Background: an optimization exercise with open tools, aiming at small area, a short achievable clock period and few clock cycles per item. Do not read the settings as production practice. RTL that was checked went through simulation tests only; none was proved equivalent to the original. The series may have gaps, and a smaller design here may also do less where the tests do not look. Only the layout flow was run in runs 2 to 6; the RTL was not checked for function there.

$ cat design/flow/run.sh
#!/bin/bash
# synth_recipe.tcl (not shown) runs the flow's synth.tcl, then flattens the netlist and writes it again
# the make line also repeats each setting of config.mk as NAME=value (left out here)
make -C /OpenROAD-flow-scripts/flow DESIGN_CONFIG=/design/flow/config.mk WORK_HOME=/design/flow/orfs CLKGATE_MAP_FILE= SYNTH_SCRIPT=/design/flow/synth_recipe.tcl finish
$ cat design/flow/config.mk
export PLATFORM = sky130hd
export DESIGN_NAME = CPU
export DESIGN_NICKNAME = CPU
export VERILOG_FILES = /design/flow/design.v
export SDC_FILE = /design/flow/constraint.sdc
export NUM_CORES = 8
export LEC_CHECK = 0
export CAP_MARGIN = 20
export CORE_MARGIN = 2
export CORE_UTILIZATION = 55.0
export SLEW_MARGIN = 20
$ cat design/flow/constraint.sdc
create_clock -name core_clock -period 10.0 [get_ports {clk}]
set_input_delay 2.0000 -clock core_clock [delete_from_list [all_inputs] [get_ports {clk}]]
set_output_delay 2.0000 -clock core_clock [all_outputs]
set_load 0.01 [all_outputs]
$ cat design/flow/design.v
module CPU(
				clk,
			  rst_n,
		   IO_stall,
         awid_m_inf,
       awaddr_m_inf,
       awsize_m_inf,
      awburst_m_inf,
        awlen_m_inf,
      awvalid_m_inf,
      awready_m_inf,
        wdata_m_inf,
        wlast_m_inf,
       wvalid_m_inf,
       wready_m_inf,
          bid_m_inf,
        bresp_m_inf,
       bvalid_m_inf,
       bready_m_inf,
         arid_m_inf,
       araddr_m_inf,
        arlen_m_inf,
       arsize_m_inf,
      arburst_m_inf,
      arvalid_m_inf,
      arready_m_inf, 
          rid_m_inf,
        rdata_m_inf,
        rresp_m_inf,
        rlast_m_inf,
       rvalid_m_inf,
       rready_m_inf 
);
input  wire clk, rst_n;
output reg  IO_stall;
parameter ID_WIDTH = 4, ADDR_WIDTH = 32, DATA_WIDTH = 16, DRAM_NUMBER = 2, WRIT_NUMBER = 1;
output wire [WRIT_NUMBER * ID_WIDTH-1:0]      awid_m_inf;
output wire [WRIT_NUMBER * ADDR_WIDTH-1:0]  awaddr_m_inf;
output wire [WRIT_NUMBER * 3 -1:0]          awsize_m_inf;
output wire [WRIT_NUMBER * 2 -1:0]         awburst_m_inf;
output wire [WRIT_NUMBER * 7 -1:0]           awlen_m_inf;
output wire [WRIT_NUMBER-1:0]              awvalid_m_inf;
input  wire [WRIT_NUMBER-1:0]              awready_m_inf;
output wire [WRIT_NUMBER * DATA_WIDTH-1:0]   wdata_m_inf;
output wire [WRIT_NUMBER-1:0]                wlast_m_inf;
output wire [WRIT_NUMBER-1:0]               wvalid_m_inf;
input  wire [WRIT_NUMBER-1:0]               wready_m_inf;
input  wire [WRIT_NUMBER * ID_WIDTH-1:0]       bid_m_inf;
input  wire [WRIT_NUMBER * 2 -1:0]           bresp_m_inf;
input  wire [WRIT_NUMBER-1:0]               bvalid_m_inf;
output wire [WRIT_NUMBER-1:0]               bready_m_inf;
output wire [DRAM_NUMBER * ID_WIDTH-1:0]      arid_m_inf;
output wire [DRAM_NUMBER * ADDR_WIDTH-1:0]  araddr_m_inf;
output wire [DRAM_NUMBER * 7 -1:0]           arlen_m_inf;
output wire [DRAM_NUMBER * 3 -1:0]          arsize_m_inf;
output wire [DRAM_NUMBER * 2 -1:0]         arburst_m_inf;
output wire [DRAM_NUMBER-1:0]              arvalid_m_inf;
input  wire [DRAM_NUMBER-1:0]              arready_m_inf;
input  wire [DRAM_NUMBER * ID_WIDTH-1:0]       rid_m_inf;
input  wire [DRAM_NUMBER * DATA_WIDTH-1:0]   rdata_m_inf;
input  wire [DRAM_NUMBER * 2 -1:0]           rresp_m_inf;
input  wire [DRAM_NUMBER-1:0]                rlast_m_inf;
input  wire [DRAM_NUMBER-1:0]               rvalid_m_inf;
output wire [DRAM_NUMBER-1:0]               rready_m_inf;
assign awid_m_inf    = 4'd0;
assign awsize_m_inf  = 3'd1;
assign awburst_m_inf = 2'd1;
assign awlen_m_inf   = 7'd0;
assign wlast_m_inf   = 1'b1;       
assign bready_m_inf  = 1'b1;
assign arid_m_inf    = 8'd0;
assign arsize_m_inf  = {3'd1, 3'd1};
assign arburst_m_inf = {2'd1, 2'd1};
reg  [255:0] rfv;
reg  [15:0]  rv;
wire [15:0]  wb_en;                
wire [15:0]  wb_data;
genvar gi;
generate for (gi = 0; gi < 16; gi = gi + 1) begin : g_rf
    always @(posedge clk) if (wb_en[gi]) rfv[16*gi +: 16] <= wb_data;
end endgenerate
always @(posedge clk or negedge rst_n)
    if (!rst_n) rv <= 16'd0;
    else        rv <= rv | wb_en;
reg  [3:0]  ra_idx, rb_idx;
reg  [15:0] ra_val, rb_val;
integer ri;
always @(*) begin
    ra_val = 16'd0;
    rb_val = 16'd0;
    for (ri = 0; ri < 16; ri = ri + 1) begin
        ra_val = ra_val | ({16{(ra_idx == ri[3:0]) & rv[ri]}} & rfv[16*ri +: 16]);
        rb_val = rb_val | ({16{(rb_idx == ri[3:0]) & rv[ri]}} & rfv[16*ri +: 16]);
    end
end
reg         i_arvalid;
reg  [10:0] i_araddr;
reg  [6:0]  i_arlen;
reg         i_rready;
reg  [7:0]  f_rem;         
reg  [7:0]  f_drop;        
reg         f_drain;       
reg  [10:0] f_addr;        
reg  [10:0] nb;            
reg         q0v, q1v;
reg  [15:0] q0, q1;
reg  [10:0] ipc;           
wire [15:0] i_rdata  = rdata_m_inf[31:16];
wire        i_beat   = rvalid_m_inf[1] & i_rready;
assign arlen_m_inf   = {i_arlen, 7'd0};
assign rready_m_inf  = {i_rready, 1'b1};
wire [2:0]  op    = q0[15:13];
wire [3:0]  f_rs  = q0[12:9];
wire [3:0]  f_rt  = q0[8:5];
wire [3:0]  f_rd  = q0[4:1];
wire        f_fn  = q0[0];
wire [4:0]  f_imm = q0[4:0];
wire is_alu  = (op == 3'd0) | (op == 3'd1 & ~f_fn);
wire is_mul  = (op == 3'd1) & f_fn;
wire is_ld   = (op == 3'd2);
wire is_st   = (op == 3'd3);
wire is_br   = (op == 3'd4);
wire is_det  = (op == 3'd7);
wire is_nop  = (op == 3'd5) | (op == 3'd6);
reg  [15:0] busy;
wire bz_rs = busy[f_rs];
wire bz_rt = busy[f_rt];
wire bz_rd = busy[f_rd];
wire        alu_sub = f_fn | (op == 3'd1);
wire [15:0] alu_sum = ra_val + (rb_val ^ {16{alu_sub}}) + {15'd0, alu_sub};
wire        alu_lt  = (ra_val[15] != rb_val[15]) ? ra_val[15] : alu_sum[15];
wire [15:0] alu_res = (op == 3'd1) ? {15'd0, alu_lt} : alu_sum;
wire        br_eq   = (ra_val == rb_val);
wire [10:0] ls_addr = ra_val[10:0] + {{6{f_imm[4]}}, f_imm};
wire [10:0] br_tgt  = ipc + 11'd1 + {{6{f_imm[4]}}, f_imm};
reg  [16:0] ma, mb;
reg  [33:0] ms, mc;
reg  [33:0] mp;
wire [33:0] bs, bc;
booth17 u_mul (.a(ma), .b(mb), .s(bs), .c(bc));
reg         a_v, s_v, p_v;
reg  [1:0]  a_kind, s_kind, p_kind;
reg         a_first, s_first, p_first;
reg  [1:0]  a_sh, s_sh, p_sh;
reg         a_buf, s_buf, p_buf;
reg  [3:0]  a_tag, s_tag, p_tag;
wire        p_mulwb = p_v & (p_kind == 2'd3);    
reg         dt_on;         
reg  [2:0]  dt_ph;         
reg  [5:0]  dt_slot;
reg  [3:0]  dt_cnt;
reg  [3:0]  dt_ra, dt_rb;
reg  [1:0]  dt_kind, dt_sh;
reg         dt_first, dt_ha, dt_hb, dt_buf;
always @(*) begin
    dt_ra = 4'd0; dt_rb = 4'd0; dt_kind = 2'd0; dt_first = 1'b0;
    dt_ha = 1'b0; dt_hb = 1'b0; dt_sh = 2'd0; dt_buf = 1'b0;
    case (dt_slot)
        6'd0: begin dt_ra = 4'd0; dt_rb = 4'd5; dt_kind = 2'd0; dt_first = 1'b1; dt_ha = 1'b0; dt_hb = 1'b0; dt_sh = 2'd0; dt_buf = 1'b0; end
        6'd1: begin dt_ra = 4'd1; dt_rb = 4'd4; dt_kind = 2'd0; dt_first = 1'b0; dt_ha = 1'b0; dt_hb = 1'b0; dt_sh = 2'd0; dt_buf = 1'b0; end
        6'd2: begin dt_ra = 4'd10; dt_rb = 4'd15; dt_kind = 2'd1; dt_first = 1'b1; dt_ha = 1'b0; dt_hb = 1'b0; dt_sh = 2'd0; dt_buf = 1'b0; end
        6'd3: begin dt_ra = 4'd11; dt_rb = 4'd14; dt_kind = 2'd1; dt_first = 1'b0; dt_ha = 1'b0; dt_hb = 1'b0; dt_sh = 2'd0; dt_buf = 1'b0; end
        6'd4: begin dt_ra = 4'd0; dt_rb = 4'd6; dt_kind = 2'd0; dt_first = 1'b1; dt_ha = 1'b0; dt_hb = 1'b0; dt_sh = 2'd0; dt_buf = 1'b1; end
        6'd5: begin dt_ra = 4'd2; dt_rb = 4'd4; dt_kind = 2'd0; dt_first = 1'b0; dt_ha = 1'b0; dt_hb = 1'b0; dt_sh = 2'd0; dt_buf = 1'b1; end
        6'd6: begin dt_ra = 4'd11; dt_rb = 4'd13; dt_kind = 2'd1; dt_first = 1'b1; dt_ha = 1'b0; dt_hb = 1'b0; dt_sh = 2'd0; dt_buf = 1'b1; end
        6'd7: begin dt_ra = 4'd9; dt_rb = 4'd15; dt_kind = 2'd1; dt_first = 1'b0; dt_ha = 1'b0; dt_hb = 1'b0; dt_sh = 2'd0; dt_buf = 1'b1; end
        6'd8: begin dt_ra = 4'd0; dt_rb = 4'd0; dt_kind = 2'd2; dt_first = 1'b0; dt_ha = 1'b0; dt_hb = 1'b0; dt_sh = 2'd0; dt_buf = 1'b0; end
        6'd9: begin dt_ra = 4'd0; dt_rb = 4'd0; dt_kind = 2'd2; dt_first = 1'b0; dt_ha = 1'b1; dt_hb = 1'b0; dt_sh = 2'd1; dt_buf = 1'b0; end
        6'd10: begin dt_ra = 4'd0; dt_rb = 4'd0; dt_kind = 2'd2; dt_first = 1'b0; dt_ha = 1'b0; dt_hb = 1'b1; dt_sh = 2'd1; dt_buf = 1'b0; end
        6'd11: begin dt_ra = 4'd0; dt_rb = 4'd0; dt_kind = 2'd2; dt_first = 1'b0; dt_ha = 1'b1; dt_hb = 1'b1; dt_sh = 2'd2; dt_buf = 1'b0; end
        6'd12: begin dt_ra = 4'd0; dt_rb = 4'd7; dt_kind = 2'd0; dt_first = 1'b1; dt_ha = 1'b0; dt_hb = 1'b0; dt_sh = 2'd0; dt_buf = 1'b0; end
        6'd13: begin dt_ra = 4'd3; dt_rb = 4'd4; dt_kind = 2'd0; dt_first = 1'b0; dt_ha = 1'b0; dt_hb = 1'b0; dt_sh = 2'd0; dt_buf = 1'b0; end
        6'd14: begin dt_ra = 4'd9; dt_rb = 4'd14; dt_kind = 2'd1; dt_first = 1'b1; dt_ha = 1'b0; dt_hb = 1'b0; dt_sh = 2'd0; dt_buf = 1'b0; end
        6'd15: begin dt_ra = 4'd10; dt_rb = 4'd13; dt_kind = 2'd1; dt_first = 1'b0; dt_ha = 1'b0; dt_hb = 1'b0; dt_sh = 2'd0; dt_buf = 1'b0; end
        6'd16: begin dt_ra = 4'd0; dt_rb = 4'd0; dt_kind = 2'd2; dt_first = 1'b0; dt_ha = 1'b0; dt_hb = 1'b0; dt_sh = 2'd0; dt_buf = 1'b1; end
        6'd17: begin dt_ra = 4'd0; dt_rb = 4'd0; dt_kind = 2'd2; dt_first = 1'b0; dt_ha = 1'b1; dt_hb = 1'b0; dt_sh = 2'd1; dt_buf = 1'b1; end
        6'd18: begin dt_ra = 4'd0; dt_rb = 4'd0; dt_kind = 2'd2; dt_first = 1'b0; dt_ha = 1'b0; dt_hb = 1'b1; dt_sh = 2'd1; dt_buf = 1'b1; end
        6'd19: begin dt_ra = 4'd0; dt_rb = 4'd0; dt_kind = 2'd2; dt_first = 1'b0; dt_ha = 1'b1; dt_hb = 1'b1; dt_sh = 2'd2; dt_buf = 1'b1; end
        6'd20: begin dt_ra = 4'd1; dt_rb = 4'd6; dt_kind = 2'd0; dt_first = 1'b1; dt_ha = 1'b0; dt_hb = 1'b0; dt_sh = 2'd0; dt_buf = 1'b1; end
        6'd21: begin dt_ra = 4'd2; dt_rb = 4'd5; dt_kind = 2'd0; dt_first = 1'b0; dt_ha = 1'b0; dt_hb = 1'b0; dt_sh = 2'd0; dt_buf = 1'b1; end
        6'd22: begin dt_ra = 4'd8; dt_rb = 4'd15; dt_kind = 2'd1; dt_first = 1'b1; dt_ha = 1'b0; dt_hb = 1'b0; dt_sh = 2'd0; dt_buf = 1'b1; end
        6'd23: begin dt_ra = 4'd11; dt_rb = 4'd12; dt_kind = 2'd1; dt_first = 1'b0; dt_ha = 1'b0; dt_hb = 1'b0; dt_sh = 2'd0; dt_buf = 1'b1; end
        6'd24: begin dt_ra = 4'd0; dt_rb = 4'd0; dt_kind = 2'd2; dt_first = 1'b0; dt_ha = 1'b0; dt_hb = 1'b0; dt_sh = 2'd0; dt_buf = 1'b0; end
        6'd25: begin dt_ra = 4'd0; dt_rb = 4'd0; dt_kind = 2'd2; dt_first = 1'b0; dt_ha = 1'b1; dt_hb = 1'b0; dt_sh = 2'd1; dt_buf = 1'b0; end
        6'd26: begin dt_ra = 4'd0; dt_rb = 4'd0; dt_kind = 2'd2; dt_first = 1'b0; dt_ha = 1'b0; dt_hb = 1'b1; dt_sh = 2'd1; dt_buf = 1'b0; end
        6'd27: begin dt_ra = 4'd0; dt_rb = 4'd0; dt_kind = 2'd2; dt_first = 1'b0; dt_ha = 1'b1; dt_hb = 1'b1; dt_sh = 2'd2; dt_buf = 1'b0; end
        6'd28: begin dt_ra = 4'd1; dt_rb = 4'd7; dt_kind = 2'd0; dt_first = 1'b1; dt_ha = 1'b0; dt_hb = 1'b0; dt_sh = 2'd0; dt_buf = 1'b0; end
        6'd29: begin dt_ra = 4'd3; dt_rb = 4'd5; dt_kind = 2'd0; dt_first = 1'b0; dt_ha = 1'b0; dt_hb = 1'b0; dt_sh = 2'd0; dt_buf = 1'b0; end
        6'd30: begin dt_ra = 4'd10; dt_rb = 4'd12; dt_kind = 2'd1; dt_first = 1'b1; dt_ha = 1'b0; dt_hb = 1'b0; dt_sh = 2'd0; dt_buf = 1'b0; end
        6'd31: begin dt_ra = 4'd8; dt_rb = 4'd14; dt_kind = 2'd1; dt_first = 1'b0; dt_ha = 1'b0; dt_hb = 1'b0; dt_sh = 2'd0; dt_buf = 1'b0; end
        6'd32: begin dt_ra = 4'd0; dt_rb = 4'd0; dt_kind = 2'd2; dt_first = 1'b0; dt_ha = 1'b0; dt_hb = 1'b0; dt_sh = 2'd0; dt_buf = 1'b1; end
        6'd33: begin dt_ra = 4'd0; dt_rb = 4'd0; dt_kind = 2'd2; dt_first = 1'b0; dt_ha = 1'b1; dt_hb = 1'b0; dt_sh = 2'd1; dt_buf = 1'b1; end
        6'd34: begin dt_ra = 4'd0; dt_rb = 4'd0; dt_kind = 2'd2; dt_first = 1'b0; dt_ha = 1'b0; dt_hb = 1'b1; dt_sh = 2'd1; dt_buf = 1'b1; end
        6'd35: begin dt_ra = 4'd0; dt_rb = 4'd0; dt_kind = 2'd2; dt_first = 1'b0; dt_ha = 1'b1; dt_hb = 1'b1; dt_sh = 2'd2; dt_buf = 1'b1; end
        6'd36: begin dt_ra = 4'd2; dt_rb = 4'd7; dt_kind = 2'd0; dt_first = 1'b1; dt_ha = 1'b0; dt_hb = 1'b0; dt_sh = 2'd0; dt_buf = 1'b1; end
        6'd37: begin dt_ra = 4'd3; dt_rb = 4'd6; dt_kind = 2'd0; dt_first = 1'b0; dt_ha = 1'b0; dt_hb = 1'b0; dt_sh = 2'd0; dt_buf = 1'b1; end
        6'd38: begin dt_ra = 4'd8; dt_rb = 4'd13; dt_kind = 2'd1; dt_first = 1'b1; dt_ha = 1'b0; dt_hb = 1'b0; dt_sh = 2'd0; dt_buf = 1'b1; end
        6'd39: begin dt_ra = 4'd9; dt_rb = 4'd12; dt_kind = 2'd1; dt_first = 1'b0; dt_ha = 1'b0; dt_hb = 1'b0; dt_sh = 2'd0; dt_buf = 1'b1; end
        6'd40: begin dt_ra = 4'd0; dt_rb = 4'd0; dt_kind = 2'd2; dt_first = 1'b0; dt_ha = 1'b0; dt_hb = 1'b0; dt_sh = 2'd0; dt_buf = 1'b0; end
        6'd41: begin dt_ra = 4'd0; dt_rb = 4'd0; dt_kind = 2'd2; dt_first = 1'b0; dt_ha = 1'b1; dt_hb = 1'b0; dt_sh = 2'd1; dt_buf = 1'b0; end
        6'd42: begin dt_ra = 4'd0; dt_rb = 4'd0; dt_kind = 2'd2; dt_first = 1'b0; dt_ha = 1'b0; dt_hb = 1'b1; dt_sh = 2'd1; dt_buf = 1'b0; end
        6'd43: begin dt_ra = 4'd0; dt_rb = 4'd0; dt_kind = 2'd2; dt_first = 1'b0; dt_ha = 1'b1; dt_hb = 1'b1; dt_sh = 2'd2; dt_buf = 1'b0; end
        6'd44: begin dt_ra = 4'd0; dt_rb = 4'd0; dt_kind = 2'd2; dt_first = 1'b0; dt_ha = 1'b0; dt_hb = 1'b0; dt_sh = 2'd0; dt_buf = 1'b1; end
        6'd45: begin dt_ra = 4'd0; dt_rb = 4'd0; dt_kind = 2'd2; dt_first = 1'b0; dt_ha = 1'b1; dt_hb = 1'b0; dt_sh = 2'd1; dt_buf = 1'b1; end
        6'd46: begin dt_ra = 4'd0; dt_rb = 4'd0; dt_kind = 2'd2; dt_first = 1'b0; dt_ha = 1'b0; dt_hb = 1'b1; dt_sh = 2'd1; dt_buf = 1'b1; end
        6'd47: begin dt_ra = 4'd0; dt_rb = 4'd0; dt_kind = 2'd2; dt_first = 1'b0; dt_ha = 1'b1; dt_hb = 1'b1; dt_sh = 2'd2; dt_buf = 1'b1; end
        default: ;
    endcase
end
reg  [32:0] t0, b0, t1, b1;      
reg  [66:0] acc;
wire [32:0] t_sel = dt_buf ? t1 : t0;
wire [32:0] b_sel = dt_buf ? b1 : b0;
wire [16:0] ch_a  = dt_ha ? t_sel[32:16] : {1'b0, t_sel[15:0]};
wire [16:0] ch_b  = dt_hb ? b_sel[32:16] : {1'b0, b_sel[15:0]};
wire dt_issue = dt_on & (dt_ph == 3'd0);
wire [32:0] x_old  = p_buf ? (p_kind[0] ? b1 : t1) : (p_kind[0] ? b0 : t0);
wire [32:0] x_new  = p_first ? mp[32:0] : (x_old - mp[32:0]);
wire [66:0] p_ext  = {{33{mp[33]}}, mp};
reg  [66:0] acc_add;
always @(*) begin
    case (p_sh)
        2'd0:    acc_add = p_ext;
        2'd1:    acc_add = {p_ext[50:0], 16'd0};
        default: acc_add = {p_ext[34:0], 32'd0};
    endcase
    if (dt_ph == 3'd3) acc_add = {58'd0, q0[8:0]};
end
wire [66:0] acc_sum = acc + acc_add;
wire        sat_ok  = (&acc[66:15]) | ~(|acc[66:15]);
wire [15:0] det_res = sat_ok ? acc[15:0] : (acc[66] ? 16'h8000 : 16'h7fff);
reg  [10:0] dm_addr;
reg         d_arvalid;
reg         ld_busy;       
reg  [3:0]  ld_tag;
reg         md_v;          
reg  [15:0] md;
reg  [3:0]  md_tag;
reg         d_awvalid, d_wvalid;
reg  [1:0]  st_ph;         
reg  [15:0] wd;
assign awaddr_m_inf  = {20'd1, dm_addr, 1'b0};
assign arvalid_m_inf = {i_arvalid, d_arvalid};
assign araddr_m_inf  = {20'd1, i_araddr, 1'b0, 20'd1, dm_addr, 1'b0};
assign awvalid_m_inf = d_awvalid;
assign wdata_m_inf   = wd;
assign wvalid_m_inf  = d_wvalid;
wire d_beat = rvalid_m_inf[0];
wire hz_alu = bz_rs | bz_rt | bz_rd | p_mulwb;
wire hz_mul = bz_rs | bz_rt | bz_rd;
wire hz_ld  = bz_rs | bz_rt | ld_busy | md_v;
wire hz_st  = bz_rs | bz_rt | ld_busy;
wire hz_br  = bz_rs | bz_rt;
wire go_alu = q0v & is_alu & ~hz_alu;
wire go_mul = q0v & is_mul & ~hz_mul;
wire go_ld  = q0v & is_ld  & ~hz_ld;
wire go_st  = q0v & is_st  & ~hz_st & (st_ph == 2'd0);
wire go_br  = q0v & is_br  & ~hz_br;
wire go_nop = q0v & is_nop;
wire go_det = q0v & is_det & ~dt_on & (busy == 16'd0);
wire st_done = (st_ph == 2'd3) & bvalid_m_inf;
wire dt_done = dt_on & (dt_ph == 3'd4);
wire pop   = go_alu | go_mul | go_ld | go_br | go_nop | st_done | dt_done;
wire taken = go_br & br_eq & (f_imm != 5'd0);
always @(*) begin
    if (dt_issue) begin ra_idx = dt_ra; rb_idx = dt_rb; end
    else          begin ra_idx = f_rs;  rb_idx = f_rt;  end
end
wire md_wb = md_v & ~p_mulwb & ~go_alu & ~dt_done;
wire [3:0] wb_idx = p_mulwb ? p_tag : go_alu ? f_rd : dt_done ? 4'd0 : md_tag;
wire       wb_any = p_mulwb | go_alu | dt_done | md_wb;
assign wb_data = p_mulwb ? mp[15:0] : go_alu ? alu_res : dt_done ? det_res : md;
generate for (gi = 0; gi < 16; gi = gi + 1) begin : g_we
    assign wb_en[gi] = wb_any & (wb_idx == gi);
end endgenerate
wire [15:0] set_mul = go_mul ? (16'd1 << f_rd) : 16'd0;
wire [15:0] set_ld  = go_ld  ? (16'd1 << f_rt) : 16'd0;
wire [15:0] clr_mul = p_mulwb ? (16'd1 << p_tag) : 16'd0;
wire [15:0] clr_md  = md_wb ? (16'd1 << md_tag) : 16'd0;
always @(posedge clk or negedge rst_n)
    if (!rst_n) busy <= 16'd0;
    else        busy <= (busy & ~clr_mul & ~clr_md) | set_mul | set_ld;
always @(posedge clk or negedge rst_n)
    if (!rst_n) IO_stall <= 1'b1;
    else        IO_stall <= ~pop;
wire [10:0] d0      = br_tgt - f_addr;
wire        in_brst = (f_rem != 8'd0) & ({1'b0, d0} < {4'd0, f_rem});
wire        push    = i_beat & (f_drop == 8'd0);
always @(posedge clk or negedge rst_n) begin
    if (!rst_n) begin
        i_arvalid <= 1'b0;
        i_araddr  <= 11'd0;
        i_arlen   <= 7'd0;
        i_rready  <= 1'b0;
        f_rem     <= 8'd0;
        f_drop    <= 8'd0;
        f_drain   <= 1'b0;
        f_addr    <= 11'd0;
        nb        <= 11'd0;
        q0v       <= 1'b0;
        q1v       <= 1'b0;
        ipc       <= 11'd0;
    end else begin : fetch
        reg [7:0]  rem_n, drop_n;
        reg        q0v_n, q1v_n, drain_n;
        rem_n   = f_rem - {7'd0, i_beat};
        drop_n  = f_drop - {7'd0, i_beat & (f_drop != 8'd0)};
        drain_n = f_drain;
        q0v_n   = q0v;
        q1v_n   = q1v;
        if (i_beat) f_addr <= f_addr + 11'd1;
        if (i_beat & ~f_drain) nb <= f_addr + 11'd1;
        if (taken) begin
            ipc   <= br_tgt;
            q1v_n = 1'b0;
            q0v_n = 1'b0;
            if (in_brst) begin
                if (i_beat) begin
                    if (d0 == 11'd0) begin q0v_n = 1'b1; q0 <= i_rdata; drop_n = 8'd0; end
                    else drop_n = {1'b0, d0[6:0]} - 8'd1;
                end else drop_n = {1'b0, d0[6:0]};
            end else begin
                drop_n  = rem_n;
                drain_n = 1'b1;
                nb      <= br_tgt;
            end
        end else begin
            if (pop) ipc <= ipc + 11'd1;
            if (pop) begin
                if (q1v) begin
                    q0 <= q1; q0v_n = 1'b1;
                    q1v_n = push;
                    if (push) q1 <= i_rdata;
                end else begin
                    q0v_n = push;
                    if (push) q0 <= i_rdata;
                    q1v_n = 1'b0;
                end
            end else if (push) begin
                if (!q0v) begin q0 <= i_rdata; q0v_n = 1'b1; end
                else      begin q1 <= i_rdata; q1v_n = 1'b1; end
            end
        end
        if (i_arvalid & arready_m_inf[1]) i_arvalid <= 1'b0;
        if (rem_n == 8'd0) begin : newburst
            reg [10:0] sa;
            reg [6:0]  ln;
            sa = drain_n ? (taken ? br_tgt : nb) : (i_beat ? f_addr + 11'd1 : nb);
            ln = (sa[10:7] == 4'hf) ? ~sa[6:0] : 7'd127;
            i_arvalid <= 1'b1;
            i_araddr  <= sa;
            i_arlen   <= ln;
            f_addr    <= sa;
            rem_n     = {1'b0, ln} + 8'd1;
            drain_n   = 1'b0;
        end
        f_rem   <= rem_n;
        f_drop  <= drop_n;
        f_drain <= drain_n;
        q0v     <= q0v_n;
        q1v     <= q1v_n;
        i_rready <= (drop_n != 8'd0) | ~(q0v_n & q1v_n);
    end
end
always @(posedge clk) begin
    if (dt_issue) begin
        ma <= (dt_kind == 2'd2) ? ch_a : {ra_val[15], ra_val};
        mb <= (dt_kind == 2'd2) ? ch_b : {rb_val[15], rb_val};
    end else begin
        ma <= {ra_val[15], ra_val};
        mb <= {rb_val[15], rb_val};
    end
    ms <= bs;
    mc <= bc;
    mp <= ms + mc;
    a_kind <= dt_issue ? dt_kind : 2'd3;
    a_first <= dt_first; a_sh <= dt_sh; a_buf <= dt_buf; a_tag <= f_rd;
    s_kind <= a_kind; s_first <= a_first; s_sh <= a_sh; s_buf <= a_buf; s_tag <= a_tag;
    p_kind <= s_kind; p_first <= s_first; p_sh <= s_sh; p_buf <= s_buf; p_tag <= s_tag;
end
always @(posedge clk or negedge rst_n)
    if (!rst_n) begin a_v <= 1'b0; s_v <= 1'b0; p_v <= 1'b0; end
    else        begin a_v <= go_mul | dt_issue; s_v <= a_v; p_v <= s_v; end
always @(posedge clk) begin
    if (p_v & (p_kind[1] == 1'b0)) begin
        case ({p_buf, p_kind[0]})
            2'b00: t0 <= x_new;
            2'b01: b0 <= x_new;
            2'b10: t1 <= x_new;
            2'b11: b1 <= x_new;
        endcase
    end
    if (go_det)                                acc <= 67'd0;
    else if (p_v & (p_kind == 2'd2))           acc <= acc_sum;
    else if (dt_on & (dt_ph == 3'd2) & (dt_cnt != 4'd0))
                                               acc <= {acc[66], acc[66], acc[66:2]};
    else if (dt_on & (dt_ph == 3'd3))          acc <= acc_sum;
end
always @(posedge clk or negedge rst_n) begin
    if (!rst_n) begin
        dt_on   <= 1'b0;
        dt_ph   <= 3'd0;
        dt_slot <= 6'd0;
        dt_cnt  <= 4'd0;
    end else begin
        if (go_det) begin
            dt_on   <= 1'b1;
            dt_ph   <= 3'd0;
            dt_slot <= 6'd0;
        end else if (dt_on) begin
            case (dt_ph)
                3'd0: begin
                    dt_slot <= dt_slot + 6'd1;
                    if (dt_slot == 6'd47) begin dt_ph <= 3'd1; dt_cnt <= 4'd2; end
                end
                3'd1: begin        
                    dt_cnt <= dt_cnt - 4'd1;
                    if (dt_cnt == 4'd0) begin dt_ph <= 3'd2; dt_cnt <= q0[12:9]; end
                end
                3'd2: begin        
                    dt_cnt <= dt_cnt - 4'd1;
                    if (dt_cnt == 4'd0) dt_ph <= 3'd3;
                end
                3'd3: dt_ph <= 3'd4;
                default: begin dt_on <= 1'b0; dt_ph <= 3'd0; end
            endcase
        end
    end
end
always @(posedge clk) begin
    if (go_ld | go_st) dm_addr <= ls_addr;
    if (go_st)         wd <= rb_val;
    if (d_beat)        md <= rdata_m_inf[15:0];
    if (d_beat)        md_tag <= ld_tag;
    if (go_ld)         ld_tag <= f_rt;
end
always @(posedge clk or negedge rst_n) begin
    if (!rst_n) begin
        d_arvalid <= 1'b0;
        ld_busy   <= 1'b0;
        md_v      <= 1'b0;
        d_awvalid <= 1'b0;
        d_wvalid  <= 1'b0;
        st_ph     <= 2'd0;
    end else begin
        if (go_ld) begin d_arvalid <= 1'b1; ld_busy <= 1'b1; end
        else if (d_arvalid & arready_m_inf[0]) d_arvalid <= 1'b0;
        if (d_beat) begin ld_busy <= 1'b0; md_v <= 1'b1; end
        else if (md_wb) md_v <= 1'b0;
        case (st_ph)
            2'd0: if (go_st) begin d_awvalid <= 1'b1; st_ph <= 2'd1; end
            2'd1: if (awready_m_inf) begin d_awvalid <= 1'b0; d_wvalid <= 1'b1; st_ph <= 2'd2; end
            2'd2: if (wready_m_inf) begin d_wvalid <= 1'b0; st_ph <= 2'd3; end
            2'd3: if (bvalid_m_inf) st_ph <= 2'd0;
        endcase
    end
end
endmodule
module booth17 (
    input  wire [16:0] a,
    input  wire [16:0] b,
    output wire [33:0] s,
    output wire [33:0] c
);
wire [17:0] bx = {b[16], b};
wire [18:0] ax = {{2{a[16]}}, a};
wire d0_one = bx[0] ^ 1'b0;
wire d0_two = (bx[1] & ~bx[0] & ~1'b0) | (~bx[1] & bx[0] & 1'b0);
wire d0_neg = bx[1];
wire [18:0] pp0;
assign pp0[0] = (d0_one & ax[0]) ^ d0_neg;
genvar g0;
generate for (g0 = 1; g0 < 19; g0 = g0 + 1) begin : gp0
    assign pp0[g0] = ((d0_one & ax[g0]) | (d0_two & ax[g0-1])) ^ d0_neg;
end endgenerate
wire d1_one = bx[2] ^ bx[1];
wire d1_two = (bx[3] & ~bx[2] & ~bx[1]) | (~bx[3] & bx[2] & bx[1]);
wire d1_neg = bx[3];
wire [18:0] pp1;
assign pp1[0] = (d1_one & ax[0]) ^ d1_neg;
genvar g1;
generate for (g1 = 1; g1 < 19; g1 = g1 + 1) begin : gp1
    assign pp1[g1] = ((d1_one & ax[g1]) | (d1_two & ax[g1-1])) ^ d1_neg;
end endgenerate
wire d2_one = bx[4] ^ bx[3];
wire d2_two = (bx[5] & ~bx[4] & ~bx[3]) | (~bx[5] & bx[4] & bx[3]);
wire d2_neg = bx[5];
wire [18:0] pp2;
assign pp2[0] = (d2_one & ax[0]) ^ d2_neg;
genvar g2;
generate for (g2 = 1; g2 < 19; g2 = g2 + 1) begin : gp2
    assign pp2[g2] = ((d2_one & ax[g2]) | (d2_two & ax[g2-1])) ^ d2_neg;
end endgenerate
wire d3_one = bx[6] ^ bx[5];
wire d3_two = (bx[7] & ~bx[6] & ~bx[5]) | (~bx[7] & bx[6] & bx[5]);
wire d3_neg = bx[7];
wire [18:0] pp3;
assign pp3[0] = (d3_one & ax[0]) ^ d3_neg;
genvar g3;
generate for (g3 = 1; g3 < 19; g3 = g3 + 1) begin : gp3
    assign pp3[g3] = ((d3_one & ax[g3]) | (d3_two & ax[g3-1])) ^ d3_neg;
end endgenerate
wire d4_one = bx[8] ^ bx[7];
wire d4_two = (bx[9] & ~bx[8] & ~bx[7]) | (~bx[9] & bx[8] & bx[7]);
wire d4_neg = bx[9];
wire [18:0] pp4;
assign pp4[0] = (d4_one & ax[0]) ^ d4_neg;
genvar g4;
generate for (g4 = 1; g4 < 19; g4 = g4 + 1) begin : gp4
    assign pp4[g4] = ((d4_one & ax[g4]) | (d4_two & ax[g4-1])) ^ d4_neg;
end endgenerate
wire d5_one = bx[10] ^ bx[9];
wire d5_two = (bx[11] & ~bx[10] & ~bx[9]) | (~bx[11] & bx[10] & bx[9]);
wire d5_neg = bx[11];
wire [18:0] pp5;
assign pp5[0] = (d5_one & ax[0]) ^ d5_neg;
genvar g5;
generate for (g5 = 1; g5 < 19; g5 = g5 + 1) begin : gp5
    assign pp5[g5] = ((d5_one & ax[g5]) | (d5_two & ax[g5-1])) ^ d5_neg;
end endgenerate
wire d6_one = bx[12] ^ bx[11];
wire d6_two = (bx[13] & ~bx[12] & ~bx[11]) | (~bx[13] & bx[12] & bx[11]);
wire d6_neg = bx[13];
wire [18:0] pp6;
assign pp6[0] = (d6_one & ax[0]) ^ d6_neg;
genvar g6;
generate for (g6 = 1; g6 < 19; g6 = g6 + 1) begin : gp6
    assign pp6[g6] = ((d6_one & ax[g6]) | (d6_two & ax[g6-1])) ^ d6_neg;
end endgenerate
wire d7_one = bx[14] ^ bx[13];
wire d7_two = (bx[15] & ~bx[14] & ~bx[13]) | (~bx[15] & bx[14] & bx[13]);
wire d7_neg = bx[15];
wire [18:0] pp7;
assign pp7[0] = (d7_one & ax[0]) ^ d7_neg;
genvar g7;
generate for (g7 = 1; g7 < 19; g7 = g7 + 1) begin : gp7
    assign pp7[g7] = ((d7_one & ax[g7]) | (d7_two & ax[g7-1])) ^ d7_neg;
end endgenerate
wire d8_one = bx[16] ^ bx[15];
wire d8_two = (bx[17] & ~bx[16] & ~bx[15]) | (~bx[17] & bx[16] & bx[15]);
wire d8_neg = bx[17];
wire [18:0] pp8;
assign pp8[0] = (d8_one & ax[0]) ^ d8_neg;
genvar g8;
generate for (g8 = 1; g8 < 19; g8 = g8 + 1) begin : gp8
    assign pp8[g8] = ((d8_one & ax[g8]) | (d8_two & ax[g8-1])) ^ d8_neg;
end endgenerate
wire t1 = pp0[16] ^ pp1[14];
wire t2 = pp0[16] & pp1[14];
wire t3 = pp0[17] ^ pp1[15];
wire t4 = pp0[17] & pp1[15];
wire t5 = ~pp0[18] ^ pp1[16] ^ pp2[14];
wire t6 = (~pp0[18] & pp1[16]) | (~pp0[18] & pp2[14]) | (pp1[16] & pp2[14]);
wire t7 = pp1[17] ^ pp2[15];
wire t8 = pp1[17] & pp2[15];
wire t9 = pp0[10] ^ pp1[8];
wire t10 = pp0[10] & pp1[8];
wire t11 = pp0[11] ^ pp1[9];
wire t12 = pp0[11] & pp1[9];
wire t13 = pp0[12] ^ pp1[10] ^ pp2[8];
wire t14 = (pp0[12] & pp1[10]) | (pp0[12] & pp2[8]) | (pp1[10] & pp2[8]);
wire t15 = pp3[6] ^ pp4[4];
wire t16 = pp3[6] & pp4[4];
wire t17 = pp0[13] ^ pp1[11] ^ pp2[9];
wire t18 = (pp0[13] & pp1[11]) | (pp0[13] & pp2[9]) | (pp1[11] & pp2[9]);
wire t19 = pp3[7] ^ pp4[5];
wire t20 = pp3[7] & pp4[5];
wire t21 = pp0[14] ^ pp1[12] ^ pp2[10];
wire t22 = (pp0[14] & pp1[12]) | (pp0[14] & pp2[10]) | (pp1[12] & pp2[10]);
wire t23 = pp3[8] ^ pp4[6] ^ pp5[4];
wire t24 = (pp3[8] & pp4[6]) | (pp3[8] & pp5[4]) | (pp4[6] & pp5[4]);
wire t25 = pp6[2] ^ pp7[0];
wire t26 = pp6[2] & pp7[0];
wire t27 = pp0[15] ^ pp1[13] ^ pp2[11];
wire t28 = (pp0[15] & pp1[13]) | (pp0[15] & pp2[11]) | (pp1[13] & pp2[11]);
wire t29 = pp3[9] ^ pp4[7] ^ pp5[5];
wire t30 = (pp3[9] & pp4[7]) | (pp3[9] & pp5[5]) | (pp4[7] & pp5[5]);
wire t31 = pp6[3] ^ pp7[1];
wire t32 = pp6[3] & pp7[1];
wire t33 = t1 ^ pp2[12] ^ pp3[10];
wire t34 = (t1 & pp2[12]) | (t1 & pp3[10]) | (pp2[12] & pp3[10]);
wire t35 = pp4[8] ^ pp5[6] ^ pp6[4];
wire t36 = (pp4[8] & pp5[6]) | (pp4[8] & pp6[4]) | (pp5[6] & pp6[4]);
wire t37 = pp7[2] ^ pp8[0] ^ d8_neg;
wire t38 = (pp7[2] & pp8[0]) | (pp7[2] & d8_neg) | (pp8[0] & d8_neg);
wire t39 = t2 ^ t3 ^ pp2[13];
wire t40 = (t2 & t3) | (t2 & pp2[13]) | (t3 & pp2[13]);
wire t41 = pp3[11] ^ pp4[9] ^ pp5[7];
wire t42 = (pp3[11] & pp4[9]) | (pp3[11] & pp5[7]) | (pp4[9] & pp5[7]);
wire t43 = pp6[5] ^ pp7[3] ^ pp8[1];
wire t44 = (pp6[5] & pp7[3]) | (pp6[5] & pp8[1]) | (pp7[3] & pp8[1]);
wire t45 = t4 ^ t5 ^ pp3[12];
wire t46 = (t4 & t5) | (t4 & pp3[12]) | (t5 & pp3[12]);
wire t47 = pp4[10] ^ pp5[8] ^ pp6[6];
wire t48 = (pp4[10] & pp5[8]) | (pp4[10] & pp6[6]) | (pp5[8] & pp6[6]);
wire t49 = pp7[4] ^ pp8[2] ^ 1'b1;
wire t50 = (pp7[4] & pp8[2]) | (pp7[4] & 1'b1) | (pp8[2] & 1'b1);
wire t51 = t6 ^ t7 ^ pp3[13];
wire t52 = (t6 & t7) | (t6 & pp3[13]) | (t7 & pp3[13]);
wire t53 = pp4[11] ^ pp5[9] ^ pp6[7];
wire t54 = (pp4[11] & pp5[9]) | (pp4[11] & pp6[7]) | (pp5[9] & pp6[7]);
wire t55 = pp7[5] ^ pp8[3] ^ 1'b1;
wire t56 = (pp7[5] & pp8[3]) | (pp7[5] & 1'b1) | (pp8[3] & 1'b1);
wire t57 = t8 ^ ~pp1[18] ^ pp2[16];
wire t58 = (t8 & ~pp1[18]) | (t8 & pp2[16]) | (~pp1[18] & pp2[16]);
wire t59 = pp3[14] ^ pp4[12] ^ pp5[10];
wire t60 = (pp3[14] & pp4[12]) | (pp3[14] & pp5[10]) | (pp4[12] & pp5[10]);
wire t61 = pp6[8] ^ pp7[6] ^ pp8[4];
wire t62 = (pp6[8] & pp7[6]) | (pp6[8] & pp8[4]) | (pp7[6] & pp8[4]);
wire t63 = pp2[17] ^ pp3[15] ^ pp4[13];
wire t64 = (pp2[17] & pp3[15]) | (pp2[17] & pp4[13]) | (pp3[15] & pp4[13]);
wire t65 = pp5[11] ^ pp6[9] ^ pp7[7];
wire t66 = (pp5[11] & pp6[9]) | (pp5[11] & pp7[7]) | (pp6[9] & pp7[7]);
wire t67 = pp8[5] ^ 1'b1;
wire t68 = pp8[5] & 1'b1;
wire t69 = ~pp2[18] ^ pp3[16] ^ pp4[14];
wire t70 = (~pp2[18] & pp3[16]) | (~pp2[18] & pp4[14]) | (pp3[16] & pp4[14]);
wire t71 = pp5[12] ^ pp6[10] ^ pp7[8];
wire t72 = (pp5[12] & pp6[10]) | (pp5[12] & pp7[8]) | (pp6[10] & pp7[8]);
wire t73 = pp3[17] ^ pp4[15] ^ pp5[13];
wire t74 = (pp3[17] & pp4[15]) | (pp3[17] & pp5[13]) | (pp4[15] & pp5[13]);
wire t75 = pp6[11] ^ pp7[9];
wire t76 = pp6[11] & pp7[9];
wire t77 = ~pp3[18] ^ pp4[16] ^ pp5[14];
wire t78 = (~pp3[18] & pp4[16]) | (~pp3[18] & pp5[14]) | (pp4[16] & pp5[14]);
wire t79 = pp4[17] ^ pp5[15];
wire t80 = pp4[17] & pp5[15];
wire t81 = pp0[6] ^ pp1[4];
wire t82 = pp0[6] & pp1[4];
wire t83 = pp0[7] ^ pp1[5];
wire t84 = pp0[7] & pp1[5];
wire t85 = pp0[8] ^ pp1[6] ^ pp2[4];
wire t86 = (pp0[8] & pp1[6]) | (pp0[8] & pp2[4]) | (pp1[6] & pp2[4]);
wire t87 = pp3[2] ^ pp4[0];
wire t88 = pp3[2] & pp4[0];
wire t89 = pp0[9] ^ pp1[7] ^ pp2[5];
wire t90 = (pp0[9] & pp1[7]) | (pp0[9] & pp2[5]) | (pp1[7] & pp2[5]);
wire t91 = pp3[3] ^ pp4[1];
wire t92 = pp3[3] & pp4[1];
wire t93 = t9 ^ pp2[6] ^ pp3[4];
wire t94 = (t9 & pp2[6]) | (t9 & pp3[4]) | (pp2[6] & pp3[4]);
wire t95 = pp4[2] ^ pp5[0] ^ d5_neg;
wire t96 = (pp4[2] & pp5[0]) | (pp4[2] & d5_neg) | (pp5[0] & d5_neg);
wire t97 = t10 ^ t11 ^ pp2[7];
wire t98 = (t10 & t11) | (t10 & pp2[7]) | (t11 & pp2[7]);
wire t99 = pp3[5] ^ pp4[3] ^ pp5[1];
wire t100 = (pp3[5] & pp4[3]) | (pp3[5] & pp5[1]) | (pp4[3] & pp5[1]);
wire t101 = t12 ^ t13 ^ t15;
wire t102 = (t12 & t13) | (t12 & t15) | (t13 & t15);
wire t103 = pp5[2] ^ pp6[0] ^ d6_neg;
wire t104 = (pp5[2] & pp6[0]) | (pp5[2] & d6_neg) | (pp6[0] & d6_neg);
wire t105 = t14 ^ t16 ^ t17;
wire t106 = (t14 & t16) | (t14 & t17) | (t16 & t17);
wire t107 = t19 ^ pp5[3] ^ pp6[1];
wire t108 = (t19 & pp5[3]) | (t19 & pp6[1]) | (pp5[3] & pp6[1]);
wire t109 = t18 ^ t20 ^ t21;
wire t110 = (t18 & t20) | (t18 & t21) | (t20 & t21);
wire t111 = t23 ^ t25 ^ d7_neg;
wire t112 = (t23 & t25) | (t23 & d7_neg) | (t25 & d7_neg);
wire t113 = t22 ^ t24 ^ t26;
wire t114 = (t22 & t24) | (t22 & t26) | (t24 & t26);
wire t115 = t27 ^ t29 ^ t31;
wire t116 = (t27 & t29) | (t27 & t31) | (t29 & t31);
wire t117 = t28 ^ t30 ^ t32;
wire t118 = (t28 & t30) | (t28 & t32) | (t30 & t32);
wire t119 = t33 ^ t35 ^ t37;
wire t120 = (t33 & t35) | (t33 & t37) | (t35 & t37);
wire t121 = t34 ^ t36 ^ t38;
wire t122 = (t34 & t36) | (t34 & t38) | (t36 & t38);
wire t123 = t39 ^ t41 ^ t43;
wire t124 = (t39 & t41) | (t39 & t43) | (t41 & t43);
wire t125 = t40 ^ t42 ^ t44;
wire t126 = (t40 & t42) | (t40 & t44) | (t42 & t44);
wire t127 = t45 ^ t47 ^ t49;
wire t128 = (t45 & t47) | (t45 & t49) | (t47 & t49);
wire t129 = t46 ^ t48 ^ t50;
wire t130 = (t46 & t48) | (t46 & t50) | (t48 & t50);
wire t131 = t51 ^ t53 ^ t55;
wire t132 = (t51 & t53) | (t51 & t55) | (t53 & t55);
wire t133 = t52 ^ t54 ^ t56;
wire t134 = (t52 & t54) | (t52 & t56) | (t54 & t56);
wire t135 = t57 ^ t59 ^ t61;
wire t136 = (t57 & t59) | (t57 & t61) | (t59 & t61);
wire t137 = t58 ^ t60 ^ t62;
wire t138 = (t58 & t60) | (t58 & t62) | (t60 & t62);
wire t139 = t63 ^ t65 ^ t67;
wire t140 = (t63 & t65) | (t63 & t67) | (t65 & t67);
wire t141 = t64 ^ t66 ^ t68;
wire t142 = (t64 & t66) | (t64 & t68) | (t66 & t68);
wire t143 = t69 ^ t71 ^ pp8[6];
wire t144 = (t69 & t71) | (t69 & pp8[6]) | (t71 & pp8[6]);
wire t145 = t70 ^ t72 ^ t73;
wire t146 = (t70 & t72) | (t70 & t73) | (t72 & t73);
wire t147 = t75 ^ pp8[7] ^ 1'b1;
wire t148 = (t75 & pp8[7]) | (t75 & 1'b1) | (pp8[7] & 1'b1);
wire t149 = t74 ^ t76 ^ t77;
wire t150 = (t74 & t76) | (t74 & t77) | (t76 & t77);
wire t151 = pp6[12] ^ pp7[10] ^ pp8[8];
wire t152 = (pp6[12] & pp7[10]) | (pp6[12] & pp8[8]) | (pp7[10] & pp8[8]);
wire t153 = t78 ^ t79 ^ pp6[13];
wire t154 = (t78 & t79) | (t78 & pp6[13]) | (t79 & pp6[13]);
wire t155 = pp7[11] ^ pp8[9] ^ 1'b1;
wire t156 = (pp7[11] & pp8[9]) | (pp7[11] & 1'b1) | (pp8[9] & 1'b1);
wire t157 = t80 ^ ~pp4[18] ^ pp5[16];
wire t158 = (t80 & ~pp4[18]) | (t80 & pp5[16]) | (~pp4[18] & pp5[16]);
wire t159 = pp6[14] ^ pp7[12] ^ pp8[10];
wire t160 = (pp6[14] & pp7[12]) | (pp6[14] & pp8[10]) | (pp7[12] & pp8[10]);
wire t161 = pp5[17] ^ pp6[15] ^ pp7[13];
wire t162 = (pp5[17] & pp6[15]) | (pp5[17] & pp7[13]) | (pp6[15] & pp7[13]);
wire t163 = pp8[11] ^ 1'b1;
wire t164 = pp8[11] & 1'b1;
wire t165 = ~pp5[18] ^ pp6[16] ^ pp7[14];
wire t166 = (~pp5[18] & pp6[16]) | (~pp5[18] & pp7[14]) | (pp6[16] & pp7[14]);
wire t167 = pp6[17] ^ pp7[15];
wire t168 = pp6[17] & pp7[15];
wire t169 = pp0[4] ^ pp1[2];
wire t170 = pp0[4] & pp1[2];
wire t171 = pp0[5] ^ pp1[3];
wire t172 = pp0[5] & pp1[3];
wire t173 = t81 ^ pp2[2] ^ pp3[0];
wire t174 = (t81 & pp2[2]) | (t81 & pp3[0]) | (pp2[2] & pp3[0]);
wire t175 = t82 ^ t83 ^ pp2[3];
wire t176 = (t82 & t83) | (t82 & pp2[3]) | (t83 & pp2[3]);
wire t177 = t84 ^ t85 ^ t87;
wire t178 = (t84 & t85) | (t84 & t87) | (t85 & t87);
wire t179 = t86 ^ t88 ^ t89;
wire t180 = (t86 & t88) | (t86 & t89) | (t88 & t89);
wire t181 = t90 ^ t92 ^ t93;
wire t182 = (t90 & t92) | (t90 & t93) | (t92 & t93);
wire t183 = t94 ^ t96 ^ t97;
wire t184 = (t94 & t96) | (t94 & t97) | (t96 & t97);
wire t185 = t98 ^ t100 ^ t101;
wire t186 = (t98 & t100) | (t98 & t101) | (t100 & t101);
wire t187 = t102 ^ t104 ^ t105;
wire t188 = (t102 & t104) | (t102 & t105) | (t104 & t105);
wire t189 = t106 ^ t108 ^ t109;
wire t190 = (t106 & t108) | (t106 & t109) | (t108 & t109);
wire t191 = t110 ^ t112 ^ t113;
wire t192 = (t110 & t112) | (t110 & t113) | (t112 & t113);
wire t193 = t114 ^ t116 ^ t117;
wire t194 = (t114 & t116) | (t114 & t117) | (t116 & t117);
wire t195 = t118 ^ t120 ^ t121;
wire t196 = (t118 & t120) | (t118 & t121) | (t120 & t121);
wire t197 = t122 ^ t124 ^ t125;
wire t198 = (t122 & t124) | (t122 & t125) | (t124 & t125);
wire t199 = t126 ^ t128 ^ t129;
wire t200 = (t126 & t128) | (t126 & t129) | (t128 & t129);
wire t201 = t130 ^ t132 ^ t133;
wire t202 = (t130 & t132) | (t130 & t133) | (t132 & t133);
wire t203 = t134 ^ t136 ^ t137;
wire t204 = (t134 & t136) | (t134 & t137) | (t136 & t137);
wire t205 = t138 ^ t140 ^ t141;
wire t206 = (t138 & t140) | (t138 & t141) | (t140 & t141);
wire t207 = t142 ^ t144 ^ t145;
wire t208 = (t142 & t144) | (t142 & t145) | (t144 & t145);
wire t209 = t146 ^ t148 ^ t149;
wire t210 = (t146 & t148) | (t146 & t149) | (t148 & t149);
wire t211 = t150 ^ t152 ^ t153;
wire t212 = (t150 & t152) | (t150 & t153) | (t152 & t153);
wire t213 = t154 ^ t156 ^ t157;
wire t214 = (t154 & t156) | (t154 & t157) | (t156 & t157);
wire t215 = t158 ^ t160 ^ t161;
wire t216 = (t158 & t160) | (t158 & t161) | (t160 & t161);
wire t217 = t162 ^ t164 ^ t165;
wire t218 = (t162 & t164) | (t162 & t165) | (t164 & t165);
wire t219 = t166 ^ t167 ^ pp8[13];
wire t220 = (t166 & t167) | (t166 & pp8[13]) | (t167 & pp8[13]);
wire t221 = t168 ^ ~pp6[18] ^ pp7[16];
wire t222 = (t168 & ~pp6[18]) | (t168 & pp7[16]) | (~pp6[18] & pp7[16]);
wire t223 = pp7[17] ^ pp8[15];
wire t224 = pp7[17] & pp8[15];
wire t225 = pp0[2] ^ pp1[0];
wire t226 = pp0[2] & pp1[0];
wire t227 = pp0[3] ^ pp1[1];
wire t228 = pp0[3] & pp1[1];
wire t229 = t169 ^ pp2[0] ^ d2_neg;
wire t230 = (t169 & pp2[0]) | (t169 & d2_neg) | (pp2[0] & d2_neg);
wire t231 = t170 ^ t171 ^ pp2[1];
wire t232 = (t170 & t171) | (t170 & pp2[1]) | (t171 & pp2[1]);
wire t233 = t172 ^ t173 ^ d3_neg;
wire t234 = (t172 & t173) | (t172 & d3_neg) | (t173 & d3_neg);
wire t235 = t174 ^ t175 ^ pp3[1];
wire t236 = (t174 & t175) | (t174 & pp3[1]) | (t175 & pp3[1]);
wire t237 = t176 ^ t177 ^ d4_neg;
wire t238 = (t176 & t177) | (t176 & d4_neg) | (t177 & d4_neg);
wire t239 = t178 ^ t179 ^ t91;
wire t240 = (t178 & t179) | (t178 & t91) | (t179 & t91);
wire t241 = t180 ^ t181 ^ t95;
wire t242 = (t180 & t181) | (t180 & t95) | (t181 & t95);
wire t243 = t182 ^ t183 ^ t99;
wire t244 = (t182 & t183) | (t182 & t99) | (t183 & t99);
wire t245 = t184 ^ t185 ^ t103;
wire t246 = (t184 & t185) | (t184 & t103) | (t185 & t103);
wire t247 = t186 ^ t187 ^ t107;
wire t248 = (t186 & t187) | (t186 & t107) | (t187 & t107);
wire t249 = t188 ^ t189 ^ t111;
wire t250 = (t188 & t189) | (t188 & t111) | (t189 & t111);
wire t251 = t190 ^ t191 ^ t115;
wire t252 = (t190 & t191) | (t190 & t115) | (t191 & t115);
wire t253 = t192 ^ t193 ^ t119;
wire t254 = (t192 & t193) | (t192 & t119) | (t193 & t119);
wire t255 = t194 ^ t195 ^ t123;
wire t256 = (t194 & t195) | (t194 & t123) | (t195 & t123);
wire t257 = t196 ^ t197 ^ t127;
wire t258 = (t196 & t197) | (t196 & t127) | (t197 & t127);
wire t259 = t198 ^ t199 ^ t131;
wire t260 = (t198 & t199) | (t198 & t131) | (t199 & t131);
wire t261 = t200 ^ t201 ^ t135;
wire t262 = (t200 & t201) | (t200 & t135) | (t201 & t135);
wire t263 = t202 ^ t203 ^ t139;
wire t264 = (t202 & t203) | (t202 & t139) | (t203 & t139);
wire t265 = t204 ^ t205 ^ t143;
wire t266 = (t204 & t205) | (t204 & t143) | (t205 & t143);
wire t267 = t206 ^ t207 ^ t147;
wire t268 = (t206 & t207) | (t206 & t147) | (t207 & t147);
wire t269 = t208 ^ t209 ^ t151;
wire t270 = (t208 & t209) | (t208 & t151) | (t209 & t151);
wire t271 = t210 ^ t211 ^ t155;
wire t272 = (t210 & t211) | (t210 & t155) | (t211 & t155);
wire t273 = t212 ^ t213 ^ t159;
wire t274 = (t212 & t213) | (t212 & t159) | (t213 & t159);
wire t275 = t214 ^ t215 ^ t163;
wire t276 = (t214 & t215) | (t214 & t163) | (t215 & t163);
wire t277 = t216 ^ t217 ^ pp8[12];
wire t278 = (t216 & t217) | (t216 & pp8[12]) | (t217 & pp8[12]);
wire t279 = t218 ^ t219 ^ 1'b1;
wire t280 = (t218 & t219) | (t218 & 1'b1) | (t219 & 1'b1);
wire t281 = t220 ^ t221 ^ pp8[14];
wire t282 = (t220 & t221) | (t220 & pp8[14]) | (t221 & pp8[14]);
wire t283 = t222 ^ t223 ^ 1'b1;
wire t284 = (t222 & t223) | (t222 & 1'b1) | (t223 & 1'b1);
wire t285 = t224 ^ ~pp7[18] ^ pp8[16];
wire t286 = (t224 & ~pp7[18]) | (t224 & pp8[16]) | (~pp7[18] & pp8[16]);
wire t287 = pp8[17] ^ 1'b1;
wire t288 = pp8[17] & 1'b1;
assign s[0] = pp0[0];
assign c[0] = d0_neg;
assign s[1] = pp0[1];
assign c[1] = 1'b0;
assign s[2] = t225;
assign c[2] = d1_neg;
assign s[3] = t226;
assign c[3] = t227;
assign s[4] = t228;
assign c[4] = t229;
assign s[5] = t230;
assign c[5] = t231;
assign s[6] = t232;
assign c[6] = t233;
assign s[7] = t234;
assign c[7] = t235;
assign s[8] = t236;
assign c[8] = t237;
assign s[9] = t238;
assign c[9] = t239;
assign s[10] = t240;
assign c[10] = t241;
assign s[11] = t242;
assign c[11] = t243;
assign s[12] = t244;
assign c[12] = t245;
assign s[13] = t246;
assign c[13] = t247;
assign s[14] = t248;
assign c[14] = t249;
assign s[15] = t250;
assign c[15] = t251;
assign s[16] = t252;
assign c[16] = t253;
assign s[17] = t254;
assign c[17] = t255;
assign s[18] = t256;
assign c[18] = t257;
assign s[19] = t258;
assign c[19] = t259;
assign s[20] = t260;
assign c[20] = t261;
assign s[21] = t262;
assign c[21] = t263;
assign s[22] = t264;
assign c[22] = t265;
assign s[23] = t266;
assign c[23] = t267;
assign s[24] = t268;
assign c[24] = t269;
assign s[25] = t270;
assign c[25] = t271;
assign s[26] = t272;
assign c[26] = t273;
assign s[27] = t274;
assign c[27] = t275;
assign s[28] = t276;
assign c[28] = t277;
assign s[29] = t278;
assign c[29] = t279;
assign s[30] = t280;
assign c[30] = t281;
assign s[31] = t282;
assign c[31] = t283;
assign s[32] = t284;
assign c[32] = t285;
assign s[33] = t286;
assign c[33] = t287;
endmodule
run_1/floorplan.png
Scale bar: 100 um. Pins as bars on the die edge.
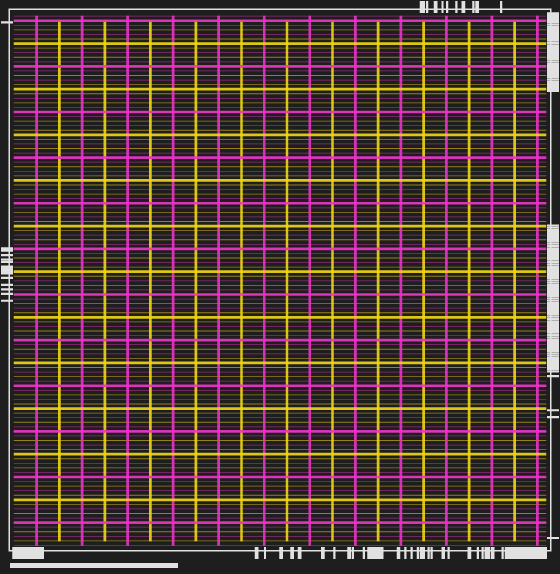
legend:
  yellow:
    net: VDD
  magenta:
    net: VSS
met1 rails: 117
met5 straps: 23
met4 straps: 23
signal pins: 230
rows: 116
height of the die: 322 um
standard cell core area: 0.100 mm2
x dimension of the die: 322 um

run_1/pinout.png
Pins as bars across the die edge, other pins in gray.
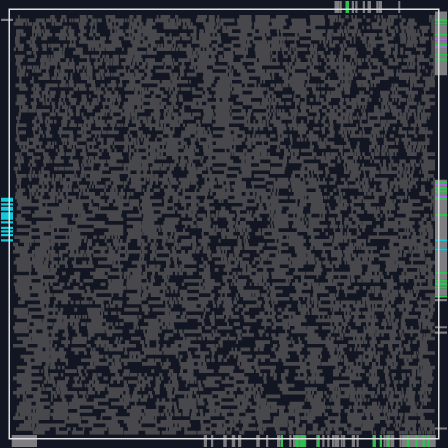
legend:
  green:
    port: awaddr_m_inf
    pins: 32
    direction: output
    edge: 16 right, 14 bottom, 2 top
  purple:
    port: arburst_m_inf
    pins: 4
    direction: output
    edge: right
  cyan:
    port: wdata_m_inf
    pins: 16
    direction: output
    edge: 14 left, 2 right
all pins by edge: 104 right, 96 bottom, 15 top, 15 left
count of port buffers added during placement: 102

==> results_tabular.tex, run 1 <==
\begin{tabular}{lr}
\hline
Metric & Value \\
\hline
\multicolumn{2}{l}{\textbf{Worst hold path}} \\
Worst Hold Launch & s\_tag[0] \\
Class of the tightest hold or removal check & reg -> reg \\
Hold worst-path end & p\_tag[0] \\
Instance count along the most critical hold path & 0 \\
\multicolumn{2}{l}{\textbf{STA}} \\
Final worst-path cycle share & 86.6\% \\
Transition time of the tightest slew-check pin & 1230 ps \\
Count of final setup violators & 0 \\
Relative slew margins & 18.0\% \\
Setup skew after layout & 56.5 ps \\
Min Hold Slack & 327 ps \\
Count of final max-slew check failures & 0 \\
Fmax achieved & 116 MHz \\
Number of hold violations in the final report & 0 \\
Setup repair after global routing missed its margin & false \\
\multicolumn{2}{l}{\textbf{Clocking}} \\
Max H-tree Level & 3 \\
Post CTS Setup Buffer Count & 0 \\
Clock latency reported for the late side of the worst-skew pair & 720 ps \\
Number of CTS-inserted buffers & 91 \\
CTS tree & built \\
Clock root buffer master & clkbuf\_16 \\
Clock transition at the register clock pins on the worst setup and hold paths after CTS & 60 ps \\
Number of clock sinks & 832 \\
Largest buffer count on any clock path & 3 \\
CTS resizes & 0 \\
Hold\_buf cts & 0 \\
\multicolumn{2}{l}{\textbf{Die}} \\
IO Count & 230 \\
Die Outline Area & 0.104 mm2 \\
\# rows & 116 \\
\# Taps & 1298 \\
Initial cell density of the core & 55.5\% \\
\multicolumn{2}{l}{\textbf{Detailed routing}} \\
Routed wire per std cell & 26.8 um \\
Final Routed Wirelength & 195 mm \\
Total routed wire length on the met1 layer & 79.9 mm \\
Drt first pass iters & 7 \\
Average vias per placed instance & 6.61 \\
Initial detailed-routing violation count & 6100 \\
Antenna Violating Nets Remaining & 0 \\
Highest metal used & met5 \\
Post-route DRC violation count & 0 \\
Via count & 48.1k \\
Total met3 wirelength after detailed routing & 22.5 mm \\
Met2 Wirelength & 82.9 mm \\
\multicolumn{2}{l}{\textbf{Global routing}} \\
Vias in the first global route & 43.9k \\
Antenna violations before repair & 4 \\
Met1 demand-to-capacity share in global routing & 51.1\% \\
Gr busiest metal & met2 \\
Total global-route track usage & 36.9\% \\
Maximum number of pins on one net before global-route repair & 82 \\
First-pass GRT wire length & 286 mm \\
Global-route congestion overflow total & 0 \\
Met2 track demand over resource in global routing & 54.3\% \\
GR Util met3 & 9.92\% \\
\multicolumn{2}{l}{\textbf{Cells and area}} \\
Largest Register & rfv \\
Number of flip-flops in the largest register & 256 \\
Count of non-CTS buffers in the layout & 266 \\
Multi-input logic area & 0.0305 mm2 \\
Leading registers by flop count & rfv (256), acc (67) \\
Clock network area share & 5.14\% \\
Proportion of cell area occupied by multi-input gates & 50.2\% \\
Multi-input logic cell count & 4388 \\
Biggest Area Class & multi-input gates \\
Clock buf count & 117 \\
Layout non-clock buf frac & 3.71\% \\
Cell area after layout & 0.0607 mm2 \\
Commonest non-fill, non-tap cell in the layout & nand2\_1 \\
Most frequent cells in the layout & nand2\_1, nor2\_1, edfxtp\_1 \\
Number of non-clock inverters in the layout & 314 \\
Fill cells & 8612 \\
N\_diodes & 2 \\
Total area of sequential cells & 0.0220 mm2 \\
Share of post-route cells with drive strength above 1 & 9.18\% \\
Fraction of standard cell area that is sequential & 36.3\% \\
Fin nets & 6297 \\
Seq cells & 832 \\
Area overhead of the layout relative to synthesis & 9.20\% \\
\multicolumn{2}{l}{\textbf{Run status}} \\
Result of the run & finished clean \\
\multicolumn{2}{l}{\textbf{Synth}} \\
Main combinational cell family by area after synthesis & compound AO/OA/AOI/OAI gates \\
Number of distinct standard cells referenced by the synthesized netlist & 110 \\
Area fraction of the dominant cell type after synthesis & 25.4\% \\
Asr flop ratio synth & 15.5\% \\
Cell count after synthesis & 5956 \\
Simple logic cell fraction of the synthesized area & 15.6\% \\
Synthesized-area fraction occupied by xor and xnor cells & 3.91\% \\
Commonest cells in the netlist & nand2\_1, nor2\_1, edfxtp\_1 \\
Most common flop cell mapped by yosys & edfxtp\_1 \\
Post-synth top area cell & edfxtp\_1 \\
Mapped Avg Cell Area & 9.33 um2 \\
Count of warnings emitted by yosys & 1 \\
Cells taking the most area after synthesis & edfxtp\_1, dfxtp\_1, dfrtp\_1 \\
Post-synthesis sequential area ratio & 39.6\% \\
Post-synth design cell area & 0.0556 mm2 \\
Most common cell in the netlist & nand2\_1 \\
Synthesis-stage register bit count & 832 \\
Adder-cell share of the synthesized area & 10.1\% \\
Compound-cell area share of the yosys netlist & 19.9\% \\
Count of flip-flops with a built-in enable after synthesis & 471 \\
Multiplexer area fraction after synthesis & 4.22\% \\
\multicolumn{2}{l}{\textbf{Setup path}} \\
Worst path depth & 22 \\
Worst flop-to-flop path endpoint & f\_rem[4] \\
Worst setup path end & f\_rem[4] \\
Critical Path Source & dt\_slot[1] \\
Depth of the worst register-to-register path & 22 \\
CP Max Fanout & 17 \\
Combined buffer and inverter count along the critical path & 2 \\
Required time reported for the critical path endpoint & 10580 ps \\
R2r startpoint & dt\_slot[1] \\
Crit end category & register \\
Critical path class & reg -> reg \\
Data arrival at the endpoint of the critical path & 9230 ps \\
Kind of cell adding the most delay to the critical path & simple AND/OR/NAND/NOR gates \\
Type of origin of the critical path & register \\
Reg-to-reg setup timing slack & 1340 ps \\
Crit-path cells & inv\_1 -> ha\_1 -> nand2b\_1 -> nor2\_1 -> o21ai\_1 -> a21o\_1 -> buf\_4 -> mux2\_2 -> and4b\_1 -> nand4\_1 -> xnor2\_1 -> a2111oi\_2 -> nand4\_4 -> nor3\_4 -> o21bai\_1 -> a221o\_1 -> or4\_1 -> or2\_1 -> ha\_1 -> nand2\_1 -> mux2i\_1 -> a221o\_1 \\
Crit-path slowest cell & nor3\_4 \\
Delay contributed by the slowest stage of the critical path & 710 ps \\
\multicolumn{2}{l}{\textbf{Placement}} \\
Cell area after placement & 0.0576 mm2 \\
Number of placed instances with taps included & 7098 \\
DP HPWL & 137 mm \\
Gp weighted congestion & 0.994 \\
Worst Setup Slack post-DPL & 1640 ps \\
\multicolumn{2}{l}{\textbf{Run}} \\
Max Cap Viol & 0 \\
\hline
\end{tabular}
Testbench counts for the RTL of run 1, summed over its fixed seeds: cycles 47,571, instructions 12,000.
run_1/critical_path.png
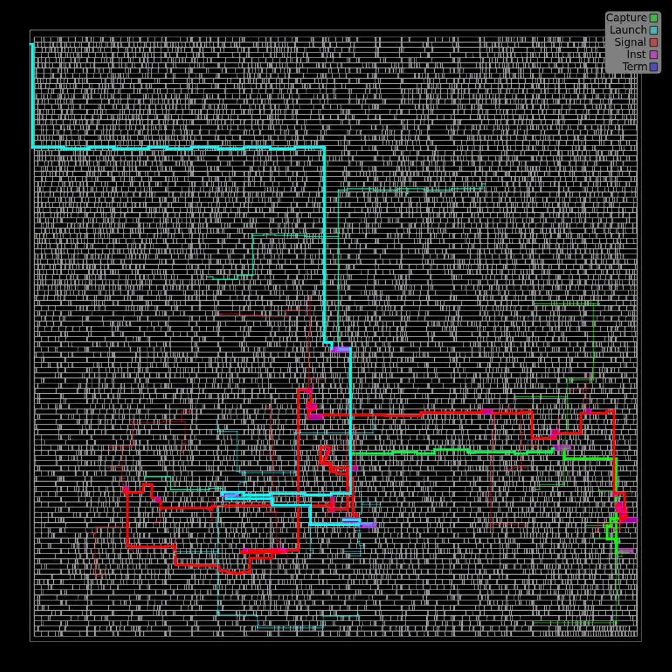
post-route setup TNS: 0 ps
Post-Layout Cell Count: 7271
final core area utilization: 60.6%
worst-case setup margin in the final layout: 1340 ps
post-layout minimum cycle time: 8660 ps

## Run 2: files that changed since run 1, shown whole
==> design/flow/design.v <==
module CPU(
				clk,
			  rst_n,
		   IO_stall,
         awid_m_inf,
       awaddr_m_inf,
       awsize_m_inf,
      awburst_m_inf,
        awlen_m_inf,
      awvalid_m_inf,
      awready_m_inf,
        wdata_m_inf,
        wlast_m_inf,
       wvalid_m_inf,
       wready_m_inf,
          bid_m_inf,
        bresp_m_inf,
       bvalid_m_inf,
       bready_m_inf,
         arid_m_inf,
       araddr_m_inf,
        arlen_m_inf,
       arsize_m_inf,
      arburst_m_inf,
      arvalid_m_inf,
      arready_m_inf, 
          rid_m_inf,
        rdata_m_inf,
        rresp_m_inf,
        rlast_m_inf,
       rvalid_m_inf,
       rready_m_inf 
);
input  wire clk, rst_n;
output reg  IO_stall;
parameter ID_WIDTH = 4, ADDR_WIDTH = 32, DATA_WIDTH = 16, DRAM_NUMBER = 2, WRIT_NUMBER = 1;
output wire [WRIT_NUMBER * ID_WIDTH-1:0]      awid_m_inf;
output wire [WRIT_NUMBER * ADDR_WIDTH-1:0]  awaddr_m_inf;
output wire [WRIT_NUMBER * 3 -1:0]          awsize_m_inf;
output wire [WRIT_NUMBER * 2 -1:0]         awburst_m_inf;
output wire [WRIT_NUMBER * 7 -1:0]           awlen_m_inf;
output wire [WRIT_NUMBER-1:0]              awvalid_m_inf;
input  wire [WRIT_NUMBER-1:0]              awready_m_inf;
output wire [WRIT_NUMBER * DATA_WIDTH-1:0]   wdata_m_inf;
output wire [WRIT_NUMBER-1:0]                wlast_m_inf;
output wire [WRIT_NUMBER-1:0]               wvalid_m_inf;
input  wire [WRIT_NUMBER-1:0]               wready_m_inf;
input  wire [WRIT_NUMBER * ID_WIDTH-1:0]       bid_m_inf;
input  wire [WRIT_NUMBER * 2 -1:0]           bresp_m_inf;
input  wire [WRIT_NUMBER-1:0]               bvalid_m_inf;
output wire [WRIT_NUMBER-1:0]               bready_m_inf;
output wire [DRAM_NUMBER * ID_WIDTH-1:0]      arid_m_inf;
output wire [DRAM_NUMBER * ADDR_WIDTH-1:0]  araddr_m_inf;
output wire [DRAM_NUMBER * 7 -1:0]           arlen_m_inf;
output wire [DRAM_NUMBER * 3 -1:0]          arsize_m_inf;
output wire [DRAM_NUMBER * 2 -1:0]         arburst_m_inf;
output wire [DRAM_NUMBER-1:0]              arvalid_m_inf;
input  wire [DRAM_NUMBER-1:0]              arready_m_inf;
input  wire [DRAM_NUMBER * ID_WIDTH-1:0]       rid_m_inf;
input  wire [DRAM_NUMBER * DATA_WIDTH-1:0]   rdata_m_inf;
input  wire [DRAM_NUMBER * 2 -1:0]           rresp_m_inf;
input  wire [DRAM_NUMBER-1:0]                rlast_m_inf;
input  wire [DRAM_NUMBER-1:0]               rvalid_m_inf;
output wire [DRAM_NUMBER-1:0]               rready_m_inf;
assign awid_m_inf    = 4'd0;
assign awsize_m_inf  = 3'd1;
assign awburst_m_inf = 2'd1;
assign awlen_m_inf   = 7'd0;
assign wlast_m_inf   = 1'b1;       
assign bready_m_inf  = 1'b1;
assign arid_m_inf    = 8'd0;
assign arsize_m_inf  = {3'd1, 3'd1};
assign arburst_m_inf = {2'd1, 2'd1};
reg  [255:0] rfv;
reg  [15:0]  rv;
wire [15:0]  wb_en;                
wire [15:0]  wb_data;
genvar gi;
generate for (gi = 0; gi < 16; gi = gi + 1) begin : g_rf
    always @(posedge clk) if (wb_en[gi]) rfv[16*gi +: 16] <= wb_data;
end endgenerate
always @(posedge clk or negedge rst_n)
    if (!rst_n) rv <= 16'd0;
    else        rv <= rv | wb_en;
reg  [3:0]  ra_idx, rb_idx;
reg  [15:0] ra_val, rb_val;
integer ri;
always @(*) begin
    ra_val = 16'd0;
    rb_val = 16'd0;
    for (ri = 0; ri < 16; ri = ri + 1) begin
        ra_val = ra_val | ({16{(ra_idx == ri[3:0]) & rv[ri]}} & rfv[16*ri +: 16]);
        rb_val = rb_val | ({16{(rb_idx == ri[3:0]) & rv[ri]}} & rfv[16*ri +: 16]);
    end
end
reg         i_arvalid;
reg  [10:0] i_araddr;
reg  [6:0]  i_arlen;
reg         i_rready;
reg  [7:0]  f_rem;         
reg  [7:0]  f_drop;        
reg         f_drain;       
reg  [10:0] f_addr;        
reg  [10:0] nb;            
reg         q0v, q1v;
reg  [15:0] q0, q1;
reg  [10:0] ipc;           
wire [15:0] i_rdata  = rdata_m_inf[31:16];
wire        i_beat   = rvalid_m_inf[1] & i_rready;
assign arlen_m_inf   = {i_arlen, 7'd0};
assign rready_m_inf  = {i_rready, d_rready};
wire [2:0]  op    = q0[15:13];
wire [3:0]  f_rs  = q0[12:9];
wire [3:0]  f_rt  = q0[8:5];
wire [3:0]  f_rd  = q0[4:1];
wire        f_fn  = q0[0];
wire [4:0]  f_imm = q0[4:0];
wire is_alu  = (op == 3'd0) | (op == 3'd1 & ~f_fn);
wire is_mul  = (op == 3'd1) & f_fn;
wire is_ld   = (op == 3'd2);
wire is_st   = (op == 3'd3);
wire is_br   = (op == 3'd4);
wire is_det  = (op == 3'd7);
wire is_nop  = (op == 3'd5) | (op == 3'd6);
reg  [15:0] busy;
wire bz_rs = busy[f_rs];
wire bz_rt = busy[f_rt];
wire bz_rd = busy[f_rd];
wire        alu_sub = f_fn | (op == 3'd1);
wire [15:0] alu_sum = ra_val + (rb_val ^ {16{alu_sub}}) + {15'd0, alu_sub};
wire        alu_lt  = (ra_val[15] != rb_val[15]) ? ra_val[15] : alu_sum[15];
wire [15:0] alu_res = (op == 3'd1) ? {15'd0, alu_lt} : alu_sum;
wire        br_eq   = (ra_val == rb_val);
wire [10:0] ls_addr = ra_val[10:0] + {{6{f_imm[4]}}, f_imm};
wire [10:0] br_tgt  = ipc + 11'd1 + {{6{f_imm[4]}}, f_imm};
reg  [16:0] ma, mb;
reg  [33:0] ms, mc;
reg  [33:0] mp;
wire [33:0] bs, bc;
booth17 u_mul (.a(ma), .b(mb), .s(bs), .c(bc));
reg         a_v, s_v, p_v;
reg  [1:0]  a_kind, s_kind, p_kind;
reg         a_first, s_first, p_first;
reg  [1:0]  a_sh, s_sh, p_sh;
reg         a_buf, s_buf, p_buf;
reg  [3:0]  a_tag, s_tag, p_tag;
wire        p_mulwb = p_v & (p_kind == 2'd3);    
reg         dt_on;         
reg  [2:0]  dt_ph;         
reg  [5:0]  dt_slot;
reg  [3:0]  dt_cnt;
reg  [3:0]  dt_ra, dt_rb, nx_ra, nx_rb;
reg  [1:0]  dt_kind, dt_sh, nx_kind, nx_sh;
reg         dt_first, dt_ha, dt_hb, dt_buf, nx_first, nx_ha, nx_hb, nx_buf;
wire [5:0]  dt_nslot;        
always @(*) begin
    nx_ra = 4'd0; nx_rb = 4'd0; nx_kind = 2'd0; nx_first = 1'b0;
    nx_ha = 1'b0; nx_hb = 1'b0; nx_sh = 2'd0; nx_buf = 1'b0;
    case (dt_nslot)
        6'd0: begin nx_ra = 4'd0; nx_rb = 4'd5; nx_kind = 2'd0; nx_first = 1'b1; nx_ha = 1'b0; nx_hb = 1'b0; nx_sh = 2'd0; nx_buf = 1'b0; end
        6'd1: begin nx_ra = 4'd1; nx_rb = 4'd4; nx_kind = 2'd0; nx_first = 1'b0; nx_ha = 1'b0; nx_hb = 1'b0; nx_sh = 2'd0; nx_buf = 1'b0; end
        6'd2: begin nx_ra = 4'd10; nx_rb = 4'd15; nx_kind = 2'd1; nx_first = 1'b1; nx_ha = 1'b0; nx_hb = 1'b0; nx_sh = 2'd0; nx_buf = 1'b0; end
        6'd3: begin nx_ra = 4'd11; nx_rb = 4'd14; nx_kind = 2'd1; nx_first = 1'b0; nx_ha = 1'b0; nx_hb = 1'b0; nx_sh = 2'd0; nx_buf = 1'b0; end
        6'd4: begin nx_ra = 4'd0; nx_rb = 4'd6; nx_kind = 2'd0; nx_first = 1'b1; nx_ha = 1'b0; nx_hb = 1'b0; nx_sh = 2'd0; nx_buf = 1'b1; end
        6'd5: begin nx_ra = 4'd2; nx_rb = 4'd4; nx_kind = 2'd0; nx_first = 1'b0; nx_ha = 1'b0; nx_hb = 1'b0; nx_sh = 2'd0; nx_buf = 1'b1; end
        6'd6: begin nx_ra = 4'd11; nx_rb = 4'd13; nx_kind = 2'd1; nx_first = 1'b1; nx_ha = 1'b0; nx_hb = 1'b0; nx_sh = 2'd0; nx_buf = 1'b1; end
        6'd7: begin nx_ra = 4'd9; nx_rb = 4'd15; nx_kind = 2'd1; nx_first = 1'b0; nx_ha = 1'b0; nx_hb = 1'b0; nx_sh = 2'd0; nx_buf = 1'b1; end
        6'd8: begin nx_ra = 4'd0; nx_rb = 4'd0; nx_kind = 2'd2; nx_first = 1'b0; nx_ha = 1'b0; nx_hb = 1'b0; nx_sh = 2'd0; nx_buf = 1'b0; end
        6'd9: begin nx_ra = 4'd0; nx_rb = 4'd0; nx_kind = 2'd2; nx_first = 1'b0; nx_ha = 1'b1; nx_hb = 1'b0; nx_sh = 2'd1; nx_buf = 1'b0; end
        6'd10: begin nx_ra = 4'd0; nx_rb = 4'd0; nx_kind = 2'd2; nx_first = 1'b0; nx_ha = 1'b0; nx_hb = 1'b1; nx_sh = 2'd1; nx_buf = 1'b0; end
        6'd11: begin nx_ra = 4'd0; nx_rb = 4'd0; nx_kind = 2'd2; nx_first = 1'b0; nx_ha = 1'b1; nx_hb = 1'b1; nx_sh = 2'd2; nx_buf = 1'b0; end
        6'd12: begin nx_ra = 4'd0; nx_rb = 4'd7; nx_kind = 2'd0; nx_first = 1'b1; nx_ha = 1'b0; nx_hb = 1'b0; nx_sh = 2'd0; nx_buf = 1'b0; end
        6'd13: begin nx_ra = 4'd3; nx_rb = 4'd4; nx_kind = 2'd0; nx_first = 1'b0; nx_ha = 1'b0; nx_hb = 1'b0; nx_sh = 2'd0; nx_buf = 1'b0; end
        6'd14: begin nx_ra = 4'd9; nx_rb = 4'd14; nx_kind = 2'd1; nx_first = 1'b1; nx_ha = 1'b0; nx_hb = 1'b0; nx_sh = 2'd0; nx_buf = 1'b0; end
        6'd15: begin nx_ra = 4'd10; nx_rb = 4'd13; nx_kind = 2'd1; nx_first = 1'b0; nx_ha = 1'b0; nx_hb = 1'b0; nx_sh = 2'd0; nx_buf = 1'b0; end
        6'd16: begin nx_ra = 4'd0; nx_rb = 4'd0; nx_kind = 2'd2; nx_first = 1'b0; nx_ha = 1'b0; nx_hb = 1'b0; nx_sh = 2'd0; nx_buf = 1'b1; end
        6'd17: begin nx_ra = 4'd0; nx_rb = 4'd0; nx_kind = 2'd2; nx_first = 1'b0; nx_ha = 1'b1; nx_hb = 1'b0; nx_sh = 2'd1; nx_buf = 1'b1; end
        6'd18: begin nx_ra = 4'd0; nx_rb = 4'd0; nx_kind = 2'd2; nx_first = 1'b0; nx_ha = 1'b0; nx_hb = 1'b1; nx_sh = 2'd1; nx_buf = 1'b1; end
        6'd19: begin nx_ra = 4'd0; nx_rb = 4'd0; nx_kind = 2'd2; nx_first = 1'b0; nx_ha = 1'b1; nx_hb = 1'b1; nx_sh = 2'd2; nx_buf = 1'b1; end
        6'd20: begin nx_ra = 4'd1; nx_rb = 4'd6; nx_kind = 2'd0; nx_first = 1'b1; nx_ha = 1'b0; nx_hb = 1'b0; nx_sh = 2'd0; nx_buf = 1'b1; end
        6'd21: begin nx_ra = 4'd2; nx_rb = 4'd5; nx_kind = 2'd0; nx_first = 1'b0; nx_ha = 1'b0; nx_hb = 1'b0; nx_sh = 2'd0; nx_buf = 1'b1; end
        6'd22: begin nx_ra = 4'd8; nx_rb = 4'd15; nx_kind = 2'd1; nx_first = 1'b1; nx_ha = 1'b0; nx_hb = 1'b0; nx_sh = 2'd0; nx_buf = 1'b1; end
        6'd23: begin nx_ra = 4'd11; nx_rb = 4'd12; nx_kind = 2'd1; nx_first = 1'b0; nx_ha = 1'b0; nx_hb = 1'b0; nx_sh = 2'd0; nx_buf = 1'b1; end
        6'd24: begin nx_ra = 4'd0; nx_rb = 4'd0; nx_kind = 2'd2; nx_first = 1'b0; nx_ha = 1'b0; nx_hb = 1'b0; nx_sh = 2'd0; nx_buf = 1'b0; end
        6'd25: begin nx_ra = 4'd0; nx_rb = 4'd0; nx_kind = 2'd2; nx_first = 1'b0; nx_ha = 1'b1; nx_hb = 1'b0; nx_sh = 2'd1; nx_buf = 1'b0; end
        6'd26: begin nx_ra = 4'd0; nx_rb = 4'd0; nx_kind = 2'd2; nx_first = 1'b0; nx_ha = 1'b0; nx_hb = 1'b1; nx_sh = 2'd1; nx_buf = 1'b0; end
        6'd27: begin nx_ra = 4'd0; nx_rb = 4'd0; nx_kind = 2'd2; nx_first = 1'b0; nx_ha = 1'b1; nx_hb = 1'b1; nx_sh = 2'd2; nx_buf = 1'b0; end
        6'd28: begin nx_ra = 4'd1; nx_rb = 4'd7; nx_kind = 2'd0; nx_first = 1'b1; nx_ha = 1'b0; nx_hb = 1'b0; nx_sh = 2'd0; nx_buf = 1'b0; end
        6'd29: begin nx_ra = 4'd3; nx_rb = 4'd5; nx_kind = 2'd0; nx_first = 1'b0; nx_ha = 1'b0; nx_hb = 1'b0; nx_sh = 2'd0; nx_buf = 1'b0; end
        6'd30: begin nx_ra = 4'd10; nx_rb = 4'd12; nx_kind = 2'd1; nx_first = 1'b1; nx_ha = 1'b0; nx_hb = 1'b0; nx_sh = 2'd0; nx_buf = 1'b0; end
        6'd31: begin nx_ra = 4'd8; nx_rb = 4'd14; nx_kind = 2'd1; nx_first = 1'b0; nx_ha = 1'b0; nx_hb = 1'b0; nx_sh = 2'd0; nx_buf = 1'b0; end
        6'd32: begin nx_ra = 4'd0; nx_rb = 4'd0; nx_kind = 2'd2; nx_first = 1'b0; nx_ha = 1'b0; nx_hb = 1'b0; nx_sh = 2'd0; nx_buf = 1'b1; end
        6'd33: begin nx_ra = 4'd0; nx_rb = 4'd0; nx_kind = 2'd2; nx_first = 1'b0; nx_ha = 1'b1; nx_hb = 1'b0; nx_sh = 2'd1; nx_buf = 1'b1; end
        6'd34: begin nx_ra = 4'd0; nx_rb = 4'd0; nx_kind = 2'd2; nx_first = 1'b0; nx_ha = 1'b0; nx_hb = 1'b1; nx_sh = 2'd1; nx_buf = 1'b1; end
        6'd35: begin nx_ra = 4'd0; nx_rb = 4'd0; nx_kind = 2'd2; nx_first = 1'b0; nx_ha = 1'b1; nx_hb = 1'b1; nx_sh = 2'd2; nx_buf = 1'b1; end
        6'd36: begin nx_ra = 4'd2; nx_rb = 4'd7; nx_kind = 2'd0; nx_first = 1'b1; nx_ha = 1'b0; nx_hb = 1'b0; nx_sh = 2'd0; nx_buf = 1'b1; end
        6'd37: begin nx_ra = 4'd3; nx_rb = 4'd6; nx_kind = 2'd0; nx_first = 1'b0; nx_ha = 1'b0; nx_hb = 1'b0; nx_sh = 2'd0; nx_buf = 1'b1; end
        6'd38: begin nx_ra = 4'd8; nx_rb = 4'd13; nx_kind = 2'd1; nx_first = 1'b1; nx_ha = 1'b0; nx_hb = 1'b0; nx_sh = 2'd0; nx_buf = 1'b1; end
        6'd39: begin nx_ra = 4'd9; nx_rb = 4'd12; nx_kind = 2'd1; nx_first = 1'b0; nx_ha = 1'b0; nx_hb = 1'b0; nx_sh = 2'd0; nx_buf = 1'b1; end
        6'd40: begin nx_ra = 4'd0; nx_rb = 4'd0; nx_kind = 2'd2; nx_first = 1'b0; nx_ha = 1'b0; nx_hb = 1'b0; nx_sh = 2'd0; nx_buf = 1'b0; end
        6'd41: begin nx_ra = 4'd0; nx_rb = 4'd0; nx_kind = 2'd2; nx_first = 1'b0; nx_ha = 1'b1; nx_hb = 1'b0; nx_sh = 2'd1; nx_buf = 1'b0; end
        6'd42: begin nx_ra = 4'd0; nx_rb = 4'd0; nx_kind = 2'd2; nx_first = 1'b0; nx_ha = 1'b0; nx_hb = 1'b1; nx_sh = 2'd1; nx_buf = 1'b0; end
        6'd43: begin nx_ra = 4'd0; nx_rb = 4'd0; nx_kind = 2'd2; nx_first = 1'b0; nx_ha = 1'b1; nx_hb = 1'b1; nx_sh = 2'd2; nx_buf = 1'b0; end
        6'd44: begin nx_ra = 4'd0; nx_rb = 4'd0; nx_kind = 2'd2; nx_first = 1'b0; nx_ha = 1'b0; nx_hb = 1'b0; nx_sh = 2'd0; nx_buf = 1'b1; end
        6'd45: begin nx_ra = 4'd0; nx_rb = 4'd0; nx_kind = 2'd2; nx_first = 1'b0; nx_ha = 1'b1; nx_hb = 1'b0; nx_sh = 2'd1; nx_buf = 1'b1; end
        6'd46: begin nx_ra = 4'd0; nx_rb = 4'd0; nx_kind = 2'd2; nx_first = 1'b0; nx_ha = 1'b0; nx_hb = 1'b1; nx_sh = 2'd1; nx_buf = 1'b1; end
        6'd47: begin nx_ra = 4'd0; nx_rb = 4'd0; nx_kind = 2'd2; nx_first = 1'b0; nx_ha = 1'b1; nx_hb = 1'b1; nx_sh = 2'd2; nx_buf = 1'b1; end
        default: ;
    endcase
end
reg  [32:0] t0, b0, t1, b1;      
reg  [66:0] acc;
wire [32:0] t_sel = dt_buf ? t1 : t0;
wire [32:0] b_sel = dt_buf ? b1 : b0;
wire [16:0] ch_a  = dt_ha ? t_sel[32:16] : {1'b0, t_sel[15:0]};
wire [16:0] ch_b  = dt_hb ? b_sel[32:16] : {1'b0, b_sel[15:0]};
wire dt_issue = dt_on & (dt_ph == 3'd0);
wire [32:0] x_old  = p_buf ? (p_kind[0] ? b1 : t1) : (p_kind[0] ? b0 : t0);
wire [32:0] x_new  = p_first ? mp[32:0] : (x_old - mp[32:0]);
wire [66:0] p_ext  = {{33{mp[33]}}, mp};
reg  [66:0] acc_add;
always @(*) begin
    case (p_sh)
        2'd0:    acc_add = p_ext;
        2'd1:    acc_add = {p_ext[50:0], 16'd0};
        default: acc_add = {p_ext[34:0], 32'd0};
    endcase
    if (dt_ph == 3'd3) acc_add = {58'd0, q0[8:0]};
end
wire [66:0] acc_sum = acc + acc_add;
wire        sat_ok  = (&acc[66:15]) | ~(|acc[66:15]);
wire [15:0] det_res = sat_ok ? acc[15:0] : (acc[66] ? 16'h8000 : 16'h7fff);
reg  [10:0] dm_addr;       
reg         d_arvalid;
reg         la1_v;         
reg  [10:0] la1;
reg  [1:0]  ld_cnt;        
reg  [3:0]  ld_tag0, ld_tag1;
reg         md_v;          
reg  [15:0] md;
reg  [3:0]  md_tag;
reg         d_rready;
reg         d_awvalid, d_wvalid;
reg  [1:0]  st_ph;         
reg  [10:0] st_addr;
reg  [15:0] wd;
assign awaddr_m_inf  = {20'd1, st_addr, 1'b0};
assign arvalid_m_inf = {i_arvalid, d_arvalid};
assign araddr_m_inf  = {20'd1, i_araddr, 1'b0, 20'd1, dm_addr, 1'b0};
assign awvalid_m_inf = d_awvalid;
assign wdata_m_inf   = wd;
assign wvalid_m_inf  = d_wvalid;
wire d_beat = rvalid_m_inf[0] & d_rready;
wire hz_alu = bz_rs | bz_rt | bz_rd | p_mulwb;
wire hz_mul = bz_rs | bz_rt | bz_rd;
wire hz_ld  = bz_rs | bz_rt | ld_cnt[1];
wire hz_st  = bz_rs | bz_rt;
wire hz_br  = bz_rs | bz_rt;
wire go_alu = q0v & is_alu & ~hz_alu;
wire go_mul = q0v & is_mul & ~hz_mul;
wire go_ld  = q0v & is_ld  & ~hz_ld;
wire go_st  = q0v & is_st  & ~hz_st & (st_ph == 2'd0);
wire go_br  = q0v & is_br  & ~hz_br;
wire go_nop = q0v & is_nop;
wire go_det = q0v & is_det & ~dt_on & (busy == 16'd0);
wire st_done = (st_ph == 2'd3) & bvalid_m_inf;
wire dt_done = dt_on & (dt_ph == 3'd4);
wire pop   = go_alu | go_mul | go_ld | go_br | go_nop | st_done | dt_done;
wire taken = go_br & br_eq & (f_imm != 5'd0);
always @(*) begin
    if (dt_issue) begin ra_idx = dt_ra; rb_idx = dt_rb; end
    else          begin ra_idx = f_rs;  rb_idx = f_rt;  end
end
wire wb_busy = p_mulwb | go_alu | dt_done;
wire md_wb   = md_v & ~wb_busy;
wire rd_wb   = d_beat & ~md_v & ~wb_busy;
wire [3:0] wb_idx = p_mulwb ? p_tag : go_alu ? f_rd : dt_done ? 4'd0 : md_v ? md_tag : ld_tag0;
wire       wb_any = wb_busy | md_wb | rd_wb;
assign wb_data = p_mulwb ? mp[15:0] : go_alu ? alu_res : dt_done ? det_res : md_v ? md : rdata_m_inf[15:0];
generate for (gi = 0; gi < 16; gi = gi + 1) begin : g_we
    assign wb_en[gi] = wb_any & (wb_idx == gi);
end endgenerate
wire [15:0] set_mul = go_mul ? (16'd1 << f_rd) : 16'd0;
wire [15:0] set_ld  = go_ld  ? (16'd1 << f_rt) : 16'd0;
wire [15:0] clr_mul = p_mulwb ? (16'd1 << p_tag) : 16'd0;
wire [15:0] clr_md  = md_wb ? (16'd1 << md_tag) : 16'd0;
wire [15:0] clr_rd  = rd_wb ? (16'd1 << ld_tag0) : 16'd0;
always @(posedge clk or negedge rst_n)
    if (!rst_n) busy <= 16'd0;
    else        busy <= (busy & ~clr_mul & ~clr_md & ~clr_rd) | set_mul | set_ld;
always @(posedge clk or negedge rst_n)
    if (!rst_n) IO_stall <= 1'b1;
    else        IO_stall <= ~pop;
wire [10:0] d0     = br_tgt - f_addr;
wire        rem_z  = (f_rem == 8'd0);
wire        rem_1  = (f_rem == 8'd1);
wire        drop_z = (f_drop == 8'd0);
wire        in_brst = ~rem_z & ({1'b0, d0} < {4'd0, f_rem});
wire        d0_z   = (d0 == 11'd0);
wire        push   = i_beat & drop_z;
wire [7:0]  rem_n  = f_rem - {7'd0, i_beat};
wire        end_n  = rem_z | (rem_1 & i_beat);    
wire [10:0] f_addr_1 = f_addr + 11'd1;
reg  [7:0]  nt_drop;
reg         nt_q0v, nt_q1v, nt_drain, nt_q0_beat, nt_q0_q1, nt_q1_beat;
reg  [10:0] nt_sa;
always @(*) begin
    nt_drop    = f_drop - {7'd0, i_beat & ~drop_z};
    nt_drain   = f_drain;
    nt_q0v     = q0v;
    nt_q1v     = q1v;
    nt_q0_beat = 1'b0;
    nt_q0_q1   = 1'b0;
    nt_q1_beat = 1'b0;
    if (pop) begin
        if (q1v) begin nt_q0_q1 = 1'b1; nt_q0v = 1'b1; nt_q1v = push; nt_q1_beat = push; end
        else     begin nt_q0v = push; nt_q0_beat = push; nt_q1v = 1'b0; end
    end else if (push) begin
        if (!q0v) begin nt_q0_beat = 1'b1; nt_q0v = 1'b1; end
        else      begin nt_q1_beat = 1'b1; nt_q1v = 1'b1; end
    end
    nt_sa = f_drain ? nb : (i_beat ? f_addr_1 : nb);
    if (end_n) nt_drain = 1'b0;
end
reg  [7:0]  tk_drop;
reg         tk_q0v, tk_drain;
reg  [10:0] tk_sa;
always @(*) begin
    tk_q0v   = 1'b0;
    tk_drain = 1'b0;
    if (in_brst) begin
        if (i_beat) begin
            if (d0_z) begin tk_q0v = 1'b1; tk_drop = 8'd0; end
            else tk_drop = {1'b0, d0[6:0]} - 8'd1;
        end else tk_drop = {1'b0, d0[6:0]};
        tk_sa = i_beat ? f_addr_1 : nb;
    end else begin
        tk_drop  = rem_n;
        tk_drain = ~end_n;
        tk_sa    = br_tgt;
    end
end
wire [7:0]  drop_n  = taken ? tk_drop : nt_drop;
wire        drain_n = taken ? tk_drain : nt_drain;
wire        q0v_n   = taken ? tk_q0v : nt_q0v;
wire        q1v_n   = taken ? 1'b0 : nt_q1v;
wire [10:0] sa      = taken ? tk_sa : nt_sa;
wire [6:0]  sa_len  = (sa[10:7] == 4'hf) ? ~sa[6:0] : 7'd127;
always @(posedge clk) begin
    if (taken ? tk_q0v : nt_q0_beat) q0 <= i_rdata;
    else if (~taken & nt_q0_q1)      q0 <= q1;
    if (~taken & nt_q1_beat)         q1 <= i_rdata;
end
always @(posedge clk or negedge rst_n) begin
    if (!rst_n) begin
        i_arvalid <= 1'b0;
        i_araddr  <= 11'd0;
        i_arlen   <= 7'd0;
        i_rready  <= 1'b0;
        f_rem     <= 8'd0;
        f_drop    <= 8'd0;
        f_drain   <= 1'b0;
        f_addr    <= 11'd0;
        nb        <= 11'd0;
        q0v       <= 1'b0;
        q1v       <= 1'b0;
        ipc       <= 11'd0;
    end else begin
        if (taken)    ipc <= br_tgt;
        else if (pop) ipc <= ipc + 11'd1;
        if (taken & ~in_brst)              nb <= br_tgt;
        else if (i_beat & ~f_drain)        nb <= f_addr_1;
        if (i_arvalid & arready_m_inf[1]) i_arvalid <= 1'b0;
        if (end_n) begin                    
            i_arvalid <= 1'b1;
            i_araddr  <= sa;
            i_arlen   <= sa_len;
            f_addr    <= sa;
            f_rem     <= {1'b0, sa_len} + 8'd1;
            f_drain   <= 1'b0;
        end else begin
            if (i_beat) f_addr <= f_addr_1;
            f_rem   <= rem_n;
            f_drain <= drain_n;
        end
        f_drop   <= drop_n;
        q0v      <= q0v_n;
        q1v      <= q1v_n;
        i_rready <= (drop_n != 8'd0) | ~(q0v_n & q1v_n);
    end
end
always @(posedge clk) begin
    if (dt_issue) begin
        ma <= (dt_kind == 2'd2) ? ch_a : {ra_val[15], ra_val};
        mb <= (dt_kind == 2'd2) ? ch_b : {rb_val[15], rb_val};
    end else begin
        ma <= {ra_val[15], ra_val};
        mb <= {rb_val[15], rb_val};
    end
    ms <= bs;
    mc <= bc;
    mp <= ms + mc;
    a_kind <= dt_issue ? dt_kind : 2'd3;
    a_first <= dt_first; a_sh <= dt_sh; a_buf <= dt_buf; a_tag <= f_rd;
    s_kind <= a_kind; s_first <= a_first; s_sh <= a_sh; s_buf <= a_buf; s_tag <= a_tag;
    p_kind <= s_kind; p_first <= s_first; p_sh <= s_sh; p_buf <= s_buf; p_tag <= s_tag;
end
always @(posedge clk or negedge rst_n)
    if (!rst_n) begin a_v <= 1'b0; s_v <= 1'b0; p_v <= 1'b0; end
    else        begin a_v <= go_mul | dt_issue; s_v <= a_v; p_v <= s_v; end
always @(posedge clk) begin
    if (p_v & (p_kind[1] == 1'b0)) begin
        case ({p_buf, p_kind[0]})
            2'b00: t0 <= x_new;
            2'b01: b0 <= x_new;
            2'b10: t1 <= x_new;
            2'b11: b1 <= x_new;
        endcase
    end
    if (go_det)                                acc <= 67'd0;
    else if (p_v & (p_kind == 2'd2))           acc <= acc_sum;
    else if (dt_on & (dt_ph == 3'd2) & (dt_cnt != 4'd0))
                                               acc <= {acc[66], acc[66], acc[66:2]};
    else if (dt_on & (dt_ph == 3'd3))          acc <= acc_sum;
end
assign dt_nslot = go_det ? 6'd0 : dt_slot + 6'd1;
always @(posedge clk) begin
    if (go_det | dt_issue) begin
        dt_ra <= nx_ra; dt_rb <= nx_rb; dt_kind <= nx_kind; dt_first <= nx_first;
        dt_ha <= nx_ha; dt_hb <= nx_hb; dt_sh <= nx_sh; dt_buf <= nx_buf;
    end
end
always @(posedge clk or negedge rst_n) begin
    if (!rst_n) begin
        dt_on   <= 1'b0;
        dt_ph   <= 3'd0;
        dt_slot <= 6'd0;
        dt_cnt  <= 4'd0;
    end else begin
        if (go_det) begin
            dt_on   <= 1'b1;
            dt_ph   <= 3'd0;
            dt_slot <= 6'd0;
        end else if (dt_on) begin
            case (dt_ph)
                3'd0: begin
                    dt_slot <= dt_slot + 6'd1;
                    if (dt_slot == 6'd47) begin dt_ph <= 3'd1; dt_cnt <= 4'd2; end
                end
                3'd1: begin        
                    dt_cnt <= dt_cnt - 4'd1;
                    if (dt_cnt == 4'd0) begin dt_ph <= 3'd2; dt_cnt <= q0[12:9]; end
                end
                3'd2: begin        
                    dt_cnt <= dt_cnt - 4'd1;
                    if (dt_cnt == 4'd0) dt_ph <= 3'd3;
                end
                3'd3: dt_ph <= 3'd4;
                default: begin dt_on <= 1'b0; dt_ph <= 3'd0; end
            endcase
        end
    end
end
wire d_arhs = d_arvalid & arready_m_inf[0];
wire [1:0] ld_cnt_n = ld_cnt + {1'b0, go_ld} - {1'b0, d_beat};
always @(posedge clk) begin
    if (go_st) st_addr <= ls_addr;
    if (go_st) wd <= rb_val;
    if (d_beat & ~rd_wb) begin md <= rdata_m_inf[15:0]; md_tag <= ld_tag0; end
    if (go_ld & ~la1_v & (~d_arvalid | d_arhs)) dm_addr <= ls_addr;
    else if (d_arhs & la1_v)                    dm_addr <= la1;
    if (go_ld & d_arvalid & ~d_arhs)            la1 <= ls_addr;
    if (d_beat) begin
        ld_tag0 <= (go_ld & (ld_cnt == 2'd1)) ? f_rt : ld_tag1;
        ld_tag1 <= f_rt;
    end else if (go_ld) begin
        if (ld_cnt == 2'd0) ld_tag0 <= f_rt;
        else                ld_tag1 <= f_rt;
    end
end
always @(posedge clk or negedge rst_n) begin
    if (!rst_n) begin
        d_arvalid <= 1'b0;
        la1_v     <= 1'b0;
        ld_cnt    <= 2'd0;
        md_v      <= 1'b0;
        d_rready  <= 1'b0;
        d_awvalid <= 1'b0;
        d_wvalid  <= 1'b0;
        st_ph     <= 2'd0;
    end else begin : dport
        reg md_v_n;
        if (go_ld) begin
            if (d_arvalid & ~d_arhs) la1_v <= 1'b1;
            d_arvalid <= 1'b1;
        end else if (d_arhs) begin
            d_arvalid <= la1_v;
            la1_v     <= 1'b0;
        end
        ld_cnt <= ld_cnt_n;
        md_v_n = (md_v & ~md_wb) | (d_beat & ~rd_wb);
        md_v     <= md_v_n;
        d_rready <= ~md_v_n;
        case (st_ph)
            2'd0: if (go_st) begin d_awvalid <= 1'b1; st_ph <= 2'd1; end
            2'd1: if (awready_m_inf) begin
                      d_awvalid <= 1'b0; st_ph <= 2'd2;
                      d_wvalid  <= (ld_cnt_n == 2'd0);
                  end
            2'd2: if (d_wvalid) begin
                      if (wready_m_inf) begin d_wvalid <= 1'b0; st_ph <= 2'd3; end
                  end else if (ld_cnt_n == 2'd0) d_wvalid <= 1'b1;
            2'd3: if (bvalid_m_inf) st_ph <= 2'd0;
        endcase
    end
end
endmodule
module booth17 (
    input  wire [16:0] a,
    input  wire [16:0] b,
    output wire [33:0] s,
    output wire [33:0] c
);
wire [17:0] bx = {b[16], b};
wire [18:0] ax = {{2{a[16]}}, a};
wire d0_one = bx[0] ^ 1'b0;
wire d0_two = (bx[1] & ~bx[0] & ~1'b0) | (~bx[1] & bx[0] & 1'b0);
wire d0_neg = bx[1];
wire [18:0] pp0;
assign pp0[0] = (d0_one & ax[0]) ^ d0_neg;
genvar g0;
generate for (g0 = 1; g0 < 19; g0 = g0 + 1) begin : gp0
    assign pp0[g0] = ((d0_one & ax[g0]) | (d0_two & ax[g0-1])) ^ d0_neg;
end endgenerate
wire d1_one = bx[2] ^ bx[1];
wire d1_two = (bx[3] & ~bx[2] & ~bx[1]) | (~bx[3] & bx[2] & bx[1]);
wire d1_neg = bx[3];
wire [18:0] pp1;
assign pp1[0] = (d1_one & ax[0]) ^ d1_neg;
genvar g1;
generate for (g1 = 1; g1 < 19; g1 = g1 + 1) begin : gp1
    assign pp1[g1] = ((d1_one & ax[g1]) | (d1_two & ax[g1-1])) ^ d1_neg;
end endgenerate
wire d2_one = bx[4] ^ bx[3];
wire d2_two = (bx[5] & ~bx[4] & ~bx[3]) | (~bx[5] & bx[4] & bx[3]);
wire d2_neg = bx[5];
wire [18:0] pp2;
assign pp2[0] = (d2_one & ax[0]) ^ d2_neg;
genvar g2;
generate for (g2 = 1; g2 < 19; g2 = g2 + 1) begin : gp2
    assign pp2[g2] = ((d2_one & ax[g2]) | (d2_two & ax[g2-1])) ^ d2_neg;
end endgenerate
wire d3_one = bx[6] ^ bx[5];
wire d3_two = (bx[7] & ~bx[6] & ~bx[5]) | (~bx[7] & bx[6] & bx[5]);
wire d3_neg = bx[7];
wire [18:0] pp3;
assign pp3[0] = (d3_one & ax[0]) ^ d3_neg;
genvar g3;
generate for (g3 = 1; g3 < 19; g3 = g3 + 1) begin : gp3
    assign pp3[g3] = ((d3_one & ax[g3]) | (d3_two & ax[g3-1])) ^ d3_neg;
end endgenerate
wire d4_one = bx[8] ^ bx[7];
wire d4_two = (bx[9] & ~bx[8] & ~bx[7]) | (~bx[9] & bx[8] & bx[7]);
wire d4_neg = bx[9];
wire [18:0] pp4;
assign pp4[0] = (d4_one & ax[0]) ^ d4_neg;
genvar g4;
generate for (g4 = 1; g4 < 19; g4 = g4 + 1) begin : gp4
    assign pp4[g4] = ((d4_one & ax[g4]) | (d4_two & ax[g4-1])) ^ d4_neg;
end endgenerate
wire d5_one = bx[10] ^ bx[9];
wire d5_two = (bx[11] & ~bx[10] & ~bx[9]) | (~bx[11] & bx[10] & bx[9]);
wire d5_neg = bx[11];
wire [18:0] pp5;
assign pp5[0] = (d5_one & ax[0]) ^ d5_neg;
genvar g5;
generate for (g5 = 1; g5 < 19; g5 = g5 + 1) begin : gp5
    assign pp5[g5] = ((d5_one & ax[g5]) | (d5_two & ax[g5-1])) ^ d5_neg;
end endgenerate
wire d6_one = bx[12] ^ bx[11];
wire d6_two = (bx[13] & ~bx[12] & ~bx[11]) | (~bx[13] & bx[12] & bx[11]);
wire d6_neg = bx[13];
wire [18:0] pp6;
assign pp6[0] = (d6_one & ax[0]) ^ d6_neg;
genvar g6;
generate for (g6 = 1; g6 < 19; g6 = g6 + 1) begin : gp6
    assign pp6[g6] = ((d6_one & ax[g6]) | (d6_two & ax[g6-1])) ^ d6_neg;
end endgenerate
wire d7_one = bx[14] ^ bx[13];
wire d7_two = (bx[15] & ~bx[14] & ~bx[13]) | (~bx[15] & bx[14] & bx[13]);
wire d7_neg = bx[15];
wire [18:0] pp7;
assign pp7[0] = (d7_one & ax[0]) ^ d7_neg;
genvar g7;
generate for (g7 = 1; g7 < 19; g7 = g7 + 1) begin : gp7
    assign pp7[g7] = ((d7_one & ax[g7]) | (d7_two & ax[g7-1])) ^ d7_neg;
end endgenerate
wire d8_one = bx[16] ^ bx[15];
wire d8_two = (bx[17] & ~bx[16] & ~bx[15]) | (~bx[17] & bx[16] & bx[15]);
wire d8_neg = bx[17];
wire [18:0] pp8;
assign pp8[0] = (d8_one & ax[0]) ^ d8_neg;
genvar g8;
generate for (g8 = 1; g8 < 19; g8 = g8 + 1) begin : gp8
    assign pp8[g8] = ((d8_one & ax[g8]) | (d8_two & ax[g8-1])) ^ d8_neg;
end endgenerate
wire t1 = pp0[16] ^ pp1[14];
wire t2 = pp0[16] & pp1[14];
wire t3 = pp0[17] ^ pp1[15];
wire t4 = pp0[17] & pp1[15];
wire t5 = ~pp0[18] ^ pp1[16] ^ pp2[14];
wire t6 = (~pp0[18] & pp1[16]) | (~pp0[18] & pp2[14]) | (pp1[16] & pp2[14]);
wire t7 = pp1[17] ^ pp2[15];
wire t8 = pp1[17] & pp2[15];
wire t9 = pp0[10] ^ pp1[8];
wire t10 = pp0[10] & pp1[8];
wire t11 = pp0[11] ^ pp1[9];
wire t12 = pp0[11] & pp1[9];
wire t13 = pp0[12] ^ pp1[10] ^ pp2[8];
wire t14 = (pp0[12] & pp1[10]) | (pp0[12] & pp2[8]) | (pp1[10] & pp2[8]);
wire t15 = pp3[6] ^ pp4[4];
wire t16 = pp3[6] & pp4[4];
wire t17 = pp0[13] ^ pp1[11] ^ pp2[9];
wire t18 = (pp0[13] & pp1[11]) | (pp0[13] & pp2[9]) | (pp1[11] & pp2[9]);
wire t19 = pp3[7] ^ pp4[5];
wire t20 = pp3[7] & pp4[5];
wire t21 = pp0[14] ^ pp1[12] ^ pp2[10];
wire t22 = (pp0[14] & pp1[12]) | (pp0[14] & pp2[10]) | (pp1[12] & pp2[10]);
wire t23 = pp3[8] ^ pp4[6] ^ pp5[4];
wire t24 = (pp3[8] & pp4[6]) | (pp3[8] & pp5[4]) | (pp4[6] & pp5[4]);
wire t25 = pp6[2] ^ pp7[0];
wire t26 = pp6[2] & pp7[0];
wire t27 = pp0[15] ^ pp1[13] ^ pp2[11];
wire t28 = (pp0[15] & pp1[13]) | (pp0[15] & pp2[11]) | (pp1[13] & pp2[11]);
wire t29 = pp3[9] ^ pp4[7] ^ pp5[5];
wire t30 = (pp3[9] & pp4[7]) | (pp3[9] & pp5[5]) | (pp4[7] & pp5[5]);
wire t31 = pp6[3] ^ pp7[1];
wire t32 = pp6[3] & pp7[1];
wire t33 = t1 ^ pp2[12] ^ pp3[10];
wire t34 = (t1 & pp2[12]) | (t1 & pp3[10]) | (pp2[12] & pp3[10]);
wire t35 = pp4[8] ^ pp5[6] ^ pp6[4];
wire t36 = (pp4[8] & pp5[6]) | (pp4[8] & pp6[4]) | (pp5[6] & pp6[4]);
wire t37 = pp7[2] ^ pp8[0] ^ d8_neg;
wire t38 = (pp7[2] & pp8[0]) | (pp7[2] & d8_neg) | (pp8[0] & d8_neg);
wire t39 = t2 ^ t3 ^ pp2[13];
wire t40 = (t2 & t3) | (t2 & pp2[13]) | (t3 & pp2[13]);
wire t41 = pp3[11] ^ pp4[9] ^ pp5[7];
wire t42 = (pp3[11] & pp4[9]) | (pp3[11] & pp5[7]) | (pp4[9] & pp5[7]);
wire t43 = pp6[5] ^ pp7[3] ^ pp8[1];
wire t44 = (pp6[5] & pp7[3]) | (pp6[5] & pp8[1]) | (pp7[3] & pp8[1]);
wire t45 = t4 ^ t5 ^ pp3[12];
wire t46 = (t4 & t5) | (t4 & pp3[12]) | (t5 & pp3[12]);
wire t47 = pp4[10] ^ pp5[8] ^ pp6[6];
wire t48 = (pp4[10] & pp5[8]) | (pp4[10] & pp6[6]) | (pp5[8] & pp6[6]);
wire t49 = pp7[4] ^ pp8[2] ^ 1'b1;
wire t50 = (pp7[4] & pp8[2]) | (pp7[4] & 1'b1) | (pp8[2] & 1'b1);
wire t51 = t6 ^ t7 ^ pp3[13];
wire t52 = (t6 & t7) | (t6 & pp3[13]) | (t7 & pp3[13]);
wire t53 = pp4[11] ^ pp5[9] ^ pp6[7];
wire t54 = (pp4[11] & pp5[9]) | (pp4[11] & pp6[7]) | (pp5[9] & pp6[7]);
wire t55 = pp7[5] ^ pp8[3] ^ 1'b1;
wire t56 = (pp7[5] & pp8[3]) | (pp7[5] & 1'b1) | (pp8[3] & 1'b1);
wire t57 = t8 ^ ~pp1[18] ^ pp2[16];
wire t58 = (t8 & ~pp1[18]) | (t8 & pp2[16]) | (~pp1[18] & pp2[16]);
wire t59 = pp3[14] ^ pp4[12] ^ pp5[10];
wire t60 = (pp3[14] & pp4[12]) | (pp3[14] & pp5[10]) | (pp4[12] & pp5[10]);
wire t61 = pp6[8] ^ pp7[6] ^ pp8[4];
wire t62 = (pp6[8] & pp7[6]) | (pp6[8] & pp8[4]) | (pp7[6] & pp8[4]);
wire t63 = pp2[17] ^ pp3[15] ^ pp4[13];
wire t64 = (pp2[17] & pp3[15]) | (pp2[17] & pp4[13]) | (pp3[15] & pp4[13]);
wire t65 = pp5[11] ^ pp6[9] ^ pp7[7];
wire t66 = (pp5[11] & pp6[9]) | (pp5[11] & pp7[7]) | (pp6[9] & pp7[7]);
wire t67 = pp8[5] ^ 1'b1;
wire t68 = pp8[5] & 1'b1;
wire t69 = ~pp2[18] ^ pp3[16] ^ pp4[14];
wire t70 = (~pp2[18] & pp3[16]) | (~pp2[18] & pp4[14]) | (pp3[16] & pp4[14]);
wire t71 = pp5[12] ^ pp6[10] ^ pp7[8];
wire t72 = (pp5[12] & pp6[10]) | (pp5[12] & pp7[8]) | (pp6[10] & pp7[8]);
wire t73 = pp3[17] ^ pp4[15] ^ pp5[13];
wire t74 = (pp3[17] & pp4[15]) | (pp3[17] & pp5[13]) | (pp4[15] & pp5[13]);
wire t75 = pp6[11] ^ pp7[9];
wire t76 = pp6[11] & pp7[9];
wire t77 = ~pp3[18] ^ pp4[16] ^ pp5[14];
wire t78 = (~pp3[18] & pp4[16]) | (~pp3[18] & pp5[14]) | (pp4[16] & pp5[14]);
wire t79 = pp4[17] ^ pp5[15];
wire t80 = pp4[17] & pp5[15];
wire t81 = pp0[6] ^ pp1[4];
wire t82 = pp0[6] & pp1[4];
wire t83 = pp0[7] ^ pp1[5];
wire t84 = pp0[7] & pp1[5];
wire t85 = pp0[8] ^ pp1[6] ^ pp2[4];
wire t86 = (pp0[8] & pp1[6]) | (pp0[8] & pp2[4]) | (pp1[6] & pp2[4]);
wire t87 = pp3[2] ^ pp4[0];
wire t88 = pp3[2] & pp4[0];
wire t89 = pp0[9] ^ pp1[7] ^ pp2[5];
wire t90 = (pp0[9] & pp1[7]) | (pp0[9] & pp2[5]) | (pp1[7] & pp2[5]);
wire t91 = pp3[3] ^ pp4[1];
wire t92 = pp3[3] & pp4[1];
wire t93 = t9 ^ pp2[6] ^ pp3[4];
wire t94 = (t9 & pp2[6]) | (t9 & pp3[4]) | (pp2[6] & pp3[4]);
wire t95 = pp4[2] ^ pp5[0] ^ d5_neg;
wire t96 = (pp4[2] & pp5[0]) | (pp4[2] & d5_neg) | (pp5[0] & d5_neg);
wire t97 = t10 ^ t11 ^ pp2[7];
wire t98 = (t10 & t11) | (t10 & pp2[7]) | (t11 & pp2[7]);
wire t99 = pp3[5] ^ pp4[3] ^ pp5[1];
wire t100 = (pp3[5] & pp4[3]) | (pp3[5] & pp5[1]) | (pp4[3] & pp5[1]);
wire t101 = t12 ^ t13 ^ t15;
wire t102 = (t12 & t13) | (t12 & t15) | (t13 & t15);
wire t103 = pp5[2] ^ pp6[0] ^ d6_neg;
wire t104 = (pp5[2] & pp6[0]) | (pp5[2] & d6_neg) | (pp6[0] & d6_neg);
wire t105 = t14 ^ t16 ^ t17;
wire t106 = (t14 & t16) | (t14 & t17) | (t16 & t17);
wire t107 = t19 ^ pp5[3] ^ pp6[1];
wire t108 = (t19 & pp5[3]) | (t19 & pp6[1]) | (pp5[3] & pp6[1]);
wire t109 = t18 ^ t20 ^ t21;
wire t110 = (t18 & t20) | (t18 & t21) | (t20 & t21);
wire t111 = t23 ^ t25 ^ d7_neg;
wire t112 = (t23 & t25) | (t23 & d7_neg) | (t25 & d7_neg);
wire t113 = t22 ^ t24 ^ t26;
wire t114 = (t22 & t24) | (t22 & t26) | (t24 & t26);
wire t115 = t27 ^ t29 ^ t31;
wire t116 = (t27 & t29) | (t27 & t31) | (t29 & t31);
wire t117 = t28 ^ t30 ^ t32;
wire t118 = (t28 & t30) | (t28 & t32) | (t30 & t32);
wire t119 = t33 ^ t35 ^ t37;
wire t120 = (t33 & t35) | (t33 & t37) | (t35 & t37);
wire t121 = t34 ^ t36 ^ t38;
wire t122 = (t34 & t36) | (t34 & t38) | (t36 & t38);
wire t123 = t39 ^ t41 ^ t43;
wire t124 = (t39 & t41) | (t39 & t43) | (t41 & t43);
wire t125 = t40 ^ t42 ^ t44;
wire t126 = (t40 & t42) | (t40 & t44) | (t42 & t44);
wire t127 = t45 ^ t47 ^ t49;
wire t128 = (t45 & t47) | (t45 & t49) | (t47 & t49);
wire t129 = t46 ^ t48 ^ t50;
wire t130 = (t46 & t48) | (t46 & t50) | (t48 & t50);
wire t131 = t51 ^ t53 ^ t55;
wire t132 = (t51 & t53) | (t51 & t55) | (t53 & t55);
wire t133 = t52 ^ t54 ^ t56;
wire t134 = (t52 & t54) | (t52 & t56) | (t54 & t56);
wire t135 = t57 ^ t59 ^ t61;
wire t136 = (t57 & t59) | (t57 & t61) | (t59 & t61);
wire t137 = t58 ^ t60 ^ t62;
wire t138 = (t58 & t60) | (t58 & t62) | (t60 & t62);
wire t139 = t63 ^ t65 ^ t67;
wire t140 = (t63 & t65) | (t63 & t67) | (t65 & t67);
wire t141 = t64 ^ t66 ^ t68;
wire t142 = (t64 & t66) | (t64 & t68) | (t66 & t68);
wire t143 = t69 ^ t71 ^ pp8[6];
wire t144 = (t69 & t71) | (t69 & pp8[6]) | (t71 & pp8[6]);
wire t145 = t70 ^ t72 ^ t73;
wire t146 = (t70 & t72) | (t70 & t73) | (t72 & t73);
wire t147 = t75 ^ pp8[7] ^ 1'b1;
wire t148 = (t75 & pp8[7]) | (t75 & 1'b1) | (pp8[7] & 1'b1);
wire t149 = t74 ^ t76 ^ t77;
wire t150 = (t74 & t76) | (t74 & t77) | (t76 & t77);
wire t151 = pp6[12] ^ pp7[10] ^ pp8[8];
wire t152 = (pp6[12] & pp7[10]) | (pp6[12] & pp8[8]) | (pp7[10] & pp8[8]);
wire t153 = t78 ^ t79 ^ pp6[13];
wire t154 = (t78 & t79) | (t78 & pp6[13]) | (t79 & pp6[13]);
wire t155 = pp7[11] ^ pp8[9] ^ 1'b1;
wire t156 = (pp7[11] & pp8[9]) | (pp7[11] & 1'b1) | (pp8[9] & 1'b1);
wire t157 = t80 ^ ~pp4[18] ^ pp5[16];
wire t158 = (t80 & ~pp4[18]) | (t80 & pp5[16]) | (~pp4[18] & pp5[16]);
wire t159 = pp6[14] ^ pp7[12] ^ pp8[10];
wire t160 = (pp6[14] & pp7[12]) | (pp6[14] & pp8[10]) | (pp7[12] & pp8[10]);
wire t161 = pp5[17] ^ pp6[15] ^ pp7[13];
wire t162 = (pp5[17] & pp6[15]) | (pp5[17] & pp7[13]) | (pp6[15] & pp7[13]);
wire t163 = pp8[11] ^ 1'b1;
wire t164 = pp8[11] & 1'b1;
wire t165 = ~pp5[18] ^ pp6[16] ^ pp7[14];
wire t166 = (~pp5[18] & pp6[16]) | (~pp5[18] & pp7[14]) | (pp6[16] & pp7[14]);
wire t167 = pp6[17] ^ pp7[15];
wire t168 = pp6[17] & pp7[15];
wire t169 = pp0[4] ^ pp1[2];
wire t170 = pp0[4] & pp1[2];
wire t171 = pp0[5] ^ pp1[3];
wire t172 = pp0[5] & pp1[3];
wire t173 = t81 ^ pp2[2] ^ pp3[0];
wire t174 = (t81 & pp2[2]) | (t81 & pp3[0]) | (pp2[2] & pp3[0]);
wire t175 = t82 ^ t83 ^ pp2[3];
wire t176 = (t82 & t83) | (t82 & pp2[3]) | (t83 & pp2[3]);
wire t177 = t84 ^ t85 ^ t87;
wire t178 = (t84 & t85) | (t84 & t87) | (t85 & t87);
wire t179 = t86 ^ t88 ^ t89;
wire t180 = (t86 & t88) | (t86 & t89) | (t88 & t89);
wire t181 = t90 ^ t92 ^ t93;
wire t182 = (t90 & t92) | (t90 & t93) | (t92 & t93);
wire t183 = t94 ^ t96 ^ t97;
wire t184 = (t94 & t96) | (t94 & t97) | (t96 & t97);
wire t185 = t98 ^ t100 ^ t101;
wire t186 = (t98 & t100) | (t98 & t101) | (t100 & t101);
wire t187 = t102 ^ t104 ^ t105;
wire t188 = (t102 & t104) | (t102 & t105) | (t104 & t105);
wire t189 = t106 ^ t108 ^ t109;
wire t190 = (t106 & t108) | (t106 & t109) | (t108 & t109);
wire t191 = t110 ^ t112 ^ t113;
wire t192 = (t110 & t112) | (t110 & t113) | (t112 & t113);
wire t193 = t114 ^ t116 ^ t117;
wire t194 = (t114 & t116) | (t114 & t117) | (t116 & t117);
wire t195 = t118 ^ t120 ^ t121;
wire t196 = (t118 & t120) | (t118 & t121) | (t120 & t121);
wire t197 = t122 ^ t124 ^ t125;
wire t198 = (t122 & t124) | (t122 & t125) | (t124 & t125);
wire t199 = t126 ^ t128 ^ t129;
wire t200 = (t126 & t128) | (t126 & t129) | (t128 & t129);
wire t201 = t130 ^ t132 ^ t133;
wire t202 = (t130 & t132) | (t130 & t133) | (t132 & t133);
wire t203 = t134 ^ t136 ^ t137;
wire t204 = (t134 & t136) | (t134 & t137) | (t136 & t137);
wire t205 = t138 ^ t140 ^ t141;
wire t206 = (t138 & t140) | (t138 & t141) | (t140 & t141);
wire t207 = t142 ^ t144 ^ t145;
wire t208 = (t142 & t144) | (t142 & t145) | (t144 & t145);
wire t209 = t146 ^ t148 ^ t149;
wire t210 = (t146 & t148) | (t146 & t149) | (t148 & t149);
wire t211 = t150 ^ t152 ^ t153;
wire t212 = (t150 & t152) | (t150 & t153) | (t152 & t153);
wire t213 = t154 ^ t156 ^ t157;
wire t214 = (t154 & t156) | (t154 & t157) | (t156 & t157);
wire t215 = t158 ^ t160 ^ t161;
wire t216 = (t158 & t160) | (t158 & t161) | (t160 & t161);
wire t217 = t162 ^ t164 ^ t165;
wire t218 = (t162 & t164) | (t162 & t165) | (t164 & t165);
wire t219 = t166 ^ t167 ^ pp8[13];
wire t220 = (t166 & t167) | (t166 & pp8[13]) | (t167 & pp8[13]);
wire t221 = t168 ^ ~pp6[18] ^ pp7[16];
wire t222 = (t168 & ~pp6[18]) | (t168 & pp7[16]) | (~pp6[18] & pp7[16]);
wire t223 = pp7[17] ^ pp8[15];
wire t224 = pp7[17] & pp8[15];
wire t225 = pp0[2] ^ pp1[0];
wire t226 = pp0[2] & pp1[0];
wire t227 = pp0[3] ^ pp1[1];
wire t228 = pp0[3] & pp1[1];
wire t229 = t169 ^ pp2[0] ^ d2_neg;
wire t230 = (t169 & pp2[0]) | (t169 & d2_neg) | (pp2[0] & d2_neg);
wire t231 = t170 ^ t171 ^ pp2[1];
wire t232 = (t170 & t171) | (t170 & pp2[1]) | (t171 & pp2[1]);
wire t233 = t172 ^ t173 ^ d3_neg;
wire t234 = (t172 & t173) | (t172 & d3_neg) | (t173 & d3_neg);
wire t235 = t174 ^ t175 ^ pp3[1];
wire t236 = (t174 & t175) | (t174 & pp3[1]) | (t175 & pp3[1]);
wire t237 = t176 ^ t177 ^ d4_neg;
wire t238 = (t176 & t177) | (t176 & d4_neg) | (t177 & d4_neg);
wire t239 = t178 ^ t179 ^ t91;
wire t240 = (t178 & t179) | (t178 & t91) | (t179 & t91);
wire t241 = t180 ^ t181 ^ t95;
wire t242 = (t180 & t181) | (t180 & t95) | (t181 & t95);
wire t243 = t182 ^ t183 ^ t99;
wire t244 = (t182 & t183) | (t182 & t99) | (t183 & t99);
wire t245 = t184 ^ t185 ^ t103;
wire t246 = (t184 & t185) | (t184 & t103) | (t185 & t103);
wire t247 = t186 ^ t187 ^ t107;
wire t248 = (t186 & t187) | (t186 & t107) | (t187 & t107);
wire t249 = t188 ^ t189 ^ t111;
wire t250 = (t188 & t189) | (t188 & t111) | (t189 & t111);
wire t251 = t190 ^ t191 ^ t115;
wire t252 = (t190 & t191) | (t190 & t115) | (t191 & t115);
wire t253 = t192 ^ t193 ^ t119;
wire t254 = (t192 & t193) | (t192 & t119) | (t193 & t119);
wire t255 = t194 ^ t195 ^ t123;
wire t256 = (t194 & t195) | (t194 & t123) | (t195 & t123);
wire t257 = t196 ^ t197 ^ t127;
wire t258 = (t196 & t197) | (t196 & t127) | (t197 & t127);
wire t259 = t198 ^ t199 ^ t131;
wire t260 = (t198 & t199) | (t198 & t131) | (t199 & t131);
wire t261 = t200 ^ t201 ^ t135;
wire t262 = (t200 & t201) | (t200 & t135) | (t201 & t135);
wire t263 = t202 ^ t203 ^ t139;
wire t264 = (t202 & t203) | (t202 & t139) | (t203 & t139);
wire t265 = t204 ^ t205 ^ t143;
wire t266 = (t204 & t205) | (t204 & t143) | (t205 & t143);
wire t267 = t206 ^ t207 ^ t147;
wire t268 = (t206 & t207) | (t206 & t147) | (t207 & t147);
wire t269 = t208 ^ t209 ^ t151;
wire t270 = (t208 & t209) | (t208 & t151) | (t209 & t151);
wire t271 = t210 ^ t211 ^ t155;
wire t272 = (t210 & t211) | (t210 & t155) | (t211 & t155);
wire t273 = t212 ^ t213 ^ t159;
wire t274 = (t212 & t213) | (t212 & t159) | (t213 & t159);
wire t275 = t214 ^ t215 ^ t163;
wire t276 = (t214 & t215) | (t214 & t163) | (t215 & t163);
wire t277 = t216 ^ t217 ^ pp8[12];
wire t278 = (t216 & t217) | (t216 & pp8[12]) | (t217 & pp8[12]);
wire t279 = t218 ^ t219 ^ 1'b1;
wire t280 = (t218 & t219) | (t218 & 1'b1) | (t219 & 1'b1);
wire t281 = t220 ^ t221 ^ pp8[14];
wire t282 = (t220 & t221) | (t220 & pp8[14]) | (t221 & pp8[14]);
wire t283 = t222 ^ t223 ^ 1'b1;
wire t284 = (t222 & t223) | (t222 & 1'b1) | (t223 & 1'b1);
wire t285 = t224 ^ ~pp7[18] ^ pp8[16];
wire t286 = (t224 & ~pp7[18]) | (t224 & pp8[16]) | (~pp7[18] & pp8[16]);
wire t287 = pp8[17] ^ 1'b1;
wire t288 = pp8[17] & 1'b1;
assign s[0] = pp0[0];
assign c[0] = d0_neg;
assign s[1] = pp0[1];
assign c[1] = 1'b0;
assign s[2] = t225;
assign c[2] = d1_neg;
assign s[3] = t226;
assign c[3] = t227;
assign s[4] = t228;
assign c[4] = t229;
assign s[5] = t230;
assign c[5] = t231;
assign s[6] = t232;
assign c[6] = t233;
assign s[7] = t234;
assign c[7] = t235;
assign s[8] = t236;
assign c[8] = t237;
assign s[9] = t238;
assign c[9] = t239;
assign s[10] = t240;
assign c[10] = t241;
assign s[11] = t242;
assign c[11] = t243;
assign s[12] = t244;
assign c[12] = t245;
assign s[13] = t246;
assign c[13] = t247;
assign s[14] = t248;
assign c[14] = t249;
assign s[15] = t250;
assign c[15] = t251;
assign s[16] = t252;
assign c[16] = t253;
assign s[17] = t254;
assign c[17] = t255;
assign s[18] = t256;
assign c[18] = t257;
assign s[19] = t258;
assign c[19] = t259;
assign s[20] = t260;
assign c[20] = t261;
assign s[21] = t262;
assign c[21] = t263;
assign s[22] = t264;
assign c[22] = t265;
assign s[23] = t266;
assign c[23] = t267;
assign s[24] = t268;
assign c[24] = t269;
assign s[25] = t270;
assign c[25] = t271;
assign s[26] = t272;
assign c[26] = t273;
assign s[27] = t274;
assign c[27] = t275;
assign s[28] = t276;
assign c[28] = t277;
assign s[29] = t278;
assign c[29] = t279;
assign s[30] = t280;
assign c[30] = t281;
assign s[31] = t282;
assign c[31] = t283;
assign s[32] = t284;
assign c[32] = t285;
assign s[33] = t286;
assign c[33] = t287;
endmodule
==> design/flow/config.mk <==
export PLATFORM = sky130hd
export DESIGN_NAME = CPU
export DESIGN_NICKNAME = CPU
export VERILOG_FILES = /design/flow/design.v
export SDC_FILE = /design/flow/constraint.sdc
export NUM_CORES = 8
export LEC_CHECK = 0
export ABC_CLOCK_PERIOD_IN_PS = 2500
export CAP_MARGIN = 20
export CORE_MARGIN = 2
export CORE_UTILIZATION = 55.0
export SETUP_SLACK_MARGIN = 5
export SLEW_MARGIN = 20
run_2/layers.png
Scale bar: 100 um. Only two layers are drawn.
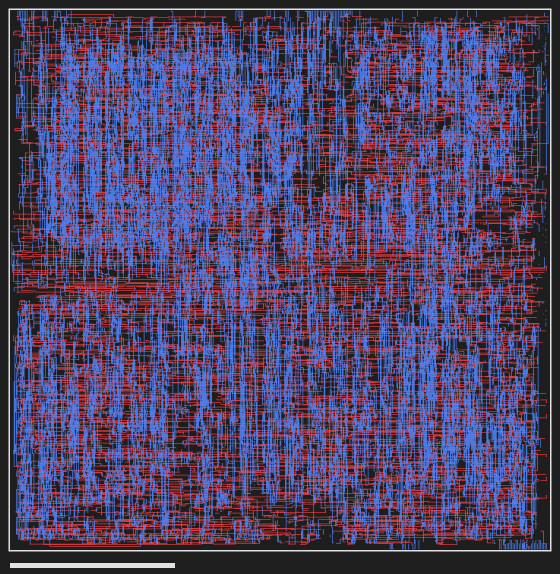
legend:
  red:
    layer: M1
    wire_length: 84.7 mm
  blue:
    layer: M2
    wire_length: 89.9 mm
Routed wire per std cell: 26.7 um
Final Routed Wirelength: 208 mm
total global-route track usage: 37.5%
via count: 50.8k

run_2/pinout.png
Pins as bars across the die edge, other pins in gray.
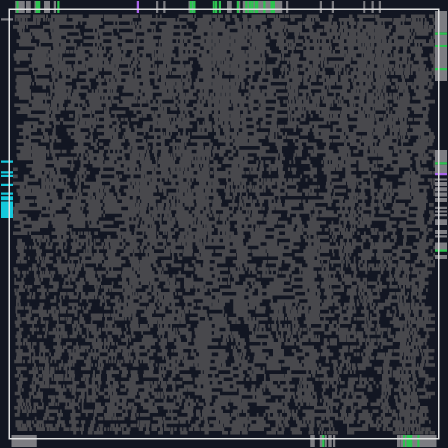
legend:
  green:
    port: awaddr_m_inf
    pins: 32
    direction: output
    edge: 20 top, 7 bottom, 5 right
  cyan:
    port: wdata_m_inf
    pins: 16
    direction: output
    edge: left
  purple:
    port: arburst_m_inf
    pins: 4
    direction: output
    edge: 3 top, 1 right
all pins by edge: 78 right, 74 top, 61 bottom, 17 left
x dimension of the die: 327 um
height of the die: 327 um

run_2/critical_path.png
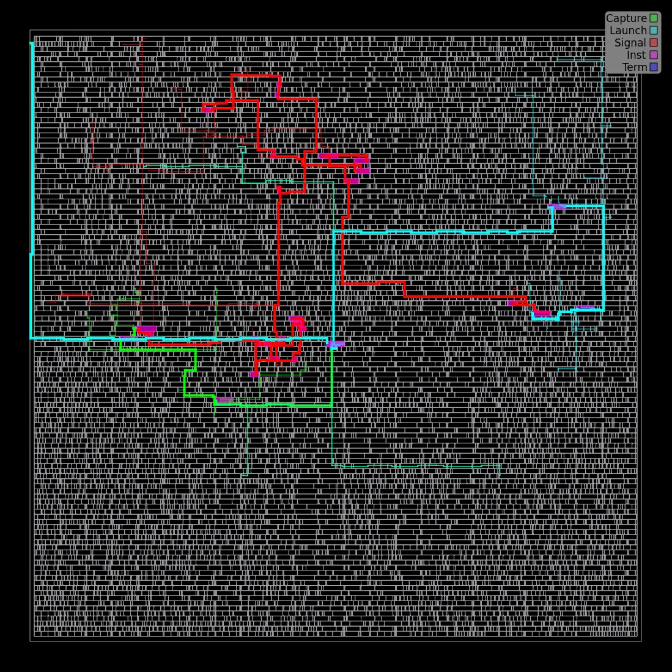
post-layout minimum cycle time: 6060 ps
Post-Layout Cell Count: 7785
final core area utilization: 66.4%

==> results_tabular.tex, run 2 <==
\begin{tabular}{lr}
\hline
Metric & Value \\
\hline
\multicolumn{2}{l}{\textbf{Cells and area}} \\
Leading registers by flop count & rfv (256), acc (67) \\
Multi-input logic area & 0.0335 mm2 (+9.8\%) \\
Multi-input logic cell count & 4474 (+2.0\%) \\
Fraction of standard cell area that is sequential & 33.9\% (-2.4 points) \\
Biggest Area Class & multi-input gates \\
Area overhead of the layout relative to synthesis & 19.8\% \\
Commonest non-fill, non-tap cell in the layout & nand2\_1 \\
Fill cells & 8246 (-4.2\%) \\
Count of non-CTS buffers in the layout & 560 (+110\%) \\
\multicolumn{2}{l}{\textbf{Run status}} \\
Result of the run & finished clean \\
\multicolumn{2}{l}{\textbf{Synth}} \\
Number of distinct standard cells referenced by the synthesized netlist & 102 (-7.3\%) \\
Area fraction of the dominant cell type after synthesis & 26.7\% (+1.2 points) \\
Post-synth design cell area & 0.0574 mm2 (+3.2\%) \\
Mapped Avg Cell Area & 9.46 um2 (+1.3\%) \\
Main combinational cell family by area after synthesis & compound AO/OA/AOI/OAI gates \\
Commonest cells in the netlist & nand2\_1, edfxtp\_1, nor2\_1 \\
Simple logic cell fraction of the synthesized area & 14.9\% (-0.68 points) \\
Most common flop cell mapped by yosys & edfxtp\_1 \\
Cell count after synthesis & 6069 (+1.9\%) \\
Synthesized-area fraction occupied by xor and xnor cells & 4.01\% (+0.11 points) \\
\multicolumn{2}{l}{\textbf{Setup path}} \\
Reg-to-reg setup timing slack & 3940 ps (+2600 ps) \\
Combined buffer and inverter count along the critical path & 7 (+5) \\
CP Max Fanout & 8 (-9) \\
Kind of cell adding the most delay to the critical path & simple AND/OR/NAND/NOR gates \\
Crit-path slowest cell & or4b\_4 \\
Data arrival at the endpoint of the critical path & 6490 ps (-2740 ps) \\
Critical path class & reg -> reg \\
Worst setup path end & rfv[93] \\
Critical Path Source & dt\_ph[0] \\
Crit-path cells & or4b\_4 -> buf\_12 -> buf\_16 -> mux2i\_4 -> buf\_12 -> buf\_4 -> buf\_6 -> o22ai\_1 -> a31oi\_1 -> nand2\_1 -> xnor2\_1 -> ha\_1 -> and3\_4 -> a31o\_4 -> o211ai\_1 -> o22ai\_2 -> buf\_4 -> or3\_1 -> a311oi\_2 -> a21oi\_2 -> buf\_6 \\
Depth of the worst register-to-register path & 21 (-4.5\%) \\
Required time reported for the critical path endpoint & 10430 ps (-150 ps) \\
Worst path depth & 21 (-4.5\%) \\
\multicolumn{2}{l}{\textbf{Clocking}} \\
Largest buffer count on any clock path & 3 (unchanged) \\
Clock transition at the register clock pins on the worst setup and hold paths after CTS & 60 ps (about the same) \\
Hold\_buf cts & 0 (unchanged) \\
Number of CTS-inserted buffers & 97 (+6.6\%) \\
Max H-tree Level & 3 (unchanged) \\
Clock latency reported for the late side of the worst-skew pair & 730 ps (about the same) \\
\multicolumn{2}{l}{\textbf{Global routing}} \\
Met1 demand-to-capacity share in global routing & 53.4\% (+2.3 points) \\
Gr busiest metal & met2 \\
Global-route congestion overflow total & 0 (unchanged) \\
\multicolumn{2}{l}{\textbf{Die}} \\
Standard cell core area & 0.103 mm2 (+3.3\%) \\
Initial cell density of the core & 55.5\% (about the same) \\
Die Outline Area & 0.107 mm2 (+3.2\%) \\
\multicolumn{2}{l}{\textbf{STA}} \\
Min Hold Slack & 299 ps (-27.5 ps) \\
Setup repair after global routing missed its margin & true \\
Transition time of the tightest slew-check pin & 1240 ps (+11.3 ps) \\
Count of final setup violators & 0 (unchanged) \\
\multicolumn{2}{l}{\textbf{Detailed routing}} \\
Average vias per placed instance & 6.53 (-1.2\%) \\
Drt first pass iters & 6 (-1) \\
Total routed wire length on the met1 layer & 84.7 mm (+6.1\%) \\
\multicolumn{2}{l}{\textbf{Placement}} \\
Cell area after placement & 0.0596 mm2 (+3.5\%) \\
Count of port buffers added during placement & 103 (+0.98\%) \\
\multicolumn{2}{l}{\textbf{Run}} \\
Max Cap Viol & 0 (unchanged) \\
\hline
\end{tabular}
## Run 3: what changed since run 2
--- a/design/flow/config.mk
+++ b/design/flow/config.mk
@@ -6,5 +6,5 @@
 export NUM_CORES = 8
 export LEC_CHECK = 0
-export ABC_CLOCK_PERIOD_IN_PS = 2500
+export ABC_CLOCK_PERIOD_IN_PS = 4000
 export CAP_MARGIN = 20
 export CORE_MARGIN = 2
run_3/floorplan.png
Scale bar: 100 um. Pins as bars on the die edge.
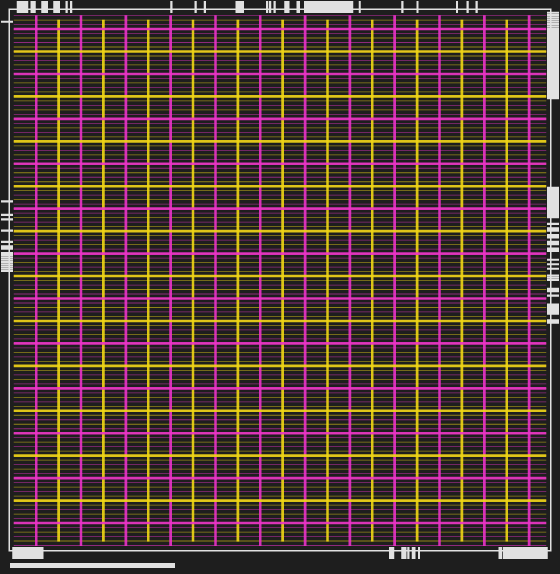
legend:
  magenta:
    net: VSS
  yellow:
    net: VDD
met1 rails: 119
signal pins: 230
rows: 118
met4 straps: 23
standard cell core area: 0.103 mm2

run_3/gates.png
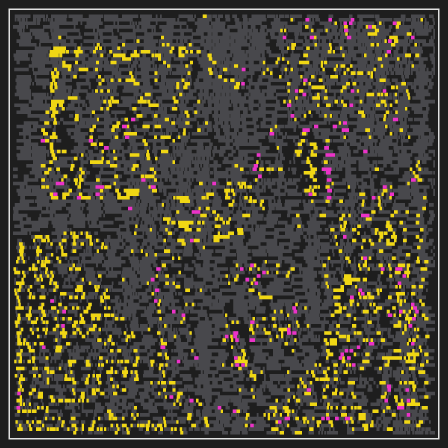
legend:
  yellow:
    family: aoi and oai cells
    cells: 1534
    most_used: a21oi_1
    where: spread over the die
  magenta:
    family: non-inverting ao/oa cells
    cells: 150
    most_used: a21o_1
    where: spread over the die
proportion of cell area occupied by multi-input gates: 48.7%
commonest non-fill, non-tap cell in the layout: nand2_1

==> results_tabular.tex, run 3 <==
\begin{tabular}{lr}
\hline
Metric & Value \\
\hline
\multicolumn{2}{l}{\textbf{Run status}} \\
Result of the run & finished clean \\
\multicolumn{2}{l}{\textbf{STA}} \\
Post-route setup TNS & 0 ps \\
Post-layout minimum cycle time & 6060 ps (unchanged) \\
Fmax achieved & 165 MHz \\
Transition time of the tightest slew-check pin & 1240 ps (unchanged) \\
Setup skew after layout & 50.7 ps \\
Min Hold Slack & 299 ps (unchanged) \\
Relative slew margins & 17.4\% \\
Count of final setup violators & 0 (unchanged) \\
Final worst-path cycle share & 60.6\% \\
Number of hold violations in the final report & 0 \\
Count of final max-slew check failures & 0 \\
Setup repair after global routing missed its margin & true \\
Worst-case setup margin in the final layout & 3940 ps \\
\multicolumn{2}{l}{\textbf{Clocking}} \\
Number of CTS-inserted buffers & 97 (unchanged) \\
Clock transition at the register clock pins on the worst setup and hold paths after CTS & 60 ps (about the same) \\
Max H-tree Level & 3 (unchanged) \\
Hold\_buf cts & 0 (unchanged) \\
Clock latency reported for the late side of the worst-skew pair & 730 ps (about the same) \\
Post CTS Setup Buffer Count & 245 \\
Clock root buffer master & clkbuf\_16 \\
Largest buffer count on any clock path & 3 (unchanged) \\
CTS tree & built \\
Number of clock sinks & 874 \\
CTS resizes & 421 \\
\multicolumn{2}{l}{\textbf{Cells and area}} \\
Number of non-clock inverters in the layout & 314 \\
Most frequent cells in the layout & nand2\_1, edfxtp\_1, nor2\_1 \\
Layout non-clock buf frac & 8.19\% \\
Total area of sequential cells & 0.0233 mm2 \\
Share of post-route cells with drive strength above 1 & 18.1\% \\
Clock buf count & 129 \\
Number of flip-flops in the largest register & 256 \\
Fill cells & 8246 (unchanged) \\
Biggest Area Class & multi-input gates \\
N\_diodes & 2 \\
Multi-input logic area & 0.0335 mm2 (unchanged) \\
Fraction of standard cell area that is sequential & 33.9\% (unchanged) \\
Leading registers by flop count & rfv (256), acc (67) \\
Fin nets & 6725 \\
Area overhead of the layout relative to synthesis & 19.8\% (unchanged) \\
Post-Layout Cell Count & 7785 (unchanged) \\
Multi-input logic cell count & 4474 (unchanged) \\
Final core area utilization & 66.4\% (unchanged) \\
Count of non-CTS buffers in the layout & 560 (unchanged) \\
Cell area after layout & 0.0688 mm2 \\
\multicolumn{2}{l}{\textbf{Die}} \\
IO Count & 230 \\
Initial cell density of the core & 55.5\% (unchanged) \\
X dimension of the die & 327 um (unchanged) \\
\# Taps & 1380 \\
Die Outline Area & 0.107 mm2 (unchanged) \\
Height of the die & 327 um (unchanged) \\
\multicolumn{2}{l}{\textbf{Synth}} \\
Simple logic cell fraction of the synthesized area & 14.9\% (unchanged) \\
Mapped Avg Cell Area & 9.46 um2 (unchanged) \\
Commonest cells in the netlist & nand2\_1, edfxtp\_1, nor2\_1 \\
Compound-cell area share of the yosys netlist & 18.6\% \\
Number of distinct standard cells referenced by the synthesized netlist & 102 (unchanged) \\
Multiplexer area fraction after synthesis & 5.96\% \\
Most common flop cell mapped by yosys & edfxtp\_1 \\
Area fraction of the dominant cell type after synthesis & 26.7\% (unchanged) \\
Cell count after synthesis & 6069 (unchanged) \\
Main combinational cell family by area after synthesis & compound AO/OA/AOI/OAI gates \\
Synthesized-area fraction occupied by xor and xnor cells & 4.01\% (unchanged) \\
Post-synth design cell area & 0.0574 mm2 (unchanged) \\
Post-synth top area cell & edfxtp\_1 \\
Count of warnings emitted by yosys & 1 \\
Most common cell in the netlist & nand2\_1 \\
Post-synthesis sequential area ratio & 40.5\% \\
Cells taking the most area after synthesis & edfxtp\_1, dfxtp\_1, dfrtp\_1 \\
Count of flip-flops with a built-in enable after synthesis & 510 \\
Asr flop ratio synth & 15.1\% \\
\multicolumn{2}{l}{\textbf{Global routing}} \\
Vias in the first global route & 47.1k \\
Total global-route track usage & 37.5\% (unchanged) \\
Gr busiest metal & met2 \\
Global-route congestion overflow total & 0 (unchanged) \\
First-pass GRT wire length & 303 mm \\
GR Util met3 & 8.39\% \\
Met1 demand-to-capacity share in global routing & 53.4\% (unchanged) \\
Maximum number of pins on one net before global-route repair & 99 \\
Antenna violations before repair & 4 \\
Met2 track demand over resource in global routing & 55.5\% \\
\multicolumn{2}{l}{\textbf{Placement}} \\
Count of port buffers added during placement & 103 (unchanged) \\
DP HPWL & 136 mm \\
Worst Setup Slack post-DPL & 2010 ps \\
Cell area after placement & 0.0596 mm2 (unchanged) \\
Number of placed instances with taps included & 7284 \\
Gp weighted congestion & 0.947 \\
\multicolumn{2}{l}{\textbf{Setup path}} \\
Critical Path Source & dt\_ph[0] \\
Combined buffer and inverter count along the critical path & 7 (unchanged) \\
Kind of cell adding the most delay to the critical path & simple AND/OR/NAND/NOR gates \\
Worst flop-to-flop path endpoint & rfv[93] \\
Reg-to-reg setup timing slack & 3940 ps (about the same) \\
Worst setup path end & rfv[93] \\
Required time reported for the critical path endpoint & 10430 ps (about the same) \\
Depth of the worst register-to-register path & 21 (unchanged) \\
CP Max Fanout & 8 (unchanged) \\
Data arrival at the endpoint of the critical path & 6490 ps (about the same) \\
Crit-path slowest cell & or4b\_4 \\
Type of origin of the critical path & register \\
Crit-path cells & or4b\_4 -> buf\_12 -> buf\_16 -> mux2i\_4 -> buf\_12 -> buf\_4 -> buf\_6 -> o22ai\_1 -> a31oi\_1 -> nand2\_1 -> xnor2\_1 -> ha\_1 -> and3\_4 -> a31o\_4 -> o211ai\_1 -> o22ai\_2 -> buf\_4 -> or3\_1 -> a311oi\_2 -> a21oi\_2 -> buf\_6 \\
Critical path class & reg -> reg \\
Crit end category & register \\
Worst path depth & 21 (unchanged) \\
\multicolumn{2}{l}{\textbf{Detailed routing}} \\
Via count & 50.8k (unchanged) \\
Initial detailed-routing violation count & 6377 \\
Final Routed Wirelength & 208 mm (unchanged) \\
Highest metal used & met5 \\
Post-route DRC violation count & 0 \\
Antenna Violating Nets Remaining & 0 \\
Drt first pass iters & 6 (unchanged) \\
Routed wire per std cell & 26.7 um (unchanged) \\
Total met3 wirelength after detailed routing & 23.5 mm \\
Total routed wire length on the met1 layer & 84.7 mm (unchanged) \\
Average vias per placed instance & 6.53 (unchanged) \\
Met2 Wirelength & 89.9 mm \\
\multicolumn{2}{l}{\textbf{Worst hold path}} \\
Class of the tightest hold or removal check & reg -> reg \\
Worst Hold Launch & a\_first \\
Hold worst-path end & s\_first \\
Instance count along the most critical hold path & 0 \\
\multicolumn{2}{l}{\textbf{Run}} \\
Max Cap Viol & 0 (unchanged) \\
\hline
\end{tabular}
--- run 4: outline of the changes from run 3 ---
design/flow/design.v: 963 -> 1017 lines; modules unchanged: 1
  CPU: edited, 517 -> 571 lines
--- a/design/flow/config.mk
+++ b/design/flow/config.mk
@@ -6,5 +6,4 @@
 export NUM_CORES = 8
 export LEC_CHECK = 0
-export ABC_CLOCK_PERIOD_IN_PS = 4000
 export CAP_MARGIN = 20
 export CORE_MARGIN = 2
run_4/pinout.png
Pins as bars across the die edge, other pins in gray.
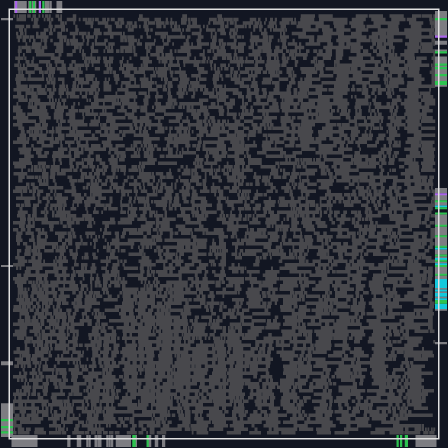
legend:
  cyan:
    port: wdata_m_inf
    pins: 16
    direction: output
    edge: right
  green:
    port: awaddr_m_inf
    pins: 32
    direction: output
    edge: 19 right, 7 bottom, 3 left, 3 top
  purple:
    port: arburst_m_inf
    pins: 4
    direction: output
    edge: 2 right, 2 top
all pins by edge: 105 right, 77 bottom, 25 top, 23 left
height of the die: 333 um
count of port buffers added during placement: 103
x dimension of the die: 333 um

run_4/layers.png
Scale bar: 100 um. Only two layers are drawn.
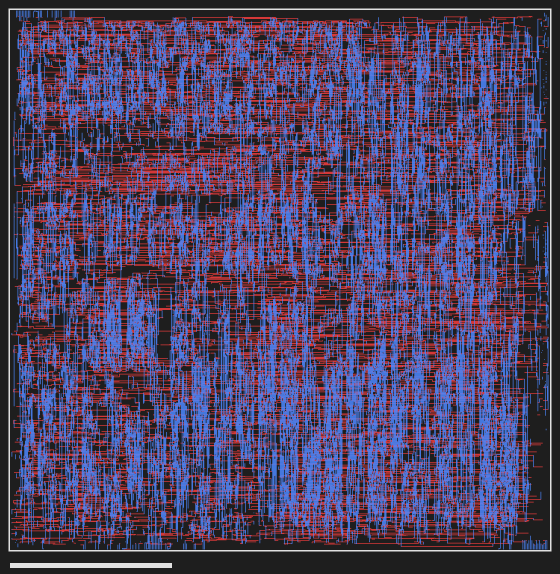
legend:
  blue:
    layer: M2
    wire_length: 87.5 mm
  red:
    layer: M1
    wire_length: 83.5 mm
total global-route track usage: 35.2%
Final Routed Wirelength: 200 mm

run_4/floorplan.png
Scale bar: 100 um. Pins as bars on the die edge.
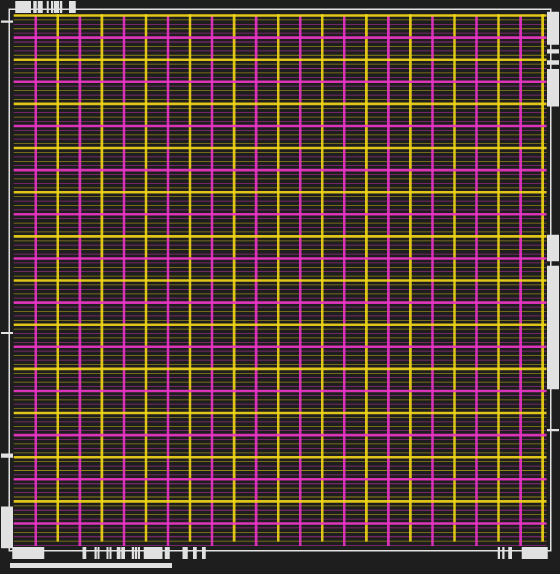
legend:
  magenta:
    net: VSS
  yellow:
    net: VDD
rows: 120
met1 rails: 121
met4 straps: 24
met5 straps: 24
standard cell core area: 0.107 mm2

==> results_tabular.tex, run 4 <==
\begin{tabular}{lr}
\hline
Metric & Value \\
\hline
\multicolumn{2}{l}{\textbf{Clocking}} \\
CTS resizes & 218 (-48\%) \\
Number of clock sinks & 953 (+9.0\%) \\
Post CTS Setup Buffer Count & 90 (-63\%) \\
Max H-tree Level & 3 (unchanged) \\
Clock latency reported for the late side of the worst-skew pair & 720 ps (about the same) \\
Largest buffer count on any clock path & 3 (unchanged) \\
Number of CTS-inserted buffers & 103 (+6.2\%) \\
CTS tree & built \\
Clock transition at the register clock pins on the worst setup and hold paths after CTS & 60 ps (about the same) \\
Clock root buffer master & clkbuf\_16 \\
Hold\_buf cts & 0 (unchanged) \\
\multicolumn{2}{l}{\textbf{Global routing}} \\
GR Util met3 & 6.45\% (-1.9 points) \\
Antenna violations before repair & 4 (unchanged) \\
First-pass GRT wire length & 296 mm (-2.4\%) \\
Global-route congestion overflow total & 0 (unchanged) \\
Met1 demand-to-capacity share in global routing & 51.1\% (-2.3 points) \\
Vias in the first global route & 46.8k (-0.65\%) \\
Gr busiest metal & met2 \\
Maximum number of pins on one net before global-route repair & 95 (-4.0\%) \\
Met2 track demand over resource in global routing & 53.0\% (-2.5 points) \\
\multicolumn{2}{l}{\textbf{Placement}} \\
Worst Setup Slack post-DPL & 3050 ps (+1040 ps) \\
Gp weighted congestion & 0.931 (-1.7\%) \\
Cell area after placement & 0.0617 mm2 (+3.5\%) \\
DP HPWL & 133 mm (-2.3\%) \\
Number of placed instances with taps included & 7336 (+0.71\%) \\
\multicolumn{2}{l}{\textbf{Detailed routing}} \\
Initial detailed-routing violation count & 6059 (-5.0\%) \\
Post-route DRC violation count & 0 (unchanged) \\
Routed wire per std cell & 26.0 um (-2.8\%) \\
Average vias per placed instance & 6.54 (+0.21\%) \\
Highest metal used & met5 \\
Total met3 wirelength after detailed routing & 21.1 mm (-10\%) \\
Drt first pass iters & 6 (unchanged) \\
Antenna Violating Nets Remaining & 0 (unchanged) \\
Met2 Wirelength & 87.5 mm (-2.7\%) \\
Via count & 50.3k (-1.1\%) \\
Total routed wire length on the met1 layer & 83.5 mm (-1.5\%) \\
\multicolumn{2}{l}{\textbf{Synth}} \\
Asr flop ratio synth & 14.4\% (-0.73 points) \\
Count of flip-flops with a built-in enable after synthesis & 554 (+8.6\%) \\
Compound-cell area share of the yosys netlist & 20.4\% (+1.9 points) \\
Most common cell in the netlist & edfxtp\_1 \\
Commonest cells in the netlist & edfxtp\_1, nand2\_1, nor2\_1 \\
Post-synth design cell area & 0.0594 mm2 (+3.4\%) \\
Mapped Avg Cell Area & 9.78 um2 (+3.4\%) \\
Post-synthesis sequential area ratio & 42.6\% (+2.1 points) \\
Cells taking the most area after synthesis & edfxtp\_1, dfxtp\_1, dfrtp\_1 \\
Main combinational cell family by area after synthesis & compound AO/OA/AOI/OAI gates \\
Simple logic cell fraction of the synthesized area & 12.3\% (-2.6 points) \\
Count of warnings emitted by yosys & 1 (unchanged) \\
Most common flop cell mapped by yosys & edfxtp\_1 \\
Multiplexer area fraction after synthesis & 4.90\% (-1.1 points) \\
Cell count after synthesis & 6069 (unchanged) \\
Adder-cell share of the synthesized area & 9.84\% \\
Synthesized-area fraction occupied by xor and xnor cells & 4.03\% (+0.015 points) \\
Area fraction of the dominant cell type after synthesis & 28.0\% (+1.3 points) \\
Post-synth top area cell & edfxtp\_1 \\
Number of distinct standard cells referenced by the synthesized netlist & 95 (-6.9\%) \\
Synthesis-stage register bit count & 953 \\
\multicolumn{2}{l}{\textbf{Die}} \\
Initial cell density of the core & 55.4\% (about the same) \\
Die Outline Area & 0.111 mm2 (+3.4\%) \\
\# rows & 120 \\
\# Taps & 1403 (+1.7\%) \\
IO Count & 230 (unchanged) \\
\multicolumn{2}{l}{\textbf{STA}} \\
Count of final setup violators & 0 (unchanged) \\
Final worst-path cycle share & 56.4\% (-4.2 points) \\
Transition time of the tightest slew-check pin & 1350 ps (+115 ps) \\
Post-route setup TNS & 0 ps (unchanged) \\
Worst-case setup margin in the final layout & 4360 ps (+420 ps) \\
Number of hold violations in the final report & 0 (unchanged) \\
Relative slew margins & 9.89\% (-7.5 points) \\
Fmax achieved & 177 MHz (+7.4\%) \\
Setup repair after global routing missed its margin & true \\
Count of final max-slew check failures & 0 (unchanged) \\
Setup skew after layout & 36.2 ps (-14.4 ps) \\
Min Hold Slack & 316 ps (+16.7 ps) \\
Post-layout minimum cycle time & 5640 ps (-420 ps) \\
\multicolumn{2}{l}{\textbf{Setup path}} \\
Required time reported for the critical path endpoint & 10550 ps (+120 ps) \\
Critical path class & reg -> reg \\
Kind of cell adding the most delay to the critical path & simple AND/OR/NAND/NOR gates \\
Type of origin of the critical path & register \\
Crit-path slowest cell & dfrtp\_1 \\
Reg-to-reg setup timing slack & 4360 ps (+420 ps) \\
R2r startpoint & ipc[0] \\
Data arrival at the endpoint of the critical path & 6190 ps (-300 ps) \\
Cell seen most often among critical-path stages & ha\_1 \\
Crit end category & register \\
Critical Path Source & ipc[0] \\
Combined buffer and inverter count along the critical path & 1 (-6) \\
Depth of the worst register-to-register path & 26 (+24\%) \\
CP Max Fanout & 5 (-3) \\
Worst path depth & 26 (+24\%) \\
Worst setup path end & f\_rem[6] \\
Delay contributed by the slowest stage of the critical path & 430 ps \\
Worst flop-to-flop path endpoint & f\_rem[6] \\
\multicolumn{2}{l}{\textbf{Cells and area}} \\
N\_diodes & 5 (+3) \\
Cell area after layout & 0.0682 mm2 (-0.78\%) \\
Seq cells & 953 \\
Number of non-clock inverters in the layout & 299 (-4.8\%) \\
Most frequent cells in the layout & edfxtp\_1, nand2\_1, nor2\_1 \\
Final core area utilization & 63.7\% (-2.7 points) \\
Share of post-route cells with drive strength above 1 & 14.2\% (-3.9 points) \\
Multi-input logic cell count & 4420 (-1.2\%) \\
Post-Layout Cell Count & 7686 (-1.3\%) \\
Leading registers by flop count & rfv (256), acc (67), mp (66) \\
Multi-input logic area & 0.0325 mm2 (-3.0\%) \\
Layout non-clock buf frac & 5.88\% (-2.3 points) \\
Fill cells & 8685 (+5.3\%) \\
Proportion of cell area occupied by multi-input gates & 47.6\% (-1.1 points) \\
Total area of sequential cells & 0.0253 mm2 (+8.8\%) \\
Clock network area share & 5.16\% \\
Largest Register & rfv \\
Biggest Area Class & multi-input gates \\
Commonest non-fill, non-tap cell in the layout & edfxtp\_1 \\
Number of flip-flops in the largest register & 256 (unchanged) \\
Fin nets & 6610 (-1.7\%) \\
Clock buf count & 134 (+3.9\%) \\
Fraction of standard cell area that is sequential & 37.1\% (+3.3 points) \\
Count of non-CTS buffers in the layout & 410 (-27\%) \\
Area overhead of the layout relative to synthesis & 14.9\% \\
\multicolumn{2}{l}{\textbf{Worst hold path}} \\
Instance count along the most critical hold path & 0 (unchanged) \\
Class of the tightest hold or removal check & reg -> reg \\
Worst Hold Launch & a\_tag[2] \\
Hold worst-path end & s\_tag[2] \\
\multicolumn{2}{l}{\textbf{Run}} \\
Max Cap Viol & 0 (unchanged) \\
\multicolumn{2}{l}{\textbf{Run status}} \\
Result of the run & finished clean \\
\hline
\end{tabular}
## Run 5: what changed since run 4
==> design/flow/flow/run.sh (new file) <==
#!/bin/bash
# Standard layout, with timing repair aiming for a larger setup margin.
set -euo pipefail
bash standard.sh SETUP_SLACK_MARGIN=6.5 finish > standard_flow.log 2>&1
==> design/flow/standard.sh (new file) <==
#!/bin/bash
# synth_recipe.tcl (not shown) runs the flow's synth.tcl, then flattens the netlist and writes it again
# the make line also repeats each setting of config.mk as NAME=value (left out here)
make -C /OpenROAD-flow-scripts/flow DESIGN_CONFIG=/design/flow/config.mk WORK_HOME=/design/flow/orfs CLKGATE_MAP_FILE= SYNTH_SCRIPT=/design/flow/synth_recipe.tcl "${@:-finish}"
removed: design/flow/run.sh
run_5/pinout.png
Pins as bars across the die edge, other pins in gray.
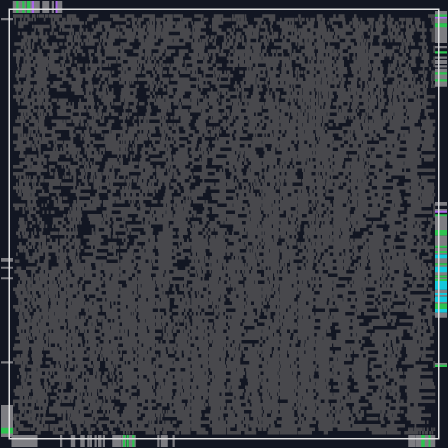
legend:
  cyan:
    port: wdata_m_inf
    pins: 16
    direction: output
    edge: right
  purple:
    port: arburst_m_inf
    pins: 4
    direction: output
    edge: 2 right, 2 top
  green:
    port: awaddr_m_inf
    pins: 32
    direction: output
    edge: 19 right, 6 bottom, 4 top, 3 left
all pins by edge: 99 right, 75 bottom, 32 top, 24 left

run_5/layers.png
Scale bar: 100 um. Only two layers are drawn.
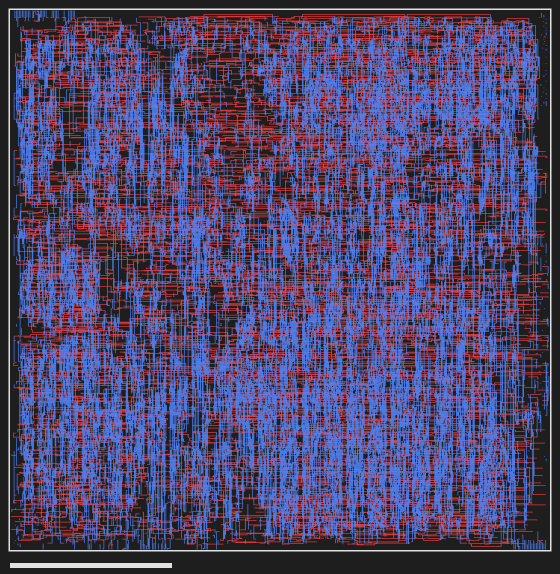
legend:
  blue:
    layer: M2
    wire_length: 99.2 mm
  red:
    layer: M1
    wire_length: 90.1 mm
via count: 55.2k
total global-route track usage: 39.7%

run_5/critical_path.png
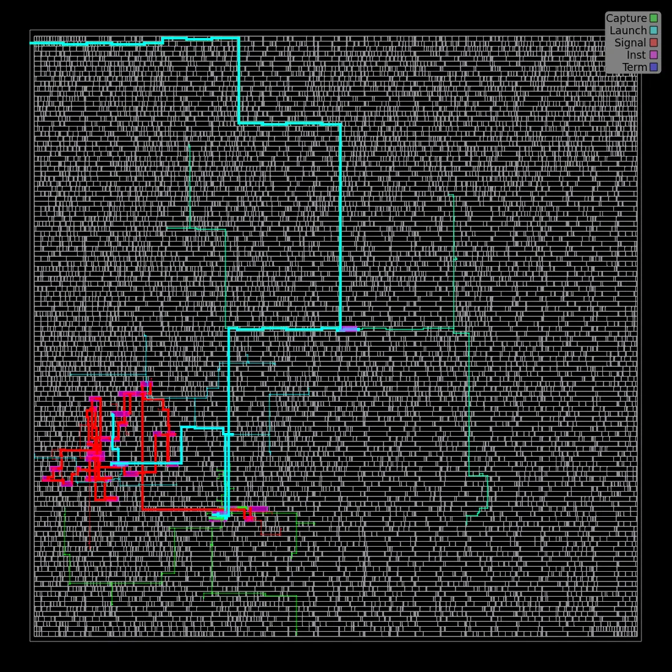
post-layout minimum cycle time: 5720 ps
final core area utilization: 74.7%
worst-case setup margin in the final layout: 4280 ps
Post-Layout Cell Count: 8217

==> results_tabular.tex, run 5 <==
\begin{tabular}{lr}
\hline
Metric & Value \\
\hline
\multicolumn{2}{l}{\textbf{Global routing}} \\
Met1 demand-to-capacity share in global routing & 55.8\% (+4.6 points) \\
Vias in the first global route & 50.5k (+7.9\%) \\
Gr busiest metal & met2 \\
Antenna violations before repair & 6 (+2) \\
Maximum number of pins on one net before global-route repair & 95 (unchanged) \\
Met2 track demand over resource in global routing & 57.8\% (+4.8 points) \\
GR Util met3 & 12.8\% (+6.4 points) \\
Global-route congestion overflow total & 0 (unchanged) \\
First-pass GRT wire length & 330 mm (+11\%) \\
\multicolumn{2}{l}{\textbf{STA}} \\
Setup repair after global routing missed its margin & true \\
Fmax achieved & 175 MHz (-1.4\%) \\
Number of hold violations in the final report & 0 (unchanged) \\
Setup skew after layout & 87.2 ps (+50.9 ps) \\
Post-route setup TNS & 0 ps (unchanged) \\
Min Hold Slack & 324 ps (+8.31 ps) \\
Count of final max-slew check failures & 0 (unchanged) \\
Count of final setup violators & 0 (unchanged) \\
Transition time of the tightest slew-check pin & 1190 ps (-159 ps) \\
\multicolumn{2}{l}{\textbf{Placement}} \\
Number of placed instances with taps included & 7300 (-0.49\%) \\
Worst Setup Slack post-DPL & 2900 ps (-154 ps) \\
Count of port buffers added during placement & 103 (unchanged) \\
DP HPWL & 134 mm (+0.39\%) \\
\multicolumn{2}{l}{\textbf{Cells and area}} \\
Total area of sequential cells & 0.0256 mm2 (+0.94\%) \\
Layout non-clock buf frac & 13.3\% (+7.4 points) \\
Multi-input logic cell count & 4434 (+0.32\%) \\
Number of non-clock inverters in the layout & 299 (unchanged) \\
Largest Register & rfv \\
Fill cells & 7232 (-17\%) \\
Commonest non-fill, non-tap cell in the layout & edfxtp\_1 \\
Fraction of standard cell area that is sequential & 32.0\% (-5.2 points) \\
Count of non-CTS buffers in the layout & 928 (+130\%) \\
Most frequent cells in the layout & edfxtp\_1, nand2\_1, buf\_4 \\
Share of post-route cells with drive strength above 1 & 32.1\% (+18 points) \\
Proportion of cell area occupied by multi-input gates & 46.2\% (-1.4 points) \\
Number of flip-flops in the largest register & 256 (unchanged) \\
Clock network area share & 4.80\% (-0.36 points) \\
Biggest Area Class & multi-input gates \\
\multicolumn{2}{l}{\textbf{Synth}} \\
Asr flop ratio synth & 14.4\% (unchanged) \\
Synthesis-stage register bit count & 953 (unchanged) \\
Count of warnings emitted by yosys & 1 (unchanged) \\
Cells taking the most area after synthesis & edfxtp\_1, dfxtp\_1, dfrtp\_1 \\
Number of distinct standard cells referenced by the synthesized netlist & 95 (unchanged) \\
Area fraction of the dominant cell type after synthesis & 28.0\% (unchanged) \\
Adder-cell share of the synthesized area & 9.84\% (unchanged) \\
Post-synthesis sequential area ratio & 42.6\% (unchanged) \\
Post-synth design cell area & 0.0594 mm2 (unchanged) \\
Synthesized-area fraction occupied by xor and xnor cells & 4.03\% (unchanged) \\
Mapped Avg Cell Area & 9.78 um2 (unchanged) \\
Count of flip-flops with a built-in enable after synthesis & 554 (unchanged) \\
Cell count after synthesis & 6069 (unchanged) \\
Post-synth top area cell & edfxtp\_1 \\
\multicolumn{2}{l}{\textbf{Clocking}} \\
Largest buffer count on any clock path & 3 (unchanged) \\
Clock latency reported for the late side of the worst-skew pair & 750 ps (+30 ps) \\
Post CTS Setup Buffer Count & 446 (+400\%) \\
Clock transition at the register clock pins on the worst setup and hold paths after CTS & 70 ps (about the same) \\
CTS resizes & 1197 (+450\%) \\
CTS tree & built \\
Clock root buffer master & clkbuf\_16 \\
Number of CTS-inserted buffers & 104 (+0.97\%) \\
Hold\_buf cts & 0 (unchanged) \\
\multicolumn{2}{l}{\textbf{Setup path}} \\
Type of origin of the critical path & register \\
Kind of cell adding the most delay to the critical path & compound AO/OA/AOI/OAI gates \\
Combined buffer and inverter count along the critical path & 3 (+2) \\
Reg-to-reg setup timing slack & 4280 ps (-80 ps) \\
Crit end category & register \\
Depth of the worst register-to-register path & 24 (-7.7\%) \\
CP Max Fanout & 4 (-1) \\
Data arrival at the endpoint of the critical path & 6290 ps (+100 ps) \\
R2r startpoint & ipc[1] \\
Worst flop-to-flop path endpoint & rb\_sel[8] \\
\multicolumn{2}{l}{\textbf{Detailed routing}} \\
Average vias per placed instance & 6.72 (+2.7\%) \\
Initial detailed-routing violation count & 7917 (+31\%) \\
Routed wire per std cell & 28.5 um (+9.6\%) \\
Total met3 wirelength after detailed routing & 34.5 mm (+64\%) \\
Highest metal used & met5 \\
Antenna Violating Nets Remaining & 0 (unchanged) \\
Post-route DRC violation count & 0 (unchanged) \\
\multicolumn{2}{l}{\textbf{Worst hold path}} \\
Class of the tightest hold or removal check & reg -> reg \\
Worst Hold Launch & s\_kind[0] \\
Hold worst-path end & p\_kind[0] \\
\multicolumn{2}{l}{\textbf{Die}} \\
Die Outline Area & 0.111 mm2 (unchanged) \\
IO Count & 230 (unchanged) \\
Height of the die & 333 um (unchanged) \\
Initial cell density of the core & 55.4\% (unchanged) \\
\multicolumn{2}{l}{\textbf{Run}} \\
Max Cap Viol & 0 (unchanged) \\
\multicolumn{2}{l}{\textbf{Run status}} \\
Result of the run & finished clean \\
\hline
\end{tabular}
## Run 6: what changed since run 5
--- a/design/flow/design.v
+++ b/design/flow/design.v
@@ -108,9 +108,10 @@
 reg  [15:0] q0, q1;
 reg  [10:0] ipc;           
+reg         rdr;           
+reg  [10:0] rdr_tgt;
 wire [15:0] i_rdata  = rdata_m_inf[31:16];
 wire        i_beat   = rvalid_m_inf[1] & i_rready;
 wire [2:0]  op    = q0[15:13];
 wire [3:0]  f_rt  = q0[8:5];
-wire [3:0]  f_rd  = q0[4:1];
 wire        f_fn  = q0[0];
 wire [4:0]  f_imm = q0[4:0];
@@ -127,15 +128,20 @@
 wire bz_rd = |(busy & rd_sel);
 wire        alu_sub = f_fn | (op == 3'd1);
-wire [15:0] alu_sum = ra_val + (rb_val ^ {16{alu_sub}}) + {15'd0, alu_sub};
+wire [15:0] alu_sum;
+ksadd #(16) u_alu (.a(ra_val), .b(rb_val ^ {16{alu_sub}}), .ci(alu_sub), .s(alu_sum));
 wire        alu_lt  = (ra_val[15] != rb_val[15]) ? ra_val[15] : alu_sum[15];
 wire [15:0] alu_res = (op == 3'd1) ? {15'd0, alu_lt} : alu_sum;
 wire        br_eq   = (ra_val == rb_val);
-wire [10:0] ls_addr = ra_val[10:0] + {{6{f_imm[4]}}, f_imm};
+wire [10:0] ls_addr;
+ksadd #(11) u_lsa (.a(ra_val[10:0]), .b({{6{f_imm[4]}}, f_imm}), .ci(1'b0), .s(ls_addr));
 wire [10:0] br_tgt  = ipc + 11'd1 + {{6{f_imm[4]}}, f_imm};
 reg  [16:0] ma, mb;
 reg  [33:0] ms, mc;
 reg  [66:0] mp;
+reg  [32:0] mq;            
 wire [33:0] bs, bc;
 booth17 u_mul (.a(ma), .b(mb), .s(bs), .c(bc));
+wire [33:0] prod;
+ksadd #(34) u_prod (.a(ms), .b(mc), .ci(1'b0), .s(prod));
 reg         a_v, s_v, p_v;
 reg  [1:0]  a_kind, s_kind, p_kind;
@@ -242,7 +248,8 @@
 wire [16:0] ch_b  = dt_hb ? b_sel[32:16] : {1'b0, b_sel[15:0]};
 wire dt_issue = dt_on & (dt_ph == 3'd0);
-wire [32:0] x_old  = p_buf ? (p_kind[0] ? b1 : t1) : (p_kind[0] ? b0 : t0);
-wire [32:0] x_new  = p_first ? mp[32:0] : (x_old - mp[32:0]);
-wire [66:0] acc_sum = acc + mp;
+wire [32:0] x_new;
+ksadd #(33) u_minor (.a(mq), .b(~mp[32:0]), .ci(1'b1), .s(x_new));
+wire [66:0] acc_sum;
+ksadd #(67) u_acc (.a(acc), .b(mp), .ci(1'b0), .s(acc_sum));
 wire        sat_ok  = (&acc[66:15]) | ~(|acc[66:15]);
 wire [15:0] det_res = sat_ok ? acc[15:0] : (acc[66] ? 16'h8000 : 16'h7fff);
@@ -277,15 +284,18 @@
 reg  [3:0] rc;
 wire       rc_full = (rc == 4'd15);
-wire       q0ok    = q0v & ~rc_full;
+wire       q0ok    = q0v & ~rc_full & ~rdr;
+wire st_wpend = st_ph[0] | (st_ph == 2'd2);
 wire go_alu = q0ok & is_alu & ~hz_alu;
 wire go_mul = q0ok & is_mul & ~hz_mul;
-wire go_ld  = q0ok & is_ld  & ~hz_ld & ~st_ph[0] & ~(st_ph == 2'd2);    
+wire go_ld  = q0ok & is_ld  & ~hz_ld & ~(st_wpend & (ls_addr == st_addr));
 wire go_st  = q0ok & is_st  & ~hz_st & (st_ph == 2'd0) & (rc == 4'd0);
 wire go_br  = q0ok & is_br  & ~hz_br;
 wire go_nop = q0ok & is_nop;
-wire go_det = q0ok & is_det & ~dt_on & (busy == 16'd0) & ~a_v & ~s_v & ~p_v;
+wire go_det = q0ok & is_det & ~dt_on;
+wire dt_pause = dt_v & (dt_kind != 2'd2) & (bz_rs | bz_rt);
+wire dt_adv   = dt_issue & ~dt_pause;
 wire st_done = (st_ph == 2'd3) & bvalid_m_inf;
 wire dt_early = dt_issue & (dt_slot == 7'd35) & ~((&acc[66:51]) | ~(|acc[66:51]));
-wire dt_done = dt_on & ((dt_ph == 3'd4) | dt_early);
+wire dt_done = dt_on & ((dt_ph == 3'd4) | dt_early) & ~p_mulwb & ~busy[0];
 wire pop   = go_alu | go_mul | go_ld | go_br | go_nop | go_st | dt_done;
 wire taken = go_br & br_eq & (f_imm != 5'd0);
@@ -299,9 +309,9 @@
 wire [15:0] dec_ld0  = 16'd1 << ld_tag0;
 always @(*) begin
-    if (p_mulwb)     begin wb_en = dec_ptag; wb_data = mp[15:0]; end
-    else if (go_alu) begin wb_en = rd_sel;   wb_data = alu_res;  end
-    else if (dt_done) begin wb_en = 16'd1;   wb_data = det_res;  end
-    else if (md_v)   begin wb_en = md_wb ? dec_md : 16'd0; wb_data = md; end
-    else             begin wb_en = rd_wb ? dec_ld0 : 16'd0; wb_data = rdata_m_inf[15:0]; end
+    if (p_mulwb)      begin wb_en = dec_ptag; wb_data = mp[15:0]; end
+    else if (go_alu)  begin wb_en = rd_sel;   wb_data = alu_res;  end
+    else if (dt_done) begin wb_en = 16'd1;    wb_data = det_res;  end
+    else if (md_v)    begin wb_en = md_wb ? dec_md : 16'd0; wb_data = md; end
+    else              begin wb_en = rd_wb ? dec_ld0 : 16'd0; wb_data = rdata_m_inf[15:0]; end
 end
 wire [15:0] set_mul = go_mul ? rd_sel : 16'd0;
@@ -321,63 +331,63 @@
         rc       <= rc + {3'd0, inc} - {3'd0, ret & (st_ph == 2'd0)};
     end
-wire [10:0] d0     = br_tgt - f_addr;
-wire        rem_z  = (f_rem == 8'd0);
-wire        rem_1  = (f_rem == 8'd1);
-wire        drop_z = (f_drop == 8'd0);
-wire        in_brst = ~rem_z & ({1'b0, d0} < {4'd0, f_rem});
-wire        d0_z   = (d0 == 11'd0);
-wire        push   = i_beat & drop_z;
-wire [7:0]  rem_n  = f_rem - {7'd0, i_beat};
-wire        end_n  = rem_z | (rem_1 & i_beat);    
+wire        rem_z   = (f_rem == 8'd0);
+wire        rem_1   = (f_rem == 8'd1);
+wire        drop_z  = (f_drop == 8'd0);
+wire        push    = i_beat & drop_z;
+wire [7:0]  rem_n   = f_rem - {7'd0, i_beat};
+wire        end_n   = rem_z | (rem_1 & i_beat);    
 wire [10:0] f_addr_1 = f_addr + 11'd1;
-reg  [7:0]  nt_drop;
-reg         nt_q0v, nt_q1v, nt_drain, nt_q0_beat, nt_q0_q1, nt_q1_beat;
-reg  [10:0] nt_sa;
+wire [10:0] ipc_1   = ipc + 11'd1;
+wire [10:0] rd_d    = rdr_tgt - f_addr;
+wire        rd_inb  = ~rem_z & ({1'b0, rd_d} < {4'd0, f_rem});
+wire        rd_q1   = q1v & (rdr_tgt == ipc_1);      
+wire        hold_ar = q0v & is_br;
+reg  [7:0]  drop_n;
+reg         q0v_n, q1v_n, drain_n, q0_beat, q0_q1, q1_beat, new_ar;
+reg  [10:0] sa, ipc_n, nb_n;
 always @(*) begin
-    nt_drop    = f_drop - {7'd0, i_beat & ~drop_z};
-    nt_drain   = f_drain;
-    nt_q0v     = q0v;
-    nt_q1v     = q1v;
-    nt_q0_beat = 1'b0;
-    nt_q0_q1   = 1'b0;
-    nt_q1_beat = 1'b0;
-    if (pop) begin
-        if (q1v) begin nt_q0_q1 = 1'b1; nt_q0v = 1'b1; nt_q1v = push; nt_q1_beat = push; end
-        else     begin nt_q0v = push; nt_q0_beat = push; nt_q1v = 1'b0; end
+    drop_n  = f_drop - {7'd0, i_beat & ~drop_z};
+    drain_n = f_drain;
+    q0v_n   = q0v;
+    q1v_n   = q1v;
+    q0_beat = 1'b0;
+    q0_q1   = 1'b0;
+    q1_beat = 1'b0;
+    ipc_n   = ipc;
+    nb_n    = (i_beat & ~f_drain) ? f_addr_1 : nb;
+    sa      = f_drain ? nb : (i_beat ? f_addr_1 : nb);
+    new_ar  = end_n & ~hold_ar;
+    if (rdr & ~rd_q1) begin
+        q0v_n = 1'b0;
+        q1v_n = 1'b0;
+        ipc_n = rdr_tgt;
+        new_ar = end_n;
+        if (rd_inb) begin
+            if (i_beat) begin
+                if (rd_d == 11'd0) begin q0v_n = 1'b1; q0_beat = 1'b1; drop_n = 8'd0; end
+                else drop_n = {1'b0, rd_d[6:0]} - 8'd1;
+            end else drop_n = {1'b0, rd_d[6:0]};
+        end else begin
+            drop_n  = rem_n;
+            drain_n = 1'b1;
+            nb_n    = rdr_tgt;
+            sa      = rdr_tgt;
+        end
+    end else if (pop | rdr) begin
+        ipc_n = ipc_1;
+        if (q1v) begin q0_q1 = 1'b1; q0v_n = 1'b1; q1v_n = push; q1_beat = push; end
+        else     begin q0v_n = push; q0_beat = push; q1v_n = 1'b0; end
     end else if (push) begin
-        if (!q0v) begin nt_q0_beat = 1'b1; nt_q0v = 1'b1; end
-        else      begin nt_q1_beat = 1'b1; nt_q1v = 1'b1; end
-    end
-    nt_sa = f_drain ? nb : (i_beat ? f_addr_1 : nb);
-    if (end_n) nt_drain = 1'b0;
-end
-reg  [7:0]  tk_drop;
-reg         tk_q0v, tk_drain;
-reg  [10:0] tk_sa;
-always @(*) begin
-    tk_q0v   = 1'b0;
-    tk_drain = 1'b0;
-    if (in_brst) begin
-        if (i_beat) begin
-            if (d0_z) begin tk_q0v = 1'b1; tk_drop = 8'd0; end
-            else tk_drop = {1'b0, d0[6:0]} - 8'd1;
-        end else tk_drop = {1'b0, d0[6:0]};
-        tk_sa = i_beat ? f_addr_1 : nb;
-    end else begin
-        tk_drop  = rem_n;
-        tk_drain = ~end_n;
-        tk_sa    = br_tgt;
+        if (!q0v) begin q0_beat = 1'b1; q0v_n = 1'b1; end
+        else      begin q1_beat = 1'b1; q1v_n = 1'b1; end
     end
+    if (new_ar) drain_n = 1'b0;
 end
-wire [7:0]  drop_n  = taken ? tk_drop : nt_drop;
-wire        drain_n = taken ? tk_drain : nt_drain;
-wire        q0v_n   = taken ? tk_q0v : nt_q0v;
-wire        q1v_n   = taken ? 1'b0 : nt_q1v;
-wire [10:0] sa      = taken ? tk_sa : nt_sa;
 wire [6:0]  sa_len  = (sa[10:7] == 4'hf) ? ~sa[6:0] : 7'd127;
 always @(posedge clk) begin
-    if (taken ? tk_q0v : nt_q0_beat) q0 <= i_rdata;
-    else if (~taken & nt_q0_q1)      q0 <= q1;
-    if (~taken & nt_q1_beat)         q1 <= i_rdata;
+    if (q0_beat)     q0 <= i_rdata;
+    else if (q0_q1)  q0 <= q1;
+    if (q1_beat)     q1 <= i_rdata;
+    if (taken)       rdr_tgt <= br_tgt;
 end
 always @(posedge clk or negedge rst_n) begin
@@ -395,11 +405,11 @@
         q1v       <= 1'b0;
         ipc       <= 11'd0;
+        rdr       <= 1'b0;
     end else begin
-        if (taken)    ipc <= br_tgt;
-        else if (pop) ipc <= ipc + 11'd1;
-        if (taken & ~in_brst)              nb <= br_tgt;
-        else if (i_beat & ~f_drain)        nb <= f_addr_1;
+        rdr <= taken;
+        ipc <= ipc_n;
+        nb  <= nb_n;
         if (i_arvalid & arready_m_inf[1]) i_arvalid <= 1'b0;
-        if (end_n) begin                    
+        if (new_ar) begin                   
             i_arvalid <= 1'b1;
             i_araddr  <= sa;
@@ -407,10 +417,9 @@
             f_addr    <= sa;
             f_rem     <= {1'b0, sa_len} + 8'd1;
-            f_drain   <= 1'b0;
         end else begin
             if (i_beat) f_addr <= f_addr_1;
             f_rem   <= rem_n;
-            f_drain <= drain_n;
         end
+        f_drain  <= drain_n;
         f_drop   <= drop_n;
         q0v      <= q0v_n;
@@ -419,24 +428,21 @@
     end
 end
-wire q0_ld_beat = taken ? tk_q0v : nt_q0_beat;
-wire q0_ld_q1   = ~taken & nt_q0_q1;
-wire dt_issue_n = go_det | (dt_issue & (dt_slot != 7'd73) & ~dt_early);
+wire dt_issue_n = go_det | (dt_adv & (dt_slot != 7'd73) & ~dt_early);
 always @(posedge clk) begin
     if (dt_issue_n) begin
         ra_sel <= 16'd1 << nx_ra;
         rb_sel <= 16'd1 << nx_rb;
-    end else if (q0_ld_beat) begin
+    end else if (q0_beat) begin
         ra_sel <= 16'd1 << i_rdata[12:9];
         rb_sel <= 16'd1 << i_rdata[8:5];
-    end else if (q0_ld_q1) begin
+    end else if (q0_q1) begin
         ra_sel <= 16'd1 << q1[12:9];
         rb_sel <= 16'd1 << q1[8:5];
     end
-    if (q0_ld_beat)    rd_sel <= 16'd1 << i_rdata[4:1];
-    else if (q0_ld_q1) rd_sel <= 16'd1 << q1[4:1];
+    if (q0_beat)    rd_sel <= 16'd1 << i_rdata[4:1];
+    else if (q0_q1) rd_sel <= 16'd1 << q1[4:1];
 end
-wire [33:0] prod = ms + mc;
 always @(posedge clk) begin
-    if (dt_issue & (dt_kind == 2'd2)) begin
+    if (dt_adv & (dt_kind == 2'd2)) begin
         ma <= ch_a;
         mb <= ch_b;
@@ -453,6 +459,9 @@
         default: mp <= {prod[33], prod, 32'd0};
     endcase
-    a_kind <= dt_issue ? dt_kind : 2'd3;
-    a_first <= dt_first; a_sh <= dt_sh; a_buf <= dt_buf; a_tag <= f_rd;
+    a_kind  <= dt_adv ? dt_kind : 2'd3;
+    a_first <= dt_adv & dt_first;
+    a_sh    <= dt_adv ? dt_sh : 2'd0;
+    a_buf   <= dt_buf;
+    a_tag   <= q0[4:1];
     s_kind <= a_kind; s_first <= a_first; s_sh <= a_sh; s_buf <= a_buf; s_tag <= a_tag;
     p_kind <= s_kind; p_first <= s_first; p_buf <= s_buf; p_tag <= s_tag;
@@ -460,7 +469,8 @@
 always @(posedge clk or negedge rst_n)
     if (!rst_n) begin a_v <= 1'b0; s_v <= 1'b0; p_v <= 1'b0; end
-    else        begin a_v <= go_mul | (dt_issue & dt_v); s_v <= a_v; p_v <= s_v; end
+    else        begin a_v <= go_mul | (dt_adv & dt_v); s_v <= a_v; p_v <= s_v; end
 always @(posedge clk) begin
-    if (p_v & (p_kind[1] == 1'b0)) begin
+    if (p_v & p_first) mq <= mp[32:0];
+    if (p_v & ~p_first & (p_kind[1] == 1'b0)) begin
         case ({p_buf, p_kind[0]})
             2'b00: t0 <= x_new;
@@ -478,5 +488,5 @@
 assign dt_nslot = go_det ? 7'd0 : dt_slot + 7'd1;
 always @(posedge clk) begin
-    if (go_det | dt_issue) begin
+    if (go_det | dt_adv) begin
         dt_kind <= nx_kind; dt_first <= nx_first;
         dt_ha <= nx_ha; dt_hb <= nx_hb; dt_sh <= nx_sh; dt_buf <= nx_buf; dt_v <= nx_v;
@@ -494,9 +504,10 @@
             dt_ph   <= 3'd0;
             dt_slot <= 7'd0;
-        end else if (dt_early) begin
-            dt_on <= 1'b0;
+        end else if (dt_done) begin
+            dt_on   <= 1'b0;
+            dt_ph   <= 3'd0;
         end else if (dt_on) begin
             case (dt_ph)
-                3'd0: begin
+                3'd0: if (dt_adv) begin
                     dt_slot <= dt_slot + 7'd1;
                     if (dt_slot == 7'd73) begin dt_ph <= 3'd1; dt_cnt <= 4'd2; end
@@ -511,5 +522,5 @@
                 end
                 3'd3: dt_ph <= 3'd4;
-                default: begin dt_on <= 1'b0; dt_ph <= 3'd0; end
+                default: ;         
             endcase
         end
@@ -518,4 +529,6 @@
 wire d_arhs = d_arvalid & arready_m_inf[0];
 wire [1:0] ld_cnt_n = ld_cnt + {1'b0, go_ld} - {1'b0, d_beat};
+reg  [1:0] st_lw;
+wire [1:0] st_lw_n = st_lw - {1'b0, d_beat & (st_lw != 2'd0)};
 always @(posedge clk) begin
     if (go_st) st_addr <= ls_addr;
@@ -543,4 +556,5 @@
         d_wvalid  <= 1'b0;
         st_ph     <= 2'd0;
+        st_lw     <= 2'd0;
     end else begin : dport
         reg md_v_n;
@@ -553,4 +567,5 @@
         end
         ld_cnt <= ld_cnt_n;
+        st_lw  <= go_st ? (ld_cnt - {1'b0, d_beat}) : st_lw_n;
         md_v_n = (md_v & ~md_wb) | (d_beat & ~rd_wb);
         md_v     <= md_v_n;
@@ -560,9 +575,9 @@
             2'd1: if (awready_m_inf) begin
                       d_awvalid <= 1'b0; st_ph <= 2'd2;
-                      d_wvalid  <= (ld_cnt_n == 2'd0);
+                      d_wvalid  <= (st_lw_n == 2'd0);
                   end
             2'd2: if (d_wvalid) begin
                       if (wready_m_inf) begin d_wvalid <= 1'b0; st_ph <= 2'd3; end
-                  end else if (ld_cnt_n == 2'd0) d_wvalid <= 1'b1;
+                  end else if (st_lw_n == 2'd0) d_wvalid <= 1'b1;
             2'd3: if (bvalid_m_inf) st_ph <= 2'd0;
         endcase
@@ -570,4 +585,31 @@
 end
 endmodule
+module ksadd #(parameter W = 16) (
+    input  wire [W-1:0] a,
+    input  wire [W-1:0] b,
+    input  wire         ci,
+    output wire [W-1:0] s
+);
+    localparam L = $clog2(W + 1);
+    wire [W:0] g [0:L];
+    wire [W:0] p [0:L];
+    assign g[0] = {a & b, ci};
+    assign p[0] = {a ^ b, 1'b0};
+    genvar k, j;
+    generate
+        for (k = 0; k < L; k = k + 1) begin : lv
+            for (j = 0; j <= W; j = j + 1) begin : bt
+                if (j >= (1 << k)) begin : cmb
+                    assign g[k+1][j] = g[k][j] | (p[k][j] & g[k][j - (1 << k)]);
+                    assign p[k+1][j] = p[k][j] & p[k][j - (1 << k)];
+                end else begin : pas
+                    assign g[k+1][j] = g[k][j];
+                    assign p[k+1][j] = p[k][j];
+                end
+            end
+        end
+    endgenerate
+    assign s = (a ^ b) ^ g[L][W-1:0];
+endmodule
 module booth17 (
     input  wire [16:0] a,
==> design/flow/flow/run.sh (replaced) <==
#!/bin/bash
# Standard layout, with timing repair aiming for a larger setup margin.
set -euo pipefail
bash standard.sh SETUP_SLACK_MARGIN=6 finish > standard_flow.log 2>&1
run_6/pinout.png
Pins as bars across the die edge, other pins in gray.
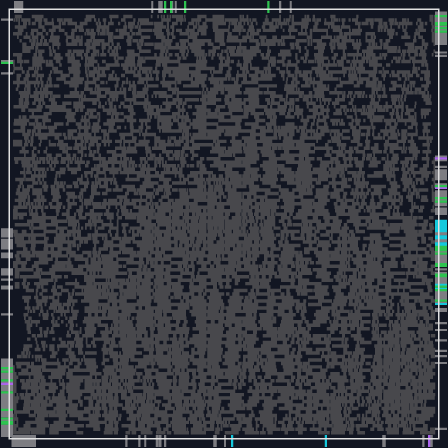
legend:
  cyan:
    port: wdata_m_inf
    pins: 16
    direction: output
    edge: 14 right, 2 bottom
  green:
    port: awaddr_m_inf
    pins: 32
    direction: output
    edge: 19 right, 9 left, 4 top
  purple:
    port: arburst_m_inf
    pins: 4
    direction: output
    edge: 2 right, 1 left, 1 bottom
height of the die: 336 um
x dimension of the die: 336 um

run_6/critical_path.png
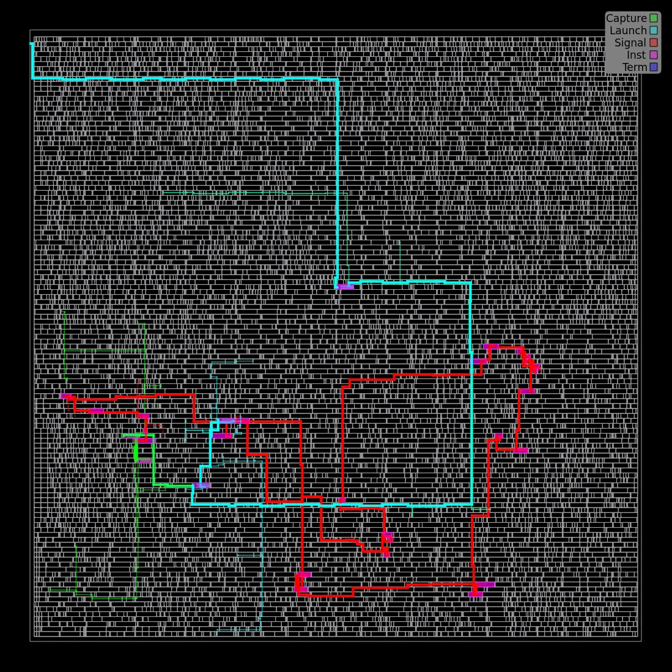
final core area utilization: 68.5%
worst-case setup margin in the final layout: 4510 ps
post-layout minimum cycle time: 5490 ps

run_6/layers.png
Scale bar: 100 um. Only two layers are drawn.
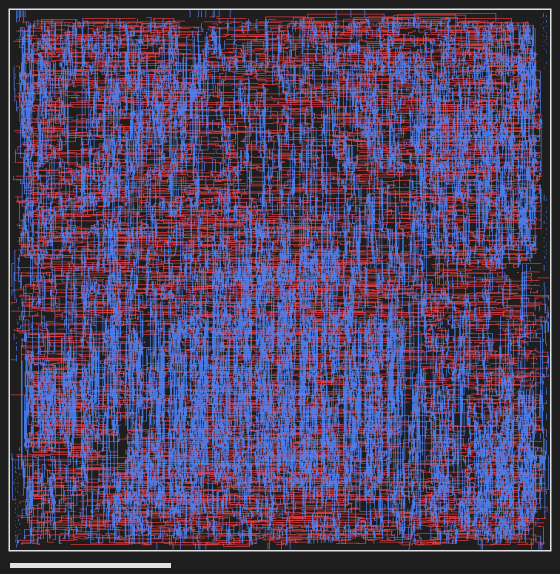
legend:
  red:
    layer: M1
    wire_length: 90.4 mm
  blue:
    layer: M2
    wire_length: 92.0 mm
Final Routed Wirelength: 222 mm
total global-route track usage: 38.2%
via count: 52.8k
Routed wire per std cell: 27.7 um

==> results_tabular.tex, run 6 <==
\begin{tabular}{lr}
\hline
Metric & Value \\
\hline
\multicolumn{2}{l}{\textbf{Clocking}} \\
CTS resizes & 651 (-46\%) \\
Largest buffer count on any clock path & 3 (unchanged) \\
Number of CTS-inserted buffers & 108 (+3.8\%) \\
Clock transition at the register clock pins on the worst setup and hold paths after CTS & 60 ps (about the same) \\
Max H-tree Level & 3 \\
CTS tree & built \\
Hold\_buf cts & 0 (unchanged) \\
Post CTS Setup Buffer Count & 268 (-40\%) \\
Clock root buffer master & clkbuf\_16 \\
Number of clock sinks & 1000 \\
Clock latency reported for the late side of the worst-skew pair & 720 ps (-30 ps) \\
\multicolumn{2}{l}{\textbf{Cells and area}} \\
Leading registers by flop count & rfv (256), acc (67), mp (66) \\
Cell area after layout & 0.0746 mm2 \\
Layout non-clock buf frac & 10.0\% (-3.3 points) \\
Count of non-CTS buffers in the layout & 650 (-30\%) \\
Seq cells & 1000 \\
Largest Register & rfv \\
Most frequent cells in the layout & edfxtp\_1, a21oi\_1, nand2\_1 \\
Fraction of standard cell area that is sequential & 35.8\% (+3.9 points) \\
Fin nets & 6927 \\
Biggest Area Class & multi-input gates \\
Fill cells & 8202 (+13\%) \\
Commonest non-fill, non-tap cell in the layout & edfxtp\_1 \\
Multi-input logic area & 0.0336 mm2 \\
Clock buf count & 150 \\
Proportion of cell area occupied by multi-input gates & 45.1\% (-1.1 points) \\
Total area of sequential cells & 0.0267 mm2 (+4.6\%) \\
Multi-input logic cell count & 4411 (-0.52\%) \\
Share of post-route cells with drive strength above 1 & 19.6\% (-13 points) \\
Number of non-clock inverters in the layout & 330 (+10\%) \\
N\_diodes & 5 \\
Number of flip-flops in the largest register & 256 (unchanged) \\
Post-Layout Cell Count & 8013 (-2.5\%) \\
Clock network area share & 4.95\% (+0.15 points) \\
Area overhead of the layout relative to synthesis & 23.4\% \\
\multicolumn{2}{l}{\textbf{Setup path}} \\
Crit-path slowest cell & fa\_2 \\
Crit-path cells & buf\_12 -> a22o\_1 -> a221oi\_2 -> nand4\_1 -> and2\_4 -> ha\_4 -> inv\_2 -> fa\_2 -> xnor2\_1 -> nor3\_1 -> nand3\_1 -> a311oi\_1 -> nand3\_1 -> nor4\_4 -> a31oi\_4 -> buf\_6 -> o31ai\_4 -> o32ai\_4 -> buf\_12 -> buf\_12 -> mux2\_4 -> mux2i\_4 -> nand2b\_4 -> nor2\_2 \\
Combined buffer and inverter count along the critical path & 5 (+2) \\
Worst setup path end & rb\_sel[4] \\
R2r startpoint & ra\_sel[6] \\
Critical Path Source & ra\_sel[6] \\
Required time reported for the critical path endpoint & 10450 ps \\
Type of origin of the critical path & register \\
CP Max Fanout & 5 (+1) \\
Crit end category & register \\
Critical path class & reg -> reg \\
Depth of the worst register-to-register path & 24 (unchanged) \\
Reg-to-reg setup timing slack & 4510 ps (+230 ps) \\
Kind of cell adding the most delay to the critical path & simple AND/OR/NAND/NOR gates \\
Data arrival at the endpoint of the critical path & 5940 ps (-350 ps) \\
Cell seen most often among critical-path stages & buf\_12 \\
Worst flop-to-flop path endpoint & rb\_sel[4] \\
Delay contributed by the slowest stage of the critical path & 450 ps \\
Worst path depth & 24 \\
\multicolumn{2}{l}{\textbf{Synth}} \\
Post-synthesis sequential area ratio & 44.2\% (+1.5 points) \\
Asr flop ratio synth & 14.0\% (-0.38 points) \\
Mapped Avg Cell Area & 9.86 um2 (+0.86\%) \\
Main combinational cell family by area after synthesis & compound AO/OA/AOI/OAI gates \\
Adder-cell share of the synthesized area & 9.64\% (-0.19 points) \\
Most common cell in the netlist & edfxtp\_1 \\
Synthesized-area fraction occupied by xor and xnor cells & 4.69\% (+0.66 points) \\
Synthesis-stage register bit count & 1000 (+4.9\%) \\
Commonest cells in the netlist & edfxtp\_1, a21oi\_1, nor2\_1 \\
Multiplexer area fraction after synthesis & 3.40\% \\
Cells taking the most area after synthesis & edfxtp\_1, dfxtp\_1, dfrtp\_1 \\
Count of warnings emitted by yosys & 6 (+5) \\
Area fraction of the dominant cell type after synthesis & 29.7\% (+1.7 points) \\
Post-synth top area cell & edfxtp\_1 \\
Cell count after synthesis & 6130 (+1.0\%) \\
Compound-cell area share of the yosys netlist & 20.5\% \\
Most common flop cell mapped by yosys & edfxtp\_1 \\
Count of flip-flops with a built-in enable after synthesis & 598 (+7.9\%) \\
Number of distinct standard cells referenced by the synthesized netlist & 109 (+15\%) \\
Simple logic cell fraction of the synthesized area & 11.7\% \\
Post-synth design cell area & 0.0605 mm2 (+1.9\%) \\
\multicolumn{2}{l}{\textbf{Placement}} \\
Worst Setup Slack post-DPL & 3140 ps (+240 ps) \\
Gp weighted congestion & 0.911 \\
Number of placed instances with taps included & 7403 (+1.4\%) \\
Cell area after placement & 0.0629 mm2 \\
Count of port buffers added during placement & 103 (unchanged) \\
DP HPWL & 135 mm (+0.63\%) \\
\multicolumn{2}{l}{\textbf{Die}} \\
Initial cell density of the core & 55.5\% (about the same) \\
\# Taps & 1414 \\
\# rows & 121 \\
Die Outline Area & 0.113 mm2 (+1.9\%) \\
IO Count & 230 (unchanged) \\
Standard cell core area & 0.109 mm2 \\
\multicolumn{2}{l}{\textbf{Detailed routing}} \\
Drt first pass iters & 7 \\
Met2 Wirelength & 92.0 mm \\
Post-route DRC violation count & 0 (unchanged) \\
Total routed wire length on the met1 layer & 90.4 mm \\
Average vias per placed instance & 6.59 (-2.0\%) \\
Total met3 wirelength after detailed routing & 28.2 mm (-18\%) \\
Highest metal used & met5 \\
Initial detailed-routing violation count & 7132 (-9.9\%) \\
Antenna Violating Nets Remaining & 0 (unchanged) \\
\multicolumn{2}{l}{\textbf{Global routing}} \\
Antenna violations before repair & 9 (+3) \\
Maximum number of pins on one net before global-route repair & 85 (-11\%) \\
Vias in the first global route & 48.8k (-3.4\%) \\
Met1 demand-to-capacity share in global routing & 54.3\% (-1.4 points) \\
Global-route congestion overflow total & 0 (unchanged) \\
Gr busiest metal & met1 \\
First-pass GRT wire length & 321 mm (-2.8\%) \\
GR Util met3 & 10.9\% (-2.0 points) \\
Met2 track demand over resource in global routing & 54.2\% (-3.6 points) \\
\multicolumn{2}{l}{\textbf{Worst hold path}} \\
Class of the tightest hold or removal check & reg -> reg \\
Instance count along the most critical hold path & 0 \\
Hold worst-path end & p\_tag[2] \\
Worst Hold Launch & s\_tag[2] \\
\multicolumn{2}{l}{\textbf{Run}} \\
Max Cap Viol & 0 (unchanged) \\
\multicolumn{2}{l}{\textbf{STA}} \\
Transition time of the tightest slew-check pin & 1310 ps (+118 ps) \\
Setup repair after global routing missed its margin & true \\
Count of final max-slew check failures & 0 (unchanged) \\
Final worst-path cycle share & 54.9\% \\
Number of hold violations in the final report & 0 (unchanged) \\
Fmax achieved & 182 MHz (+4.1\%) \\
Count of final setup violators & 0 (unchanged) \\
Setup skew after layout & 44.7 ps (-42.5 ps) \\
Relative slew margins & 12.3\% \\
Min Hold Slack & 323 ps (-1.27 ps) \\
Post-route setup TNS & 0 ps (unchanged) \\
\multicolumn{2}{l}{\textbf{Run status}} \\
Result of the run & finished clean \\
\hline
\end{tabular}
## Run 7: what changed since run 6
--- a/design/flow/design.v
+++ b/design/flow/design.v
@@ -129,10 +129,10 @@
 wire        alu_sub = f_fn | (op == 3'd1);
 wire [15:0] alu_sum;
-ksadd #(16) u_alu (.a(ra_val), .b(rb_val ^ {16{alu_sub}}), .ci(alu_sub), .s(alu_sum));
+ksadd #(16, 5) u_alu (.a(ra_val), .b(rb_val ^ {16{alu_sub}}), .ci(alu_sub), .s(alu_sum));
 wire        alu_lt  = (ra_val[15] != rb_val[15]) ? ra_val[15] : alu_sum[15];
 wire [15:0] alu_res = (op == 3'd1) ? {15'd0, alu_lt} : alu_sum;
 wire        br_eq   = (ra_val == rb_val);
 wire [10:0] ls_addr;
-ksadd #(11) u_lsa (.a(ra_val[10:0]), .b({{6{f_imm[4]}}, f_imm}), .ci(1'b0), .s(ls_addr));
+ksadd #(11, 4) u_lsa (.a(ra_val[10:0]), .b({{6{f_imm[4]}}, f_imm}), .ci(1'b0), .s(ls_addr));
 wire [10:0] br_tgt  = ipc + 11'd1 + {{6{f_imm[4]}}, f_imm};
 reg  [16:0] ma, mb;
@@ -143,5 +143,5 @@
 booth17 u_mul (.a(ma), .b(mb), .s(bs), .c(bc));
 wire [33:0] prod;
-ksadd #(34) u_prod (.a(ms), .b(mc), .ci(1'b0), .s(prod));
+ksadd #(34, 6) u_prod (.a(ms), .b(mc), .ci(1'b0), .s(prod));
 reg         a_v, s_v, p_v;
 reg  [1:0]  a_kind, s_kind, p_kind;
@@ -249,7 +249,7 @@
 wire dt_issue = dt_on & (dt_ph == 3'd0);
 wire [32:0] x_new;
-ksadd #(33) u_minor (.a(mq), .b(~mp[32:0]), .ci(1'b1), .s(x_new));
+ksadd #(33, 6) u_minor (.a(mq), .b(~mp[32:0]), .ci(1'b1), .s(x_new));
 wire [66:0] acc_sum;
-ksadd #(67) u_acc (.a(acc), .b(mp), .ci(1'b0), .s(acc_sum));
+ksadd #(67, 7) u_acc (.a(acc), .b(mp), .ci(1'b0), .s(acc_sum));
 wire        sat_ok  = (&acc[66:15]) | ~(|acc[66:15]);
 wire [15:0] det_res = sat_ok ? acc[15:0] : (acc[66] ? 16'h8000 : 16'h7fff);
@@ -585,5 +585,5 @@
 end
 endmodule
-module ksadd #(parameter W = 16) (
+module ksadd #(parameter W = 16, parameter L = 5) (
     input  wire [W-1:0] a,
     input  wire [W-1:0] b,
@@ -591,5 +591,4 @@
     output wire [W-1:0] s
 );
-    localparam L = $clog2(W + 1);
     wire [W:0] g [0:L];
     wire [W:0] p [0:L];
==> design/flow/run.sh (new file) <==
#!/bin/bash
# synth_recipe.tcl (not shown) runs the flow's synth.tcl, then flattens the netlist and writes it again
# the make line also repeats each setting of config.mk as NAME=value (left out here)
make -C /OpenROAD-flow-scripts/flow DESIGN_CONFIG=/design/flow/config.mk WORK_HOME=/design/flow/orfs CLKGATE_MAP_FILE= SYNTH_SCRIPT=/design/flow/synth_recipe.tcl finish
removed: design/flow/flow/run.sh
removed: design/flow/standard.sh
run_7/critical_path.png
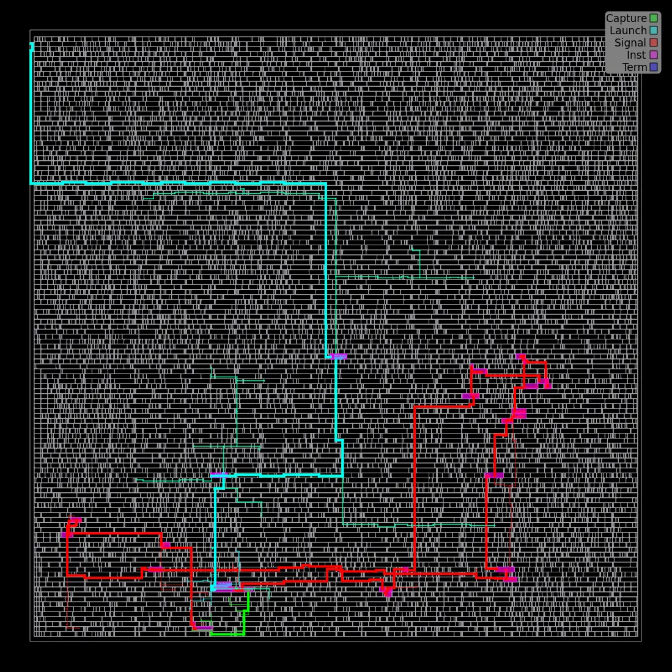
final core area utilization: 63.2%
Post-Layout Cell Count: 7739
worst-case setup margin in the final layout: 4600 ps
post-layout minimum cycle time: 5400 ps

run_7/floorplan.png
Scale bar: 100 um. Pins as bars on the die edge.
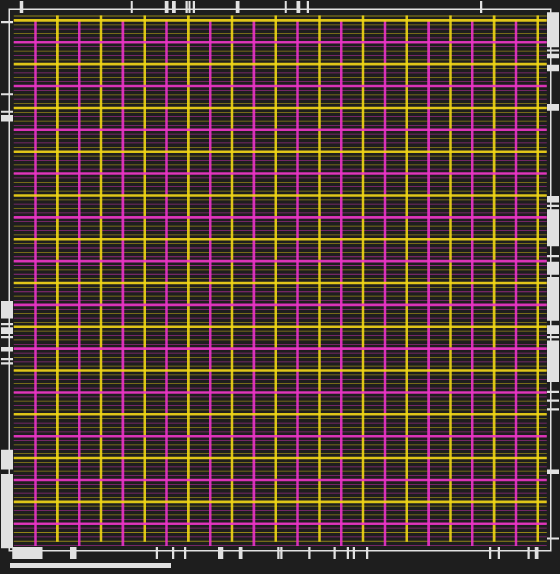
legend:
  magenta:
    net: VSS
  yellow:
    net: VDD
met5 straps: 24
rows: 121
met4 straps: 24
signal pins: 230
met1 rails: 122
standard cell core area: 0.109 mm2

run_7/pinout.png
Pins as bars across the die edge, other pins in gray.
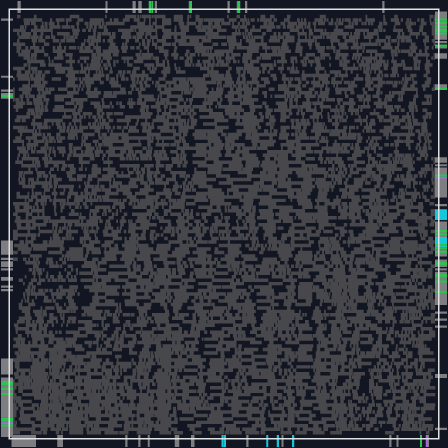
legend:
  cyan:
    port: wdata_m_inf
    pins: 16
    direction: output
    edge: 11 right, 5 bottom
  purple:
    port: arburst_m_inf
    pins: 4
    direction: output
    edge: 2 right, 1 left, 1 bottom
  green:
    port: awaddr_m_inf
    pins: 32
    direction: output
    edge: 19 right, 8 left, 4 top, 1 bottom

==> results_tabular.tex, run 7 <==
\begin{tabular}{lr}
\hline
Metric & Value \\
\hline
\multicolumn{2}{l}{\textbf{Run status}} \\
Result of the run & finished clean \\
\multicolumn{2}{l}{\textbf{Synth}} \\
Post-synth top area cell & edfxtp\_1 \\
Simple logic cell fraction of the synthesized area & 11.7\% (unchanged) \\
Cell count after synthesis & 6130 (unchanged) \\
Asr flop ratio synth & 14.0\% (unchanged) \\
Adder-cell share of the synthesized area & 9.64\% (unchanged) \\
Most common cell in the netlist & edfxtp\_1 \\
Most common flop cell mapped by yosys & edfxtp\_1 \\
Commonest cells in the netlist & edfxtp\_1, a21oi\_1, nor2\_1 \\
Multiplexer area fraction after synthesis & 3.40\% (unchanged) \\
Count of flip-flops with a built-in enable after synthesis & 598 (unchanged) \\
Number of distinct standard cells referenced by the synthesized netlist & 109 (unchanged) \\
Cells taking the most area after synthesis & edfxtp\_1, dfxtp\_1, dfrtp\_1 \\
Count of warnings emitted by yosys & 6 (unchanged) \\
Compound-cell area share of the yosys netlist & 20.5\% (unchanged) \\
Main combinational cell family by area after synthesis & compound AO/OA/AOI/OAI gates \\
Mapped Avg Cell Area & 9.86 um2 (unchanged) \\
\multicolumn{2}{l}{\textbf{Setup path}} \\
Depth of the worst register-to-register path & 24 (unchanged) \\
Worst setup path end & ra\_sel[6] \\
Data arrival at the endpoint of the critical path & 5830 ps (-110 ps) \\
Combined buffer and inverter count along the critical path & 5 (unchanged) \\
Crit end category & register \\
Critical path class & reg -> reg \\
CP Max Fanout & 6 (+1) \\
Delay contributed by the slowest stage of the critical path & 550 ps (+100 ps) \\
Type of origin of the critical path & register \\
Crit-path slowest cell & edfxtp\_1 \\
R2r startpoint & ra\_sel[0] \\
Kind of cell adding the most delay to the critical path & simple AND/OR/NAND/NOR gates \\
Critical Path Source & ra\_sel[0] \\
Worst path depth & 24 (unchanged) \\
Worst flop-to-flop path endpoint & ra\_sel[6] \\
Reg-to-reg setup timing slack & 4600 ps (+100 ps) \\
Crit-path cells & a22o\_1 -> a221oi\_1 -> nand4\_1 -> and2\_4 -> ha\_4 -> inv\_2 -> fa\_2 -> xnor2\_2 -> nor3\_2 -> nand3\_1 -> a311oi\_1 -> nand3\_1 -> nor4\_4 -> a31oi\_4 -> buf\_12 -> inv\_12 -> a41oi\_4 -> o32ai\_4 -> buf\_12 -> buf\_12 -> mux2\_4 -> o21ai\_4 -> nand2b\_4 -> nor2\_1 \\
\multicolumn{2}{l}{\textbf{Global routing}} \\
Vias in the first global route & 46.0k (-5.7\%) \\
First-pass GRT wire length & 300 mm (-6.4\%) \\
Gr busiest metal & met1 \\
Total global-route track usage & 35.6\% (-2.6 points) \\
GR Util met3 & 8.67\% (-2.2 points) \\
Global-route congestion overflow total & 0 (unchanged) \\
Met1 demand-to-capacity share in global routing & 52.2\% (-2.1 points) \\
\multicolumn{2}{l}{\textbf{Cells and area}} \\
Commonest non-fill, non-tap cell in the layout & edfxtp\_1 \\
Area overhead of the layout relative to synthesis & 14.0\% \\
Number of flip-flops in the largest register & 256 (unchanged) \\
Biggest Area Class & multi-input gates \\
Fraction of standard cell area that is sequential & 38.8\% (+3.0 points) \\
Clock network area share & 5.12\% (+0.18 points) \\
Total area of sequential cells & 0.0267 mm2 (about the same) \\
Fill cells & 8940 (+9.0\%) \\
Cell area after layout & 0.0689 mm2 (-7.7\%) \\
Multi-input logic cell count & 4403 (-0.18\%) \\
Most frequent cells in the layout & edfxtp\_1, a21oi\_1, nand2\_1 \\
Multi-input logic area & 0.0317 mm2 (-5.7\%) \\
Number of non-clock inverters in the layout & 330 (unchanged) \\
Layout non-clock buf frac & 5.64\% (-4.4 points) \\
Fin nets & 6661 (-3.8\%) \\
Proportion of cell area occupied by multi-input gates & 46.1\% (+0.97 points) \\
Leading registers by flop count & rfv (256), acc (67), mp (66) \\
Seq cells & 1000 (unchanged) \\
Share of post-route cells with drive strength above 1 & 12.4\% (-7.1 points) \\
\multicolumn{2}{l}{\textbf{Detailed routing}} \\
Via count & 50.2k (-4.8\%) \\
Average vias per placed instance & 6.49 (-1.5\%) \\
Drt first pass iters & 7 (unchanged) \\
Antenna Violating Nets Remaining & 0 (unchanged) \\
Total met3 wirelength after detailed routing & 23.8 mm (-15\%) \\
Routed wire per std cell & 26.5 um (-4.3\%) \\
Total routed wire length on the met1 layer & 87.6 mm (-3.1\%) \\
Initial detailed-routing violation count & 6192 (-13\%) \\
Post-route DRC violation count & 0 (unchanged) \\
\multicolumn{2}{l}{\textbf{STA}} \\
Number of hold violations in the final report & 0 (unchanged) \\
Setup repair after global routing missed its margin & true \\
Setup skew after layout & 39.6 ps (-5.15 ps) \\
Count of final setup violators & 0 (unchanged) \\
Fmax achieved & 185 MHz (+1.8\%) \\
Relative slew margins & 15.3\% (+2.9 points) \\
Min Hold Slack & 327 ps (+3.89 ps) \\
Transition time of the tightest slew-check pin & 1270 ps (-43.6 ps) \\
\multicolumn{2}{l}{\textbf{Clocking}} \\
Clock transition at the register clock pins on the worst setup and hold paths after CTS & 60 ps (about the same) \\
Hold\_buf cts & 0 (unchanged) \\
Number of clock sinks & 1000 (unchanged) \\
Max H-tree Level & 3 (unchanged) \\
CTS resizes & 164 (-75\%) \\
Post CTS Setup Buffer Count & 59 (-78\%) \\
Number of CTS-inserted buffers & 105 (-2.8\%) \\
Largest buffer count on any clock path & 3 (unchanged) \\
CTS tree & built \\
\multicolumn{2}{l}{\textbf{Run}} \\
Max Cap Viol & 0 (unchanged) \\
\multicolumn{2}{l}{\textbf{Placement}} \\
Worst Setup Slack post-DPL & 3350 ps (+210 ps) \\
DP HPWL & 135 mm (+0.30\%) \\
Cell area after placement & 0.0627 mm2 (-0.18\%) \\
Number of placed instances with taps included & 7410 (+0.095\%) \\
\multicolumn{2}{l}{\textbf{Worst hold path}} \\
Hold worst-path end & p\_tag[3] \\
Class of the tightest hold or removal check & reg -> reg \\
Worst Hold Launch & s\_tag[3] \\
\multicolumn{2}{l}{\textbf{Die}} \\
Height of the die & 336 um (unchanged) \\
\# Taps & 1414 (unchanged) \\
Initial cell density of the core & 55.5\% (unchanged) \\
IO Count & 230 (unchanged) \\
\hline
\end{tabular}
Testbench counts for the RTL of run 7, summed over its fixed seeds: cycles 38,156, instructions 12,000.
## Run 8: what changed since run 7
--- a/design/flow/design.v
+++ b/design/flow/design.v
@@ -123,18 +123,25 @@
 wire is_det  = (op == 3'd7);
 wire is_nop  = (op == 3'd5) | (op == 3'd6);
-reg  [15:0] busy;
-wire bz_rs = |(busy & ra_sel);
-wire bz_rt = |(busy & rb_sel);
-wire bz_rd = |(busy & rd_sel);
-wire        alu_sub = f_fn | (op == 3'd1);
+reg  [15:0] busy, kill;
+wire [15:0] busy_rd = busy & ~kill;
+wire bz_rs  = |(busy_rd & ra_sel);
+wire bz_rt  = |(busy_rd & rb_sel);
+wire bzw_rt = |(busy & rb_sel);
+wire bz_rd  = |(busy & rd_sel);
+reg         x_alu, x_sub, x_slt;
+reg  [15:0] x_rd;
+reg  [16:0] ma, mb;
 wire [15:0] alu_sum;
-ksadd #(16, 5) u_alu (.a(ra_val), .b(rb_val ^ {16{alu_sub}}), .ci(alu_sub), .s(alu_sum));
-wire        alu_lt  = (ra_val[15] != rb_val[15]) ? ra_val[15] : alu_sum[15];
-wire [15:0] alu_res = (op == 3'd1) ? {15'd0, alu_lt} : alu_sum;
+ksadd #(16, 5) u_alu (.a(ma[15:0]), .b(mb[15:0] ^ {16{x_sub}}), .ci(x_sub), .s(alu_sum));
+wire        alu_lt  = (ma[15] != mb[15]) ? ma[15] : alu_sum[15];
+wire [15:0] alu_res = x_slt ? {15'd0, alu_lt} : alu_sum;
+wire        xw_rs   = x_alu & |(x_rd & ra_sel);
+wire        xw_rt   = x_alu & |(x_rd & rb_sel);
+wire [15:0] ra_fwd  = xw_rs ? alu_res : ra_val;
+wire [15:0] rb_fwd  = xw_rt ? alu_res : rb_val;
 wire        br_eq   = (ra_val == rb_val);
 wire [10:0] ls_addr;
 ksadd #(11, 4) u_lsa (.a(ra_val[10:0]), .b({{6{f_imm[4]}}, f_imm}), .ci(1'b0), .s(ls_addr));
 wire [10:0] br_tgt  = ipc + 11'd1 + {{6{f_imm[4]}}, f_imm};
-reg  [16:0] ma, mb;
 reg  [33:0] ms, mc;
 reg  [66:0] mp;
@@ -150,5 +157,8 @@
 reg         a_buf, s_buf, p_buf;
 reg  [3:0]  a_tag, s_tag, p_tag;
-wire        p_mulwb = p_v & (p_kind == 2'd3);    
+wire        p_mul   = p_v & (p_kind == 2'd3);    
+wire [15:0] dec_ptag = 16'd1 << p_tag;
+wire        k_mul    = |(dec_ptag & kill);
+wire        p_mulwb = p_mul & ~k_mul;          
 reg         dt_on;         
 reg  [2:0]  dt_ph;         
@@ -277,9 +287,10 @@
 assign wvalid_m_inf  = d_wvalid;
 wire d_beat = rvalid_m_inf[0] & d_rready;
-wire hz_alu = bz_rs | bz_rt | bz_rd | p_mulwb;
+wire s_mul  = s_v & (s_kind == 2'd3);      
+wire hz_alu = bz_rs | bz_rt | s_mul;
 wire hz_mul = bz_rs | bz_rt | bz_rd;
-wire hz_ld  = bz_rs | bz_rt | ld_cnt[1];
-wire hz_st  = bz_rs | bz_rt;
-wire hz_br  = bz_rs | bz_rt;
+wire hz_ld  = bz_rs | bzw_rt | ld_cnt[1] | xw_rs;
+wire hz_st  = bz_rs | bz_rt | xw_rs;
+wire hz_br  = bz_rs | bz_rt | xw_rs | xw_rt;
 reg  [3:0] rc;
 wire       rc_full = (rc == 4'd15);
@@ -288,5 +299,5 @@
 wire go_alu = q0ok & is_alu & ~hz_alu;
 wire go_mul = q0ok & is_mul & ~hz_mul;
-wire go_ld  = q0ok & is_ld  & ~hz_ld & ~(st_wpend & (ls_addr == st_addr));
+wire go_ld  = q0ok & is_ld  & ~hz_ld;
 wire go_st  = q0ok & is_st  & ~hz_st & (st_ph == 2'd0) & (rc == 4'd0);
 wire go_br  = q0ok & is_br  & ~hz_br;
@@ -297,18 +308,21 @@
 wire st_done = (st_ph == 2'd3) & bvalid_m_inf;
 wire dt_early = dt_issue & (dt_slot == 7'd35) & ~((&acc[66:51]) | ~(|acc[66:51]));
-wire dt_done = dt_on & ((dt_ph == 3'd4) | dt_early) & ~p_mulwb & ~busy[0];
+wire dt_done = dt_on & ((dt_ph == 3'd4) | dt_early) & ~p_mulwb & ~busy_rd[0];
 wire pop   = go_alu | go_mul | go_ld | go_br | go_nop | go_st | dt_done;
 wire taken = go_br & br_eq & (f_imm != 5'd0);
 wire inc   = go_alu | go_mul | go_ld | go_br | go_nop | dt_done;
 wire ret   = (st_ph == 2'd0) ? ((rc != 4'd0) | inc) : st_done;
-wire wb_busy = p_mulwb | go_alu | dt_done;
-wire md_wb   = md_v & ~wb_busy;
-wire rd_wb   = d_beat & ~md_v & ~wb_busy;
-wire [15:0] dec_ptag = 16'd1 << p_tag;
 wire [15:0] dec_md   = 16'd1 << md_tag;
 wire [15:0] dec_ld0  = 16'd1 << ld_tag0;
+wire        k_md     = |(dec_md & kill);
+wire        k_ld0    = |(dec_ld0 & kill);
+wire wb_busy = p_mulwb | x_alu | dt_done;
+wire md_wb   = md_v & ~wb_busy & ~k_md;
+wire rd_wb   = d_beat & ~md_v & ~wb_busy & ~k_ld0;
+wire md_kl   = md_v & k_md;
+wire rd_kl   = d_beat & ~md_v & k_ld0;
 always @(*) begin
     if (p_mulwb)      begin wb_en = dec_ptag; wb_data = mp[15:0]; end
-    else if (go_alu)  begin wb_en = rd_sel;   wb_data = alu_res;  end
+    else if (x_alu)   begin wb_en = x_rd;     wb_data = alu_res;  end
     else if (dt_done) begin wb_en = 16'd1;    wb_data = det_res;  end
     else if (md_v)    begin wb_en = md_wb ? dec_md : 16'd0; wb_data = md; end
@@ -317,10 +331,16 @@
 wire [15:0] set_mul = go_mul ? rd_sel : 16'd0;
 wire [15:0] set_ld  = go_ld  ? rb_sel : 16'd0;
-wire [15:0] clr_mul = p_mulwb ? dec_ptag : 16'd0;
-wire [15:0] clr_md  = md_wb ? dec_md : 16'd0;
-wire [15:0] clr_rd  = rd_wb ? dec_ld0 : 16'd0;
+wire [15:0] clr_mul = p_mul ? dec_ptag : 16'd0;
+wire [15:0] clr_md  = (md_wb | md_kl) ? dec_md : 16'd0;
+wire [15:0] clr_rd  = (rd_wb | rd_kl) ? dec_ld0 : 16'd0;
+wire [15:0] set_kl  = go_alu ? (rd_sel & busy & ~clr_mul & ~clr_md & ~clr_rd) : 16'd0;
 always @(posedge clk or negedge rst_n)
-    if (!rst_n) busy <= 16'd0;
-    else        busy <= (busy & ~clr_mul & ~clr_md & ~clr_rd) | set_mul | set_ld;
+    if (!rst_n) begin
+        busy <= 16'd0;
+        kill <= 16'd0;
+    end else begin
+        busy <= (busy & ~clr_mul & ~clr_md & ~clr_rd) | set_mul | set_ld;
+        kill <= ((kill & ~clr_mul & ~clr_md & ~clr_rd) | set_kl) & ~set_mul & ~set_ld;
+    end
 always @(posedge clk or negedge rst_n)
     if (!rst_n) begin
@@ -448,7 +468,10 @@
         mb <= ch_b;
     end else begin
-        ma <= {ra_val[15], ra_val};
-        mb <= {rb_val[15], rb_val};
+        ma <= {ra_fwd[15], ra_fwd};
+        mb <= {rb_fwd[15], rb_fwd};
     end
+    x_rd  <= rd_sel;
+    x_sub <= f_fn | (op == 3'd1);
+    x_slt <= (op == 3'd1);
     ms <= bs;
     mc <= bc;
@@ -468,6 +491,6 @@
 end
 always @(posedge clk or negedge rst_n)
-    if (!rst_n) begin a_v <= 1'b0; s_v <= 1'b0; p_v <= 1'b0; end
-    else        begin a_v <= go_mul | (dt_adv & dt_v); s_v <= a_v; p_v <= s_v; end
+    if (!rst_n) begin a_v <= 1'b0; s_v <= 1'b0; p_v <= 1'b0; x_alu <= 1'b0; end
+    else        begin a_v <= go_mul | (dt_adv & dt_v); s_v <= a_v; p_v <= s_v; x_alu <= go_alu; end
 always @(posedge clk) begin
     if (p_v & p_first) mq <= mp[32:0];
@@ -528,4 +551,6 @@
 end
 wire d_arhs = d_arvalid & arready_m_inf[0];
+reg  d_arq, d_arh, la1_h;
+wire a_free = ~d_arq | d_arhs;
 wire [1:0] ld_cnt_n = ld_cnt + {1'b0, go_ld} - {1'b0, d_beat};
 reg  [1:0] st_lw;
@@ -533,9 +558,11 @@
 always @(posedge clk) begin
     if (go_st) st_addr <= ls_addr;
-    if (go_st) wd <= rb_val;
-    if (d_beat & ~rd_wb) begin md <= rdata_m_inf[15:0]; md_tag <= ld_tag0; end
-    if (go_ld & ~la1_v & (~d_arvalid | d_arhs)) dm_addr <= ls_addr;
-    else if (d_arhs & la1_v)                    dm_addr <= la1;
-    if (go_ld & d_arvalid & ~d_arhs)            la1 <= ls_addr;
+    if (go_st) wd <= rb_fwd;
+    if (d_beat & ~rd_wb & ~rd_kl) begin md <= rdata_m_inf[15:0]; md_tag <= ld_tag0; end
+    if (a_free) begin
+        if (la1_v)      dm_addr <= la1;
+        else if (go_ld) dm_addr <= ls_addr;
+    end
+    if (go_ld & ~(a_free & ~la1_v)) la1 <= ls_addr;
     if (d_beat) begin
         ld_tag0 <= (go_ld & (ld_cnt == 2'd1)) ? f_rt : ld_tag1;
@@ -549,5 +576,8 @@
     if (!rst_n) begin
         d_arvalid <= 1'b0;
+        d_arq     <= 1'b0;
+        d_arh     <= 1'b0;
         la1_v     <= 1'b0;
+        la1_h     <= 1'b0;
         ld_cnt    <= 2'd0;
         md_v      <= 1'b0;
@@ -558,15 +588,25 @@
         st_lw     <= 2'd0;
     end else begin : dport
-        reg md_v_n;
-        if (go_ld) begin
-            if (d_arvalid & ~d_arhs) la1_v <= 1'b1;
-            d_arvalid <= 1'b1;
-        end else if (d_arhs) begin
-            d_arvalid <= la1_v;
-            la1_v     <= 1'b0;
+        reg md_v_n, arq_n, arh_n;
+        if (a_free) begin
+            if (la1_v) begin
+                arq_n = 1'b1; arh_n = la1_h & st_wpend;
+                la1_v <= go_ld; la1_h <= st_wpend;
+            end else if (go_ld) begin
+                arq_n = 1'b1; arh_n = st_wpend;
+            end else begin
+                arq_n = 1'b0; arh_n = 1'b0;
+            end
+        end else begin
+            arq_n = 1'b1; arh_n = d_arh & st_wpend;
+            if (go_ld) begin la1_v <= 1'b1; la1_h <= st_wpend; end
+            else la1_h <= la1_h & st_wpend;
         end
+        d_arq     <= arq_n;
+        d_arh     <= arh_n;
+        d_arvalid <= arq_n & ~arh_n;
         ld_cnt <= ld_cnt_n;
         st_lw  <= go_st ? (ld_cnt - {1'b0, d_beat}) : st_lw_n;
-        md_v_n = (md_v & ~md_wb) | (d_beat & ~rd_wb);
+        md_v_n = (md_v & ~md_wb & ~md_kl) | (d_beat & ~rd_wb & ~rd_kl);
         md_v     <= md_v_n;
         d_rready <= ~md_v_n;
==> design/flow/flow/run.sh (new file) <==
#!/bin/bash
# Standard layout, with timing repair aiming for a larger setup margin.
set -euo pipefail
bash standard.sh SETUP_SLACK_MARGIN=6 finish > standard_flow.log 2>&1
==> design/flow/standard.sh (new file) <==
#!/bin/bash
# synth_recipe.tcl (not shown) runs the flow's synth.tcl, then flattens the netlist and writes it again
# the make line also repeats each setting of config.mk as NAME=value (left out here)
make -C /OpenROAD-flow-scripts/flow DESIGN_CONFIG=/design/flow/config.mk WORK_HOME=/design/flow/orfs CLKGATE_MAP_FILE= SYNTH_SCRIPT=/design/flow/synth_recipe.tcl "${@:-finish}"
removed: design/flow/run.sh
run_8/layers.png
Scale bar: 100 um. Only two layers are drawn.
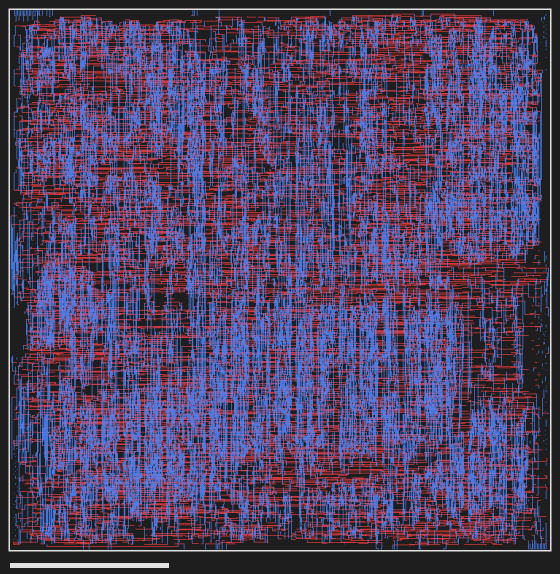
legend:
  red:
    layer: M1
    wire_length: 92.4 mm
  blue:
    layer: M2
    wire_length: 90.8 mm
Final Routed Wirelength: 219 mm
total global-route track usage: 37.0%

run_8/floorplan.png
Scale bar: 100 um. Pins as bars on the die edge.
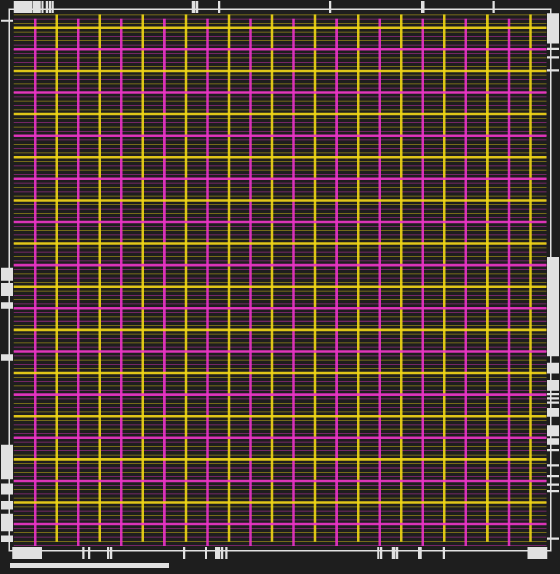
legend:
  magenta:
    net: VSS
  yellow:
    net: VDD
rows: 123
signal pins: 230
met1 rails: 124
met4 straps: 24
height of the die: 340 um
x dimension of the die: 340 um
standard cell core area: 0.112 mm2

run_8/pinout.png
Pins as bars across the die edge, other pins in gray.
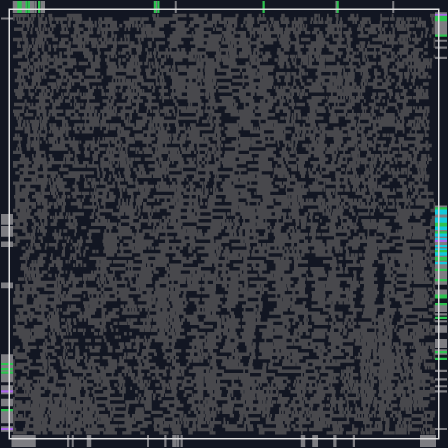
legend:
  purple:
    port: arburst_m_inf
    pins: 4
    direction: output
    edge: 2 left, 2 right
  cyan:
    port: wdata_m_inf
    pins: 16
    direction: output
    edge: right
  green:
    port: awaddr_m_inf
    pins: 32
    direction: output
    edge: 19 right, 9 top, 4 left
all pins by edge: 94 right, 55 left, 52 bottom, 29 top

==> results_tabular.tex, run 8 <==
\begin{tabular}{lr}
\hline
Metric & Value \\
\hline
\multicolumn{2}{l}{\textbf{Run status}} \\
Result of the run & finished clean \\
\multicolumn{2}{l}{\textbf{Cells and area}} \\
Clock network area share & 5.34\% (+0.22 points) \\
Fill cells & 9188 (+2.8\%) \\
Share of post-route cells with drive strength above 1 & 14.1\% (+1.6 points) \\
Biggest Area Class & multi-input gates \\
Multi-input logic area & 0.0333 mm2 (+4.8\%) \\
Number of flip-flops in the largest register & 256 (unchanged) \\
Layout non-clock buf frac & 5.56\% (-0.083 points) \\
Final core area utilization & 64.0\% (+0.74 points) \\
Fraction of standard cell area that is sequential & 38.4\% (-0.35 points) \\
Area overhead of the layout relative to synthesis & 15.5\% \\
Total area of sequential cells & 0.0276 mm2 (+3.3\%) \\
Proportion of cell area occupied by multi-input gates & 46.3\% (+0.25 points) \\
Leading registers by flop count & rfv (256), acc (67), mp (66) \\
Commonest non-fill, non-tap cell in the layout & edfxtp\_1 \\
Fin nets & 6898 (+3.6\%) \\
Seq cells & 1038 (+3.8\%) \\
Number of non-clock inverters in the layout & 328 (-0.61\%) \\
Most frequent cells in the layout & edfxtp\_1, nor2\_1, nand2\_1 \\
Post-Layout Cell Count & 8076 (+4.4\%) \\
\multicolumn{2}{l}{\textbf{Die}} \\
\# Taps & 1500 (+6.1\%) \\
Initial cell density of the core & 55.4\% (-0.099 points) \\
IO Count & 230 (unchanged) \\
\multicolumn{2}{l}{\textbf{Clocking}} \\
Number of clock sinks & 1038 (+3.8\%) \\
Max H-tree Level & 3 (unchanged) \\
CTS resizes & 270 (+65\%) \\
Hold\_buf cts & 0 (unchanged) \\
Number of CTS-inserted buffers & 112 (+6.7\%) \\
Post CTS Setup Buffer Count & 105 (+78\%) \\
CTS tree & built \\
\multicolumn{2}{l}{\textbf{STA}} \\
Post-layout minimum cycle time & 4260 ps (-1140 ps) \\
Setup skew after layout & 51.6 ps (+12.0 ps) \\
Worst-case setup margin in the final layout & 5740 ps (+1140 ps) \\
Transition time of the tightest slew-check pin & 1130 ps (-134 ps) \\
Min Hold Slack & 326 ps (-0.808 ps) \\
Relative slew margins & 24.5\% (+9.2 points) \\
Count of final setup violators & 0 (unchanged) \\
Number of hold violations in the final report & 0 (unchanged) \\
Setup repair after global routing missed its margin & true \\
Fmax achieved & 235 MHz (+27\%) \\
\multicolumn{2}{l}{\textbf{Setup path}} \\
Critical path class & reg -> reg \\
Kind of cell adding the most delay to the critical path & compound AO/OA/AOI/OAI gates \\
Delay contributed by the slowest stage of the critical path & 520 ps (-30 ps) \\
Crit end category & register \\
Combined buffer and inverter count along the critical path & 3 (-2) \\
CP Max Fanout & 6 (unchanged) \\
Worst setup path end & rb\_sel[1] \\
\multicolumn{2}{l}{\textbf{Detailed routing}} \\
Average vias per placed instance & 6.59 (+1.6\%) \\
Antenna Violating Nets Remaining & 0 (unchanged) \\
Via count & 53.2k (+6.0\%) \\
Total met3 wirelength after detailed routing & 27.1 mm (+14\%) \\
Post-route DRC violation count & 0 (unchanged) \\
Initial detailed-routing violation count & 7530 (+22\%) \\
\multicolumn{2}{l}{\textbf{Placement}} \\
Cell area after placement & 0.0644 mm2 (+2.7\%) \\
DP HPWL & 145 mm (+7.3\%) \\
Number of placed instances with taps included & 7703 (+4.0\%) \\
Worst Setup Slack post-DPL & 3840 ps (+487 ps) \\
\multicolumn{2}{l}{\textbf{Synth}} \\
Compound-cell area share of the yosys netlist & 20.5\% (+0.042 points) \\
Commonest cells in the netlist & nor2\_1, edfxtp\_1, nand2\_1 \\
Main combinational cell family by area after synthesis & compound AO/OA/AOI/OAI gates \\
Asr flop ratio synth & 15.4\% (+1.4 points) \\
Adder-cell share of the synthesized area & 8.81\% (-0.84 points) \\
Most common flop cell mapped by yosys & edfxtp\_1 \\
Cells taking the most area after synthesis & edfxtp\_1, dfxtp\_1, dfrtp\_1 \\
Post-synth top area cell & edfxtp\_1 \\
Count of warnings emitted by yosys & 6 (unchanged) \\
Most common cell in the netlist & nor2\_1 \\
Count of flip-flops with a built-in enable after synthesis & 598 (unchanged) \\
\multicolumn{2}{l}{\textbf{Worst hold path}} \\
Hold worst-path end & s\_buf \\
Worst Hold Launch & a\_buf \\
Class of the tightest hold or removal check & reg -> reg \\
\multicolumn{2}{l}{\textbf{Global routing}} \\
Vias in the first global route & 49.2k (+7.1\%) \\
First-pass GRT wire length & 323 mm (+7.7\%) \\
Met1 demand-to-capacity share in global routing & 54.8\% (+2.6 points) \\
Global-route congestion overflow total & 0 (unchanged) \\
Gr busiest metal & met1 \\
GR Util met3 & 9.05\% (+0.38 points) \\
\multicolumn{2}{l}{\textbf{Run}} \\
Max Cap Viol & 0 (unchanged) \\
\hline
\end{tabular}
Testbench counts for the RTL of run 8, summed over its fixed seeds: cycles 38,608, instructions 12,000.
## Run 9: what changed since run 8
==> design/flow/run.sh (new file) <==
#!/bin/bash
# synth_recipe.tcl (not shown) runs the flow's synth.tcl, then flattens the netlist and writes it again
# the make line also repeats each setting of config.mk as NAME=value (left out here)
make -C /OpenROAD-flow-scripts/flow DESIGN_CONFIG=/design/flow/config.mk WORK_HOME=/design/flow/orfs CLKGATE_MAP_FILE= SYNTH_SCRIPT=/design/flow/synth_recipe.tcl finish
removed: design/flow/flow/run.sh
removed: design/flow/standard.sh
run_9/pinout.png
Pins as bars across the die edge, other pins in gray.
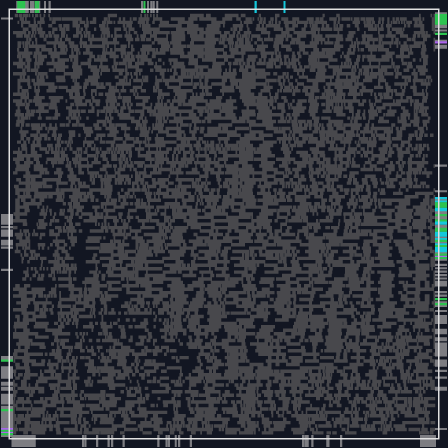
legend:
  cyan:
    port: wdata_m_inf
    pins: 16
    direction: output
    edge: 14 right, 2 top
  green:
    port: awaddr_m_inf
    pins: 32
    direction: output
    edge: 20 right, 8 top, 4 left
  purple:
    port: arburst_m_inf
    pins: 4
    direction: output
    edge: 2 left, 2 right
all pins by edge: 96 right, 55 left, 53 bottom, 26 top

run_9/floorplan.png
Scale bar: 100 um. Pins as bars on the die edge.
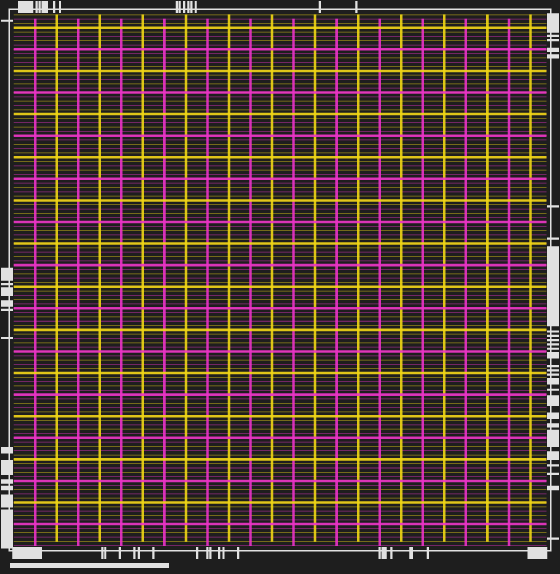
legend:
  magenta:
    net: VSS
  yellow:
    net: VDD
met5 straps: 24
rows: 123
met1 rails: 124
met4 straps: 24

run_9/layers.png
Scale bar: 100 um. Only two layers are drawn.
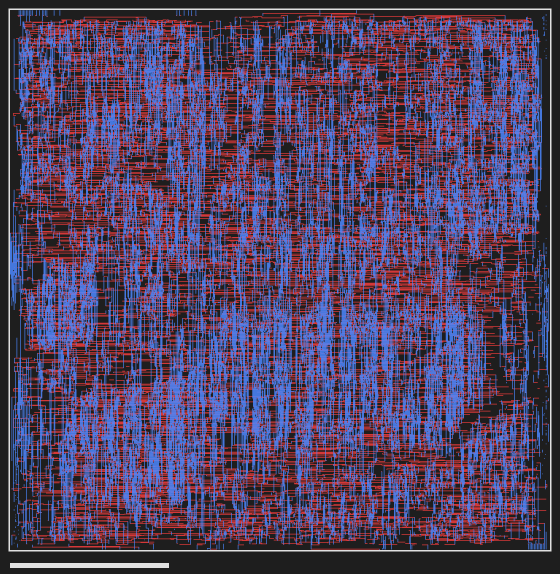
legend:
  blue:
    layer: M2
    wire_length: 87.8 mm
  red:
    layer: M1
    wire_length: 91.9 mm
Routed wire per std cell: 26.6 um
total global-route track usage: 35.7%
via count: 52.0k
Final Routed Wirelength: 212 mm

==> results_tabular.tex, run 9 <==
\begin{tabular}{lr}
\hline
Metric & Value \\
\hline
\multicolumn{2}{l}{\textbf{Global routing}} \\
Vias in the first global route & 47.5k (-3.4\%) \\
First-pass GRT wire length & 313 mm (-3.2\%) \\
Global-route congestion overflow total & 0 (unchanged) \\
GR Util met3 & 7.12\% (-1.9 points) \\
Met1 demand-to-capacity share in global routing & 54.3\% (-0.55 points) \\
\multicolumn{2}{l}{\textbf{Placement}} \\
DP HPWL & 145 mm (-0.27\%) \\
Number of placed instances with taps included & 7709 (+0.078\%) \\
Worst Setup Slack post-DPL & 4070 ps (+236 ps) \\
Cell area after placement & 0.0644 mm2 (about the same) \\
\multicolumn{2}{l}{\textbf{Synth}} \\
Count of flip-flops with a built-in enable after synthesis & 598 (unchanged) \\
Asr flop ratio synth & 15.4\% (unchanged) \\
Count of warnings emitted by yosys & 6 (unchanged) \\
Most common flop cell mapped by yosys & edfxtp\_1 \\
Most common cell in the netlist & nor2\_1 \\
Compound-cell area share of the yosys netlist & 20.5\% (unchanged) \\
Cells taking the most area after synthesis & edfxtp\_1, dfxtp\_1, dfrtp\_1 \\
Post-synth top area cell & edfxtp\_1 \\
Commonest cells in the netlist & nor2\_1, edfxtp\_1, nand2\_1 \\
Main combinational cell family by area after synthesis & compound AO/OA/AOI/OAI gates \\
\multicolumn{2}{l}{\textbf{Run}} \\
Max Cap Viol & 0 (unchanged) \\
\multicolumn{2}{l}{\textbf{Cells and area}} \\
Multi-input logic area & 0.0317 mm2 (-4.6\%) \\
Post-Layout Cell Count & 7943 (-1.6\%) \\
Number of non-clock inverters in the layout & 328 (unchanged) \\
Fin nets & 6772 (-1.8\%) \\
Total area of sequential cells & 0.0276 mm2 (-0.13\%) \\
Biggest Area Class & multi-input gates \\
Commonest non-fill, non-tap cell in the layout & nor2\_1 \\
Fill cells & 9544 (+3.9\%) \\
Number of flip-flops in the largest register & 256 (unchanged) \\
Clock network area share & 5.61\% (+0.27 points) \\
Leading registers by flop count & rfv (256), acc (67), mp (66) \\
Layout non-clock buf frac & 3.61\% (-1.9 points) \\
Seq cells & 1038 (unchanged) \\
Share of post-route cells with drive strength above 1 & 8.55\% (-5.5 points) \\
Most frequent cells in the layout & nor2\_1, edfxtp\_1, nand2\_1 \\
\multicolumn{2}{l}{\textbf{Detailed routing}} \\
Initial detailed-routing violation count & 7199 (-4.4\%) \\
Post-route DRC violation count & 0 (unchanged) \\
Average vias per placed instance & 6.55 (-0.72\%) \\
\multicolumn{2}{l}{\textbf{Clocking}} \\
CTS tree & built \\
Hold\_buf cts & 0 (unchanged) \\
Max H-tree Level & 3 (unchanged) \\
Number of clock sinks & 1038 (unchanged) \\
Post CTS Setup Buffer Count & 3 (-97\%) \\
CTS resizes & 16 (-94\%) \\
Number of CTS-inserted buffers & 110 (-1.8\%) \\
\multicolumn{2}{l}{\textbf{Die}} \\
X dimension of the die & 340 um (unchanged) \\
Height of the die & 340 um (unchanged) \\
Standard cell core area & 0.112 mm2 (unchanged) \\
IO Count & 230 (unchanged) \\
Initial cell density of the core & 55.4\% (unchanged) \\
\multicolumn{2}{l}{\textbf{STA}} \\
Worst-case setup margin in the final layout & 5100 ps (-647 ps) \\
Setup skew after layout & 46.7 ps (-4.93 ps) \\
Count of final setup violators & 0 (unchanged) \\
Fmax achieved & 204 MHz (-13\%) \\
Number of hold violations in the final report & 0 (unchanged) \\
Transition time of the tightest slew-check pin & 1130 ps (-5.63 ps) \\
Post-layout minimum cycle time & 4900 ps (+647 ps) \\
Setup repair after global routing missed its margin & true \\
Relative slew margins & 24.8\% (+0.38 points) \\
\multicolumn{2}{l}{\textbf{Setup path}} \\
Reg-to-reg setup timing slack & 5100 ps \\
Combined buffer and inverter count along the critical path & 2 (-1) \\
Crit-path slowest cell & nor4\_2 \\
Crit end category & register \\
CP Max Fanout & 15 (+9) \\
Delay contributed by the slowest stage of the critical path & 640 ps (+120 ps) \\
Critical path class & reg -> reg \\
\multicolumn{2}{l}{\textbf{Run status}} \\
Result of the run & finished clean \\
\multicolumn{2}{l}{\textbf{Worst hold path}} \\
Worst Hold Launch & a\_buf \\
\hline
\end{tabular}
==> run 10: too many edits to list; what changed since run 9 <==
design/flow/design.v: 1098 -> 1636 lines; modules unchanged: 2
  CPU: edited, 626 -> 634 lines
  bkadd67: new, 266 lines
  bkadd34: new, 133 lines
  bkadd33: new, 131 lines
==> module bkadd34 as of run 10 <==
module bkadd34 (input wire [33:0] a, input wire [33:0] b, input wire ci, output wire [33:0] s);
wire [34:0] g0 = {a & b, ci};
wire [34:0] p0 = {a ^ b, 1'b0};
wire gg1 = g0[1] | (p0[1] & g0[0]);
wire pp1 = p0[1] & p0[0];
wire gg2 = g0[3] | (p0[3] & g0[2]);
wire pp2 = p0[3] & p0[2];
wire gg3 = g0[5] | (p0[5] & g0[4]);
wire pp3 = p0[5] & p0[4];
wire gg4 = g0[7] | (p0[7] & g0[6]);
wire pp4 = p0[7] & p0[6];
wire gg5 = g0[9] | (p0[9] & g0[8]);
wire pp5 = p0[9] & p0[8];
wire gg6 = g0[11] | (p0[11] & g0[10]);
wire pp6 = p0[11] & p0[10];
wire gg7 = g0[13] | (p0[13] & g0[12]);
wire pp7 = p0[13] & p0[12];
wire gg8 = g0[15] | (p0[15] & g0[14]);
wire pp8 = p0[15] & p0[14];
wire gg9 = g0[17] | (p0[17] & g0[16]);
wire pp9 = p0[17] & p0[16];
wire gg10 = g0[19] | (p0[19] & g0[18]);
wire pp10 = p0[19] & p0[18];
wire gg11 = g0[21] | (p0[21] & g0[20]);
wire pp11 = p0[21] & p0[20];
wire gg12 = g0[23] | (p0[23] & g0[22]);
wire pp12 = p0[23] & p0[22];
wire gg13 = g0[25] | (p0[25] & g0[24]);
wire pp13 = p0[25] & p0[24];
wire gg14 = g0[27] | (p0[27] & g0[26]);
wire pp14 = p0[27] & p0[26];
wire gg15 = g0[29] | (p0[29] & g0[28]);
wire pp15 = p0[29] & p0[28];
wire gg16 = g0[31] | (p0[31] & g0[30]);
wire pp16 = p0[31] & p0[30];
wire gg17 = g0[33] | (p0[33] & g0[32]);
wire pp17 = p0[33] & p0[32];
wire gg18 = gg2 | (pp2 & gg1);
wire pp18 = pp2 & pp1;
wire gg19 = gg4 | (pp4 & gg3);
wire pp19 = pp4 & pp3;
wire gg20 = gg6 | (pp6 & gg5);
wire pp20 = pp6 & pp5;
wire gg21 = gg8 | (pp8 & gg7);
wire pp21 = pp8 & pp7;
wire gg22 = gg10 | (pp10 & gg9);
wire pp22 = pp10 & pp9;
wire gg23 = gg12 | (pp12 & gg11);
wire pp23 = pp12 & pp11;
wire gg24 = gg14 | (pp14 & gg13);
wire pp24 = pp14 & pp13;
wire gg25 = gg16 | (pp16 & gg15);
wire pp25 = pp16 & pp15;
wire gg26 = gg19 | (pp19 & gg18);
wire pp26 = pp19 & pp18;
wire gg27 = gg21 | (pp21 & gg20);
wire pp27 = pp21 & pp20;
wire gg28 = gg23 | (pp23 & gg22);
wire pp28 = pp23 & pp22;
wire gg29 = gg25 | (pp25 & gg24);
wire pp29 = pp25 & pp24;
wire gg30 = gg27 | (pp27 & gg26);
wire pp30 = pp27 & pp26;
wire gg31 = gg29 | (pp29 & gg28);
wire pp31 = pp29 & pp28;
wire gg32 = gg31 | (pp31 & gg30);
wire pp32 = pp31 & pp30;
wire gg33 = gg28 | (pp28 & gg30);
wire gg34 = gg20 | (pp20 & gg26);
wire gg35 = gg22 | (pp22 & gg30);
wire gg36 = gg24 | (pp24 & gg33);
wire gg37 = gg3 | (pp3 & gg18);
wire gg38 = gg5 | (pp5 & gg26);
wire gg39 = gg7 | (pp7 & gg34);
wire gg40 = gg9 | (pp9 & gg30);
wire gg41 = gg11 | (pp11 & gg35);
wire gg42 = gg13 | (pp13 & gg33);
wire gg43 = gg15 | (pp15 & gg36);
wire gg44 = gg17 | (pp17 & gg32);
wire gg45 = g0[2] | (p0[2] & gg1);
wire gg46 = g0[4] | (p0[4] & gg18);
wire gg47 = g0[6] | (p0[6] & gg37);
wire gg48 = g0[8] | (p0[8] & gg26);
wire gg49 = g0[10] | (p0[10] & gg38);
wire gg50 = g0[12] | (p0[12] & gg34);
wire gg51 = g0[14] | (p0[14] & gg39);
wire gg52 = g0[16] | (p0[16] & gg30);
wire gg53 = g0[18] | (p0[18] & gg40);
wire gg54 = g0[20] | (p0[20] & gg35);
wire gg55 = g0[22] | (p0[22] & gg41);
wire gg56 = g0[24] | (p0[24] & gg33);
wire gg57 = g0[26] | (p0[26] & gg42);
wire gg58 = g0[28] | (p0[28] & gg36);
wire gg59 = g0[30] | (p0[30] & gg43);
wire gg60 = g0[32] | (p0[32] & gg32);
wire gg61 = g0[34] | (p0[34] & gg44);
wire [33:0] cy;
assign cy[0] = g0[0];
assign cy[1] = gg1;
assign cy[2] = gg45;
assign cy[3] = gg18;
assign cy[4] = gg46;
assign cy[5] = gg37;
assign cy[6] = gg47;
assign cy[7] = gg26;
assign cy[8] = gg48;
assign cy[9] = gg38;
assign cy[10] = gg49;
assign cy[11] = gg34;
assign cy[12] = gg50;
assign cy[13] = gg39;
assign cy[14] = gg51;
assign cy[15] = gg30;
assign cy[16] = gg52;
assign cy[17] = gg40;
assign cy[18] = gg53;
assign cy[19] = gg35;
assign cy[20] = gg54;
assign cy[21] = gg41;
assign cy[22] = gg55;
assign cy[23] = gg33;
assign cy[24] = gg56;
assign cy[25] = gg42;
assign cy[26] = gg57;
assign cy[27] = gg36;
assign cy[28] = gg58;
assign cy[29] = gg43;
assign cy[30] = gg59;
assign cy[31] = gg32;
assign cy[32] = gg60;
assign cy[33] = gg44;
assign s = (a ^ b) ^ cy;
endmodule
==> design/flow/flow/run.sh (new file) <==
#!/bin/bash
# Standard layout, with timing repair aiming for a larger setup margin.
set -euo pipefail
bash standard.sh SETUP_SLACK_MARGIN=6.5 finish > standard_flow.log 2>&1
==> design/flow/standard.sh (new file) <==
#!/bin/bash
# synth_recipe.tcl (not shown) runs the flow's synth.tcl, then flattens the netlist and writes it again
# the make line also repeats each setting of config.mk as NAME=value (left out here)
make -C /OpenROAD-flow-scripts/flow DESIGN_CONFIG=/design/flow/config.mk WORK_HOME=/design/flow/orfs CLKGATE_MAP_FILE= SYNTH_SCRIPT=/design/flow/synth_recipe.tcl "${@:-finish}"
removed: design/flow/run.sh
run_10/floorplan.png
Scale bar: 100 um. Pins as bars on the die edge.
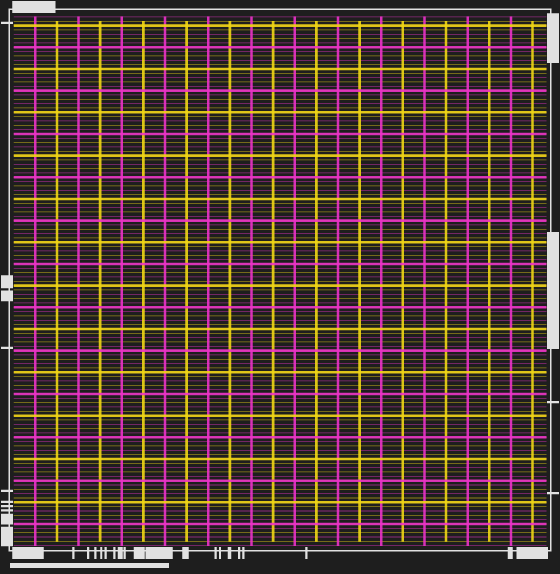
legend:
  magenta:
    net: VSS
  yellow:
    net: VDD
met5 straps: 24
rows: 122
met4 straps: 24
signal pins: 230
height of the die: 339 um

run_10/layers.png
Scale bar: 100 um. Only two layers are drawn.
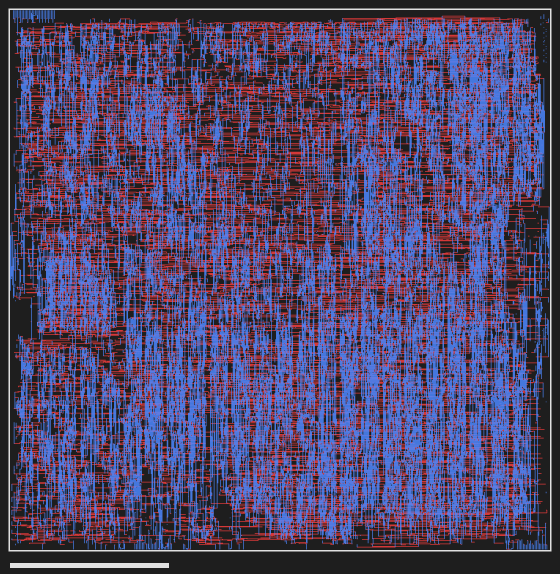
legend:
  red:
    layer: M1
    wire_length: 91.4 mm
  blue:
    layer: M2
    wire_length: 99.9 mm
Routed wire per std cell: 28.8 um
Final Routed Wirelength: 236 mm
via count: 54.2k
total global-route track usage: 38.1%

run_10/critical_path.png
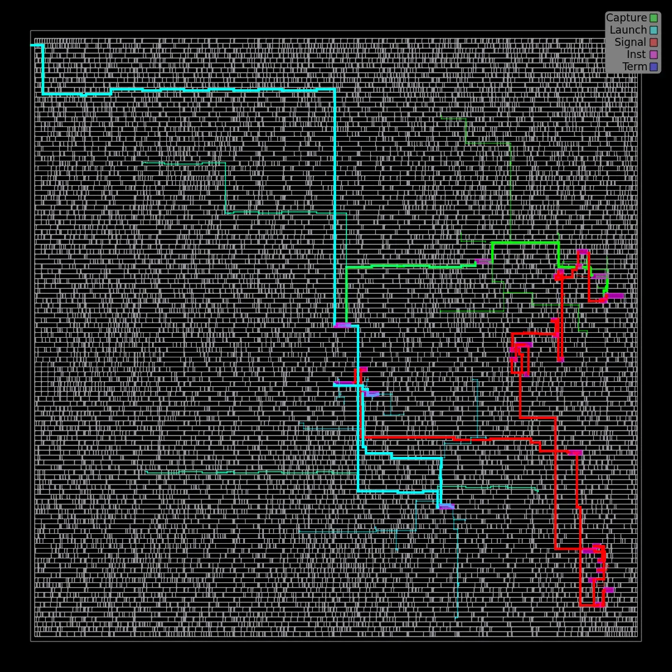
post-layout minimum cycle time: 4080 ps
Post-Layout Cell Count: 8198
worst-case setup margin in the final layout: 5920 ps
final core area utilization: 72.7%

==> results_tabular.tex, run 10 <==
\begin{tabular}{lr}
\hline
Metric & Value \\
\hline
\multicolumn{2}{l}{\textbf{Run status}} \\
Result of the run & finished clean \\
\multicolumn{2}{l}{\textbf{Clocking}} \\
Number of clock sinks & 1050 (+1.2\%) \\
Hold\_buf cts & 0 (unchanged) \\
Number of CTS-inserted buffers & 113 (+2.7\%) \\
Max H-tree Level & 3 (unchanged) \\
CTS resizes & 854 (+838) \\
\multicolumn{2}{l}{\textbf{STA}} \\
Count of final setup violators & 0 (unchanged) \\
Fmax achieved & 245 MHz (+20\%) \\
Relative slew margins & 22.4\% (-2.5 points) \\
Setup skew after layout & 43.5 ps (-3.14 ps) \\
Number of hold violations in the final report & 0 (unchanged) \\
Setup repair after global routing missed its margin & true \\
\multicolumn{2}{l}{\textbf{Worst hold path}} \\
Worst Hold Launch & s\_tag[2] \\
\multicolumn{2}{l}{\textbf{Cells and area}} \\
Most frequent cells in the layout & edfxtp\_1, nand2\_1, nor2\_1 \\
Total area of sequential cells & 0.0281 mm2 (+2.1\%) \\
Multi-input logic area & 0.0363 mm2 (+14\%) \\
Seq cells & 1050 (+1.2\%) \\
Leading registers by flop count & rfv (256), acc (67), mp (66) \\
Clock network area share & 4.76\% (-0.85 points) \\
Fin nets & 7092 (+4.7\%) \\
Biggest Area Class & multi-input gates \\
Commonest non-fill, non-tap cell in the layout & edfxtp\_1 \\
Fill cells & 7794 (-18\%) \\
Number of flip-flops in the largest register & 256 (unchanged) \\
Cell area after layout & 0.0807 mm2 \\
Share of post-route cells with drive strength above 1 & 28.2\% (+20 points) \\
Layout non-clock buf frac & 11.3\% (+7.6 points) \\
Number of non-clock inverters in the layout & 389 (+19\%) \\
\multicolumn{2}{l}{\textbf{Global routing}} \\
GR Util met3 & 9.26\% (+2.1 points) \\
Vias in the first global route & 49.0k (+3.2\%) \\
Met1 demand-to-capacity share in global routing & 54.6\% (+0.28 points) \\
First-pass GRT wire length & 328 mm (+5.0\%) \\
Global-route congestion overflow total & 0 (unchanged) \\
\multicolumn{2}{l}{\textbf{Synth}} \\
Count of warnings emitted by yosys & 3 (-3) \\
Cells taking the most area after synthesis & edfxtp\_1, dfxtp\_1, dfrtp\_1 \\
Most common flop cell mapped by yosys & edfxtp\_1 \\
Synthesized-area fraction occupied by xor and xnor cells & 3.27\% \\
Multiplexer area fraction after synthesis & 3.68\% \\
Synthesis-stage register bit count & 1050 \\
Post-synth top area cell & edfxtp\_1 \\
Most common cell in the netlist & edfxtp\_1 \\
Commonest cells in the netlist & edfxtp\_1, nor2\_1, nand2\_1 \\
Area fraction of the dominant cell type after synthesis & 29.7\% \\
Asr flop ratio synth & 15.2\% (-0.18 points) \\
Main combinational cell family by area after synthesis & compound AO/OA/AOI/OAI gates \\
\multicolumn{2}{l}{\textbf{Setup path}} \\
Cell seen most often among critical-path stages & buf\_6 \\
Critical path class & reg -> reg \\
CP Max Fanout & 3 (-12) \\
Combined buffer and inverter count along the critical path & 6 (+4) \\
Crit-path slowest cell & edfxtp\_1 \\
\multicolumn{2}{l}{\textbf{Die}} \\
Standard cell core area & 0.111 mm2 (-1.2\%) \\
IO Count & 230 (unchanged) \\
X dimension of the die & 339 um (-0.41\%) \\
Initial cell density of the core & 55.6\% (+0.22 points) \\
\multicolumn{2}{l}{\textbf{Placement}} \\
Cell area after placement & 0.0644 mm2 (about the same) \\
Number of placed instances with taps included & 7381 (-4.3\%) \\
Worst Setup Slack post-DPL & 4260 ps (+185 ps) \\
DP HPWL & 141 mm (-2.2\%) \\
\multicolumn{2}{l}{\textbf{Detailed routing}} \\
Post-route DRC violation count & 0 (unchanged) \\
Total routed wire length on the met1 layer & 91.4 mm \\
Average vias per placed instance & 6.61 (+1.0\%) \\
Initial detailed-routing violation count & 7927 (+10\%) \\
\multicolumn{2}{l}{\textbf{Run}} \\
Max Cap Viol & 0 (unchanged) \\
\hline
\end{tabular}
Testbench counts for the RTL of run 10, summed over its fixed seeds: cycles 38,608, instructions 12,000.
## Run 11: what changed since run 10
==> design/flow/flow/run.sh (replaced) <==
#!/bin/bash
# Standard layout, with timing repair aiming for a larger setup margin.
set -euo pipefail
bash standard.sh SETUP_SLACK_MARGIN=6 finish > standard_flow.log 2>&1
run_11/layers.png
Scale bar: 100 um. Only two layers are drawn.
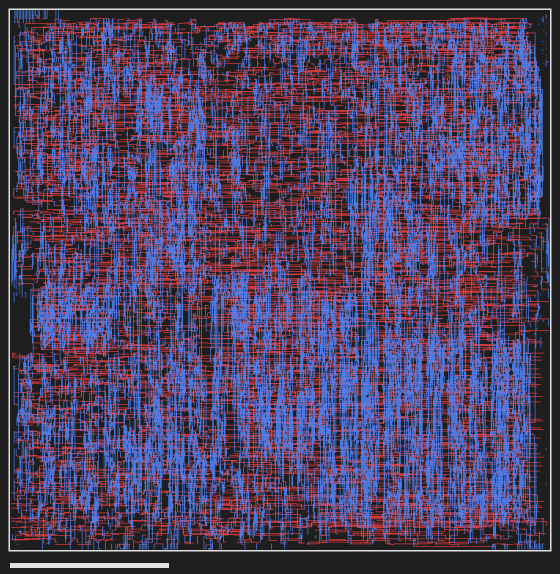
legend:
  blue:
    layer: M2
    wire_length: 89.1 mm
  red:
    layer: M1
    wire_length: 88.6 mm
total global-route track usage: 35.4%
Final Routed Wirelength: 209 mm
Routed wire per std cell: 27.0 um
via count: 50.4k

run_11/pinout.png
Pins as bars across the die edge, other pins in gray.
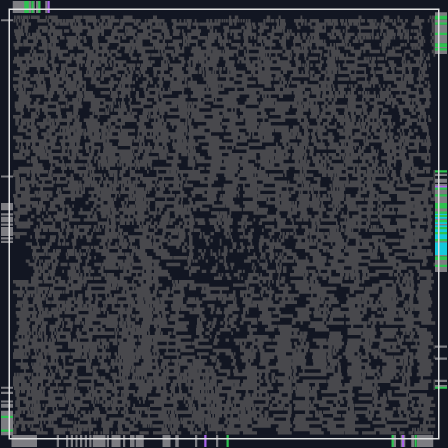
legend:
  green:
    port: awaddr_m_inf
    pins: 32
    direction: output
    edge: 23 right, 4 top, 3 bottom, 2 left
  purple:
    port: arburst_m_inf
    pins: 4
    direction: output
    edge: 2 bottom, 1 right, 1 top
  cyan:
    port: wdata_m_inf
    pins: 16
    direction: output
    edge: right
x dimension of the die: 339 um

run_11/floorplan.png
Scale bar: 100 um. Pins as bars on the die edge.
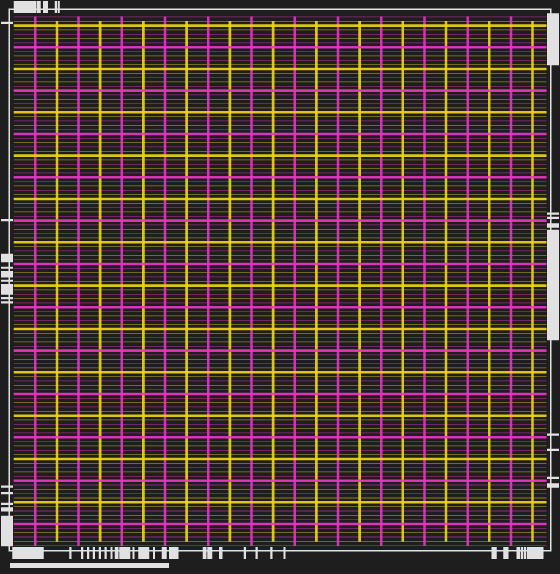
legend:
  magenta:
    net: VSS
  yellow:
    net: VDD
signal pins: 230
rows: 122
standard cell core area: 0.111 mm2

==> results_tabular.tex, run 11 <==
\begin{tabular}{lr}
\hline
Metric & Value \\
\hline
\multicolumn{2}{l}{\textbf{Die}} \\
\# rows & 122 \\
Die Outline Area & 0.115 mm2 \\
IO Count & 230 (unchanged) \\
Initial cell density of the core & 55.6\% (unchanged) \\
\multicolumn{2}{l}{\textbf{Clocking}} \\
Number of CTS-inserted buffers & 112 (-0.88\%) \\
Number of clock sinks & 1050 (unchanged) \\
CTS tree & built \\
Post CTS Setup Buffer Count & 62 \\
CTS resizes & 255 (-70\%) \\
Max H-tree Level & 3 (unchanged) \\
Hold\_buf cts & 0 (unchanged) \\
Largest buffer count on any clock path & 3 \\
\multicolumn{2}{l}{\textbf{Cells and area}} \\
Layout non-clock buf frac & 5.17\% (-6.1 points) \\
Fin nets & 6640 (-6.4\%) \\
Seq cells & 1050 (unchanged) \\
Share of post-route cells with drive strength above 1 & 15.3\% (-13 points) \\
Fraction of standard cell area that is sequential & 39.3\% \\
Number of flip-flops in the largest register & 256 (unchanged) \\
Total area of sequential cells & 0.0280 mm2 (-0.35\%) \\
N\_diodes & 1 \\
Area overhead of the layout relative to synthesis & 15.6\% \\
Post-Layout Cell Count & 7743 (-5.6\%) \\
Fill cells & 8975 (+15\%) \\
Count of non-CTS buffers in the layout & 383 \\
Cell area after layout & 0.0713 mm2 (-12\%) \\
Final core area utilization & 64.3\% (-8.4 points) \\
Commonest non-fill, non-tap cell in the layout & edfxtp\_1 \\
Most frequent cells in the layout & edfxtp\_1, nand2\_1, nor2\_1 \\
Leading registers by flop count & rfv (256), acc (67), mp (66) \\
Clock network area share & 5.46\% (+0.70 points) \\
Biggest Area Class & multi-input gates \\
Multi-input logic area & 0.0323 mm2 (-11\%) \\
Number of non-clock inverters in the layout & 389 (unchanged) \\
\multicolumn{2}{l}{\textbf{Global routing}} \\
Global-route congestion overflow total & 0 (unchanged) \\
GR Util met3 & 8.17\% (-1.1 points) \\
Antenna violations before repair & 8 \\
Vias in the first global route & 47.0k (-4.3\%) \\
Met1 demand-to-capacity share in global routing & 52.1\% (-2.5 points) \\
First-pass GRT wire length & 307 mm (-6.6\%) \\
\multicolumn{2}{l}{\textbf{Setup path}} \\
Critical path class & reg -> reg \\
Crit-path slowest cell & a31oi\_1 \\
Depth of the worst register-to-register path & 12 \\
Required time reported for the critical path endpoint & 10360 ps \\
CP Max Fanout & 24 (+21) \\
Worst flop-to-flop path endpoint & rdr\_imm1 \\
Worst setup path end & rdr\_imm1 \\
Delay contributed by the slowest stage of the critical path & 800 ps \\
Combined buffer and inverter count along the critical path & 3 (-3) \\
Cell seen most often among critical-path stages & buf\_4 \\
\multicolumn{2}{l}{\textbf{Placement}} \\
Cell area after placement & 0.0640 mm2 (-0.59\%) \\
DP HPWL & 140 mm (-0.87\%) \\
Number of placed instances with taps included & 7382 (+0.014\%) \\
Count of port buffers added during placement & 103 \\
Worst Setup Slack post-DPL & 4380 ps (+121 ps) \\
\multicolumn{2}{l}{\textbf{Detailed routing}} \\
Total routed wire length on the met1 layer & 88.6 mm (-3.1\%) \\
Initial detailed-routing violation count & 6603 (-17\%) \\
Drt first pass iters & 6 \\
Met2 Wirelength & 89.1 mm \\
Total met3 wirelength after detailed routing & 23.6 mm \\
Highest metal used & met5 \\
Post-route DRC violation count & 0 (unchanged) \\
Average vias per placed instance & 6.51 (-1.6\%) \\
Antenna Violating Nets Remaining & 0 \\
\multicolumn{2}{l}{\textbf{Run}} \\
Max Cap Viol & 0 (unchanged) \\
\multicolumn{2}{l}{\textbf{STA}} \\
Setup repair after global routing missed its margin & true \\
Post-route setup TNS & 0 ps \\
Fmax achieved & 248 MHz (+1.3\%) \\
Count of final max-slew check failures & 0 \\
Count of final setup violators & 0 (unchanged) \\
Number of hold violations in the final report & 0 (unchanged) \\
Transition time of the tightest slew-check pin & 1250 ps \\
Relative slew margins & 16.1\% (-6.2 points) \\
Setup skew after layout & 52.3 ps (+8.79 ps) \\
Min Hold Slack & 326 ps \\
Post-layout minimum cycle time & 4030 ps (-51.9 ps) \\
Worst-case setup margin in the final layout & 5970 ps (+51.9 ps) \\
\multicolumn{2}{l}{\textbf{Run status}} \\
Result of the run & finished clean \\
\multicolumn{2}{l}{\textbf{Synth}} \\
Count of warnings emitted by yosys & 3 (unchanged) \\
Main combinational cell family by area after synthesis & compound AO/OA/AOI/OAI gates \\
Most common cell in the netlist & edfxtp\_1 \\
Commonest cells in the netlist & edfxtp\_1, nor2\_1, nand2\_1 \\
Asr flop ratio synth & 15.2\% (unchanged) \\
Cells taking the most area after synthesis & edfxtp\_1, dfxtp\_1, dfrtp\_1 \\
Mapped Avg Cell Area & 10.2 um2 \\
Cell count after synthesis & 6065 \\
Simple logic cell fraction of the synthesized area & 12.3\% \\
Post-synth top area cell & edfxtp\_1 \\
Area fraction of the dominant cell type after synthesis & 29.7\% (unchanged) \\
Most common flop cell mapped by yosys & edfxtp\_1 \\
Synthesized-area fraction occupied by xor and xnor cells & 3.27\% (unchanged) \\
Synthesis-stage register bit count & 1050 (unchanged) \\
Post-synth design cell area & 0.0617 mm2 \\
Multiplexer area fraction after synthesis & 3.68\% (unchanged) \\
\multicolumn{2}{l}{\textbf{Worst hold path}} \\
Worst Hold Launch & a\_first \\
Hold worst-path end & s\_first \\
\hline
\end{tabular}

[static timing again, ports no longer ideal]
The results above use ideal ports. As a check the final layouts listed here were re-extracted and re-timed, cells and wires unchanged.
Step 1 (the two cells are an assumption about what drives the block):
set clk [get_ports {clk}]
set_driving_cell -lib_cell sky130_fd_sc_hd__clkbuf_16 $clk
set_driving_cell -lib_cell sky130_fd_sc_hd__buf_2 [delete_from_list [all_inputs] $clk]
Step 2 adds t to the input delays and takes it off the output delays; t is the mean of the earliest and latest rising clock arrival at the registers after step 1. Input paths then give back, and output paths get back, about the clock's delay inside the block.
a / b / c = ideal ports / drivers / drivers and shift; a / b = the first two.
| run | t (ns) | setup WS [ns] | latest minus earliest clock arrival (ns) | worst register clock-pin slew, ns | worst slew at a driven data input, ns |
|---|---|---|---|---|---|
| run 1 | 0.774 | 1.343 / 1.343 / 1.343 | 0.060 / 0.060 | 0.07 / 0.07 | 0.06 |
| run 2 | 0.772 | 3.939 / 3.939 / 3.939 | 0.051 / 0.051 | 0.07 / 0.07 | 0.08 |
| run 3 | 0.772 | 3.939 / 3.939 / 3.939 | 0.051 / 0.051 | 0.07 / 0.07 | 0.08 |
| run 4 | 0.774 | 4.359 / 4.359 / 4.040 | 0.036 / 0.037 | 0.07 / 0.07 | 0.15 |
| run 5 | 0.790 | 4.280 / 4.280 / 4.019 | 0.089 / 0.089 | 0.07 / 0.07 | 0.04 |
| run 6 | 0.768 | 4.506 / 4.506 / 4.506 | 0.046 / 0.046 | 0.07 / 0.07 | 0.09 |
| run 7 | 0.766 | 4.602 / 4.602 / 4.602 | 0.042 / 0.041 | 0.07 / 0.07 | 0.09 |
| run 8 | 0.798 | 5.744 / 5.744 / 5.114 | 0.052 / 0.051 | 0.07 / 0.07 | 0.08 |
| run 9 | 0.788 | 5.097 / 5.097 / 4.598 | 0.046 / 0.047 | 0.07 / 0.07 | 0.07 |
| run 10 | 0.809 | 5.921 / 5.921 / 5.608 | 0.043 / 0.044 | 0.07 / 0.07 | 0.06 |
| run 11 | 0.803 | 5.973 / 5.973 / 5.536 | 0.053 / 0.053 | 0.07 / 0.07 | 0.05 |
After both steps every run listed still meets setup and hold. The setup slack of run 8, which loses most, moves by 0.000 ns with the drivers and by -0.630 ns with both steps.
